Background: an optimization exercise with open tools, aiming at small area and a short achievable clock period. Do not read the settings as production practice. Only simulation tests tie the RTL to the original design; equivalence was not proved. Not every run is shown, and edits may drop behaviour that the tests do not exercise.

<file path="design/flow/constraint.sdc">
create_clock -name core_clock -period 9.0 [get_ports {clk}]
set_input_delay 1.8000 -clock core_clock [delete_from_list [all_inputs] [get_ports {clk}]]
set_output_delay 1.8000 -clock core_clock [all_outputs]
set_load 0.01 [all_outputs]
</file>
<file path="design/flow/design.v">
`timescale 1ns / 1ps
module Full_Adder( A, B, Cin, Sum, Cout);
	input  A, B, Cin;
	output Sum, Cout;	
	wire w;
	assign w = A ^ B;
	assign Sum = w ^ Cin;
	assign Cout = (A & B) | (w & Cin); 
endmodule
`timescale 1ns / 1ps
module Add( A, B, Cin, Sum, Cout);
	input  [15:0]  A, B;
	input  Cin;
	output [15:0] Sum; 
	output Cout;	
	wire[15:0] tSum, tCin;
	Full_Adder zero    (.A(A[0]), .B(B[0]), .Cin(Cin),     .Sum(tSum[0]), .Cout(tCin[1]));
	Full_Adder first   (.A(A[1]), .B(B[1]), .Cin(tCin[1]), .Sum(tSum[1]), .Cout(tCin[2]));
	Full_Adder second  (.A(A[2]), .B(B[2]), .Cin(tCin[2]), .Sum(tSum[2]), .Cout(tCin[3]));
	Full_Adder third   (.A(A[3]), .B(B[3]), .Cin(tCin[3]), .Sum(tSum[3]), .Cout(tCin[4]));
	Full_Adder fourth  (.A(A[4]), .B(B[4]), .Cin(tCin[4]), .Sum(tSum[4]), .Cout(tCin[5]));
	Full_Adder fifth   (.A(A[5]), .B(B[5]), .Cin(tCin[5]), .Sum(tSum[5]), .Cout(tCin[6]));
	Full_Adder sixth   (.A(A[6]), .B(B[6]), .Cin(tCin[6]), .Sum(tSum[6]), .Cout(tCin[7]));
	Full_Adder seventh (.A(A[7]), .B(B[7]), .Cin(tCin[7]), .Sum(tSum[7]), .Cout(tCin[8]));
	Full_Adder eighth     	(.A(A[8]),  .B(B[8]),  .Cin(tCin[8]),  .Sum(tSum[8]),  .Cout(tCin[9]));
	Full_Adder ninth   	 	(.A(A[9]),  .B(B[9]),  .Cin(tCin[9]),  .Sum(tSum[9]),  .Cout(tCin[10]));
	Full_Adder tenth  	 	(.A(A[10]), .B(B[10]), .Cin(tCin[10]), .Sum(tSum[10]), .Cout(tCin[11]));
	Full_Adder eleventh   	(.A(A[11]), .B(B[11]), .Cin(tCin[11]), .Sum(tSum[11]), .Cout(tCin[12]));
	Full_Adder twelveth   	(.A(A[12]), .B(B[12]), .Cin(tCin[12]), .Sum(tSum[12]), .Cout(tCin[13]));
	Full_Adder thirteenth 	(.A(A[13]), .B(B[13]), .Cin(tCin[13]), .Sum(tSum[13]), .Cout(tCin[14]));
	Full_Adder fourthteenth (.A(A[14]), .B(B[14]), .Cin(tCin[14]), .Sum(tSum[14]), .Cout(tCin[15]));
	Full_Adder fifthteenth  (.A(A[15]), .B(B[15]), .Cin(tCin[15]), .Sum(tSum[15]), .Cout(Cout));
	assign Sum = tSum;
endmodule
`timescale 1ns / 1ps
module two_comp(input [15:0] X, input neg, output reg[15:0] Y);
	always@*
		begin
			if(neg)
				Y <= ~X;
			else
				Y <= X;
		end
endmodule
`timescale 1ns / 1ps
module Add2Com( A, B, Cin, neg, Sum, Cout);
	input  [15:0]  A, B;
	input  Cin;
	input neg;
	output [15:0] Sum; 
	output Cout;	
	wire [15:0] B2C;
	wire	temp;
	two_comp one1( .X(B), .neg(neg),.Y(B2C));	
	Add Add1( .A(A), .B(B2C), .Cin(neg), .Sum(Sum), .Cout(temp));
	assign Cout = temp;
endmodule
`timescale 1ns / 1ps
module AND(input [15:0] X, input [15:0] Y, output [15:0] Z);
	assign Z = X & Y;
endmodule
`timescale 1ns / 1ps
module OR(input [15:0] X, input [15:0] Y, output [15:0] Z);
	assign Z = X | Y;
endmodule
`timescale 1ns / 1ps
module comparator( input X, input Y, output lt, output eq, output gt);	
	and and1(lt, ~X, Y);
	and and2(gt, X, ~Y);
	nor nor1(eq, lt, gt);
endmodule
`timescale 1ns / 1ps
module comparator16bit( input [15:0] X, input [15:0] Y, output lt, output eq, output gt);	
	wire [15:0] ltw,eqw,gtw;
	comparator com0(  .X(X[0]),  .Y(Y[0]),  .lt(ltw[0]),  .eq(eqw[0]),  .gt(gtw[0]));
	comparator com1(  .X(X[1]),  .Y(Y[1]),  .lt(ltw[1]),  .eq(eqw[1]),  .gt(gtw[1]));
	comparator com2(  .X(X[2]),  .Y(Y[2]),  .lt(ltw[2]),  .eq(eqw[2]),  .gt(gtw[2]));	
	comparator com3(  .X(X[3]),  .Y(Y[3]),  .lt(ltw[3]),  .eq(eqw[3]),  .gt(gtw[3]));
	comparator com4(  .X(X[4]),  .Y(Y[4]),  .lt(ltw[4]),  .eq(eqw[4]),  .gt(gtw[4]));
	comparator com5(  .X(X[5]),  .Y(Y[5]),  .lt(ltw[5]),  .eq(eqw[5]),  .gt(gtw[5]));
	comparator com6(  .X(X[6]),  .Y(Y[6]),  .lt(ltw[6]),  .eq(eqw[6]),  .gt(gtw[6]));
	comparator com7(  .X(X[7]),  .Y(Y[7]),  .lt(ltw[7]),  .eq(eqw[7]),  .gt(gtw[7]));
	comparator com8(  .X(X[8]),  .Y(Y[8]),  .lt(ltw[8]),  .eq(eqw[8]),  .gt(gtw[8]));
	comparator com9(  .X(X[9]),  .Y(Y[9]),  .lt(ltw[9]),  .eq(eqw[9]),  .gt(gtw[9]));
	comparator com10( .X(X[10]), .Y(Y[10]), .lt(ltw[10]), .eq(eqw[10]), .gt(gtw[10]));
	comparator com11( .X(X[11]), .Y(Y[11]), .lt(ltw[11]), .eq(eqw[11]), .gt(gtw[11]));
	comparator com12( .X(X[12]), .Y(Y[12]), .lt(ltw[12]), .eq(eqw[12]), .gt(gtw[12]));
	comparator com13( .X(X[13]), .Y(Y[13]), .lt(ltw[13]), .eq(eqw[13]), .gt(gtw[13]));
	comparator com14( .X(X[14]), .Y(Y[14]), .lt(ltw[14]), .eq(eqw[14]), .gt(gtw[14]));
	comparator com15( .X(X[15]), .Y(Y[15]), .lt(ltw[15]), .eq(eqw[15]), .gt(gtw[15]));
	assign eq = eqw[0] & eqw[1] & eqw[2]&eqw[3]&eqw[4]&eqw[5]&eqw[6]&eqw[7]&eqw[8]&eqw[9]&eqw[10]&eqw[11]&eqw[12]&eqw[13]&eqw[14]&eqw[15];
	assign lt = (ltw[15]) | (ltw[14] & eqw[15]) | (ltw[13] & eqw[14] & eqw[15]) | (ltw[12] & eqw[13]& eqw[14]& eqw[15])  | (ltw[11] & eqw[12]& eqw[13]& eqw[14]& eqw[15]) | (ltw[10] &  eqw[11]& eqw[12]& eqw[13]& eqw[14]&eqw[15]) | (ltw[9] & eqw[10]& eqw[11]& eqw[12]& eqw[13]& eqw[14]& eqw[15]) | (ltw[8] & eqw[9]& eqw[10]& eqw[11]& eqw[12]& eqw[13]& eqw[14]& eqw[15]) | (ltw[7]& eqw[8]& eqw[9]& eqw[10]& eqw[11]& eqw[12]& eqw[13]& eqw[14]& eqw[15]) | (ltw[6]& eqw[7]& eqw[8]& eqw[9]& eqw[10]& eqw[11]& eqw[12]& eqw[13]& eqw[14]& eqw[15]) | (ltw[5] & eqw[6]& eqw[7]& eqw[8]& eqw[9]& eqw[10]& eqw[11]& eqw[12]& eqw[13]& eqw[14]& eqw[15]) | (ltw[4] & eqw[5]& eqw[6]& eqw[7]& eqw[8]& eqw[9]& eqw[10]& eqw[11]& eqw[12]& eqw[13]& eqw[14]& eqw[15]) | (ltw[3] & eqw[4]& eqw[5]& eqw[6]& eqw[7]& eqw[8]& eqw[9]& eqw[10]& eqw[11]& eqw[12]& eqw[13]& eqw[14]& eqw[15]) | (ltw[2] &eqw[3]& eqw[4]& eqw[5]& eqw[6]& eqw[7]& eqw[8]& eqw[9]& eqw[10]& eqw[11]& eqw[12]& eqw[13]& eqw[14]& eqw[15]) | (ltw[1] & eqw[2]& eqw[3]& eqw[4]& eqw[5]& eqw[6]& eqw[7]& eqw[8]& eqw[9]& eqw[10]& eqw[11]& eqw[12]& eqw[13]& eqw[14]& eqw[15]) | (ltw[0] & eqw[1] & eqw[2]& eqw[3]& eqw[4]& eqw[5]& eqw[6]& eqw[7]& eqw[8]& eqw[9]& eqw[10]& eqw[11]& eqw[12]& eqw[13]& eqw[14]& eqw[15]);
	assign gt = (gtw[15]) | (gtw[14] & eqw[15]) | (gtw[13] & eqw[14] & eqw[15]) | (gtw[12] & eqw[13]& eqw[14]& eqw[15])  | (gtw[11] & eqw[12]& eqw[13]& eqw[14]& eqw[15]) | (gtw[10] & eqw[11]& eqw[12]& eqw[13]& eqw[14]& eqw[15]) | (gtw[9] & eqw[10]& eqw[11]& eqw[12]& eqw[13]& eqw[14]& eqw[15]) | (gtw[8] & eqw[9]& eqw[10]& eqw[11]& eqw[12]& eqw[13]& eqw[14]& eqw[15]) | (gtw[7]& eqw[8]& eqw[9]& eqw[10]& eqw[11]& eqw[12]& eqw[13]& eqw[14]& eqw[15]) | (gtw[6]& eqw[7]& eqw[8]& eqw[9]& eqw[10]& eqw[11]& eqw[12]& eqw[13]& eqw[14]& eqw[15]) | (gtw[5] & eqw[6]& eqw[7]& eqw[8]& eqw[9]& eqw[10]& eqw[11]& eqw[12]& eqw[13]& eqw[14]& eqw[15]) | (gtw[4] & eqw[5]& eqw[6]& eqw[7]& eqw[8]& eqw[9]& eqw[10]& eqw[11]& eqw[12]& eqw[13]& eqw[14]& eqw[15]) | (gtw[3] & eqw[4]& eqw[5]& eqw[6]& eqw[7]& eqw[8]& eqw[9]& eqw[10]& eqw[11]& eqw[12]& eqw[13]& eqw[14]& eqw[15]) | (gtw[2] & eqw[3]& eqw[4]& eqw[5]& eqw[6]& eqw[7]& eqw[8]& eqw[9]& eqw[10]& eqw[11]& eqw[12]& eqw[13]& eqw[14]& eqw[15]) | (gtw[1] & eqw[2]& eqw[3]& eqw[4]& eqw[5]& eqw[6]& eqw[7]& eqw[8]& eqw[9]& eqw[10]& eqw[11]& eqw[12]& eqw[13]& eqw[14]& eqw[15]) | (gtw[0] & eqw[1] & eqw[2]& eqw[3]& eqw[4]& eqw[5]& eqw[6]& eqw[7]& eqw[8]& eqw[9]& eqw[10]& eqw[11]& eqw[12]& eqw[13]& eqw[14]& eqw[15]);
endmodule
`timescale 1ns / 1ps
module MUX(input select, input[1:0] in, output out);
	wire [1:0] d;
	not not1(nselect, select);
	and and1(d[0], select, in[0]);
	and and2(d[1], nselect, in[1]);
	or or1(out,d[0], d[1]);
endmodule
`timescale 1ns / 1ps
module MUX_16bit(input select, input[15:0] X, input[15:0] Y, output[15:0] Z);
	MUX MUX0 (.select(select), .in({X[0], Y[0]}),  .out(Z[0]));
	MUX MUX1 (.select(select), .in({X[1], Y[1]}),  .out(Z[1]));
	MUX MUX2 (.select(select), .in({X[2], Y[2]}),  .out(Z[2]));
	MUX MUX3 (.select(select), .in({X[3], Y[3]}),  .out(Z[3]));
	MUX MUX4 (.select(select), .in({X[4], Y[4]}),  .out(Z[4]));
	MUX MUX5 (.select(select), .in({X[5], Y[5]}),  .out(Z[5]));
	MUX MUX6 (.select(select), .in({X[6], Y[6]}),  .out(Z[6]));
	MUX MUX7 (.select(select), .in({X[7], Y[7]}),  .out(Z[7]));
	MUX MUX8 (.select(select), .in({X[8], Y[8]}),  .out(Z[8]));
	MUX MUX9 (.select(select), .in({X[9], Y[9]}),  .out(Z[9]));
	MUX MUX10(.select(select), .in({X[10],Y[10]}), .out(Z[10]));
	MUX MUX11(.select(select), .in({X[11],Y[11]}), .out(Z[11]));
	MUX MUX12(.select(select), .in({X[12],Y[12]}), .out(Z[12]));
	MUX MUX13(.select(select), .in({X[13],Y[13]}), .out(Z[13]));
	MUX MUX14(.select(select), .in({X[14],Y[14]}), .out(Z[14]));
	MUX MUX15(.select(select), .in({X[15],Y[15]}), .out(Z[15]));
endmodule
`timescale 1ns / 1ps
module mux16x16x1(select, A,B,C,D,E,F,G,H,I,J,K,L,M,N,O,P, Z);
	input [3:0] select;
	input [15:0] A,B,C,D,E,F,G,H,I,J,K,L,M,N,O,P;
	output [15:0] Z;
	wire [15:0] w1,w2,w3,w4,w5,w6,w7,w8,w9,w10,w11,w12,w13,w14;
	MUX_16bit MUX1(.select(select[0]), .X(A), .Y(B), .Z(w1));
	MUX_16bit MUX2(.select(select[0]), .X(C), .Y(D), .Z(w2));
	MUX_16bit MUX3(.select(select[0]), .X(E), .Y(F), .Z(w3));
	MUX_16bit MUX4(.select(select[0]), .X(G), .Y(H), .Z(w4));
	MUX_16bit MUX5(.select(select[0]), .X(I), .Y(J), .Z(w5));
	MUX_16bit MUX6(.select(select[0]), .X(K), .Y(L), .Z(w6));
	MUX_16bit MUX7(.select(select[0]), .X(M), .Y(N), .Z(w7));
	MUX_16bit MUX8(.select(select[0]), .X(O), .Y(P), .Z(w8));
	MUX_16bit MUX9 (.select(select[1]), .X(w1), .Y(w2), .Z(w9));
	MUX_16bit MUX10(.select(select[1]), .X(w3), .Y(w4), .Z(w10));
	MUX_16bit MUX11(.select(select[1]), .X(w5), .Y(w6), .Z(w11));
	MUX_16bit MUX12(.select(select[1]), .X(w7), .Y(w8), .Z(w12));
	MUX_16bit MUX13(.select(select[2]), .X(w9), .Y(w10), .Z(w13));
	MUX_16bit MUX14(.select(select[2]), .X(w11), .Y(w12), .Z(w14));
	MUX_16bit MUX15(.select(select[3]), .X(w13), .Y(w14), .Z(Z));
endmodule
`timescale 1ns / 1ps
module dff( clk, data, reset, q );
	input clk, data, reset;
	output reg q;
	always@(posedge clk)
	begin
		q <= data;
		if(reset)
			q <= 0;
	end
endmodule
`timescale 1ns / 1ps
module register16bit( clk, reset, D, select, Q);
	input clk, reset, select;
	input  [15:0] D;
	output [15:0] Q;
	wire 	 [15:0] Z;
	MUX_16bit MUX1( .select(select), .X(Q), .Y(D), .Z(Z) );
	dff d0 ( .clk(clk), .reset(reset), .data(Z[0]),  .q(Q[0]) );
	dff d1 ( .clk(clk), .reset(reset), .data(Z[1]),  .q(Q[1]) );
	dff d2 ( .clk(clk), .reset(reset), .data(Z[2]),  .q(Q[2]) );
	dff d3 ( .clk(clk), .reset(reset), .data(Z[3]),  .q(Q[3]) );
	dff d4 ( .clk(clk), .reset(reset), .data(Z[4]),  .q(Q[4]) );
	dff d5 ( .clk(clk), .reset(reset), .data(Z[5]),  .q(Q[5]) );
	dff d6 ( .clk(clk), .reset(reset), .data(Z[6]),  .q(Q[6]) );
	dff d7 ( .clk(clk), .reset(reset), .data(Z[7]),  .q(Q[7]) );
	dff d8 ( .clk(clk), .reset(reset), .data(Z[8]),  .q(Q[8]) );	
	dff d9 ( .clk(clk), .reset(reset), .data(Z[9]),  .q(Q[9]) );
	dff d10( .clk(clk), .reset(reset), .data(Z[10]), .q(Q[10]) );	
	dff d11( .clk(clk), .reset(reset), .data(Z[11]), .q(Q[11]) );	
	dff d12( .clk(clk), .reset(reset), .data(Z[12]), .q(Q[12]) );	
	dff d13( .clk(clk), .reset(reset), .data(Z[13]), .q(Q[13]) );
	dff d14( .clk(clk), .reset(reset), .data(Z[14]), .q(Q[14]) );	
	dff d15( .clk(clk), .reset(reset), .data(Z[15]), .q(Q[15]) );
endmodule
`timescale 1ns / 1ps
module Decoder4t16(
    input E,
    input [3:0] S,
    output [15:0] D
    );
	assign D = (E) ? (1 << S) : 16'b0 ;
endmodule
`timescale 1ns / 1ps
module reg_file( A, B, C, Aaddr, Baddr, Caddr, load, clear, clk, r1, r2, r3 );
	input  load, clk, clear;
	input  [15:0] C;
	input  [3:0] Aaddr, Baddr, Caddr;
	output [15:0] A, B, r1,r2,r3;
	wire [15:0] regOut1,regOut2,regOut3,regOut4,regOut5,regOut6,regOut7,regOut8,regOut9,regOut10,regOut11,regOut12,regOut13,regOut14,regOut15,regOut16;
	wire [15:0] slt;
	Decoder4t16 dec(.E(load), .S(Caddr), .D(slt));
	register16bit reg1 ( .clk(clk), .reset(clear), .D(C), .select(slt[0]),  .Q(regOut1 ));
	register16bit reg2 ( .clk(clk), .reset(clear), .D(C), .select(slt[1]),  .Q(regOut2 ));
	register16bit reg3 ( .clk(clk), .reset(clear), .D(C), .select(slt[2]),  .Q(regOut3 ));
	register16bit reg4 ( .clk(clk), .reset(clear), .D(C), .select(slt[3]),  .Q(regOut4 ));
	register16bit reg5 ( .clk(clk), .reset(clear), .D(C), .select(slt[4]),  .Q(regOut5 ));
	register16bit reg6 ( .clk(clk), .reset(clear), .D(C), .select(slt[5]),  .Q(regOut6 ));
	register16bit reg7 ( .clk(clk), .reset(clear), .D(C), .select(slt[6]),  .Q(regOut7 ));
	register16bit reg8 ( .clk(clk), .reset(clear), .D(C), .select(slt[7]),  .Q(regOut8 ));
	register16bit reg9 ( .clk(clk), .reset(clear), .D(C), .select(slt[8]),  .Q(regOut9 ));
	register16bit reg10( .clk(clk), .reset(clear), .D(C), .select(slt[9]),  .Q(regOut10));
	register16bit reg11( .clk(clk), .reset(clear), .D(C), .select(slt[10]), .Q(regOut11));
	register16bit reg12( .clk(clk), .reset(clear), .D(C), .select(slt[11]), .Q(regOut12));
	register16bit reg13( .clk(clk), .reset(clear), .D(C), .select(slt[12]), .Q(regOut13));
	register16bit reg14( .clk(clk), .reset(clear), .D(C), .select(slt[13]), .Q(regOut14));
	register16bit reg15( .clk(clk), .reset(clear), .D(C), .select(slt[14]), .Q(regOut15));
	register16bit reg16( .clk(clk), .reset(clear), .D(C), .select(slt[15]), .Q(regOut16));
	mux16x16x1 muxA(.select(Aaddr), .A(regOut1),.B(regOut2),.C(regOut3),.D(regOut4),.E(regOut5),.F(regOut6),.G(regOut7),.H(regOut8),.I(regOut9),.J(regOut10),.K(regOut11),.L(regOut12),.M(regOut13),.N(regOut14),.O(regOut15),.P(regOut16), .Z(A));
	mux16x16x1 muxB(.select(Baddr), .A(regOut1),.B(regOut2),.C(regOut3),.D(regOut4),.E(regOut5),.F(regOut6),.G(regOut7),.H(regOut8),.I(regOut9),.J(regOut10),.K(regOut11),.L(regOut12),.M(regOut13),.N(regOut14),.O(regOut15),.P(regOut16), .Z(B));
	assign r1 = regOut2;
	assign r2 = regOut3;
	assign r3 = regOut4;
endmodule
`timescale 1ns / 1ps
module ControlUnit(
	input [3:0] controlop,
	output reg [2:0] ALUop,
	output reg jump, regdest, Regwrite, ALUsrc, branch, memread, memwrite, memtoreg
	);
	always @ (controlop)
	begin
	case (controlop)
			0:  
			begin
				ALUop = 2;
				jump = 0;
				regdest = 1;
				Regwrite = 1;
				ALUsrc = 0;
				branch=0;
				memread=0;
				memwrite=0;
				memtoreg=0;
			end
			1:  
			begin
				ALUop=3;
				jump=0;
				regdest=1;
				Regwrite=1;
				ALUsrc=0;
				branch=0;
				memread=0;
				memwrite=0;
				memtoreg=0;
			end
	2:  
			begin
				ALUop=0;
				jump=0;
				regdest=1;
				Regwrite=1;
				ALUsrc=0;
				branch=0;
				memread=0;
				memwrite=0;
				memtoreg=0;
			end
	3:  
			begin
				ALUop=0;
				jump=0;
				regdest=0;
				Regwrite=1;
				ALUsrc=1;
				branch=0;
				memread=0;
				memwrite=0;
				memtoreg=0;
			end
			6:  
			begin
				ALUop=1;
				jump=0;
				regdest=1;
				Regwrite=1;
				ALUsrc=0;
				branch=0;
				memread=0;
				memwrite=0;
				memtoreg=0;
			end
			7:  
			begin
				ALUop=4;
				jump=0;
				regdest=1;
				Regwrite=1;
				ALUsrc=0;
				branch=0;
				memread=0;
				memwrite=0;
				memtoreg=0;
			end
			8:  
			begin
				ALUop=0;
				jump=0;
				regdest=0;
				Regwrite=1;
				ALUsrc=1;
				branch=0;
				memread=1;
				memwrite=0;
				memtoreg=1;
			end
			10:  
			begin
				ALUop=0;
				jump=0;
				regdest=0;
				Regwrite=0;
				ALUsrc=1;
				branch=0;
				memread=0;
				memwrite=1;
				memtoreg=1;
			end
			14:  
			begin
				ALUop=5;
				jump=0;
				regdest=0;
				Regwrite=0;
				ALUsrc=0;
				branch=1;
				memread=0;
				memwrite=0;
				memtoreg=0;
			end
		  15:  
			begin
				ALUop=0;
				jump=1;
				regdest=0;
				Regwrite=0;
				ALUsrc=1;
				branch=0;
				memread=0;
				memwrite=0;
				memtoreg=0;
			end
			default:
			begin
				ALUop=0;
				jump=0;
				regdest=0;
				Regwrite=0;
				ALUsrc=0;
				branch=0;
				memread=0;
				memwrite=0;
				memtoreg=0;
			end
		  endcase
	end
endmodule
`timescale 1ns / 1ps
module alu(clk,X, Y, out, Cin, Cout, lt, eq, gt, V, opcod);
	input  [15:0] X, Y;
	input  [2:0] opcod;
	input  Cin,clk;
	output [15:0] out;
	output Cout, lt, eq, gt, V;
	wire [16:0] add, sub, andL, orL;
	reg [16:0] temp;
	Add2Com add1( .A(X), .B(Y), .Cin(Cin), .neg(1'b0), .Sum(add[15:0]), .Cout(add[16]));
	Add2Com sub1(.A(X), .B(Y), .Cin(1'b1), .neg(1'b1), .Sum(sub[15:0]), .Cout(sub[16]));
	OR or1(.X(X), .Y(Y), .Z(orL));
	AND and1(.X(X), .Y(Y), .Z(andL));
	comparator16bit com1( .X(X), .Y(Y), .lt(lt), .eq(eq), .gt(gt));	
	always @(*)
	begin
		case(opcod)
			0: temp = add;
			1: temp = sub;
			2: temp = andL;
			3: temp = orL;
			4: begin
				if(lt)
					temp = 1;
				else 
					temp = 0;
				end
			5: temp = 0;
			default: temp = 8;
		endcase
	end
	assign out  = temp[15:0];
	assign Cout = temp[16];
endmodule
`timescale 1ns / 1ps
module Data_Memory( clk, clear, MemWrite, MemRead, Address, WriteData, ReadData );
	input  clk, clear, MemWrite, MemRead;
	input  [15:0] WriteData;
	input  [15:0] Address;
	output reg[15:0] ReadData;
	reg[15:0]d_mm[0:15];
	always@(posedge clk)
	begin
		if(clear) begin
			d_mm[0]  <= 16'h0001;
			d_mm[1]  <= 16'h0004;
			d_mm[2]  <= 16'h0006;
			d_mm[3]  <= 16'h0004;
			d_mm[4]  <= 16'h0005;
			d_mm[5]  <= 16'h0006;
			d_mm[6]  <= 16'h0001;
			d_mm[7]  <= 16'h0001;
			d_mm[8]  <= 16'h0001;
			d_mm[9]  <= 16'h0001;
			d_mm[10] <= 16'h0001;
			d_mm[11] <= 16'h0001;
			d_mm[12] <= 16'h0001;
			d_mm[13] <= 16'h0001;
			d_mm[14] <= 16'h0001;
			d_mm[15] <= 16'h0001;
		end
		else if(MemWrite)
			d_mm[Address[3:0]] <= WriteData;
	end
	always@(*)
		ReadData = d_mm[Address[3:0]];
endmodule
`timescale 1ns / 1ps
module aoi222(input a0, a1, b0, b1, c0, c1, output y);
	assign y = ~((a0 & a1) | (b0 & b1) | (c0 & c1));
endmodule
module nand2m(input a, b, output y);
	assign y = ~(a & b);
endmodule
module nand3m(input a, b, c, output y);
	assign y = ~(a & b & c);
endmodule
module nand4m(input a, b, c, d, output y);
	assign y = ~(a & b & c & d);
endmodule
module nor2m(input a, b, output y);
	assign y = ~(a | b);
endmodule
module or2m(input a, b, output y);
	assign y = a | b;
endmodule
module xor2m(input a, b, output y);
	assign y = a ^ b;
endmodule
module nand2bm(input an, b, output y);
	assign y = an | ~b;
endmodule
module nor2bm(input a, bn, output y);
	assign y = ~a & bn;
endmodule
module oai21m(input a1, a2, b1, output y);
	assign y = ~((a1 | a2) & b1);
endmodule
module aoi21m(input a1, a2, b1, output y);
	assign y = ~((a1 & a2) | b1);
endmodule
module mux2im(input a0, a1, s, output y);
	assign y = ~(s ? a1 : a0);
endmodule
module mux16t(input [15:0] d, input [15:0] s, output [5:0] t);
	aoi222 u0(d[0],  s[0],  d[1],  s[1],  d[2],  s[2],  t[0]);
	aoi222 u1(d[3],  s[3],  d[4],  s[4],  d[5],  s[5],  t[1]);
	aoi222 u2(d[6],  s[6],  d[7],  s[7],  d[8],  s[8],  t[2]);
	aoi222 u3(d[9],  s[9],  d[10], s[10], d[11], s[11], t[3]);
	aoi222 u4(d[12], s[12], d[13], s[13], d[14], s[14], t[4]);
	nand2m u5(d[15], s[15], t[5]);
endmodule
module mux16oh(input [15:0] d, input [15:0] s, output yn);
	wire [5:0] t;
	wire x0, x1;
	mux16t m(.d(d), .s(s), .t(t));
	nand3m v0(t[0], t[1], t[2], x0);
	nand3m v1(t[3], t[4], t[5], x1);
	nor2m  w0(x0, x1, yn);
endmodule
module mux16ohx(input [15:0] d, input [15:0] s, input xn, output yn);
	wire [5:0] t;
	wire x0, x1;
	mux16t m(.d(d), .s(s), .t(t));
	nand3m v0(t[0], t[1], t[2], x0);
	nand4m v1(t[3], t[4], t[5], xn, x1);
	nor2m  w0(x0, x1, yn);
endmodule
module mux16wb(input [15:0] d, input [15:0] s, input alun, output y);
	wire [5:0] t;
	wire x0, x1;
	mux16t m(.d(d), .s(s), .t(t));
	nand3m v0(t[0], t[1], t[2], x0);
	nand4m v1(t[3], t[4], t[5], alun, x1);
	or2m   w0(x0, x1, y);
endmodule
module MIPS(
	input clk, clear,
	input [15:0] instr,
	output reg [3:0] PC,
	output [15:0] R1, R2, R3
	);
	wire [3:0] op  = instr[15:12];
	wire [3:0] rs  = instr[11:8];
	wire [3:0] rt  = instr[7:4];
	wire [3:0] rd  = instr[3:0];
	wire [3:0] imm = instr[3:0];
	wire nc = ~clear;
	wire is_and  = (op == 4'd0);
	wire is_or   = (op == 4'd1);
	wire is_add  = (op == 4'd2);
	wire is_addi = (op == 4'd3);
	wire is_sub  = (op == 4'd6);
	wire is_slt  = (op == 4'd7);
	wire is_lw   = (op == 4'd8);
	wire is_sw   = (op == 4'd10);
	wire is_bne  = (op == 4'd14);
	wire is_j    = (op == 4'd15);
	wire rwe = is_and | is_or | is_add | is_addi | is_sub | is_slt | is_lw;
	wire [3:0] waddr = (is_addi | is_lw) ? rt : rd;
	wire sub = op[2];    
	wire [15:0] r [0:15];    
	wire [15:0] m [0:15];    
	wire [15:0] sA, sB, mhit, sM, An, Bn, A, Bx, wd, alun;
	genvar i, b;
	generate
		for (i = 0; i < 16; i = i + 1) begin : dec
			assign sA[i] = (rs == i);
			assign sB[i] = (rt == i);
			wire [3:0] tgt = i - imm;
			assign mhit[i] = (A[3:0] == tgt);
			assign sM[i] = mhit[i] & is_lw & nc;
		end
		for (b = 0; b < 16; b = b + 1) begin : rp
			wire [15:0] rc, mc;
			for (i = 0; i < 16; i = i + 1) begin : w_
				assign rc[i] = r[i][b];
				assign mc[i] = m[i][b];
			end
			mux16oh pa(.d(rc), .s(sA), .yn(An[b]));
			mux16oh pb(.d(rc), .s(sB), .yn(Bn[b]));
			mux16wb pm(.d(mc), .s(sM), .alun(alun[b]), .y(wd[b]));
		end
	endgenerate
	assign A  = ~An;
	assign Bx = ~Bn;    
	wire [15:0] e0, e1;    
	generate
		for (b = 0; b < 16; b = b + 1) begin : ye
			if (b < 4) begin : lo
				assign e0[b] = is_addi ? ~imm[b] : sub;
				assign e1[b] = is_addi ? ~imm[b] : ~sub;
			end else begin : hi
				assign e0[b] = is_addi | sub;
				assign e1[b] = is_addi | ~sub;
			end
		end
	endgenerate
	wire [15:0] Yn, p, g0, t0;
	wire [15:0] g1n, t1n, g2, t2, g3n, t3n, g4;
	generate
		for (b = 0; b < 16; b = b + 1) begin : l0
			mux2im uy(~e0[b], ~e1[b], Bn[b], Yn[b]);    
			xor2m  up(An[b], Yn[b], p[b]);              
			if (b == 0) begin : c0
				assign g0[0] = (~An[0] & ~Yn[0]) | ((~An[0] | ~Yn[0]) & sub);
				assign t0[0] = 1'b0;
			end else begin : cn
				nor2m  ug(An[b], Yn[b], g0[b]);     
				nand2m ut(An[b], Yn[b], t0[b]);     
			end
		end
		for (b = 0; b < 16; b = b + 1) begin : l1
			if (b >= 1) begin : c
				aoi21m ug(t0[b], g0[b-1], g0[b], g1n[b]);
				if (b >= 2) begin : t
					nand2m ut(t0[b], t0[b-1], t1n[b]);
				end else begin : tz
					assign t1n[b] = 1'b1;
				end
			end else begin : p_
				assign g1n[b] = ~g0[b];
				assign t1n[b] = 1'b1;
			end
		end
		for (b = 0; b < 16; b = b + 1) begin : l2
			if (b >= 2) begin : c
				oai21m ug(t1n[b], g1n[b-2], g1n[b], g2[b]);
				if (b >= 4) begin : t
					nor2m ut(t1n[b], t1n[b-2], t2[b]);
				end else begin : tz
					assign t2[b] = 1'b0;
				end
			end else begin : p_
				assign g2[b] = ~g1n[b];
				assign t2[b] = 1'b0;
			end
		end
		for (b = 0; b < 16; b = b + 1) begin : l3
			if (b >= 4) begin : c
				aoi21m ug(t2[b], g2[b-4], g2[b], g3n[b]);
				if (b >= 8) begin : t
					nand2m ut(t2[b], t2[b-4], t3n[b]);
				end else begin : tz
					assign t3n[b] = 1'b1;
				end
			end else begin : p_
				assign g3n[b] = ~g2[b];
				assign t3n[b] = 1'b1;
			end
		end
		for (b = 0; b < 16; b = b + 1) begin : l4
			if (b >= 8) begin : c
				oai21m ug(t3n[b], g3n[b-8], g3n[b], g4[b]);
			end else begin : p_
				assign g4[b] = ~g3n[b];
			end
		end
	endgenerate
	wire [15:0] c = {g4[14:0], sub};
	wire lt = ~g4[15];    
	wire sel_as  = (is_add | is_addi | is_sub) & nc;
	wire sel_and = is_and & nc;
	wire sel_or  = is_or & nc;
	wire sel_slt = is_slt & nc;
	wire [15:0] lg = ({16{sel_and}} & (A & Bx)) | ({16{sel_or}} & (A | Bx));
	wire [15:0] xv = ({16{sel_as}} &  p) | lg;    
	wire [15:0] yv = ({16{sel_as}} & ~p) | lg;    
	wire alun0;
	generate
		for (b = 0; b < 16; b = b + 1) begin : fin
			if (b == 0) begin : b0
				mux2im um(xv[b], yv[b], c[b], alun0);
			end else begin : bn
				mux2im um(xv[b], yv[b], c[b], alun[b]);
			end
		end
	endgenerate
	assign alun[0] = alun0 & ~(sel_slt & lt);
	wire [15:0] dz = Bx & {16{nc}};
	wire [15:0] d1 = Bx | {16{clear}};
	function [15:0] dinit(input integer w);
		case (w)
			0: dinit = 16'h0001;
			1: dinit = 16'h0004;
			2: dinit = 16'h0006;
			3: dinit = 16'h0004;
			4: dinit = 16'h0005;
			5: dinit = 16'h0006;
			default: dinit = 16'h0001;
		endcase
	endfunction
	generate
		for (i = 0; i < 16; i = i + 1) begin : g
			reg [15:0] rr;
			reg [15:0] mm;
			always @(posedge clk)
				if (clear || (rwe && waddr == i))
					rr <= wd;
			always @(posedge clk)
				if (clear || (is_sw && mhit[i]))
					mm <= (dinit(i) & d1) | (~dinit(i) & dz);
			assign r[i] = rr;
			assign m[i] = mm;
		end
	endgenerate
	wire taken = is_j | (is_bne & (An != Bn));
	always @(posedge clk) begin
		if (clear)
			PC <= 4'd0;
		else if (taken)
			PC <= instr[3:0];
		else
			PC <= PC + 4'd1;
	end
	assign R1 = r[1];
	assign R2 = r[2];
	assign R3 = r[3];
endmodule
</file>
<file path="design/flow/config.mk">
export PLATFORM = sky130hd
export DESIGN_NAME = MIPS
export DESIGN_NICKNAME = MIPS
export VERILOG_FILES = /design/flow/design.v
export SDC_FILE = /design/flow/constraint.sdc
export NUM_CORES = 4
export LEC_CHECK = 0
export CAP_MARGIN = 20
export CORE_MARGIN = 2
export CORE_UTILIZATION = 65
export CTS_BUF_LIST = sky130_fd_sc_hd__clkbuf_8
export CTS_CLUSTER_DIAMETER = 50
export CTS_CLUSTER_SIZE = 16
export SETUP_SLACK_MARGIN = 4.2
export SLEW_MARGIN = 20
export SYNTH_HIERARCHICAL = 1
export SYNTH_MINIMUM_KEEP_SIZE = 0
export TNS_END_PERCENT = 10
</file>
<file path="design/flow/standard.sh">
#!/bin/bash
# synth_recipe.tcl (not shown) runs the flow's synth.tcl, then flattens the netlist and writes it again
# the make line also repeats each setting of config.mk as NAME=value (left out here)
make -C /OpenROAD-flow-scripts/flow DESIGN_CONFIG=/design/flow/config.mk WORK_HOME=/design/flow/orfs CLKGATE_MAP_FILE= SYNTH_SCRIPT=/design/flow/synth_recipe.tcl "${@:-finish}"
</file>
<file path="design/flow/flow/run.sh">
#!/bin/bash
# Layout flow: the standard ORFS flow (standard.sh, unchanged synthesis),
# with the port buffers made from sky130_fd_sc_hd__buf_1 (resized later where timing needs it) instead of the
# buffer ORFS picks by default (a delay cell). Every input and output port
# still gets its own buffer. The whole make output goes to standard_flow.log.
set -euo pipefail
bash standard.sh "BUFFER_PORTS_ARGS=-buffer_cell sky130_fd_sc_hd__buf_1" finish > standard_flow.log 2>&1
</file>
Fig. 1: run 1, the metal 1 layer
Drawn at 2 px/um. Supply wires on this layer in grey. Cells faint in the background.
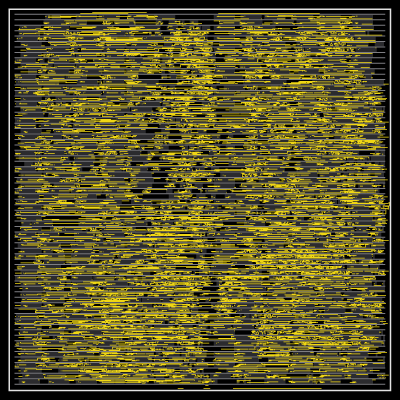
wire length on this layer = 25.4 mm
share of all routed wire = 31%
longest straight run = 58.9 um
main direction = horizontal
DRT Wirelength: 81,200 um
Vias: 18,000

Fig. 2: run 1, M2 wires
Drawn at 3 px/um.
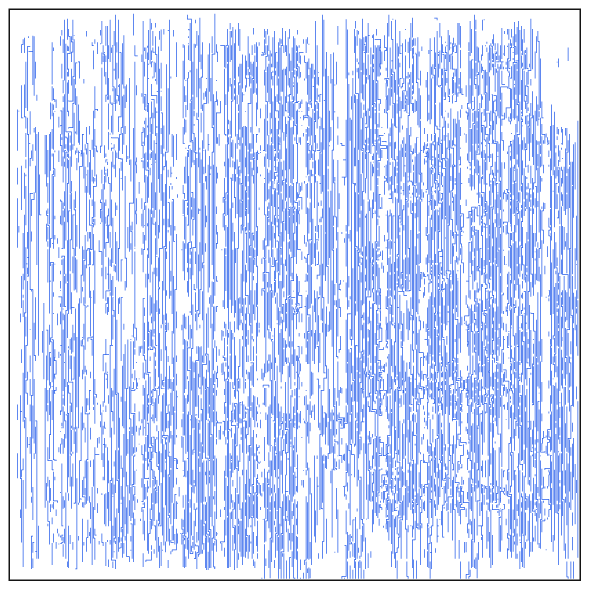
wire length on this layer = 36.5 mm
longest straight run = 93.2 um
main direction = vertical
nets with wire on the layer = 1,717
met2 usage: 64.7%

Fig. 3: run 1, metal 3
Drawn at 3 px/um. Cells faint in the background.
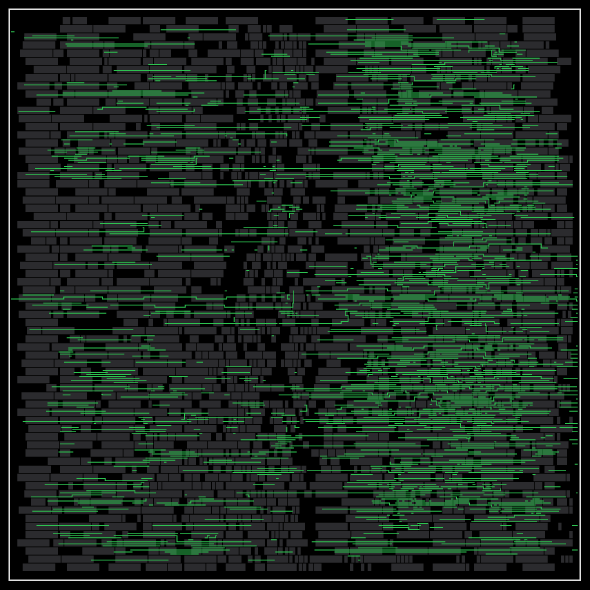
share of all routed wire = 16%
wire length on this layer = 12,800 um
nets with wire on the layer = 502
longest straight run = 116 um
main direction = horizontal
grt met3 use: 12.7%

Fig. 4: run 1, signal wires on met4
Drawn at 2 px/um. Supply wires on this layer in grey. Cells faint in the background.
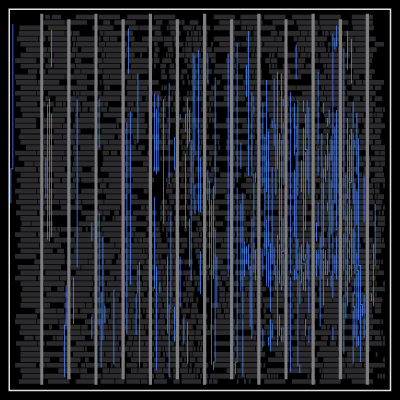
nets with wire on the layer = 162
main direction = vertical
wire length on this layer = 6,480 um
longest straight run = 111 um
share of all routed wire = 8.0%

==> run notes, run 1 <==
CP Capture Type register; share of layout cells above drive strength 1 26.3%; clock latency (worst-skew pair) 0.67 ns; Synth top area share 68.5%; Synth Area in Compound Gates 15.0%; non-clock buffer share of cell area 7.75%; DR WL met3 12,800 um; crit path launch type input pin; chip height between 150 and 200 um; Top Metal Used met5; nets 1,854; Simple-Gate Fraction of Synth Area about 8.9%; Post-Synth XOR/XNOR Area 1.78%; CP Data Arrival Time 5.72 ns; M1 GR Usage a little over half; Iter 0 DRT Violations roughly 4,500; total negative slack 0 ns; vias in the first global route 16,600; CP Class input pin to register; Root Driver clkbuf_8; total gr overflow 0; TritonRoute pass-1 iters 16; H-Tree Depth 2; share of cell area taken by multi-input logic gates 29.6%; largest net degree at the start of global routing 63; crit path to g[10].rr[13]; capturing point of the worst reg2reg path g[10].rr[13]; Core ar. 34,300 um^2; share of flip-flops with an asynchronous set or reset 0%; wire per inst between 30 and 40 um; Worst-path clk slew approximately 0.1 ns; hold buffer count at cts 0; count of clock buffers in the final design 44; sequential area share after synthesis 68.8%; Final WS setup between 3 and 4 ns; RSZ-0062 raised after global routing true; area leader, netlist edfxtp_1; initial core utilization about two thirds; Residual DRC 0; outcome timing/DRC/antenna clean; WHS between 0.6 and 0.7 ns; # IOs 70; worst hold path type register to register; most common library cells after synthesis edfxtp_1, a222oi_1, nand2_1; WL met2 between 30,000 and 40,000 um; total track usage 42.0%; commonest non-fill, non-tap cell in the layout edfxtp_1; die area approximately 36,000 um^2; Placed Instances ~2,000; Max Cap Violations 0; pre-CTS WS ~1.9 ns; # Post-CTS Setup Buffers 104; area grow syn2layout 21.4%; slowest CP cell a222oi_1; post-DP HPWL 45,400 um; Max-slew headroom 18.3%; Max clock buf depth 3; GRT busiest layer met2; input/output buffers 69; pins over their slew limit 0; invs w/o clock 46; RR Startpoint g[6].rr[12]; final setup fails 0; adder-cell share of the synthesized area 2.23%; critical path data required time between 9 and 10 ns; WP buf/inv 2; worst-margin pin slew 1.23 ns; first-pass GRT wire length approximately 110,000 um; ClkCell Share 3.15%; crit-path max cell delay around 0.80 ns; worst setup path startpoint instr[4]; TritonCTS clock tree built; Vias/cell between 7 and 8; dpl cell area around 24,000 um^2; clk sinks around 520; Top Registers g.mm x256, g.rr x256, PC x4; Tcrit/Tclk final about 60%; #MultiIn Comb 941; Row Count between 60 and 70; Fin. Hold Viols 0; most common cell in the netlist edfxtp_1; ranking of synthesized cells by area edfxtp_1, a222oi_1, nand2_1, ha_1, nor2_1; # fillers roughly 1,900; post-route design area roughly 27,000 um^2; clk_skew approximately 0.056 ns; gpl congestion 1.01; fin util 79.5%; syn avg cell area ~15 um^2; #FFs+latches synth slightly above 500; Seq cells 516; clock buffer count from CTS 43; # diodes 5; total number of yosys warnings 7; Resized cells post-CTS 131; metal1 wirelength 25,400 um; Synth cell types 48; Highest Clock Rate roughly 190 MHz; Crit path depth 16; Mapped Area between 20,000 and 25,000 um^2; hold path cells 2; cells after synthesis about 1,500; crit-path cells buf_8 -> nand2b_4 -> nor2_4 -> buf_12 -> a222oi_1 -> nand3_2 -> nor2_4 -> mux2i_1 -> nand2_1 -> a21oi_2 -> o21ai_1 -> a21oi_2 -> o21ai_1 -> mux2i_1 -> nand4_1 -> or2_2; Crit Path Max Fanout 16; Hold EP PC[0]; Primary FF master, synth edfxtp_1; largest family of logic cells by synthesized area compound AO/OA/AOI/OAI gates; Non-CTS buffers 248; fraction of standard cell area that is sequential between 50% and 60%; Top class by area registers; mux cell area share after synthesis 2.00%; Hold Path Origin PC[0]
==> run 2, diff against run 1 <==
--- a/design/flow/config.mk
+++ b/design/flow/config.mk
@@ -7,12 +7,11 @@
 export LEC_CHECK = 0
 export CAP_MARGIN = 20
 export CORE_MARGIN = 2
-export CORE_UTILIZATION = 65
+export CORE_UTILIZATION = 60
 export CTS_BUF_LIST = sky130_fd_sc_hd__clkbuf_8
 export CTS_CLUSTER_DIAMETER = 50
 export CTS_CLUSTER_SIZE = 16
-export SETUP_SLACK_MARGIN = 4.2
+export SETUP_SLACK_MARGIN = 4
 export SLEW_MARGIN = 20
 export SYNTH_HIERARCHICAL = 1
 export SYNTH_MINIMUM_KEEP_SIZE = 0
-export TNS_END_PERCENT = 10
Fig. 5: run 2, track usage over the die
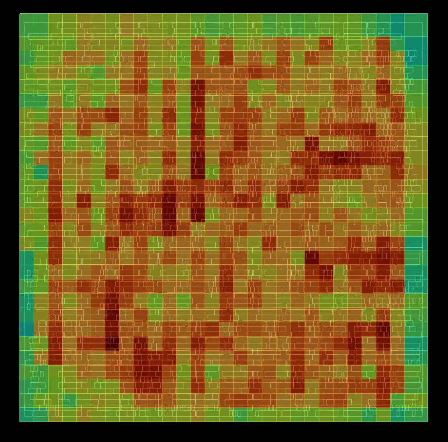
GRT busiest layer: met1
wire per inst: 32.4 um
grt met3 use: 7.00%
total track usage: 36.1%

Fig. 6: run 2, the metal 1 layer
Drawn at 2 px/um. Supply wires on this layer in grey. Cells faint in the background.
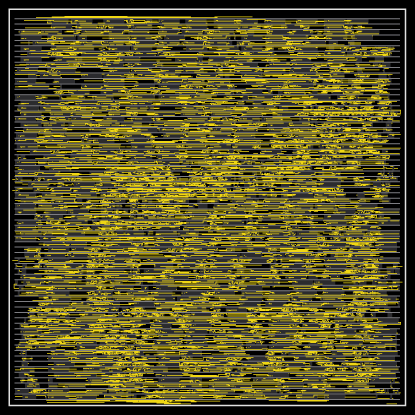
main direction = horizontal
share of all routed wire = 38%
wire length on this layer = 27.5 mm
nets with wire on the layer = 1,714
longest straight run = 90.6 um
Vias: 16,700
M1 GR Usage: 55.4%
DRT Wirelength: 72,000 um

==> run notes, run 2 <==
Simple-Gate Fraction of Synth Area 8.88% (unchanged); Worst-path clk slew 0.09 ns (about the same); CP Class input pin to register; gpl congestion 0.914 (-9.5%); initial core utilization 61.2% (-4.3 points); Top Metal Used met4; WP buf/inv 6 (+4); clock buffer count from CTS 46 (+7.0%); clock latency (worst-skew pair) 0.65 ns (-0.02 ns); final setup fails 0 (unchanged); total number of yosys warnings 7 (unchanged); RSZ-0062 raised after global routing true; Max clock buf depth 3 (unchanged); cells after synthesis 1,525 (unchanged); share of layout cells above drive strength 1 22.3% (-4.0 points); H-Tree Depth 2 (unchanged); Row Count 70 (+2.9%); crit path launch type input pin; Non-CTS buffers 179 (-28%); WHS 0.618 ns (-0.0136 ns); area grow syn2layout 16.0%; syn avg cell area 14.7 um^2 (unchanged); sequential area share after synthesis 68.8% (unchanged); Highest Clock Rate 195 MHz (+5.0%); DR WL met3 10,000 um (-21%); post-DP HPWL 45,400 um (+0.11%); nets 1,789 (-3.5%); Seq cells 516 (unchanged); count of clock buffers in the final design 47 (+6.8%); Final WS setup 3.87 ns (+0.258 ns); # IOs 70 (unchanged); fin util 71.0% (-8.5 points); clk_skew 0.0321 ns (-0.0235 ns); CP Capture Type register; # diodes 0 (-5); hold buffer count at cts 0 (unchanged); vias in the first global route 15,300 (-8.1%); crit path to g[14].rr[15]; TritonRoute pass-1 iters 13 (-3); metal1 wirelength 27,500 um (+8.6%); capturing point of the worst reg2reg path g[14].rr[15]; met2 usage 52.0% (-13 points); outcome timing/DRC/antenna clean; fraction of standard cell area that is sequential 59.3% (+2.6 points); Hold Path Origin PC[0]; first-pass GRT wire length 101,000 um (-5.8%); #FFs+latches synth 516 (unchanged); largest net degree at the start of global routing 63 (unchanged); ranking of synthesized cells by area edfxtp_1, a222oi_1, nand2_1, ha_1, nor2_1; worst hold path type register to register; area leader, netlist edfxtp_1; Synth top area share 68.5% (unchanged); crit-path max cell delay 0.43 ns (-0.37 ns); Synth Area in Compound Gates 15.0% (unchanged); pre-CTS WS 2.13 ns (+0.256 ns); worst setup path startpoint instr[11]; ClkCell Share 3.27% (+0.12 points); dpl cell area 23,800 um^2 (+0.18%); Core ar. 36,700 um^2 (+7.0%); total gr overflow 0 (unchanged); Primary FF master, synth edfxtp_1; crit-path cells clkbuf_4 -> nand2_2 -> nor3_2 -> buf_6 -> a222oi_1 -> nand3_1 -> nor2_4 -> buf_4 -> xor2_4 -> buf_12 -> buf_4 -> xnor2_1 -> nor2_1 -> buf_6 -> a222oi_1 -> nand3_2 -> or2_4; adder-cell share of the synthesized area 2.23% (unchanged); commonest non-fill, non-tap cell in the layout edfxtp_1; mux cell area share after synthesis 2.00% (unchanged); Resized cells post-CTS 109 (-17%); Top class by area registers; Residual DRC 0 (unchanged); slowest CP cell a222oi_1; chip height 197 um (+4.0%); Max-slew headroom 20.8% (+2.5 points); pins over their slew limit 0 (unchanged); Post-Synth XOR/XNOR Area 1.78% (unchanged); most common cell in the netlist edfxtp_1
Fig. 7: run 2, signal wires on met4
Drawn at 2 px/um. Supply wires on this layer in grey. Cells faint in the background.
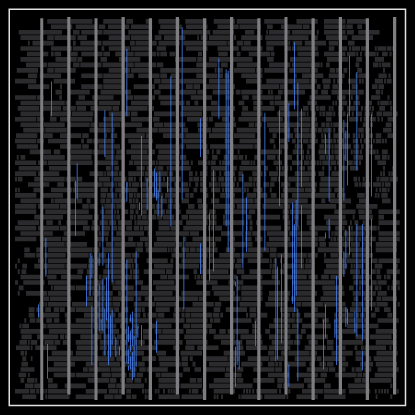

Fig. 8: run 2, metal 3
Drawn at 3 px/um. Cells faint in the background.
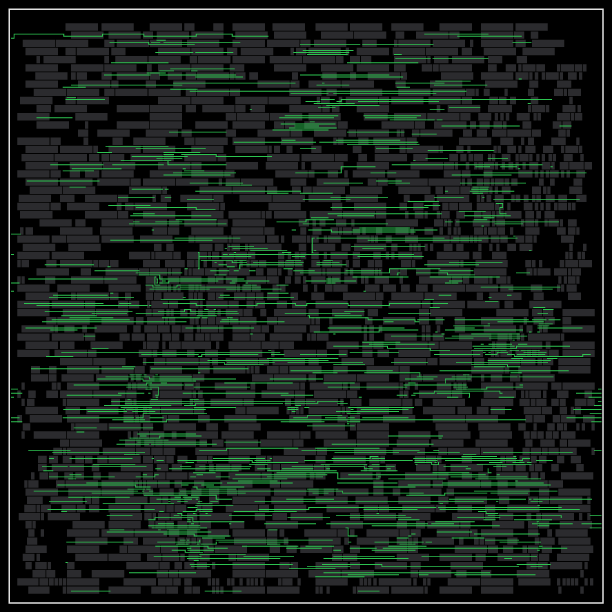

==> run 3, diff against run 2 <==
--- a/design/flow/config.mk
+++ b/design/flow/config.mk
@@ -7,10 +7,10 @@
 export LEC_CHECK = 0
 export CAP_MARGIN = 20
 export CORE_MARGIN = 2
-export CORE_UTILIZATION = 60
-export CTS_BUF_LIST = sky130_fd_sc_hd__clkbuf_8
-export CTS_CLUSTER_DIAMETER = 50
-export CTS_CLUSTER_SIZE = 16
+export CORE_UTILIZATION = 65
+export CTS_BUF_LIST = sky130_fd_sc_hd__clkbuf_16
+export CTS_CLUSTER_DIAMETER = 60
+export CTS_CLUSTER_SIZE = 24
 export SETUP_SLACK_MARGIN = 4
 export SLEW_MARGIN = 20
 export SYNTH_HIERARCHICAL = 1
Fig. 9: run 3, metal 3
Drawn at 3 px/um. Cells faint in the background.
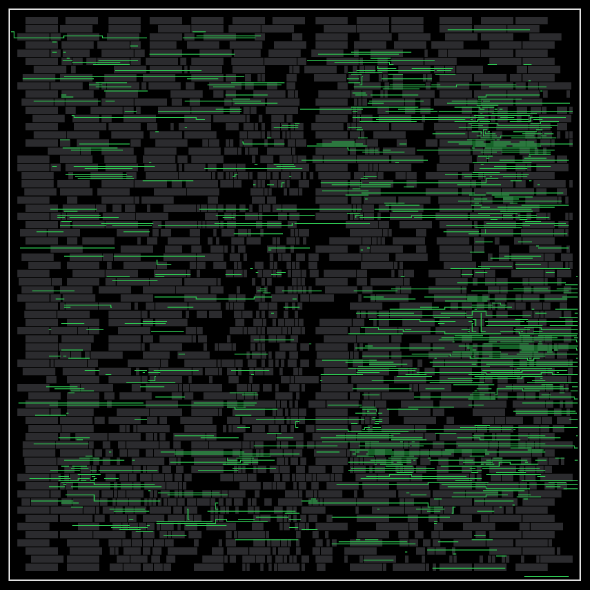
wire length on this layer = 8,000 um
main direction = horizontal
DRT Wirelength: 66,700 um
Vias: 16,100
grt met3 use: 8.02%

Fig. 10: run 3, signal wires on met4
Drawn at 2 px/um. Supply wires on this layer in grey. Cells faint in the background.
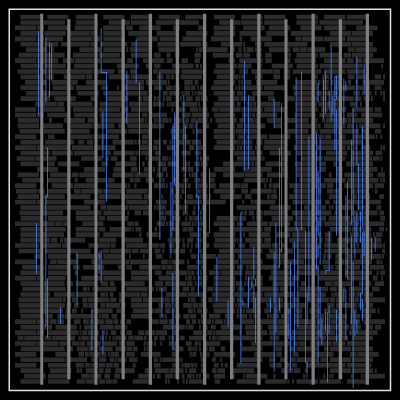
longest straight run = 83.6 um
share of all routed wire = 4.9%

==> run notes, run 3 <==
outcome timing/DRC/antenna clean; number of synthesized flops with an enable pin 512; first-pass GRT wire length 96,700 um (-4.3%); Multi-input gate area 7550 um^2; CP Data Arrival Time about 5.4 ns; largest net degree at the start of global routing 63 (unchanged); # IOs 70 (unchanged); wire per inst 30.8 um (-4.8%); Hold EP PC[0]; cells after synthesis 1,525 (unchanged); crit-path max cell delay 0.40 ns (-0.03 ns); Non-Filler Instances between 2,000 and 2,500; clk_skew 0.0235 ns (-0.00857 ns); nets 1,747 (-2.3%); tap cells around 460; Placed Instances around 2,100; largest family of logic cells by synthesized area compound AO/OA/AOI/OAI gates; DR WL met3 8000 um (-20%); mux cell area share after synthesis 2.00% (unchanged); hold buffer count at cts 0 (unchanged); area leader, netlist edfxtp_1; Top Metal Used met5; input/output buffers 69; share of layout cells above drive strength 1 18.5% (-3.8 points); cell family with most CP delay simple AND/OR/NAND/NOR gates; Non-CTS buffers 155 (-13%); WHS 0.611 ns (-0.00767 ns); Post-Synth XOR/XNOR Area 1.78% (unchanged); Synth Area in Compound Gates 15.0% (unchanged); CP Class input pin to register; RR Startpoint g[3].rr[3]; metal1 wirelength 23,500 um (-15%); most common library cells after synthesis edfxtp_1, a222oi_1, nand2_1; flop2flop setup slack about 5.3 ns; Primary FF master, synth edfxtp_1; clock latency (worst-skew pair) 0.61 ns (-0.04 ns); Die Wd ~190 um; Top Registers g.mm x256, g.rr x256, PC x4; pins over their slew limit 0 (unchanged); # fillers approximately 2,100; #FFs+latches synth 516 (unchanged); Tmin final between 5 and 6 ns; adder-cell share of the synthesized area 2.23% (unchanged); total negative slack 0 ns; ranking of synthesized cells by area edfxtp_1, a222oi_1, nand2_1, ha_1, nor2_1; crit-path cells clkbuf_4 -> nand2b_4 -> nor2_4 -> buf_4 -> a222oi_1 -> nand3_2 -> nor2_4 -> mux2i_4 -> nand2_1 -> a21oi_4 -> inv_1 -> a21oi_2 -> o21ai_1 -> mux2i_1 -> nand4_1 -> or2_4; Mapped Area about 22,000 um^2; non-clock buffer share of cell area around 4%; Hold Path Origin PC[0]; #MultiIn Comb 939; commonest non-fill, non-tap cell in the layout edfxtp_1; pre-CTS WS 2.33 ns (+0.202 ns); WL met2 approximately 32,000 um; Final WS setup 3.97 ns (+0.103 ns); post-DP HPWL 43,700 um (-3.7%); hold path cells 2; dpl cell area 23,600 um^2 (-0.52%); H-Tree Depth 1 (-1); die area about 36,000 um^2; ClkCell Share 4.09% (+0.82 points); Row Count 68 (-2.9%); Synth cell types 48; Top class by area registers; worst hold path type register to register; invs w/o clock 46; Synth top area share 68.5% (unchanged); crit path launch type input pin; Post-DRT Antenna Nets 0; capturing point of the worst reg2reg path g[1].rr[14]; sequential area share after synthesis 68.8% (unchanged); chip height 190 um (-3.8%); Max-slew headroom 27.1% (+6.2 points); CP Capture Type register; total gr overflow 0 (unchanged); WP buf/inv 3 (-3); Vias/cell between 7 and 8; clock buffer count from CTS 31 (-33%); Residual DRC 0 (unchanged); # Post-CTS Setup Buffers 25; share of cell area taken by multi-input logic gates 29.2%; most frequent cells in the layout edfxtp_1, a222oi_1, nand2_1, nand3_1, buf_4; Most common cell on crit path nor2_4; Reg area roughly 15,000 um^2; fraction of standard cell area that is sequential 59.8% (+0.42 points); Worst-path clk slew 0.08 ns (about the same); initial core utilization 65.5% (+4.3 points); TritonCTS clock tree built; Tcrit/Tclk final 55.8%; critical path data required time a little over 9 ns; Crit Path Max Fanout 9; Fin. Hold Viols 0; Resized cells post-CTS 97 (-11%); count of clock buffers in the final design 31 (-34%); gpl congestion 1.03 (+13%); final setup fails 0 (unchanged); RSZ-0062 raised after global routing true; TritonRoute pass-1 iters 17 (+4); Max Cap Violations 0; initial antenna violation count 2; slowest CP cell a222oi_1; Iter 0 DRT Violations around 3,000; worst-margin pin slew between 1 and 1.5 ns; Simple-Gate Fraction of Synth Area 8.88% (unchanged); syn avg cell area 14.7 um^2 (unchanged); Core ar. 34,300 um^2 (-6.6%); cells on worst reg2reg path 12; most common cell in the netlist edfxtp_1; area grow syn2layout 15.2%; Max clock buf depth 3 (unchanged); worst setup path startpoint instr[4]; Seq cells 516 (unchanged); # diodes 2 (+2); Root Driver clkbuf_16; crit path to g[1].rr[14]; M1 GR Usage 47.1% (-8.2 points); share of flip-flops with an asynchronous set or reset 0%; post-route design area between 20,000 and 30,000 um^2; total number of yosys warnings 7 (unchanged); clk sinks around 520; Crit path depth 16; vias in the first global route 15,400 (+0.73%); Highest Clock Rate 199 MHz (+2.0%)
Fig. 11: run 3, track usage over the die
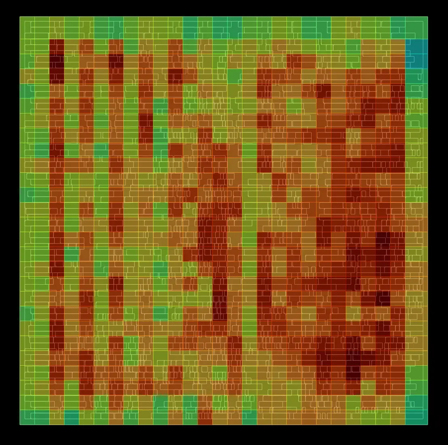
total track usage: 36.6%
met2 usage: 60.0%
GRT busiest layer: met2
fin util: 75.4%

==> run 4, diff against run 3 <==
==> design/flow/flow/run.sh (replaced) <==
#!/bin/bash
# Layout flow: the standard ORFS flow (standard.sh, unchanged synthesis),
# with the port buffers made from sky130_fd_sc_hd__buf_4 instead of the
# buffer ORFS picks by default (a delay cell). Every input and output port
# still gets its own buffer. The whole make output goes to standard_flow.log.
set -euo pipefail
bash standard.sh "BUFFER_PORTS_ARGS=-buffer_cell sky130_fd_sc_hd__buf_4" finish > standard_flow.log 2>&1
--- a/design/flow/config.mk
+++ b/design/flow/config.mk
@@ -8,9 +8,7 @@
 export CAP_MARGIN = 20
 export CORE_MARGIN = 2
 export CORE_UTILIZATION = 65
-export CTS_BUF_LIST = sky130_fd_sc_hd__clkbuf_16
-export CTS_CLUSTER_DIAMETER = 60
-export CTS_CLUSTER_SIZE = 24
+export CTS_BUF_LIST = sky130_fd_sc_hd__clkbuf_4
 export SETUP_SLACK_MARGIN = 4
 export SLEW_MARGIN = 20
 export SYNTH_HIERARCHICAL = 1
Fig. 12: run 4, track usage over the die
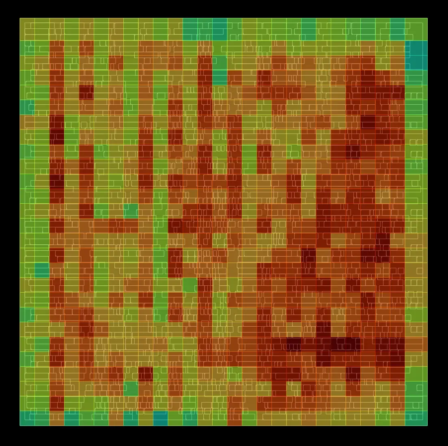
wire per inst: 29.6 um
M1 GR Usage: 48.5%

Fig. 13: run 4, signal wires on met4
Drawn at 2 px/um. Supply wires on this layer in grey. Cells faint in the background.
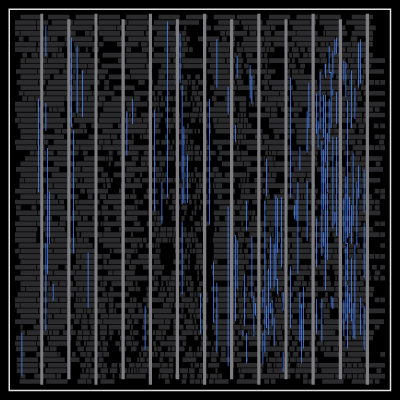
longest straight run = 87.7 um
nets with wire on the layer = 91
wire length on this layer = 3,280 um
Vias: 16,700
DRT Wirelength: 67,700 um

==> run notes, run 4 <==
outcome timing/DRC/antenna clean; Post-DRT Antenna Nets 0 (unchanged); TritonCTS clock tree built; chip height 190 um (unchanged); dpl cell area 23,900 um^2 (+1.0%); total number of yosys warnings 7 (unchanged); vias in the first global route 16,200 (+5.4%); Worst-path clk slew 0.06 ns (-0.02 ns); WHS 0.601 ns (-0.00989 ns); total negative slack 0 ns (unchanged); Core ar. 34,300 um^2 (unchanged); Hold EP PC[0]; grt met3 use 8.98% (+0.96 points); Post-Synth XOR/XNOR Area 1.78% (unchanged); Top Metal Used met5; post-route design area 25,900 um^2 (+0.27%); initial antenna violation count 2 (unchanged); sequential area share after synthesis 68.8% (unchanged); pins over their slew limit 0 (unchanged); worst-margin pin slew 1.13 ns (+0.0356 ns); # diodes 1 (-1); CP Class input pin to register; #MultiIn Comb 937 (-0.21%); post-DP HPWL 44,500 um (+1.7%); hold path cells 2 (unchanged); Top class by area registers; nets 1,812 (+3.7%); mux cell area share after synthesis 2.00% (unchanged); Root Driver clkbuf_4; Final WS setup 3.92 ns (-0.0511 ns); Row Count 68 (unchanged); flop2flop setup slack 5.12 ns (-0.19 ns); capturing point of the worst reg2reg path g[8].rr[14]; ranking of synthesized cells by area edfxtp_1, a222oi_1, nand2_1, ha_1, nor2_1; WP buf/inv 2 (-1); worst setup path startpoint instr[6]; hold buffer count at cts 0 (unchanged); Multi-input gate area 7220 um^2 (-4.4%); fin util 75.6% (+0.20 points); slowest CP cell or2_1; share of flip-flops with an asynchronous set or reset 0% (unchanged); Synth cell types 48 (unchanged); first-pass GRT wire length 99,200 um (+2.6%); Simple-Gate Fraction of Synth Area 8.88% (unchanged); WL met2 32,100 um (+0.49%); largest net degree at the start of global routing 63 (unchanged); CP Data Arrival Time 5.58 ns (+0.21 ns); Hold Path Origin PC[0]; cell family with most CP delay simple AND/OR/NAND/NOR gates; final setup fails 0 (unchanged); metal1 wirelength 23,500 um (+0.32%); cells after synthesis 1,525 (unchanged); Crit Path Max Fanout 16 (+7); DR WL met3 8740 um (+9.3%); most common cell in the netlist edfxtp_1; pre-CTS WS 2.60 ns (+0.263 ns); most common library cells after synthesis edfxtp_1, a222oi_1, nand2_1; # IOs 70 (unchanged); critical path data required time 9.50 ns (+0.16 ns); share of cell area taken by multi-input logic gates 27.9% (-1.4 points); Placed Instances 2,057 (-0.097%); Tmin final 5.08 ns (+0.0511 ns); clk sinks 516 (unchanged); area leader, netlist edfxtp_1; Tcrit/Tclk final 56.4% (+0.57 points); share of layout cells above drive strength 1 23.6% (+5.1 points); Non-CTS buffers 133 (-14%); input/output buffers 69 (unchanged); largest family of logic cells by synthesized area compound AO/OA/AOI/OAI gates; worst hold path type register to register; initial core utilization 65.5% (unchanged); Max clock buf depth 3 (unchanged); commonest non-fill, non-tap cell in the layout edfxtp_1; count of clock buffers in the final design 159 (+410%); Synth top area share 68.5% (unchanged); Mapped Area 22,500 um^2 (unchanged); fraction of standard cell area that is sequential 59.6% (-0.16 points); RR Startpoint g[3].rr[1]; tap cells 455 (unchanged); syn avg cell area 14.7 um^2 (unchanged); total track usage 37.7% (+1.1 points); # Post-CTS Setup Buffers 5 (-80%); Crit path depth 16 (unchanged); # fillers 2,098 (-0.94%); crit path to g[8].rr[14]; crit-path cells buf_4 -> nand2b_2 -> nor3_4 -> buf_4 -> a222oi_1 -> nand3_1 -> nor2_2 -> mux2i_1 -> nand2_1 -> a21oi_2 -> o21ai_1 -> a21oi_2 -> o21ai_1 -> mux2i_1 -> nand4_1 -> or2_1; Fin. Hold Viols 0 (unchanged); H-Tree Depth 3 (+2); Primary FF master, synth edfxtp_1; non-clock buffer share of cell area 4.07% (+0.037 points); Resized cells post-CTS 36 (-63%); total gr overflow 0 (unchanged); Highest Clock Rate 197 MHz (-1.0%); #FFs+latches synth 516 (unchanged); area grow syn2layout 15.5%; Max-slew headroom 24.7% (-2.3 points); Vias/cell 7.31 (-1.5%); CP Capture Type register; Non-Filler Instances 2,286 (+5.5%); die area 36,000 um^2 (unchanged); crit-path max cell delay 0.47 ns (+0.07 ns); Iter 0 DRT Violations 3,049 (+1.4%); Seq cells 516 (unchanged); adder-cell share of the synthesized area 2.23% (unchanged); Die Wd 190 um (unchanged); Residual DRC 0 (unchanged); Reg area 15,500 um^2 (unchanged); gpl congestion 0.970 (-5.9%); most frequent cells in the layout edfxtp_1, a222oi_1, clkbuf_4, nand2_1, buf_4; invs w/o clock 46 (unchanged); TritonRoute pass-1 iters 14 (-3); crit path launch type input pin; GRT busiest layer met2; clock buffer count from CTS 120 (+290%); number of synthesized flops with an enable pin 512 (unchanged)
Fig. 14: run 4, M2 wires
Drawn at 3 px/um.
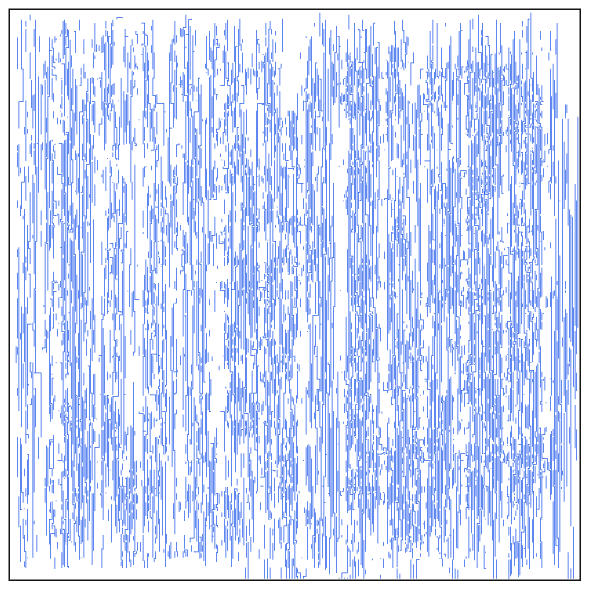
longest straight run = 95.0 um
main direction = vertical
share of all routed wire = 47%
wire length on this layer = 32.1 mm
nets with wire on the layer = 1,635
met2 usage: 60.9%

==> run 5, diff against run 4 <==
--- a/design/flow/design.v
+++ b/design/flow/design.v
@@ -487,13 +487,16 @@
 	nand4m v1(t[3], t[4], t[5], xn, x1);
 	nor2m  w0(x0, x1, yn);
 endmodule
-module mux16wb(input [15:0] d, input [15:0] s, input alun, output y);
+module wbbit(input [15:0] d, input [15:0] s, input xhn, yhn, c, output y);
 	wire [5:0] t;
-	wire x0, x1;
+	wire u1, ux, uy, xn, yn;
 	mux16t m(.d(d), .s(s), .t(t));
-	nand3m v0(t[0], t[1], t[2], x0);
-	nand4m v1(t[3], t[4], t[5], alun, x1);
-	or2m   w0(x0, x1, y);
+	nand3m v1(t[0], t[1], t[2], u1);
+	nand4m v2(t[3], t[4], t[5], xhn, ux);
+	nand4m v3(t[3], t[4], t[5], yhn, uy);
+	nor2m  w1(u1, ux, xn);
+	nor2m  w2(u1, uy, yn);
+	mux2im m2(xn, yn, c, y);    
 endmodule
 module MIPS(
 	input clk, clear,
@@ -522,7 +525,7 @@
 	wire sub = op[2];    
 	wire [15:0] r [0:15];    
 	wire [15:0] m [0:15];    
-	wire [15:0] sA, sB, mhit, sM, An, Bn, A, Bx, wd, alun;
+	wire [15:0] sA, sB, mhit, sM, An, Bn, A, Bx, wd, xh, yh, csel;
 	genvar i, b;
 	generate
 		for (i = 0; i < 16; i = i + 1) begin : dec
@@ -540,7 +543,7 @@
 			end
 			mux16oh pa(.d(rc), .s(sA), .yn(An[b]));
 			mux16oh pb(.d(rc), .s(sB), .yn(Bn[b]));
-			mux16wb pm(.d(mc), .s(sM), .alun(alun[b]), .y(wd[b]));
+			wbbit pm(.d(mc), .s(sM), .xhn(~xh[b]), .yhn(~yh[b]), .c(csel[b]), .y(wd[b]));
 		end
 	endgenerate
 	assign A  = ~An;
@@ -625,19 +628,10 @@
 	wire sel_or  = is_or & nc;
 	wire sel_slt = is_slt & nc;
 	wire [15:0] lg = ({16{sel_and}} & (A & Bx)) | ({16{sel_or}} & (A | Bx));
-	wire [15:0] xv = ({16{sel_as}} &  p) | lg;    
-	wire [15:0] yv = ({16{sel_as}} & ~p) | lg;    
-	wire alun0;
-	generate
-		for (b = 0; b < 16; b = b + 1) begin : fin
-			if (b == 0) begin : b0
-				mux2im um(xv[b], yv[b], c[b], alun0);
-			end else begin : bn
-				mux2im um(xv[b], yv[b], c[b], alun[b]);
-			end
-		end
-	endgenerate
-	assign alun[0] = alun0 & ~(sel_slt & lt);
+	wire arith0 = sel_as & (p[0] ^ sub);
+	assign xh = {({15{sel_as}} &  p[15:1]) | lg[15:1], arith0 | lg[0]};
+	assign yh = {({15{sel_as}} & ~p[15:1]) | lg[15:1], arith0 | lg[0] | sel_slt};
+	assign csel = {c[15:1], lt};
 	wire [15:0] dz = Bx & {16{nc}};
 	wire [15:0] d1 = Bx | {16{clear}};
 	function [15:0] dinit(input integer w);
==> design/flow/flow/run.sh (replaced) <==
#!/bin/bash
# Layout flow: the standard ORFS flow (standard.sh, unchanged synthesis),
# with the port buffers made from sky130_fd_sc_hd__buf_1 (resized later where timing needs it) instead of the
# buffer ORFS picks by default (a delay cell). Every input and output port
# still gets its own buffer. The whole make output goes to standard_flow.log.
set -euo pipefail
bash standard.sh "BUFFER_PORTS_ARGS=-buffer_cell sky130_fd_sc_hd__buf_1" finish > standard_flow.log 2>&1
--- a/design/flow/config.mk
+++ b/design/flow/config.mk
@@ -8,7 +8,9 @@
 export CAP_MARGIN = 20
 export CORE_MARGIN = 2
 export CORE_UTILIZATION = 65
-export CTS_BUF_LIST = sky130_fd_sc_hd__clkbuf_4
+export CTS_BUF_LIST = sky130_fd_sc_hd__clkbuf_8
+export CTS_CLUSTER_DIAMETER = 50
+export CTS_CLUSTER_SIZE = 16
 export SETUP_SLACK_MARGIN = 4
 export SLEW_MARGIN = 20
 export SYNTH_HIERARCHICAL = 1
Fig. 15: run 5, metal 3
Drawn at 3 px/um. Cells faint in the background.
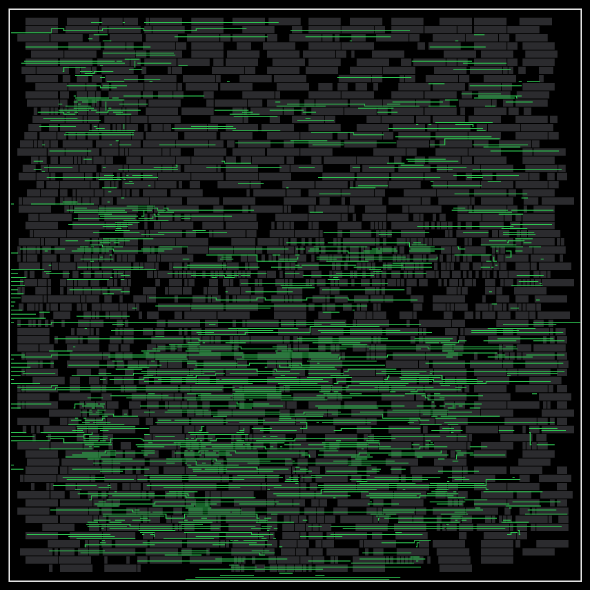
share of all routed wire = 15%
nets with wire on the layer = 443
grt met3 use: 9.41%
DRT Wirelength: 71,600 um
Vias: 17,300

Fig. 16: run 5, signal wires on met4
Drawn at 2 px/um. Supply wires on this layer in grey. Cells faint in the background.
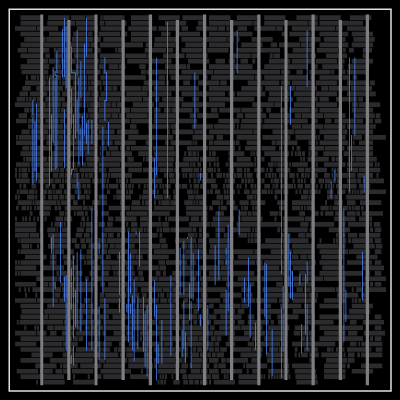

==> run notes, run 5 <==
clock buffer count from CTS 46 (-62%); commonest non-fill, non-tap cell in the layout edfxtp_1; Core ar. 34,400 um^2 (+0.25%); TritonRoute pass-1 iters 12 (-2); chip height 190 um (+0.16%); Hold EP PC[3]; cell family with most CP delay simple AND/OR/NAND/NOR gates; share of cell area taken by multi-input logic gates 29.4% (+1.5 points); worst-margin pin slew 1.18 ns (+0.0492 ns); Simple-Gate Fraction of Synth Area 9.41% (+0.53 points); M1 GR Usage 56.0% (+7.5 points); fin util 77.2% (+1.6 points); dpl cell area 23,800 um^2 (-0.32%); #MultiIn Comb 970 (+3.5%); Hold Path Origin PC[3]; Most common cell on crit path nand3_1; Placed Instances 2,092 (+1.7%); Top Metal Used met4; sequential area share after synthesis 68.6% (-0.22 points); invs w/o clock 48 (+4.3%); initial antenna violation count 0 (-2); # diodes 0 (-1); Crit path depth 17 (+1); post-route design area 26,500 um^2 (+2.4%); Synth Area in Compound Gates between 10 and 15%; share of layout cells above drive strength 1 22.0% (-1.6 points); largest family of logic cells by synthesized area compound AO/OA/AOI/OAI gates; Top class by area registers; RR Startpoint g[3].rr[0]; initial core utilization 65.5% (about the same); crit-path cells clkbuf_4 -> nand2b_4 -> nor2_4 -> buf_4 -> a222oi_1 -> nand3_1 -> nor2_4 -> xnor2_1 -> and2_1 -> nand3_1 -> nor2_1 -> buf_6 -> a222oi_1 -> nand3_1 -> nor2_2 -> mux2i_4 -> buf_12; adder-cell share of the synthesized area 2.22% (-0.0072 points); Resized cells post-CTS 76 (+110%); total number of yosys warnings 7 (unchanged); hold path cells 3 (+1); fraction of standard cell area that is sequential 58.2% (-1.4 points); Non-CTS buffers 192 (+44%); most frequent cells in the layout edfxtp_1, a222oi_1, nor2_1, nand2_1, buf_4; CP Class input pin to register; area grow syn2layout 17.9%; non-clock buffer share of cell area 5.92% (+1.8 points); syn avg cell area 14.5 um^2 (-1.7%); # IOs 70 (unchanged); WP buf/inv 4 (+2); tap cells 455 (unchanged); clk sinks 516 (unchanged); crit path launch type input pin; worst setup path startpoint instr[11]; GRT busiest layer met2; number of synthesized flops with an enable pin 512 (unchanged); worst hold path type register to register; Multi-input gate area 7800 um^2 (+8.0%); crit path to g[14].rr[12]; critical path data required time 9.42 ns (-0.08 ns); slowest CP cell a222oi_1; capturing point of the worst reg2reg path g[14].rr[12]; mux cell area share after synthesis 1.97% (-0.029 points); Die Wd 190 um (+0.16%); TritonCTS clock tree built; clk_skew between 0.04 and 0.05 ns; Max-slew headroom 21.4% (-3.3 points); Mapped Area 22,500 um^2 (+0.32%); metal1 wirelength 25,800 um (+9.7%); Synth cell types 51 (+6.3%); vias in the first global route 16,200 (-0.20%); gpl congestion 0.980 (+1.0%); Max clock buf depth 3 (unchanged); flop2flop setup slack 5.30 ns (+0.18 ns); Row Count 68 (unchanged); Root Driver clkbuf_8; Crit Path Max Fanout 16 (unchanged); Synth top area share 68.3% (-0.22 points); cells on worst reg2reg path 13; post-DP HPWL 44,300 um (-0.40%); share of flip-flops with an asynchronous set or reset 0% (unchanged); first-pass GRT wire length 101,000 um (+2.2%); CP Data Arrival Time 5.47 ns (-0.11 ns); clock latency (worst-skew pair) between 0.6 and 0.7 ns; largest net degree at the start of global routing 46 (-27%); total track usage 38.7% (+1.0 points); pre-CTS WS 2.01 ns (-0.582 ns); #FFs+latches synth 516 (unchanged); final setup fails 0 (unchanged); Tmin final 5.05 ns (-0.0285 ns); Primary FF master, synth edfxtp_1; wire per inst 31.7 um (+7.1%); WHS 0.608 ns (+0.00725 ns); most common cell in the netlist edfxtp_1; Seq cells 516 (unchanged); Max Cap Violations 0; Fin. Hold Viols 0 (unchanged); # Post-CTS Setup Buffers 55 (+50); pins over their slew limit 0 (unchanged); crit-path max cell delay 0.41 ns (-0.06 ns); die area 36,200 um^2 (+0.32%); Iter 0 DRT Violations 3,588 (+18%); ClkCell Share under 10%; DR WL met3 11,000 um (+26%); Vias/cell 7.65 (+4.7%); H-Tree Depth 2 (-1); area leader, netlist edfxtp_1; WL met2 31,500 um (-1.9%); hold buffer count at cts 0 (unchanged); CP Capture Type register; Highest Clock Rate 198 MHz (+0.56%); Non-Filler Instances 2,258 (-1.2%); total gr overflow 0 (unchanged); Worst-path clk slew 0.09 ns (+0.03 ns); nets 1,832 (+1.1%); most common library cells after synthesis edfxtp_1, a222oi_1, nor2_1; input/output buffers 69 (unchanged); Top Registers g.mm x256, g.rr x256, PC x4; Reg area 15,500 um^2 (unchanged); cells after synthesis 1,556 (+2.0%); # fillers 2,035 (-3.0%); Residual DRC 0 (unchanged); count of clock buffers in the final design 49 (-69%); Final WS setup 3.95 ns (+0.0285 ns); RSZ-0062 raised after global routing true; Post-DRT Antenna Nets 0 (unchanged); ranking of synthesized cells by area edfxtp_1, a222oi_1, nor2_1, ha_1, nand2_1; Tcrit/Tclk final 56.1% (-0.32 points); outcome timing/DRC/antenna clean; Post-Synth XOR/XNOR Area 1.82% (+0.044 points); total negative slack 0 ns (unchanged)
Fig. 17: run 5, M2 wires
Drawn at 3 px/um.
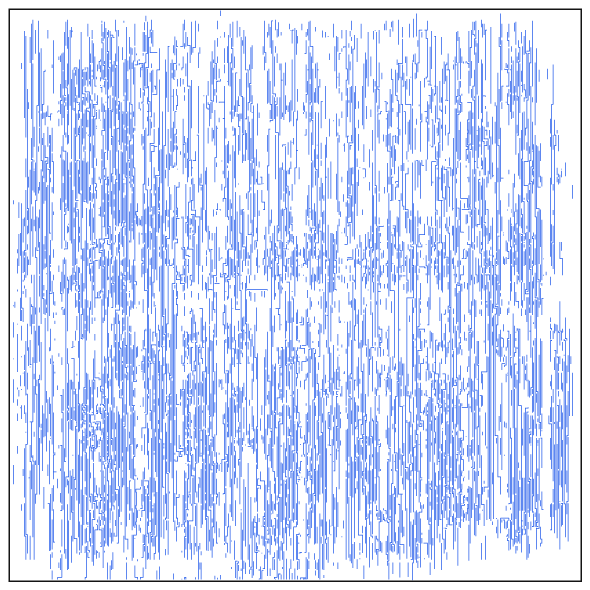
longest straight run = 77.2 um
main direction = vertical
wire length on this layer = 31.5 mm
nets with wire on the layer = 1,650
share of all routed wire = 44%
met2 usage: 57.8%

==> run 6, diff against run 5 <==
--- a/design/flow/design.v
+++ b/design/flow/design.v
@@ -442,6 +442,9 @@
 module nor2m(input a, b, output y);
 	assign y = ~(a | b);
 endmodule
+module and2m(input a, b, output y);
+	assign y = a & b;
+endmodule
 module or2m(input a, b, output y);
 	assign y = a | b;
 endmodule
@@ -487,16 +490,13 @@
 	nand4m v1(t[3], t[4], t[5], xn, x1);
 	nor2m  w0(x0, x1, yn);
 endmodule
-module wbbit(input [15:0] d, input [15:0] s, input xhn, yhn, c, output y);
+module mux16wb(input [15:0] d, input [15:0] s, input alun, output y);
 	wire [5:0] t;
-	wire u1, ux, uy, xn, yn;
+	wire x0, x1;
 	mux16t m(.d(d), .s(s), .t(t));
-	nand3m v1(t[0], t[1], t[2], u1);
-	nand4m v2(t[3], t[4], t[5], xhn, ux);
-	nand4m v3(t[3], t[4], t[5], yhn, uy);
-	nor2m  w1(u1, ux, xn);
-	nor2m  w2(u1, uy, yn);
-	mux2im m2(xn, yn, c, y);    
+	nand3m v0(t[0], t[1], t[2], x0);
+	nand4m v1(t[3], t[4], t[5], alun, x1);
+	or2m   w0(x0, x1, y);
 endmodule
 module MIPS(
 	input clk, clear,
@@ -525,15 +525,28 @@
 	wire sub = op[2];    
 	wire [15:0] r [0:15];    
 	wire [15:0] m [0:15];    
-	wire [15:0] sA, sB, mhit, sM, An, Bn, A, Bx, wd, xh, yh, csel;
+	wire [15:0] mhit, An, Bn, A, Bx, wd, alun;
+	wire [15:0] sA [0:1];
+	wire [15:0] sB [0:1];
+	wire [15:0] sM [0:1];
+	wire [3:0] pAl, pAh, pBl, pBh;
+	wire lwnc = is_lw & nc;
 	genvar i, b;
 	generate
+		for (i = 0; i < 4; i = i + 1) begin : pre
+			assign pAl[i] = ~(rs[1:0] == i);
+			assign pAh[i] = ~(rs[3:2] == i);
+			assign pBl[i] = ~(rt[1:0] == i);
+			assign pBh[i] = ~(rt[3:2] == i);
+		end
 		for (i = 0; i < 16; i = i + 1) begin : dec
-			assign sA[i] = (rs == i);
-			assign sB[i] = (rt == i);
+			for (b = 0; b < 2; b = b + 1) begin : cp
+				nor2m ua(pAl[i % 4], pAh[i / 4], sA[b][i]);
+				nor2m ub(pBl[i % 4], pBh[i / 4], sB[b][i]);
+				and2m um(mhit[i], lwnc, sM[b][i]);
+			end
 			wire [3:0] tgt = i - imm;
 			assign mhit[i] = (A[3:0] == tgt);
-			assign sM[i] = mhit[i] & is_lw & nc;
 		end
 		for (b = 0; b < 16; b = b + 1) begin : rp
 			wire [15:0] rc, mc;
@@ -541,9 +554,9 @@
 				assign rc[i] = r[i][b];
 				assign mc[i] = m[i][b];
 			end
-			mux16oh pa(.d(rc), .s(sA), .yn(An[b]));
-			mux16oh pb(.d(rc), .s(sB), .yn(Bn[b]));
-			wbbit pm(.d(mc), .s(sM), .xhn(~xh[b]), .yhn(~yh[b]), .c(csel[b]), .y(wd[b]));
+			mux16oh pa(.d(rc), .s(sA[b / 8]), .yn(An[b]));
+			mux16oh pb(.d(rc), .s(sB[b / 8]), .yn(Bn[b]));
+			mux16wb pm(.d(mc), .s(sM[b / 8]), .alun(alun[b]), .y(wd[b]));
 		end
 	endgenerate
 	assign A  = ~An;
@@ -628,10 +641,19 @@
 	wire sel_or  = is_or & nc;
 	wire sel_slt = is_slt & nc;
 	wire [15:0] lg = ({16{sel_and}} & (A & Bx)) | ({16{sel_or}} & (A | Bx));
-	wire arith0 = sel_as & (p[0] ^ sub);
-	assign xh = {({15{sel_as}} &  p[15:1]) | lg[15:1], arith0 | lg[0]};
-	assign yh = {({15{sel_as}} & ~p[15:1]) | lg[15:1], arith0 | lg[0] | sel_slt};
-	assign csel = {c[15:1], lt};
+	wire [15:0] xv = ({16{sel_as}} &  p) | lg;    
+	wire [15:0] yv = ({16{sel_as}} & ~p) | lg;    
+	wire alun0;
+	generate
+		for (b = 0; b < 16; b = b + 1) begin : fin
+			if (b == 0) begin : b0
+				mux2im um(xv[b], yv[b], c[b], alun0);
+			end else begin : bn
+				mux2im um(xv[b], yv[b], c[b], alun[b]);
+			end
+		end
+	endgenerate
+	assign alun[0] = alun0 & ~(sel_slt & lt);
 	wire [15:0] dz = Bx & {16{nc}};
 	wire [15:0] d1 = Bx | {16{clear}};
 	function [15:0] dinit(input integer w);
Fig. 18: run 6, signal wires on met4
Drawn at 2 px/um. Supply wires on this layer in grey. Cells faint in the background.
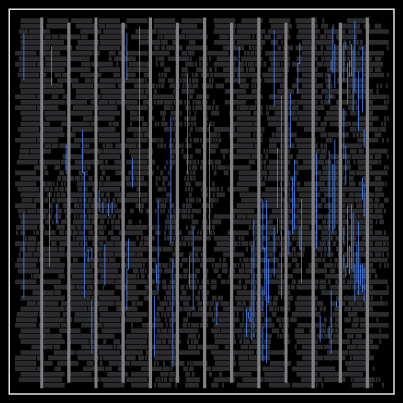
nets with wire on the layer = 74
main direction = vertical
wire length on this layer = 2,370 um
share of all routed wire = 3.8%
DRT Wirelength: 62,600 um
Vias: 16,400

Fig. 19: run 6, metal 3
Drawn at 3 px/um. Cells faint in the background.
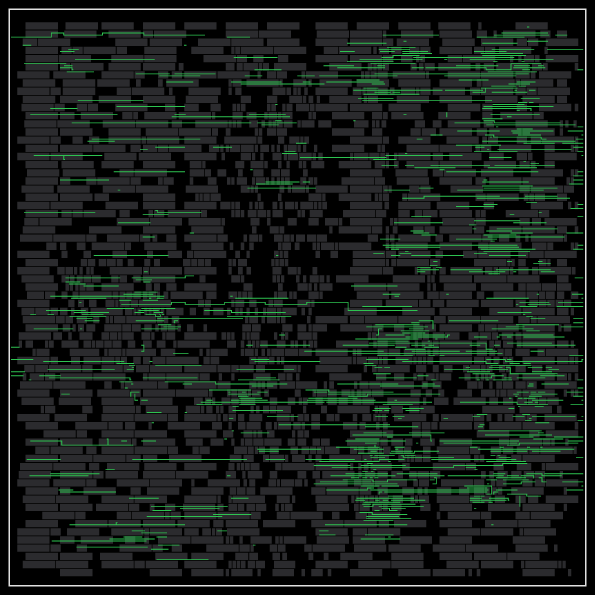
main direction = horizontal
share of all routed wire = 10%
grt met3 use: 5.28%

Fig. 20: run 6, the metal 1 layer
Drawn at 2 px/um. Supply wires on this layer in grey. Cells faint in the background.
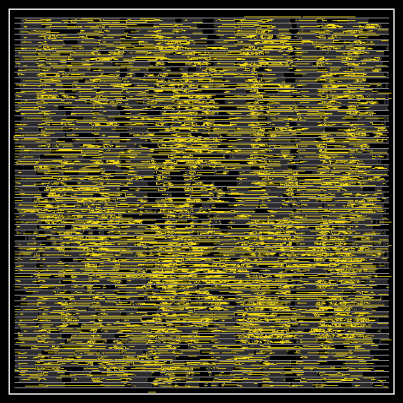
longest straight run = 46.9 um
main direction = horizontal
wire length on this layer = 22.9 mm
M1 GR Usage: 44.1%

==> run notes, run 6 <==
nets 1,827 (-0.27%); #MultiIn Comb 1,035 (+6.7%); Simple-Gate Fraction of Synth Area 10.7% (+1.2 points); WHS 0.535 ns (-0.0728 ns); Die Wd 192 um (+0.78%); ClkCell Share 3.65% (about the same); first-pass GRT wire length 91,600 um (-9.6%); Fin. Hold Viols 0 (unchanged); invs w/o clock 50 (+4.2%); area grow syn2layout 11.6%; clock buffer count from CTS 46 (unchanged); H-Tree Depth 2 (unchanged); Multi-input gate area 7660 um^2 (-1.8%); most frequent cells in the layout edfxtp_1, a222oi_1, nand2_1, nor2_1, nand3_1; DR WL met3 6550 um (-41%); Iter 0 DRT Violations 2,984 (-17%); capturing point of the worst reg2reg path g[13].rr[7]; slowest CP cell a222oi_1; flop2flop setup slack 5.26 ns (-0.04 ns); input/output buffers 69 (unchanged); WL met2 30,800 um (-2.3%); crit path launch type input pin; # Post-CTS Setup Buffers 5 (-91%); largest family of logic cells by synthesized area compound AO/OA/AOI/OAI gates; Non-Filler Instances 2,250 (-0.35%); Root Driver clkbuf_8; Hold EP PC[0]; pins over their slew limit 0 (unchanged); pre-CTS WS 2.75 ns (+0.736 ns); RSZ-0062 raised after global routing true; fin util 73.7% (-3.5 points); Max Cap Violations 0 (unchanged); syn avg cell area 14.1 um^2 (-2.9%); TritonRoute pass-1 iters 14 (+2); Tmin final 4.92 ns (-0.126 ns); post-DP HPWL 43,900 um (-0.87%); dpl cell area 23,700 um^2 (-0.38%); ranking of synthesized cells by area edfxtp_1, a222oi_1, nor2_1, nand2_1, ha_1; cell family with most CP delay simple AND/OR/NAND/NOR gates; gpl congestion 0.975 (-0.52%); critical path data required time 9.36 ns (-0.06 ns); clock latency (worst-skew pair) 0.65 ns (-0.02 ns); worst-margin pin slew 1.16 ns (-0.0166 ns); outcome timing/DRC/antenna clean; Final WS setup 4.08 ns (+0.126 ns); # diodes 0 (unchanged); hold path cells 1 (-2); most common library cells after synthesis edfxtp_1, a222oi_1, nor2_1; Row Count 68 (unchanged); post-route design area 25,500 um^2 (-3.8%); Seq cells 516 (unchanged); total track usage 33.7% (-5.0 points); initial antenna violation count 1 (+1); Synth Area in Compound Gates 15.2% (+0.46 points); Tcrit/Tclk final 54.7% (-1.4 points); Top class by area registers; mux cell area share after synthesis 1.44% (-0.53 points); clk_skew 0.0351 ns (-0.00563 ns); Vias/cell 7.31 (-4.5%); area leader, netlist edfxtp_1; Crit path depth 16 (-1); chip height 192 um (+0.78%); Post-Synth XOR/XNOR Area 1.60% (-0.22 points); initial core utilization 66.1% (+0.56 points); Core ar. 34,600 um^2 (+0.74%); Worst-path clk slew 0.09 ns (about the same); count of clock buffers in the final design 50 (+2.0%); #FFs+latches synth 516 (unchanged); RR Startpoint g[3].rr[2]; worst hold path type register to register; total gr overflow 0 (unchanged); hold buffer count at cts 0 (unchanged); crit path to g[7].rr[6]; Post-DRT Antenna Nets 0 (unchanged); CP Class input pin to register; total negative slack 0 ns (unchanged); Hold Path Origin PC[0]; Max-slew headroom 22.6% (+1.1 points); vias in the first global route 15,800 (-2.5%); tap cells 455 (unchanged); TritonCTS clock tree built; clk sinks 516 (unchanged); Highest Clock Rate 203 MHz (+2.6%); share of flip-flops with an asynchronous set or reset 0% (unchanged); crit-path max cell delay 0.40 ns (about the same); Mapped Area 22,900 um^2 (+1.6%); commonest non-fill, non-tap cell in the layout edfxtp_1; final setup fails 0 (unchanged); met2 usage 57.0% (-0.75 points); Placed Instances 2,139 (+2.2%); largest net degree at the start of global routing 34 (-26%); GRT busiest layer met2; worst setup path startpoint instr[4]; crit-path cells buf_2 -> or2_4 -> nor2_2 -> a222oi_1 -> nand3_1 -> nor2_4 -> mux2i_2 -> nor2b_2 -> a21oi_4 -> a21oi_2 -> inv_1 -> a21oi_2 -> inv_1 -> mux2i_2 -> nand4_1 -> or2_4; most common cell in the netlist edfxtp_1; Crit Path Max Fanout 16 (unchanged)
==> run 7, diff against run 6 <==
--- a/design/flow/config.mk
+++ b/design/flow/config.mk
@@ -7,7 +7,7 @@
 export LEC_CHECK = 0
 export CAP_MARGIN = 20
 export CORE_MARGIN = 2
-export CORE_UTILIZATION = 65
+export CORE_UTILIZATION = 70
 export CTS_BUF_LIST = sky130_fd_sc_hd__clkbuf_8
 export CTS_CLUSTER_DIAMETER = 50
 export CTS_CLUSTER_SIZE = 16
Fig. 21: run 7, signal wires on met4
Drawn at 2 px/um. Supply wires on this layer in grey. Cells faint in the background.
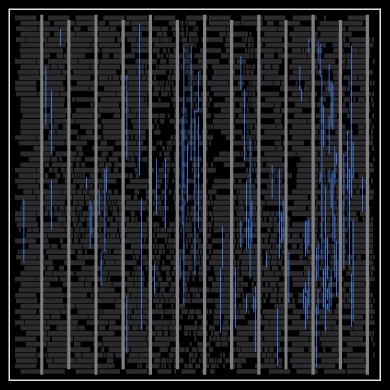
longest straight run = 91.6 um
share of all routed wire = 4.1%
main direction = vertical
Vias: 16,400
DRT Wirelength: 61,000 um

Fig. 22: run 7, track usage over the die
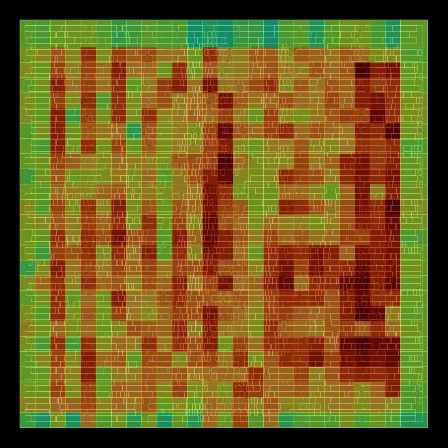
total track usage: 35.3%
wire per inst: 27.3 um
fin util: 78.6%

Fig. 23: run 7, M2 wires
Drawn at 3 px/um.
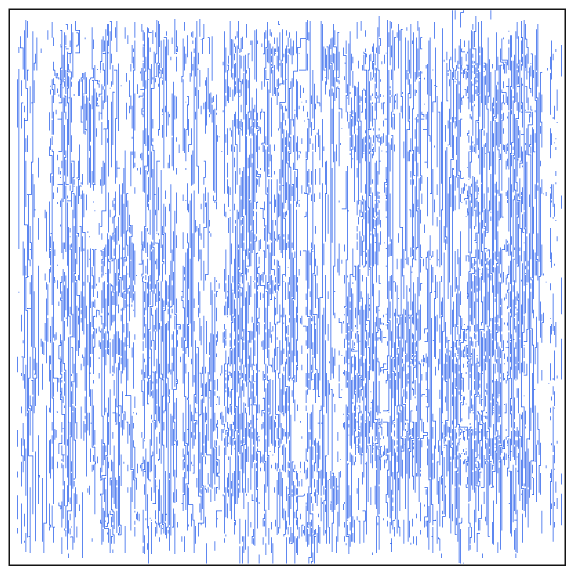
met2 usage: 60.3%

==> run notes, run 7 <==
outcome timing/DRC/antenna clean; share of flip-flops with an asynchronous set or reset 0% (unchanged); Final WS setup 3.99 ns (-0.0870 ns); CP Data Arrival Time 5.37 ns; Top Registers g.mm x256, g.rr x256, PC x4; pre-CTS WS 2.76 ns (+0.0132 ns); Hold Path Origin PC[0]; WL met2 29,800 um (-3.2%); Max-slew headroom 23.3% (+0.69 points); share of cell area taken by multi-input logic gates between 30 and 40%; sequential area share after synthesis approximately 68%; clock latency (worst-skew pair) 0.62 ns (-0.03 ns); slowest CP cell a222oi_1; Core ar. 32,400 um^2 (-6.5%); total number of yosys warnings 7; crit path to g[7].rr[0]; area grow syn2layout 11.2%; most common library cells after synthesis edfxtp_1, a222oi_1, nor2_1; total negative slack 0 ns (unchanged); GRT busiest layer met2; Fin. Hold Viols 0 (unchanged); vias in the first global route 15,800 (+0.21%); Vias/cell 7.36 (+0.75%); #MultiIn Comb 1,037 (+0.19%); CP Class input pin to register; post-DP HPWL 42,500 um (-3.1%); most common cell in the netlist edfxtp_1; ClkCell Share 3.45% (-0.20 points); nets 1,825 (-0.11%); cells after synthesis between 1,500 and 2,000; Iter 0 DRT Violations 2,698 (-9.6%); clock buffer count from CTS 44 (-4.3%); count of clock buffers in the final design 45 (-10%); DR WL met3 6870 um (+4.9%); first-pass GRT wire length 90,200 um (-1.5%); # Post-CTS Setup Buffers 7 (+2); Post-DRT Antenna Nets 0 (unchanged); crit path launch type input pin; cells on worst reg2reg path 14; worst-margin pin slew 1.15 ns (-0.0104 ns); Root Driver clkbuf_8; Top Metal Used met4; die area about 34,000 um^2; Non-CTS buffers 119; Post-Synth XOR/XNOR Area 1.60% (unchanged); RSZ-0062 raised after global routing true; Die Wd 185 um (-3.6%); Multi-input gate area 7680 um^2 (+0.28%); Max Cap Violations 0 (unchanged); invs w/o clock 49 (-2.0%); # diodes 0 (unchanged); Synth Area in Compound Gates 15.2% (unchanged); TritonRoute pass-1 iters 15 (+1); crit-path max cell delay 0.52 ns (+0.12 ns); metal1 wirelength ~22,000 um; RR Startpoint g[2].rr[2]; Row Count 66 (-2.9%); initial core utilization 70.7% (+4.6 points); # IOs 70; post-route design area 25,500 um^2 (-0.32%); initial antenna violation count 0 (-1); Max clock buf depth 3; most frequent cells in the layout edfxtp_1, a222oi_1, nand2_1, nor2_1, nand3_1; clk_skew 0.0361 ns (+0.000990 ns); M1 GR Usage 44.7% (+0.57 points); Top class by area registers; share of layout cells above drive strength 1 16.2%; input/output buffers 69 (unchanged); chip height 185 um (-3.6%); Synth cell types between 50 and 60; worst hold path type register to register; hold buffer count at cts 0 (unchanged); grt met3 use 6.23% (+0.95 points); Highest Clock Rate 200 MHz (-1.7%); adder-cell share of the synthesized area between 2 and 2.5%; Placed Instances 2,125 (-0.65%); mux cell area share after synthesis 1.44% (unchanged); total gr overflow 0 (unchanged); dpl cell area 23,700 um^2 (about the same); clk sinks 516 (unchanged); final setup fails 0 (unchanged); Hold EP PC[0]; flop2flop setup slack 5.16 ns (-0.10 ns); largest family of logic cells by synthesized area compound AO/OA/AOI/OAI gates; Simple-Gate Fraction of Synth Area 10.7% (unchanged); Worst-path clk slew 0.09 ns (about the same); capturing point of the worst reg2reg path g[7].rr[0]; Residual DRC 0; pins over their slew limit 0 (unchanged); Non-Filler Instances 2,232 (-0.80%); Tcrit/Tclk final 55.7% (+0.97 points); ranking of synthesized cells by area edfxtp_1, a222oi_1, nor2_1, nand2_1, ha_1; CP Capture Type register; number of synthesized flops with an enable pin about 510; hold path cells 1 (unchanged); Resized cells post-CTS just over 80; non-clock buffer share of cell area 2.75%; fraction of standard cell area that is sequential just over 60%; gpl congestion 1.01 (+3.2%); Crit Path Max Fanout 8 (-8); TritonCTS clock tree built; Reg area between 15,000 and 20,000 um^2; Tmin final 5.01 ns (+0.0870 ns); worst setup path startpoint instr[9]; WP buf/inv 4; crit-path cells buf_4 -> or2_4 -> nor2_4 -> a222oi_1 -> nand3_1 -> nor2_4 -> buf_6 -> xnor2_4 -> xor2_2 -> inv_2 -> nand2_2 -> nor2_1 -> and2_4 -> a222oi_1 -> nand4_1 -> buf_4 -> or2_4; Crit path depth 17 (+1); critical path data required time 9.36 ns (about the same); syn avg cell area 14.1 um^2 (unchanged); Synth top area share 67.2%; Mapped Area 22,900 um^2 (unchanged); commonest non-fill, non-tap cell in the layout edfxtp_1; # fillers around 1,900; Seq cells 516 (unchanged); largest net degree at the start of global routing 61 (+79%); WHS 0.519 ns (-0.0165 ns); H-Tree Depth 2 (unchanged); area leader, netlist edfxtp_1; Primary FF master, synth edfxtp_1; tap cells 442 (-2.9%); #FFs+latches synth 516 (unchanged); cell family with most CP delay simple AND/OR/NAND/NOR gates
==> run 8, diff against run 7 <==
--- a/design/flow/config.mk
+++ b/design/flow/config.mk
@@ -7,11 +7,11 @@
 export LEC_CHECK = 0
 export CAP_MARGIN = 20
 export CORE_MARGIN = 2
-export CORE_UTILIZATION = 70
+export CORE_UTILIZATION = 65
 export CTS_BUF_LIST = sky130_fd_sc_hd__clkbuf_8
 export CTS_CLUSTER_DIAMETER = 50
 export CTS_CLUSTER_SIZE = 16
-export SETUP_SLACK_MARGIN = 4
+export SETUP_SLACK_MARGIN = 3.9
 export SLEW_MARGIN = 20
 export SYNTH_HIERARCHICAL = 1
 export SYNTH_MINIMUM_KEEP_SIZE = 0
Fig. 24: run 8, signal wires on met4
Drawn at 2 px/um. Supply wires on this layer in grey. Cells faint in the background.
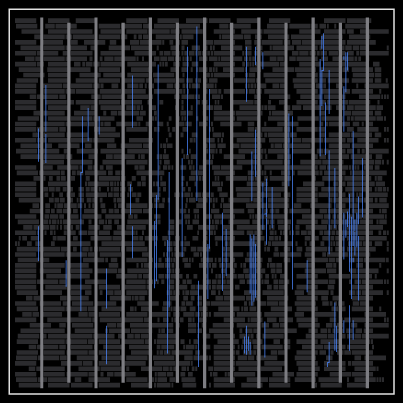
Vias: 16,200
DRT Wirelength: 61,600 um

Fig. 25: run 8, the metal 1 layer
Drawn at 2 px/um. Supply wires on this layer in grey. Cells faint in the background.
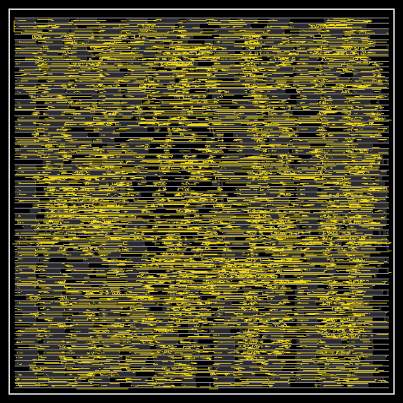
main direction = horizontal
share of all routed wire = 37%
longest straight run = 44.6 um
M1 GR Usage: 43.2%

==> run notes, run 8 <==
outcome timing/DRC/antenna clean; most common cell in the netlist edfxtp_1; cells on worst reg2reg path 11 (-3); Max-slew headroom 20.3% (-3.0 points); WL met2 30,700 um (+2.9%); Synth Area in Compound Gates 15.2% (unchanged); sequential area share after synthesis 67.5% (unchanged); Multi-input gate area 7550 um^2 (-1.7%); adder-cell share of the synthesized area 2.19% (unchanged); worst-margin pin slew 1.19 ns (+0.0401 ns); dpl cell area 23,700 um^2 (+0.23%); Seq cells 516 (unchanged); initial antenna violation count 0 (unchanged); invs w/o clock 49 (unchanged); DR WL met3 6250 um (-9.0%); Primary FF master, synth edfxtp_1; crit-path max cell delay 0.74 ns (+0.22 ns); capturing point of the worst reg2reg path g[7].rr[15]; Non-Filler Instances 2,246 (+0.63%); most common library cells after synthesis edfxtp_1, a222oi_1, nor2_1; post-route design area 25,400 um^2 (-0.29%); Core ar. 34,600 um^2 (+7.0%); Die Wd 192 um (+3.7%); pre-CTS WS 2.61 ns (-0.151 ns); Vias/cell 7.20 (-2.2%); slowest CP cell a222oi_1; ClkCell Share 3.74% (+0.29 points); Synth cell types 56 (unchanged); Final WS setup 3.85 ns (-0.142 ns); pins over their slew limit 0 (unchanged); Hold Path Origin PC[0]; Hold EP PC[0]; initial core utilization 66.1% (-4.6 points); Simple-Gate Fraction of Synth Area 10.7% (unchanged); worst hold path type register to register; area grow syn2layout 10.9%; fraction of standard cell area that is sequential 60.9% (+0.18 points); first-pass GRT wire length 90,800 um (+0.57%); metal1 wirelength 22,600 um (+3.7%); Crit Path Max Fanout 8 (unchanged); gpl congestion 0.955 (-5.0%); share of flip-flops with an asynchronous set or reset 0% (unchanged); RR Startpoint g[3].rr[3]; largest family of logic cells by synthesized area compound AO/OA/AOI/OAI gates; Post-DRT Antenna Nets 0 (unchanged); cell family with most CP delay simple AND/OR/NAND/NOR gates; hold buffer count at cts 0 (unchanged); total negative slack 0 ns (unchanged); Top Metal Used met4; die area 36,700 um^2 (+7.5%); CP Capture Type register; # diodes 0 (unchanged); critical path data required time 9.39 ns (+0.03 ns); tap cells 455 (+2.9%); GRT busiest layer met2; Residual DRC 0 (unchanged); share of layout cells above drive strength 1 14.9% (-1.3 points); Reg area 15,500 um^2 (unchanged); Top Registers g.mm x256, g.rr x256, PC x4; # IOs 70 (unchanged); share of cell area taken by multi-input logic gates 29.8% (-0.42 points); chip height 192 um (+3.7%); total number of yosys warnings 7 (unchanged); TritonCTS clock tree built; Highest Clock Rate 194 MHz (-2.8%); Placed Instances 2,145 (+0.94%); ranking of synthesized cells by area edfxtp_1, a222oi_1, nor2_1, nand2_1, ha_1; worst setup path startpoint instr[8]
Fig. 26: run 8, track usage over the die
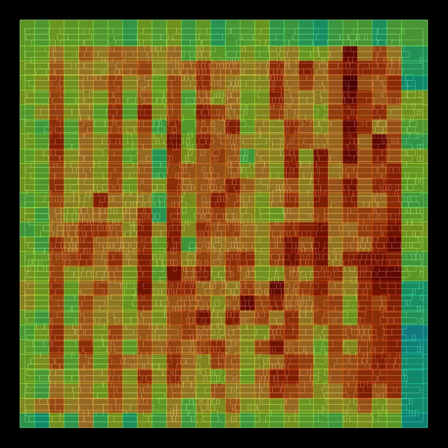
wire per inst: 27.4 um
grt met3 use: 4.88%
fin util: 73.3%
total track usage: 33.4%
met2 usage: 57.5%

==> run 9, diff against run 8 <==
--- a/design/flow/config.mk
+++ b/design/flow/config.mk
@@ -11,7 +11,7 @@
 export CTS_BUF_LIST = sky130_fd_sc_hd__clkbuf_8
 export CTS_CLUSTER_DIAMETER = 50
 export CTS_CLUSTER_SIZE = 16
-export SETUP_SLACK_MARGIN = 3.9
+export SETUP_SLACK_MARGIN = 4.15
 export SLEW_MARGIN = 20
 export SYNTH_HIERARCHICAL = 1
 export SYNTH_MINIMUM_KEEP_SIZE = 0
==> run notes, run 9 <==
Synth top area share 67.2%; CP Capture Type register; Iter 0 DRT Violations about 2,800; GRT busiest layer met2; WHS between 0.5 and 0.6 ns; number of synthesized flops with an enable pin 512; worst hold path type register to register; sequential area share after synthesis 67.5% (unchanged); Synth cell types 56 (unchanged); TritonCTS clock tree built; hold buffer count at cts 0 (unchanged); Residual DRC 0 (unchanged); Most common cell on crit path nor2_4; slowest CP cell a222oi_1; invs w/o clock 50 (+2.0%); Resized cells post-CTS 104; Final WS setup 4.12 ns (+0.276 ns); total number of yosys warnings 7 (unchanged); #MultiIn Comb approximately 1,000; cells on worst reg2reg path 13 (+2); fraction of standard cell area that is sequential 59.2% (-1.7 points); WL met2 31,100 um (+1.5%); Reg area 15,500 um^2 (unchanged); metal1 wirelength 23,500 um (+4.0%); Root Driver clkbuf_8; Fin. Hold Viols 0; Tcrit/Tclk final 54.2%; total gr overflow 0; CP Data Arrival Time 5.24 ns; clock buffer count from CTS 45; ranking of synthesized cells by area edfxtp_1, a222oi_1, nor2_1, nand2_1, ha_1; Primary FF master, synth edfxtp_1; total negative slack 0 ns (unchanged); Max-slew headroom 20.0% (-0.29 points); first-pass GRT wire length 91,900 um (+1.3%); most common cell in the netlist edfxtp_1; Hold Path Origin PC[0]; Max clock buf depth 3; CP Class input pin to register; initial antenna violation count 0 (unchanged); chip height 192 um (unchanged); clock latency (worst-skew pair) ~0.64 ns; # Post-CTS Setup Buffers 14; crit path to g[5].rr[6]; # IOs 70 (unchanged); Top Metal Used met4; most common library cells after synthesis edfxtp_1, a222oi_1, nor2_1; Tmin final 4.88 ns; RSZ-0062 raised after global routing true; outcome timing/DRC/antenna clean; Seq cells 516 (unchanged); Simple-Gate Fraction of Synth Area 10.7% (unchanged); critical path data required time 9.36 ns (-0.03 ns); capturing point of the worst reg2reg path g[5].rr[6]; clk sinks between 500 and 600; RR Startpoint g[2].rr[2]; commonest non-fill, non-tap cell in the layout edfxtp_1; Synth Area in Compound Gates 15.2% (unchanged); most frequent cells in the layout edfxtp_1, a222oi_1, nand2_1, nor2_1, nand3_1; cell family with most CP delay simple AND/OR/NAND/NOR gates; clk_skew ~0.036 ns; ClkCell Share 3.33% (-0.42 points); WP buf/inv 4; gpl congestion 0.942 (-1.4%); Max Cap Violations 0; initial core utilization 66.1% (unchanged); Die Wd 192 um (unchanged); area grow syn2layout 14.1%; Highest Clock Rate 205 MHz (+5.7%); pins over their slew limit 0 (unchanged); mux cell area share after synthesis about 1.4%; Hold EP PC[0]; share of layout cells above drive strength 1 20.7% (+5.8 points); share of cell area taken by multi-input logic gates 30.5% (+0.78 points); Top class by area registers; Placed Instances 2,140 (-0.23%); Core ar. 34,600 um^2 (unchanged); crit-path max cell delay 0.43 ns (-0.31 ns); count of clock buffers in the final design 45; share of flip-flops with an asynchronous set or reset 0% (unchanged); post-route design area 26,100 um^2 (+2.9%); Top Registers g.mm x256, g.rr x256, PC x4; hold path cells 1; #FFs+latches synth 516; Non-CTS buffers about 160; Non-Filler Instances 2,283 (+1.6%); Multi-input gate area 7980 um^2 (+5.6%); largest family of logic cells by synthesized area compound AO/OA/AOI/OAI gates; flop2flop setup slack 5.27 ns; post-DP HPWL between 40,000 and 50,000 um; adder-cell share of the synthesized area 2.19% (unchanged); Post-Synth XOR/XNOR Area ~1.6%; dpl cell area 23,800 um^2 (about the same); vias in the first global route 15,700; total track usage 33.5% (+0.16 points); die area 36,700 um^2 (unchanged); input/output buffers between 60 and 70; Crit Path Max Fanout 8 (unchanged); TritonRoute pass-1 iters 13; tap cells 455 (unchanged); # diodes 0 (unchanged); Crit path depth 17; Post-DRT Antenna Nets 0 (unchanged); # fillers about 2,200; largest net degree at the start of global routing 61; Row Count 68; pre-CTS WS 2.69 ns (+0.0796 ns); Vias/cell 7.20 (about the same); worst-margin pin slew 1.20 ns (+0.00433 ns); DR WL met3 6320 um (+1.1%); worst setup path startpoint instr[9]
Fig. 27: run 9, track usage over the die
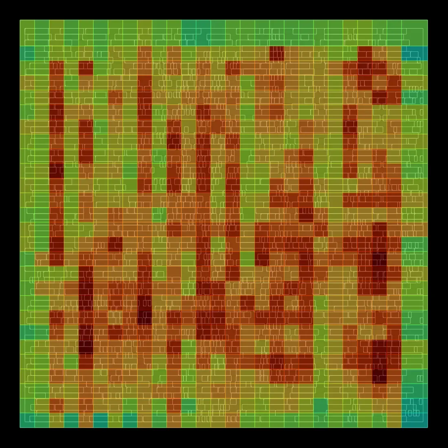
fin util: 75.4%
wire per inst: 27.6 um
grt met3 use: 4.44%
M1 GR Usage: 44.3%

Fig. 28: run 9, the metal 1 layer
Drawn at 2 px/um. Supply wires on this layer in grey. Cells faint in the background.
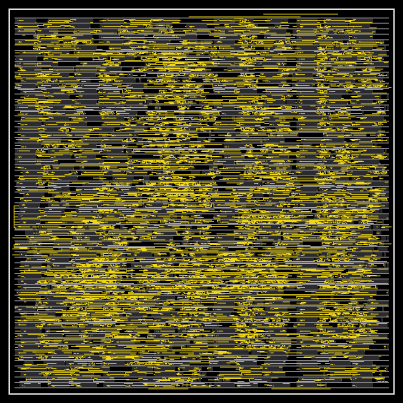
DRT Wirelength: 63,000 um
Vias: 16,400

Fig. 29: run 9, M2 wires
Drawn at 3 px/um.
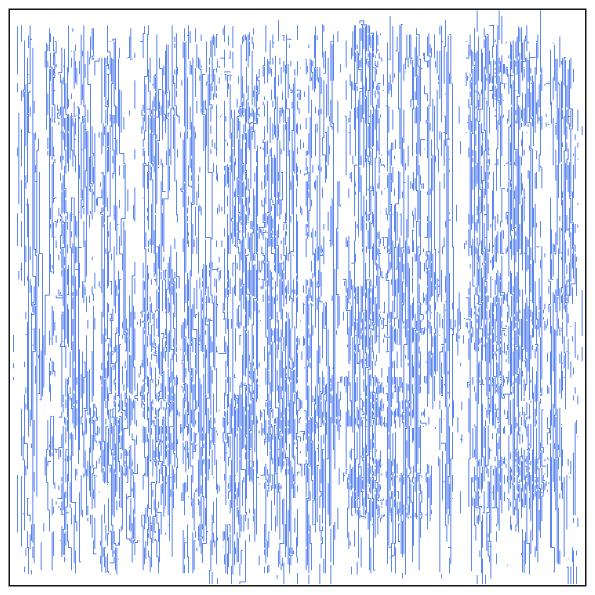
wire length on this layer = 31.1 mm
share of all routed wire = 49%
nets with wire on the layer = 1,646
longest straight run = 125 um
main direction = vertical
met2 usage: 57.0%

==> run 10, diff against run 9 <==
--- a/design/flow/config.mk
+++ b/design/flow/config.mk
@@ -11,7 +11,8 @@
 export CTS_BUF_LIST = sky130_fd_sc_hd__clkbuf_8
 export CTS_CLUSTER_DIAMETER = 50
 export CTS_CLUSTER_SIZE = 16
-export SETUP_SLACK_MARGIN = 4.15
+export PLACE_DENSITY = 0.75
+export SETUP_SLACK_MARGIN = 4
 export SLEW_MARGIN = 20
 export SYNTH_HIERARCHICAL = 1
 export SYNTH_MINIMUM_KEEP_SIZE = 0
Fig. 30: run 10, metal 3
Drawn at 3 px/um. Cells faint in the background.
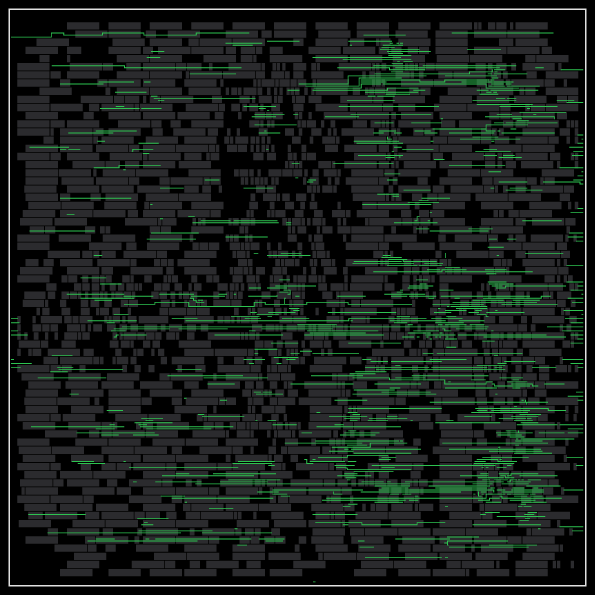
share of all routed wire = 11%
longest straight run = 122 um
nets with wire on the layer = 447
Vias: 16,300
DRT Wirelength: 60,800 um
grt met3 use: 5.68%

Fig. 31: run 10, M2 wires
Drawn at 3 px/um.
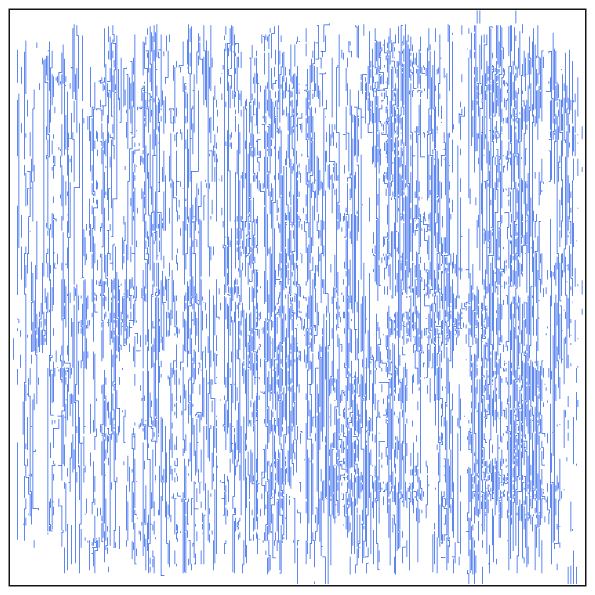
wire length on this layer = 29.7 mm
main direction = vertical
longest straight run = 79.2 um
share of all routed wire = 49%
nets with wire on the layer = 1,594
met2 usage: 55.7%

==> run notes, run 10 <==
most common cell in the netlist edfxtp_1; post-DP HPWL 43,100 um (-1.8%); GRT busiest layer met2; adder-cell share of the synthesized area 2.19% (unchanged); share of layout cells above drive strength 1 14.2% (-6.5 points); invs w/o clock 50 (unchanged); hold buffer count at cts 0 (unchanged); post-route design area 25,200 um^2 (-3.6%); Multi-input gate area 7500 um^2 (-5.9%); metal1 wirelength 22,700 um (-3.4%); most frequent cells in the layout edfxtp_1, a222oi_1, nand2_1, nor2_1, nand3_1; total negative slack 0 ns (unchanged); share of flip-flops with an asynchronous set or reset 0% (unchanged); mux cell area share after synthesis 1.44% (unchanged); crit-path max cell delay 0.56 ns (+0.13 ns); Fin. Hold Viols 0 (unchanged); # IOs 70 (unchanged); cells on worst reg2reg path 12 (-1); first-pass GRT wire length 89,900 um (-2.2%); TritonRoute pass-1 iters 15 (+2); Seq cells 516 (unchanged); RSZ-0062 raised after global routing true; ClkCell Share 3.56% (+0.23 points); total number of yosys warnings 7 (unchanged); area grow syn2layout 10.0%; Die Wd 192 um (unchanged); #FFs+latches synth 516 (unchanged); Post-Synth XOR/XNOR Area 1.60% (unchanged); pre-CTS WS 2.80 ns (+0.106 ns); total track usage 32.9% (-0.62 points); clock buffer count from CTS 46 (+2.2%); WL met2 29,700 um (-4.5%); Synth top area share 67.2% (unchanged); gpl congestion 1.02 (+8.2%); TritonCTS clock tree built; Crit Path Max Fanout 8 (unchanged); vias in the first global route 15,300 (-3.0%); worst-margin pin slew 1.13 ns (-0.0674 ns); Tcrit/Tclk final 55.8% (+1.7 points); chip height 192 um (unchanged); Root Driver clkbuf_8; # fillers 2,288 (+6.3%); pins over their slew limit 0 (unchanged); RR Startpoint g[3].rr[3]; die area 36,700 um^2 (unchanged); outcome timing/DRC/antenna clean; critical path data required time 9.37 ns (about the same); Max Cap Violations 0 (unchanged); wire per inst 27.1 um (-1.6%); number of synthesized flops with an enable pin 512 (unchanged); clk sinks 516 (unchanged); worst setup path startpoint instr[11]; Top class by area registers; Resized cells post-CTS 76 (-27%); initial antenna violation count 0 (unchanged); Iter 0 DRT Violations 2,956 (+6.6%); DR WL met3 6660 um (+5.4%); Max-slew headroom 24.8% (+4.8 points); largest net degree at the start of global routing 61 (unchanged); Synth Area in Compound Gates 15.2% (unchanged); area leader, netlist edfxtp_1; capturing point of the worst reg2reg path g[9].rr[11]; Top Registers g.mm x256, g.rr x256, PC x4; slowest CP cell a222oi_1; hold path cells 1 (unchanged); initial core utilization 66.1% (unchanged); total gr overflow 0 (unchanged); syn avg cell area between 10 and 15 um^2; Reg area 15,500 um^2 (unchanged); WHS 0.548 ns (+0.00919 ns); worst hold path type register to register; Vias/cell 7.26 (+0.73%); Crit path depth 14 (-3); share of cell area taken by multi-input logic gates 29.8% (-0.75 points); Primary FF master, synth edfxtp_1; Hold EP PC[0]; largest family of logic cells by synthesized area compound AO/OA/AOI/OAI gates; ranking of synthesized cells by area edfxtp_1, a222oi_1, nor2_1, nand2_1, ha_1; Max clock buf depth 3 (unchanged); #MultiIn Comb 1,035 (-0.19%); fraction of standard cell area that is sequential 61.4% (+2.2 points); most common library cells after synthesis edfxtp_1, a222oi_1, nor2_1; # diodes 0 (unchanged); # Post-CTS Setup Buffers 2 (-12); Non-CTS buffers 105 (-33%); Non-Filler Instances 2,241 (-1.8%); dpl cell area 23,700 um^2 (-0.24%); Top Metal Used met4; Final WS setup 3.97 ns (-0.150 ns); flop2flop setup slack 5.22 ns (-0.05 ns); clk_skew 0.0372 ns (+0.000753 ns); Simple-Gate Fraction of Synth Area 10.7% (unchanged); Post-DRT Antenna Nets 0 (unchanged); Highest Clock Rate 199 MHz (-3.0%); Core ar. 34,600 um^2 (unchanged); clock latency (worst-skew pair) 0.65 ns (about the same); input/output buffers 69 (unchanged); CP Data Arrival Time 5.40 ns (+0.16 ns); Tmin final 5.03 ns (+0.150 ns); tap cells 455 (unchanged); commonest non-fill, non-tap cell in the layout edfxtp_1; Placed Instances 2,139 (-0.047%); CP Capture Type register; Residual DRC 0 (unchanged); fin util 72.7% (-2.7 points); count of clock buffers in the final design 49 (+8.9%); cell family with most CP delay simple AND/OR/NAND/NOR gates; CP Class input pin to register
Fig. 32: run 10, the metal 1 layer
Drawn at 2 px/um. Supply wires on this layer in grey. Cells faint in the background.
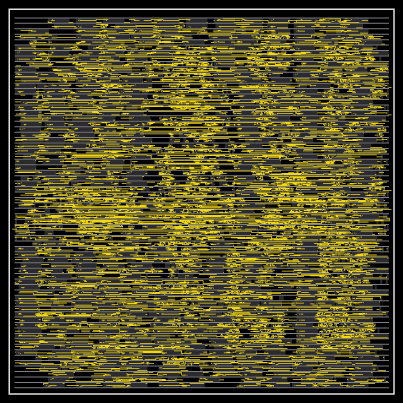
wire length on this layer = 22.7 mm
share of all routed wire = 37%
longest straight run = 46.5 um
M1 GR Usage: 43.7%

==> run 11, diff against run 10 <==
--- a/design/flow/config.mk
+++ b/design/flow/config.mk
@@ -11,7 +11,7 @@
 export CTS_BUF_LIST = sky130_fd_sc_hd__clkbuf_8
 export CTS_CLUSTER_DIAMETER = 50
 export CTS_CLUSTER_SIZE = 16
-export PLACE_DENSITY = 0.75
+export GPL_ROUTABILITY_DRIVEN = 0
 export SETUP_SLACK_MARGIN = 4
 export SLEW_MARGIN = 20
 export SYNTH_HIERARCHICAL = 1
==> run notes, run 11 <==
outcome timing/DRC/antenna clean; WP buf/inv 2; Primary FF master, synth edfxtp_1; CP Class input pin to register; # Post-CTS Setup Buffers 2 (unchanged); hold path cells 1 (unchanged); crit-path cells clkbuf_2 -> nand2b_4 -> nor2_2 -> a222oi_1 -> nand3_1 -> nor2_4 -> xnor2_2 -> nor2b_1 -> and3_1 -> and2_1 -> a222oi_1 -> nand4_1 -> buf_4 -> or2_4; capturing point of the worst reg2reg path g[1].rr[14]; Top Registers g.mm x256, g.rr x256, PC x4; crit path to g[1].rr[14]; syn avg cell area 14.1 um^2 (unchanged); Core ar. 34,600 um^2 (unchanged); Max-slew headroom 24.9% (+0.084 points); pins over their slew limit 0 (unchanged); Non-CTS buffers 103 (-1.9%); Crit Path Max Fanout 8 (unchanged); #MultiIn Comb 1,035 (unchanged); ClkCell Share 3.44% (-0.12 points); Die Wd 192 um (unchanged); clock buffer count from CTS 45 (-2.2%); initial antenna violation count 0 (unchanged); cells on worst reg2reg path 11 (-1); count of clock buffers in the final design 45 (-8.2%); mux cell area share after synthesis 1.44% (unchanged); most common cell in the netlist edfxtp_1; Simple-Gate Fraction of Synth Area 10.7% (unchanged); Hold EP PC[0]; number of synthesized flops with an enable pin 512 (unchanged); dpl cell area 23,700 um^2 (about the same); tap cells 455 (unchanged); largest family of logic cells by synthesized area compound AO/OA/AOI/OAI gates; Top Metal Used met4; Vias/cell 7.19 (-0.88%); ranking of synthesized cells by area edfxtp_1, a222oi_1, nor2_1, nand2_1, ha_1; post-route design area 25,200 um^2 (about the same); TritonCTS clock tree built; total number of yosys warnings 7 (unchanged); WL met2 29,900 um (+0.84%); initial core utilization 66.1% (unchanged); hold buffer count at cts 0 (unchanged); # IOs 70 (unchanged); commonest non-fill, non-tap cell in the layout edfxtp_1; area grow syn2layout 10.1% (about the same); cell family with most CP delay simple AND/OR/NAND/NOR gates; adder-cell share of the synthesized area 2.19% (unchanged); critical path data required time 9.38 ns (about the same); Residual DRC 0 (unchanged); Mapped Area approximately 23,000 um^2; vias in the first global route 15,700 (+3.2%); Reg area 15,500 um^2 (unchanged); #FFs+latches synth 516 (unchanged); Tcrit/Tclk final 55.4% (-0.46 points); GRT busiest layer met2; die area 36,700 um^2 (unchanged); sequential area share after synthesis between 60% and 70%; # diodes 1 (+1); share of cell area taken by multi-input logic gates 30.1% (+0.25 points); Non-Filler Instances 2,232 (-0.40%); clk sinks 516 (unchanged); share of flip-flops with an asynchronous set or reset 0% (unchanged); Tmin final 4.98 ns (-0.0412 ns); Crit path depth 14 (unchanged); flop2flop setup slack 5.17 ns (-0.05 ns); largest net degree at the start of global routing 61 (unchanged); clock latency (worst-skew pair) 0.66 ns (about the same); Max Cap Violations 0 (unchanged); Seq cells 516 (unchanged); Most common cell on crit path a222oi_1; Max clock buf depth 3 (unchanged); nets about 1,800; invs w/o clock 49 (-2.0%); RSZ-0062 raised after global routing true; DR WL met3 6200 um (-6.8%); area leader, netlist edfxtp_1; total negative slack 0 ns (unchanged); final setup fails 0; share of layout cells above drive strength 1 14.2% (+0.023 points); Resized cells post-CTS 84 (+11%); crit path launch type input pin; # fillers 2,244 (-1.9%); crit-path max cell delay 0.56 ns (about the same); Row Count between 60 and 70; H-Tree Depth 2; Top class by area registers; total gr overflow 0 (unchanged); RR Startpoint g[3].rr[0]; worst-margin pin slew 1.12 ns (-0.00541 ns); Placed Instances 2,137 (-0.094%); post-DP HPWL 43,500 um (+0.93%); clk_skew 0.0404 ns (+0.00317 ns); fin util 72.7% (about the same); slowest CP cell a222oi_1; input/output buffers 69 (unchanged); non-clock buffer share of cell area around 2.2%; Synth Area in Compound Gates 15.2% (unchanged); Worst-path clk slew roughly 0.090 ns; chip height 192 um (unchanged); WHS 0.586 ns (+0.0382 ns); Synth cell types 56; CP Data Arrival Time 5.36 ns (-0.04 ns); Highest Clock Rate 201 MHz (+0.83%); pre-CTS WS 2.80 ns (+0.00644 ns); most common library cells after synthesis edfxtp_1, a222oi_1, nor2_1; worst setup path startpoint instr[8]; Final WS setup 4.02 ns (+0.0412 ns); CP Capture Type register; Post-Synth XOR/XNOR Area 1.60% (unchanged); Post-DRT Antenna Nets 0 (unchanged); worst hold path type register to register; Root Driver clkbuf_8; most frequent cells in the layout edfxtp_1, a222oi_1, nand2_1, nor2_1, nand3_1; Fin. Hold Viols 0 (unchanged); fraction of standard cell area that is sequential 61.3% (about the same); metal1 wirelength 22,800 um (+0.18%); Iter 0 DRT Violations 2,681 (-9.3%); TritonRoute pass-1 iters 17 (+2); Multi-input gate area 7570 um^2 (+0.90%); Hold Path Origin PC[0]; cells after synthesis between 1,500 and 2,000; first-pass GRT wire length 91,300 um (+1.5%); Synth top area share 67.2% (unchanged)
Fig. 33: run 11, metal 3
Drawn at 3 px/um. Cells faint in the background.
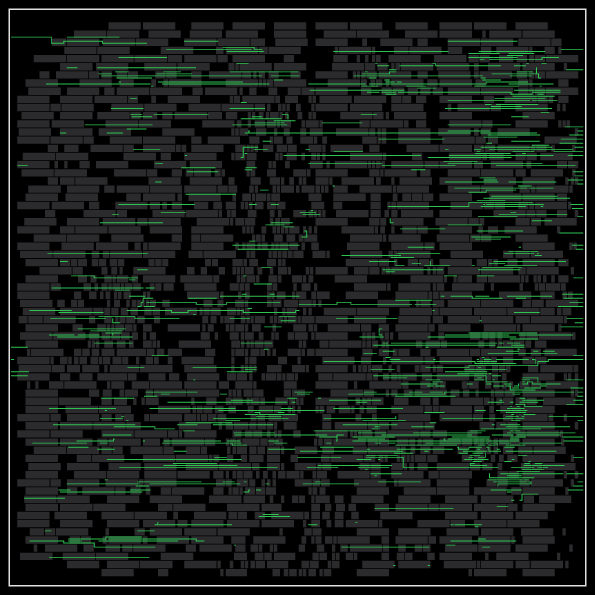
nets with wire on the layer = 400
share of all routed wire = 10%
main direction = horizontal
wire length on this layer = 6,200 um
longest straight run = 75.0 um
Vias: 16,100
grt met3 use: 5.79%

Fig. 34: run 11, track usage over the die
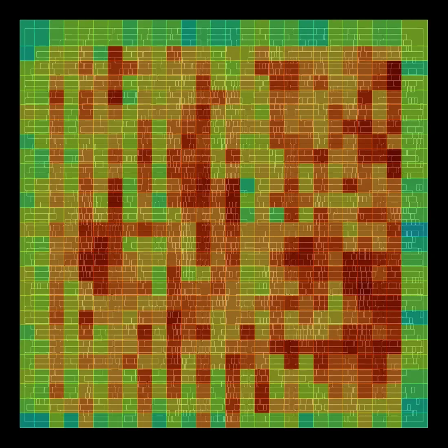
wire per inst: 27.3 um
M1 GR Usage: 43.2%
met2 usage: 56.5%
total track usage: 33.3%

Fig. 35: run 11, M2 wires
Drawn at 3 px/um.
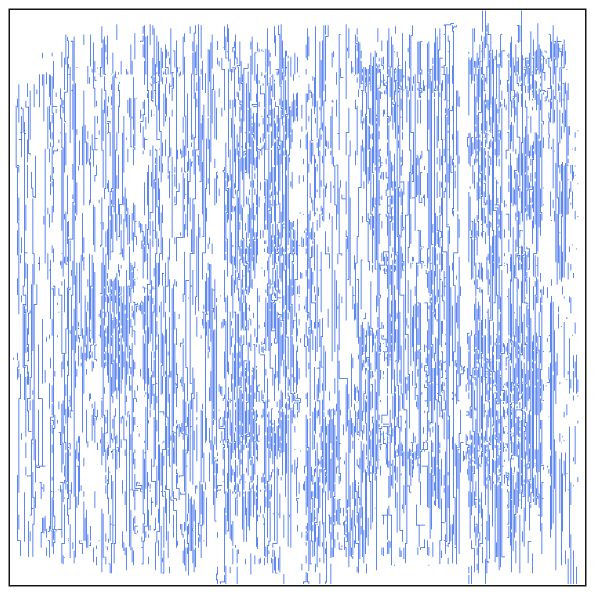
DRT Wirelength: 60,900 um

Fig. 36: run 11, the metal 1 layer
Drawn at 2 px/um. Supply wires on this layer in grey. Cells faint in the background.
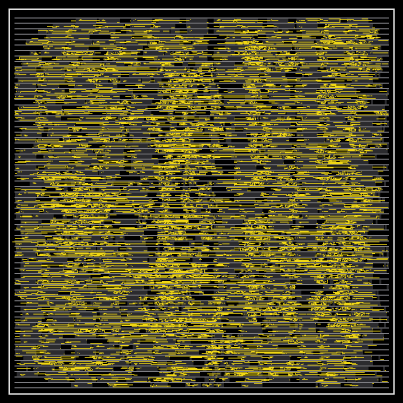

==> run 12, diff against run 11 <==
--- a/design/flow/config.mk
+++ b/design/flow/config.mk
@@ -12,6 +12,7 @@
 export CTS_CLUSTER_DIAMETER = 50
 export CTS_CLUSTER_SIZE = 16
 export GPL_ROUTABILITY_DRIVEN = 0
+export PLACE_DENSITY = 0.75
 export SETUP_SLACK_MARGIN = 4
 export SLEW_MARGIN = 20
 export SYNTH_HIERARCHICAL = 1
Fig. 37: run 12, the metal 1 layer
Drawn at 2 px/um. Supply wires on this layer in grey. Cells faint in the background.
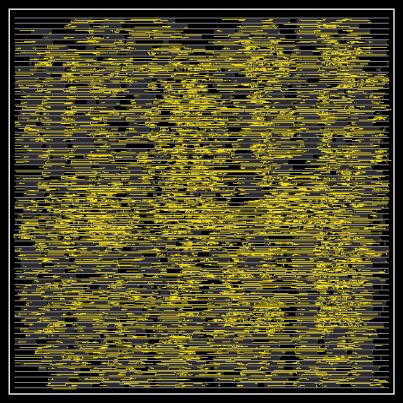
wire length on this layer = 22.2 mm
main direction = horizontal
M1 GR Usage: 43.7%
DRT Wirelength: 61,900 um
Vias: 16,600

Fig. 38: run 12, metal 3
Drawn at 3 px/um. Cells faint in the background.
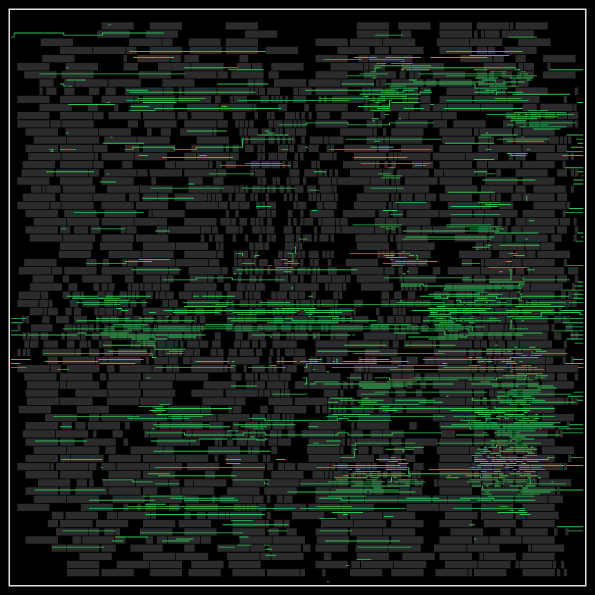
main direction = horizontal
longest straight run = 114 um
nets with wire on the layer = 473
grt met3 use: 6.58%

Fig. 39: run 12, track usage over the die
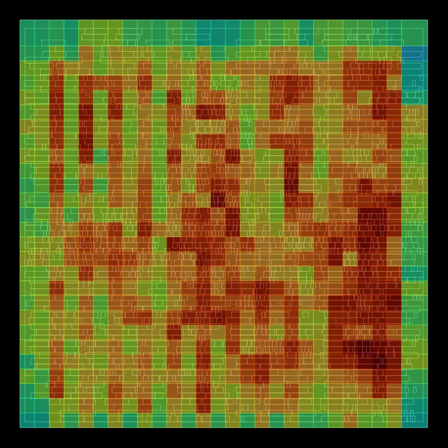
wire per inst: 27.4 um
fin util: 73.8%

==> run notes, run 12 <==
TritonCTS clock tree built; Top Registers g.mm x256, g.rr x256, PC x4; # diodes 2 (+1); Final WS setup 3.95 ns (-0.0656 ns); adder-cell share of the synthesized area 2.19% (unchanged); crit path launch type input pin; CP Data Arrival Time 5.43 ns (+0.07 ns); hold buffer count at cts 0 (unchanged); Highest Clock Rate 198 MHz (-1.3%); crit-path max cell delay 0.41 ns (-0.15 ns); sequential area share after synthesis 67.5% (unchanged); Placed Instances 2,138 (+0.047%); total number of yosys warnings 7 (unchanged); Synth cell types 56 (unchanged); initial antenna violation count 2 (+2); Most common cell on crit path a222oi_1; share of cell area taken by multi-input logic gates 30.2% (+0.18 points); H-Tree Depth 2 (unchanged); Tmin final 5.05 ns (+0.0656 ns); Core ar. 34,600 um^2 (unchanged); vias in the first global route 15,200 (-3.2%); CP Capture Type register; Reg area 15,500 um^2 (unchanged); Hold Path Origin PC[0]; dpl cell area 23,700 um^2 (about the same); area grow syn2layout 11.6%; post-route design area 25,500 um^2 (+1.4%); clk sinks 516 (unchanged); total gr overflow 0 (unchanged); metal1 wirelength 22,200 um (-2.4%); # Post-CTS Setup Buffers 8 (+6); WHS 0.526 ns (-0.0603 ns); Max Cap Violations 0 (unchanged); Row Count 68 (unchanged); invs w/o clock 50 (+2.0%); cell family with most CP delay simple AND/OR/NAND/NOR gates; Crit path depth 15 (+1); post-DP HPWL 42,600 um (-2.1%); number of synthesized flops with an enable pin 512 (unchanged); Synth top area share 67.2% (unchanged); Primary FF master, synth edfxtp_1; ClkCell Share 3.43% (-0.0036 points); syn avg cell area 14.1 um^2 (unchanged); met2 usage 52.4% (-4.0 points); Max-slew headroom 24.7% (-0.14 points); Simple-Gate Fraction of Synth Area 10.7% (unchanged); Non-CTS buffers 124 (+20%); fraction of standard cell area that is sequential 60.5% (-0.85 points); outcome timing/DRC/antenna clean; Resized cells post-CTS 92 (+9.5%); non-clock buffer share of cell area 2.84% (+0.68 points); WL met2 29,300 um (-2.3%); die area 36,700 um^2 (unchanged); input/output buffers 69 (unchanged); clock buffer count from CTS 44 (-2.2%); total negative slack 0 ns (unchanged); Iter 0 DRT Violations 3,076 (+15%)
==> run 13, diff against run 12 <==
--- a/design/flow/config.mk
+++ b/design/flow/config.mk
@@ -12,7 +12,7 @@
 export CTS_CLUSTER_DIAMETER = 50
 export CTS_CLUSTER_SIZE = 16
 export GPL_ROUTABILITY_DRIVEN = 0
-export PLACE_DENSITY = 0.75
+export PLACE_DENSITY = 0.85
 export SETUP_SLACK_MARGIN = 4
 export SLEW_MARGIN = 20
 export SYNTH_HIERARCHICAL = 1
Fig. 40: run 13, M2 wires
Drawn at 3 px/um.
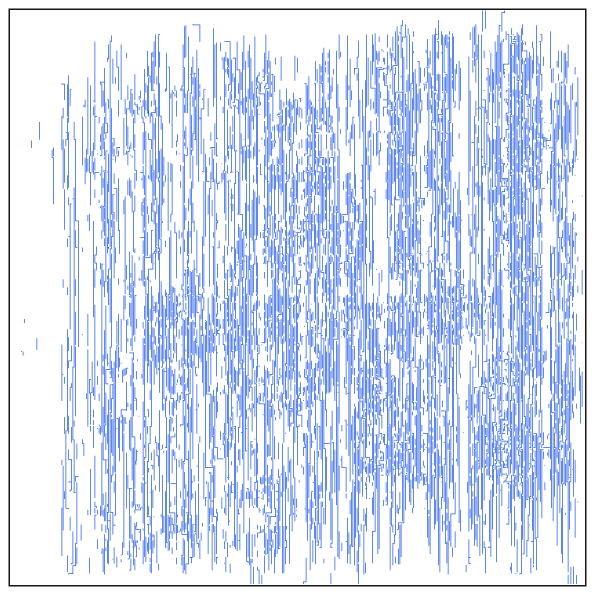
share of all routed wire = 49%
main direction = vertical
met2 usage: 56.1%
Vias: 16,800
DRT Wirelength: 61,600 um

Fig. 41: run 13, track usage over the die
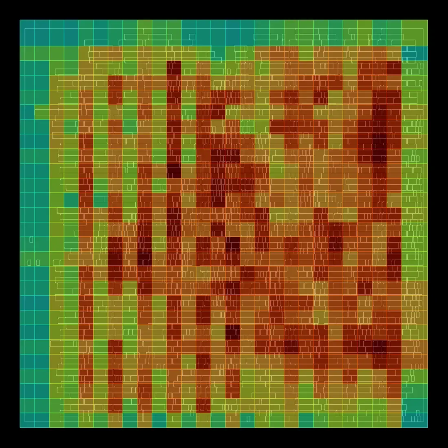
grt met3 use: 6.50%
M1 GR Usage: 42.0%
fin util: 72.6%
total track usage: 33.2%

==> run notes, run 13 <==
Final WS setup 3.91 ns (-0.0366 ns); Synth cell types 56 (unchanged); pins over their slew limit 0; fraction of standard cell area that is sequential 61.5% (+0.97 points); adder-cell share of the synthesized area 2.19% (unchanged); Tmin final 5.09 ns (+0.0366 ns); RR Startpoint g[0].rr[2]; crit path to PC[2]; capturing point of the worst reg2reg path g[7].rr[6]; WP buf/inv 3; metal1 wirelength 21,500 um (-3.2%); invs w/o clock 49 (-2.0%); first-pass GRT wire length between 90,000 and 100,000 um; Max-slew headroom 27.8% (+3.0 points); Core ar. 34,600 um^2 (unchanged); ClkCell Share 3.30% (-0.13 points); Simple-Gate Fraction of Synth Area 10.7% (unchanged); Row Count 68 (unchanged); wire per inst 27.7 um (+1.0%); dpl cell area 23,700 um^2 (about the same); most common library cells after synthesis edfxtp_1, a222oi_1, nor2_1; #MultiIn Comb 1,034; slowest CP cell nor2_1; Hold Path Origin PC[0]; CP Class input pin to register; share of flip-flops with an asynchronous set or reset 0%; Die Wd around 190 um; post-route design area 25,100 um^2 (-1.6%); Primary FF master, synth edfxtp_1; largest family of logic cells by synthesized area compound AO/OA/AOI/OAI gates; Placed Instances 2,137 (-0.047%); Hold EP PC[0]; DR WL met3 around 7400 um; Iter 0 DRT Violations 3,623 (+18%); tap cells ~460; # Post-CTS Setup Buffers 3 (-5); Reg area 15,500 um^2 (unchanged); die area 36,700 um^2 (unchanged); worst hold path type register to register; Multi-input gate area about 7600 um^2; Synth Area in Compound Gates 15.2%; input/output buffers 69 (unchanged); hold buffer count at cts 0 (unchanged); outcome timing/DRC/antenna clean; # diodes 0 (-2); Crit path depth 14 (-1); Residual DRC 0; critical path data required time around 9.5 ns; pre-CTS WS 2.64 ns; H-Tree Depth 2 (unchanged); initial core utilization roughly two thirds; # fillers ~2,100; Synth top area share 67.2% (unchanged); worst setup path startpoint instr[10]; Max Cap Violations 0 (unchanged); Post-DRT Antenna Nets 0; WL met2 30,000 um (+2.6%); commonest non-fill, non-tap cell in the layout edfxtp_1; Crit Path Max Fanout 8; Non-Filler Instances ~2,200; initial antenna violation count 0 (-2); clk sinks 516 (unchanged); total number of yosys warnings 7 (unchanged); area leader, netlist edfxtp_1; most common cell in the netlist edfxtp_1; syn avg cell area 14.1 um^2 (unchanged); cells after synthesis between 1,500 and 2,000; Highest Clock Rate 197 MHz (-0.72%); non-clock buffer share of cell area 2.12% (-0.72 points); nets about 1,800; TritonRoute pass-1 iters 15; cell family with most CP delay simple AND/OR/NAND/NOR gates; crit-path cells clkbuf_2 -> or2_4 -> buf_4 -> nor2_1 -> a222oi_1 -> nand3_1 -> nor2_1 -> inv_1 -> ha_1 -> nor4_1 -> nand4_1 -> o2111ai_4 -> nor2_1 -> a211oi_1; flop2flop setup slack between 5 and 6 ns; clk_skew 0.0344 ns; final setup fails 0; share of cell area taken by multi-input logic gates 30.1% (-0.12 points); Max clock buf depth 3; Vias/cell approximately 7.6; clock buffer count from CTS 42 (-4.5%); clock latency (worst-skew pair) approximately 0.61 ns; RSZ-0062 raised after global routing true; Seq cells 516; Tcrit/Tclk final between 50% and 60%; largest net degree at the start of global routing ~60; Worst-path clk slew 0.09 ns; ranking of synthesized cells by area edfxtp_1, a222oi_1, nor2_1, nand2_1, ha_1; # IOs 70; Non-CTS buffers 101 (-19%); Fin. Hold Viols 0; Resized cells post-CTS 82 (-11%); Top class by area registers; Post-Synth XOR/XNOR Area 1.60%; Top Registers g.mm x256, g.rr x256, PC x4; TritonCTS clock tree built; area grow syn2layout 9.87%; Top Metal Used met4; chip height approximately 190 um; crit path launch type input pin; GRT busiest layer met2; crit-path max cell delay 0.66 ns (+0.25 ns); CP Data Arrival Time 5.59 ns (+0.16 ns); Most common cell on crit path nor2_1; #FFs+latches synth 516; total negative slack 0 ns (unchanged); Mapped Area 22,900 um^2; mux cell area share after synthesis about 1.4%; post-DP HPWL 42,800 um (+0.50%); CP Capture Type register; count of clock buffers in the final design 47; Root Driver clkbuf_8; worst-margin pin slew approximately 1.1 ns; hold path cells 1; vias in the first global route 16,200 (+6.4%); most frequent cells in the layout edfxtp_1, a222oi_1, nand2_1, nor2_1, nand3_1; number of synthesized flops with an enable pin 512 (unchanged); share of layout cells above drive strength 1 13.6%; total gr overflow 0 (unchanged); sequential area share after synthesis 67.5% (unchanged); WHS 0.532 ns (+0.00641 ns); cells on worst reg2reg path 13
Fig. 42: run 13, metal 3
Drawn at 3 px/um. Cells faint in the background.
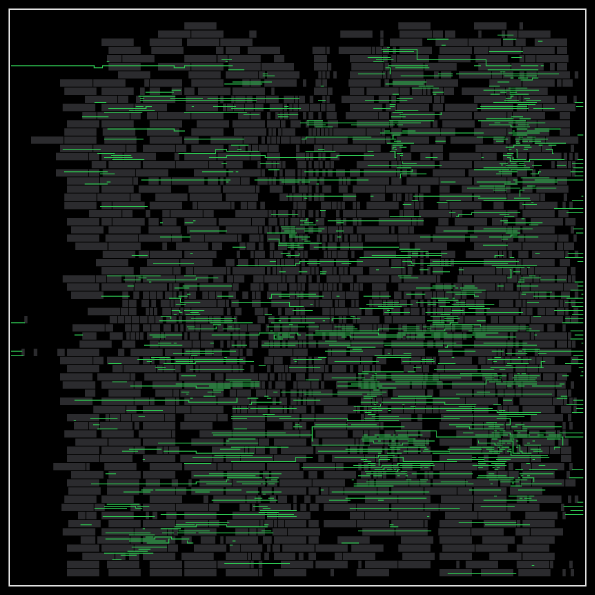
main direction = horizontal
longest straight run = 63.7 um
share of all routed wire = 12%
wire length on this layer = 7,370 um
nets with wire on the layer = 543

==> run 14, diff against run 13 <==
--- a/design/flow/config.mk
+++ b/design/flow/config.mk
@@ -8,11 +8,10 @@
 export CAP_MARGIN = 20
 export CORE_MARGIN = 2
 export CORE_UTILIZATION = 65
-export CTS_BUF_LIST = sky130_fd_sc_hd__clkbuf_8
-export CTS_CLUSTER_DIAMETER = 50
-export CTS_CLUSTER_SIZE = 16
+export CTS_BUF_LIST = sky130_fd_sc_hd__clkbuf_16
+export CTS_CLUSTER_DIAMETER = 60
+export CTS_CLUSTER_SIZE = 24
 export GPL_ROUTABILITY_DRIVEN = 0
-export PLACE_DENSITY = 0.85
 export SETUP_SLACK_MARGIN = 4
 export SLEW_MARGIN = 20
 export SYNTH_HIERARCHICAL = 1
Fig. 43: run 14, M2 wires
Drawn at 3 px/um.
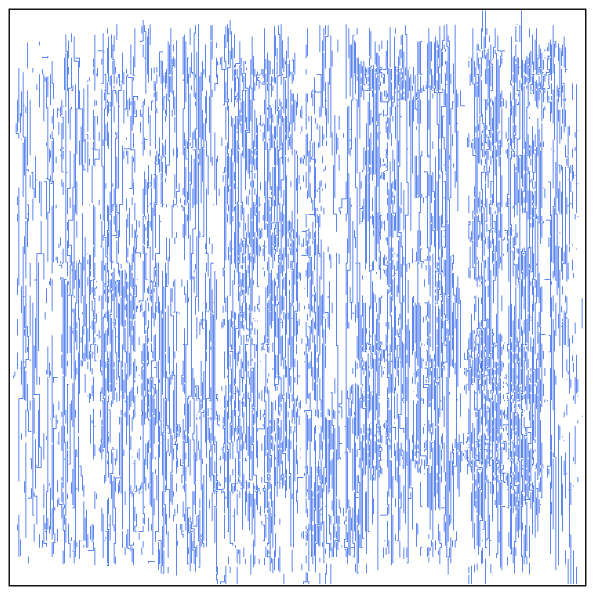
longest straight run = 103 um
wire length on this layer = 30.7 mm
share of all routed wire = 49%
main direction = vertical
met2 usage: 56.7%
Vias: 16,400

Fig. 44: run 14, track usage over the die
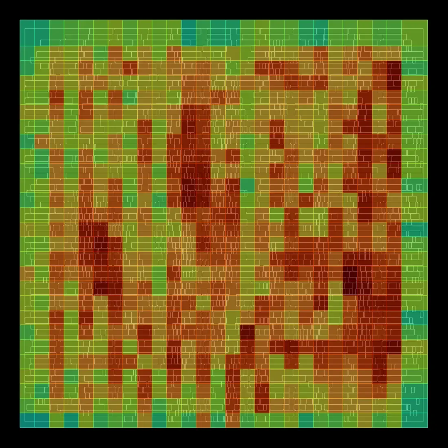
fin util: 75.4%
total track usage: 33.3%
wire per inst: 27.7 um
grt met3 use: 5.13%
M1 GR Usage: 43.6%

Fig. 45: run 14, the metal 1 layer
Drawn at 2 px/um. Supply wires on this layer in grey. Cells faint in the background.
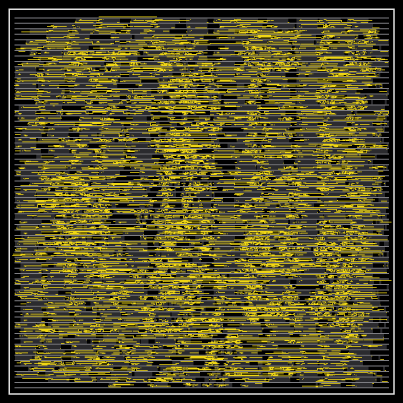
DRT Wirelength: 62,400 um

==> run notes, run 14 <==
outcome timing/DRC/antenna clean; crit path to g[9].rr[14]; metal1 wirelength 22,800 um (+6.0%); cells on worst reg2reg path 13 (unchanged); # diodes 1 (+1); chip height 192 um (unchanged); # fillers 2,086 (-2.0%); Hold EP PC[0]; Placed Instances 2,137 (unchanged); #MultiIn Comb 1,036 (+0.19%); share of cell area taken by multi-input logic gates 29.9% (-0.26 points); most frequent cells in the layout edfxtp_1, a222oi_1, nand2_1, nor2_1, nand3_1; WP buf/inv 5 (+2); clk_skew 0.0325 ns (-0.00193 ns); Post-DRT Antenna Nets 0 (unchanged); Tmin final 5.04 ns (-0.0477 ns); crit-path cells buf_6 -> or2_4 -> buf_4 -> nor2_4 -> a222oi_1 -> nand3_1 -> nor2_4 -> buf_12 -> xor2_4 -> buf_4 -> buf_4 -> xnor2_1 -> nor2_1 -> and2_2 -> a222oi_1 -> nand4_1 -> or2_4; input/output buffers 69 (unchanged); TritonRoute pass-1 iters 15 (unchanged); critical path data required time 9.28 ns (-0.23 ns); Tcrit/Tclk final 56.0% (-0.53 points); clock buffer count from CTS 35 (-17%); Synth top area share 67.2% (unchanged); Primary FF master, synth edfxtp_1; Most common cell on crit path buf_4; Non-Filler Instances 2,254 (+1.3%); Synth Area in Compound Gates 15.2% (unchanged); share of layout cells above drive strength 1 17.9% (+4.3 points); nets 1,832 (+1.7%); Final WS setup 3.96 ns (+0.0477 ns); #FFs+latches synth 516 (unchanged); count of clock buffers in the final design 37 (-21%); initial antenna violation count 0 (unchanged); Crit Path Max Fanout 8 (unchanged); RSZ-0062 raised after global routing true; DR WL met3 6680 um (-9.3%); Max-slew headroom 24.3% (-3.5 points); Top class by area registers; ClkCell Share 4.83% (+1.5 points); post-route design area 26,100 um^2 (+3.9%); ranking of synthesized cells by area edfxtp_1, a222oi_1, nor2_1, nand2_1, ha_1; Resized cells post-CTS 105 (+28%); share of flip-flops with an asynchronous set or reset 0% (unchanged); initial core utilization 66.1% (unchanged); invs w/o clock 49 (unchanged); Reg area 15,500 um^2 (unchanged); Seq cells 516 (unchanged); Mapped Area 22,900 um^2 (unchanged); most common library cells after synthesis edfxtp_1, a222oi_1, nor2_1; Core ar. 34,600 um^2 (unchanged); total number of yosys warnings 7 (unchanged); pins over their slew limit 0 (unchanged); first-pass GRT wire length 91,600 um (about the same); Worst-path clk slew 0.08 ns (about the same); clock latency (worst-skew pair) 0.56 ns (-0.05 ns); pre-CTS WS 2.80 ns (+0.165 ns); worst-margin pin slew 1.13 ns (+0.0520 ns); CP Data Arrival Time 5.32 ns (-0.27 ns); Root Driver clkbuf_16; RR Startpoint g[2].rr[3]; vias in the first global route 15,700 (-3.0%); CP Capture Type register; WL met2 30,700 um (+2.4%); Max clock buf depth 3 (unchanged); Simple-Gate Fraction of Synth Area 10.7% (unchanged); post-DP HPWL 43,500 um (+1.7%); commonest non-fill, non-tap cell in the layout edfxtp_1; clk sinks 516 (unchanged); tap cells 455 (unchanged); worst hold path type register to register; cell family with most CP delay simple AND/OR/NAND/NOR gates; Iter 0 DRT Violations 3,210 (-11%); most common cell in the netlist edfxtp_1; Non-CTS buffers 136 (+35%); area leader, netlist edfxtp_1; capturing point of the worst reg2reg path g[9].rr[14]; TritonCTS clock tree built; # IOs 70 (unchanged)
==> run 15, diff against run 14 <==
--- a/design/flow/design.v
+++ b/design/flow/design.v
@@ -482,6 +482,18 @@
 	nand3m v1(t[3], t[4], t[5], x1);
 	nor2m  w0(x0, x1, yn);
 endmodule
+module mux16oh2(input [15:0] d, input [15:0] s, output y, yn);
+	wire [5:0] t;
+	wire x0, x1;
+	mux16t m(.d(d), .s(s), .t(t));
+	nand3m v0(t[0], t[1], t[2], x0);
+	nand3m v1(t[3], t[4], t[5], x1);
+	nor2m  w0(x0, x1, yn);
+	or2m   w1(x0, x1, y);
+endmodule
+module aoi221(input a1, a2, b1, b2, c1, output y);
+	assign y = ~((a1 & a2) | (b1 & b2) | c1);
+endmodule
 module mux16ohx(input [15:0] d, input [15:0] s, input xn, output yn);
 	wire [5:0] t;
 	wire x0, x1;
@@ -555,29 +567,19 @@
 				assign mc[i] = m[i][b];
 			end
 			mux16oh pa(.d(rc), .s(sA[b / 8]), .yn(An[b]));
-			mux16oh pb(.d(rc), .s(sB[b / 8]), .yn(Bn[b]));
+			mux16oh2 pb(.d(rc), .s(sB[b / 8]), .y(Bx[b]), .yn(Bn[b]));
 			mux16wb pm(.d(mc), .s(sM[b / 8]), .alun(alun[b]), .y(wd[b]));
 		end
 	endgenerate
 	assign A  = ~An;
-	assign Bx = ~Bn;    
-	wire [15:0] e0, e1;    
-	generate
-		for (b = 0; b < 16; b = b + 1) begin : ye
-			if (b < 4) begin : lo
-				assign e0[b] = is_addi ? ~imm[b] : sub;
-				assign e1[b] = is_addi ? ~imm[b] : ~sub;
-			end else begin : hi
-				assign e0[b] = is_addi | sub;
-				assign e1[b] = is_addi | ~sub;
-			end
-		end
-	endgenerate
+	wire selB  = ~is_addi & ~sub;
+	wire selBn = ~is_addi & sub;
+	wire [15:0] immb = {12'b0, imm & {4{is_addi}}};
 	wire [15:0] Yn, p, g0, t0;
 	wire [15:0] g1n, t1n, g2, t2, g3n, t3n, g4;
 	generate
 		for (b = 0; b < 16; b = b + 1) begin : l0
-			mux2im uy(~e0[b], ~e1[b], Bn[b], Yn[b]);    
+			aoi221 uy(selB, Bx[b], selBn, Bn[b], immb[b], Yn[b]);
 			xor2m  up(An[b], Yn[b], p[b]);              
 			if (b == 0) begin : c0
 				assign g0[0] = (~An[0] & ~Yn[0]) | ((~An[0] | ~Yn[0]) & sub);
--- a/design/flow/config.mk
+++ b/design/flow/config.mk
@@ -8,9 +8,9 @@
 export CAP_MARGIN = 20
 export CORE_MARGIN = 2
 export CORE_UTILIZATION = 65
-export CTS_BUF_LIST = sky130_fd_sc_hd__clkbuf_16
-export CTS_CLUSTER_DIAMETER = 60
-export CTS_CLUSTER_SIZE = 24
+export CTS_BUF_LIST = sky130_fd_sc_hd__clkbuf_8
+export CTS_CLUSTER_DIAMETER = 50
+export CTS_CLUSTER_SIZE = 16
 export GPL_ROUTABILITY_DRIVEN = 0
 export SETUP_SLACK_MARGIN = 4
 export SLEW_MARGIN = 20
Fig. 46: run 15, signal wires on met4
Drawn at 2 px/um. Supply wires on this layer in grey. Cells faint in the background.
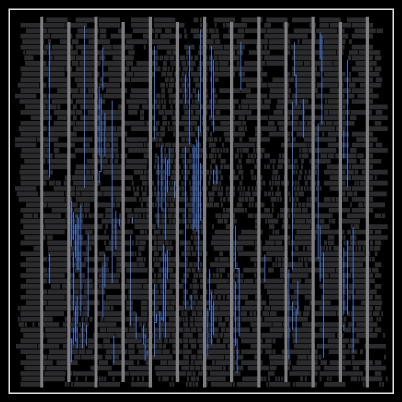
share of all routed wire = 4.1%
nets with wire on the layer = 78
DRT Wirelength: 63,000 um
Vias: 16,900

Fig. 47: run 15, the metal 1 layer
Drawn at 2 px/um. Supply wires on this layer in grey. Cells faint in the background.
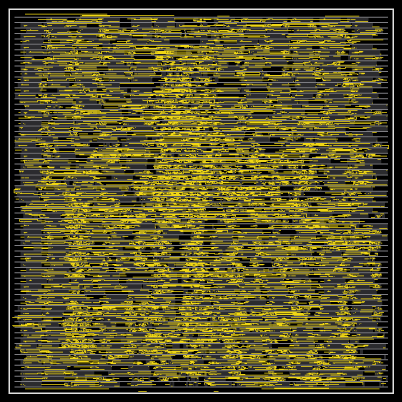
share of all routed wire = 39%
wire length on this layer = 24.7 mm
main direction = horizontal
nets with wire on the layer = 1,757
longest straight run = 58.9 um
M1 GR Usage: 51.2%

Fig. 48: run 15, metal 3
Drawn at 3 px/um. Cells faint in the background.
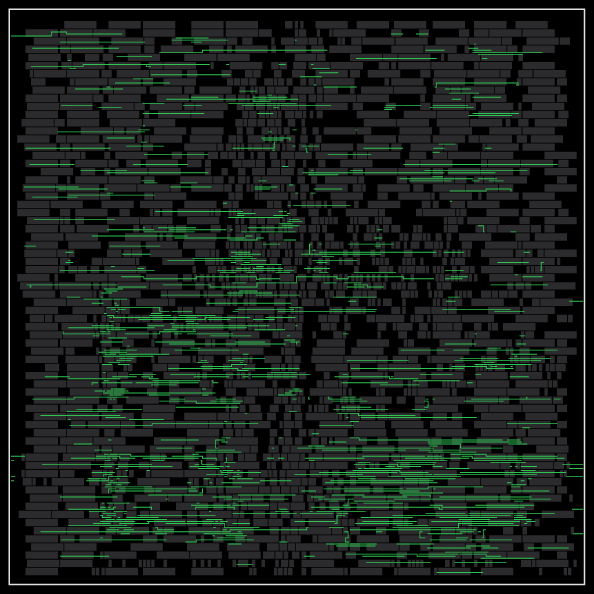
longest straight run = 63.0 um
main direction = horizontal
nets with wire on the layer = 399
share of all routed wire = 11%
wire length on this layer = 7,220 um
grt met3 use: 5.20%

==> run notes, run 15 <==
most frequent cells in the layout edfxtp_1, a222oi_1, nand2_1, nor2_1, nand3_1; Root Driver clkbuf_8; worst-margin pin slew 1.05 ns (-0.0789 ns); chip height 191 um (-0.20%); wire per inst 27.5 um (-0.59%); Core ar. 34,500 um^2 (-0.25%); Crit Path Max Fanout 16 (+8); #MultiIn Comb 1,064 (+2.7%); RSZ-0062 raised after global routing true; cell family with most CP delay simple AND/OR/NAND/NOR gates; Tcrit/Tclk final 55.6% (-0.43 points); capturing point of the worst reg2reg path g[13].rr[6]; share of flip-flops with an asynchronous set or reset 0% (unchanged); clock buffer count from CTS 46 (+31%); clk_skew 0.0462 ns (+0.0137 ns); metal1 wirelength 24,700 um (+8.5%); Mapped Area 22,800 um^2 (-0.40%); WP buf/inv 4 (-1); Worst-path clk slew 0.09 ns (about the same); Placed Instances 2,156 (+0.89%); outcome timing/DRC/antenna clean; initial core utilization 66.0% (-0.11 points); vias in the first global route 15,500 (-1.2%); # IOs 70 (unchanged); DR WL met3 7220 um (+8.0%); input/output buffers 69 (unchanged); Synth Area in Compound Gates 16.3% (+1.1 points); CP Capture Type register; CP Data Arrival Time 5.36 ns (+0.04 ns); post-DP HPWL 43,300 um (-0.62%); ranking of synthesized cells by area edfxtp_1, a222oi_1, nand2_1, nor2_1, nand3_1; TritonCTS clock tree built; cells on worst reg2reg path 14 (+1); most common cell in the netlist edfxtp_1; initial antenna violation count 0 (unchanged); total track usage 34.2% (+0.93 points); Primary FF master, synth edfxtp_1; TritonRoute pass-1 iters 13 (-2); share of cell area taken by multi-input logic gates 30.3% (+0.41 points); Non-CTS buffers 146 (+7.4%); total number of yosys warnings 7 (unchanged); pre-CTS WS 2.69 ns (-0.111 ns); # fillers 2,233 (+7.0%); most common library cells after synthesis edfxtp_1, a222oi_1, nand2_1, nor2_1, nand3_1; clk sinks 516 (unchanged); RR Startpoint g[3].rr[0]; Tmin final 5.00 ns (-0.0386 ns); Reg area 15,500 um^2 (unchanged); Most common cell on crit path or2_4; critical path data required time 9.36 ns (+0.08 ns); fin util 74.7% (-0.70 points); Resized cells post-CTS 106 (+0.95%)

==> notes/layouts.md <==
Pictures saved along the way, in no particular order.

Signal wires on met4.
Drawn at 2 px/um. Supply wires on this layer in grey. Cells faint in the background.
panel A
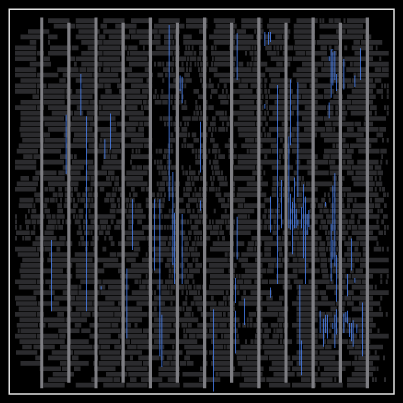
panel B
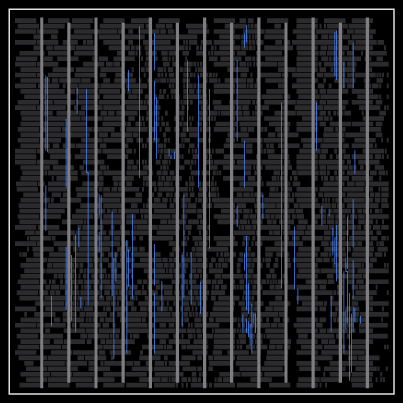
panel C
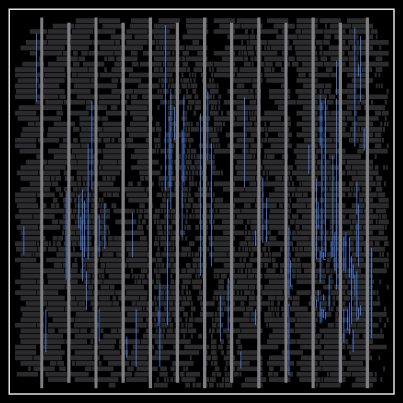
panel D
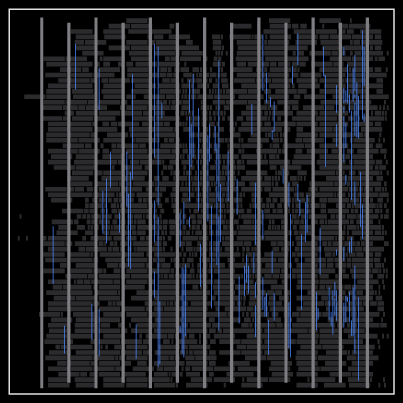
Panel C is run 14.
Panel A is run 10.
Panel B is run 9.
Panel D is run 13.

Key to panel B:
share of all routed wire = 3.2%
wire length on this layer = 2,040 um
main direction = vertical
longest straight run = 92.5 um
nets with wire on the layer = 65

afterwards: timing with drivers on the ports:
The results above use ideal ports. As a check the final layouts listed here were re-extracted and re-timed, cells and wires unchanged. Step 1 sets driving cells, clkbuf_16 on the clock port and buf_2 on the other inputs (assumed; they add their load-dependent delay and slew). Step 2 times the ports against the registers' clock, not the clock port: input delays grow and output delays shrink by t, the midpoint of the rising clock arrivals with the driver on. Slacks: no drivers / after step 1 / after step 2; pairs: no drivers / after step 1.
run	t (ns)	slack for setup (ns)	latest minus earliest clock arrival (ns)	worst data-port slew with drivers (ns)
run 1	0.691	3.613 / 3.583 / 2.892	0.056 / 0.056	0.11
run 2	0.690	3.871 / 3.903 / 3.213	0.032 / 0.032	0.07
run 3	0.653	3.974 / 3.973 / 3.319	0.024 / 0.023	0.05
run 4	0.880	3.923 / 3.931 / 3.051	0.063 / 0.064	0.05
run 5	0.700	3.951 / 3.980 / 3.280	0.041 / 0.041	0.08
run 6	0.688	4.077 / 4.104 / 3.416	0.035 / 0.035	0.05
run 7	0.646	3.990 / 4.009 / 3.363	0.036 / 0.036	0.07
run 8	0.687	3.848 / 3.860 / 3.173	0.046 / 0.046	0.04
run 9	0.672	4.124 / 4.137 / 3.464	0.048 / 0.047	0.06
run 10	0.678	3.974 / 3.990 / 3.312	0.038 / 0.038	0.07
run 11	0.688	4.015 / 4.043 / 3.355	0.040 / 0.040	0.08
run 12	0.676	3.950 / 3.976 / 3.300	0.034 / 0.034	0.08
run 13	0.645	3.913 / 3.936 / 3.291	0.034 / 0.034	0.05
run 14	0.601	3.961 / 3.936 / 3.335	0.032 / 0.033	0.09
run 15	0.675	3.999 / 4.019 / 3.344	0.048 / 0.048	0.04
After both steps every run listed still meets setup and hold. For run 4, which loses most, drivers alone change the setup slack by +0.008 ns; drivers and shift together by -0.872 ns.
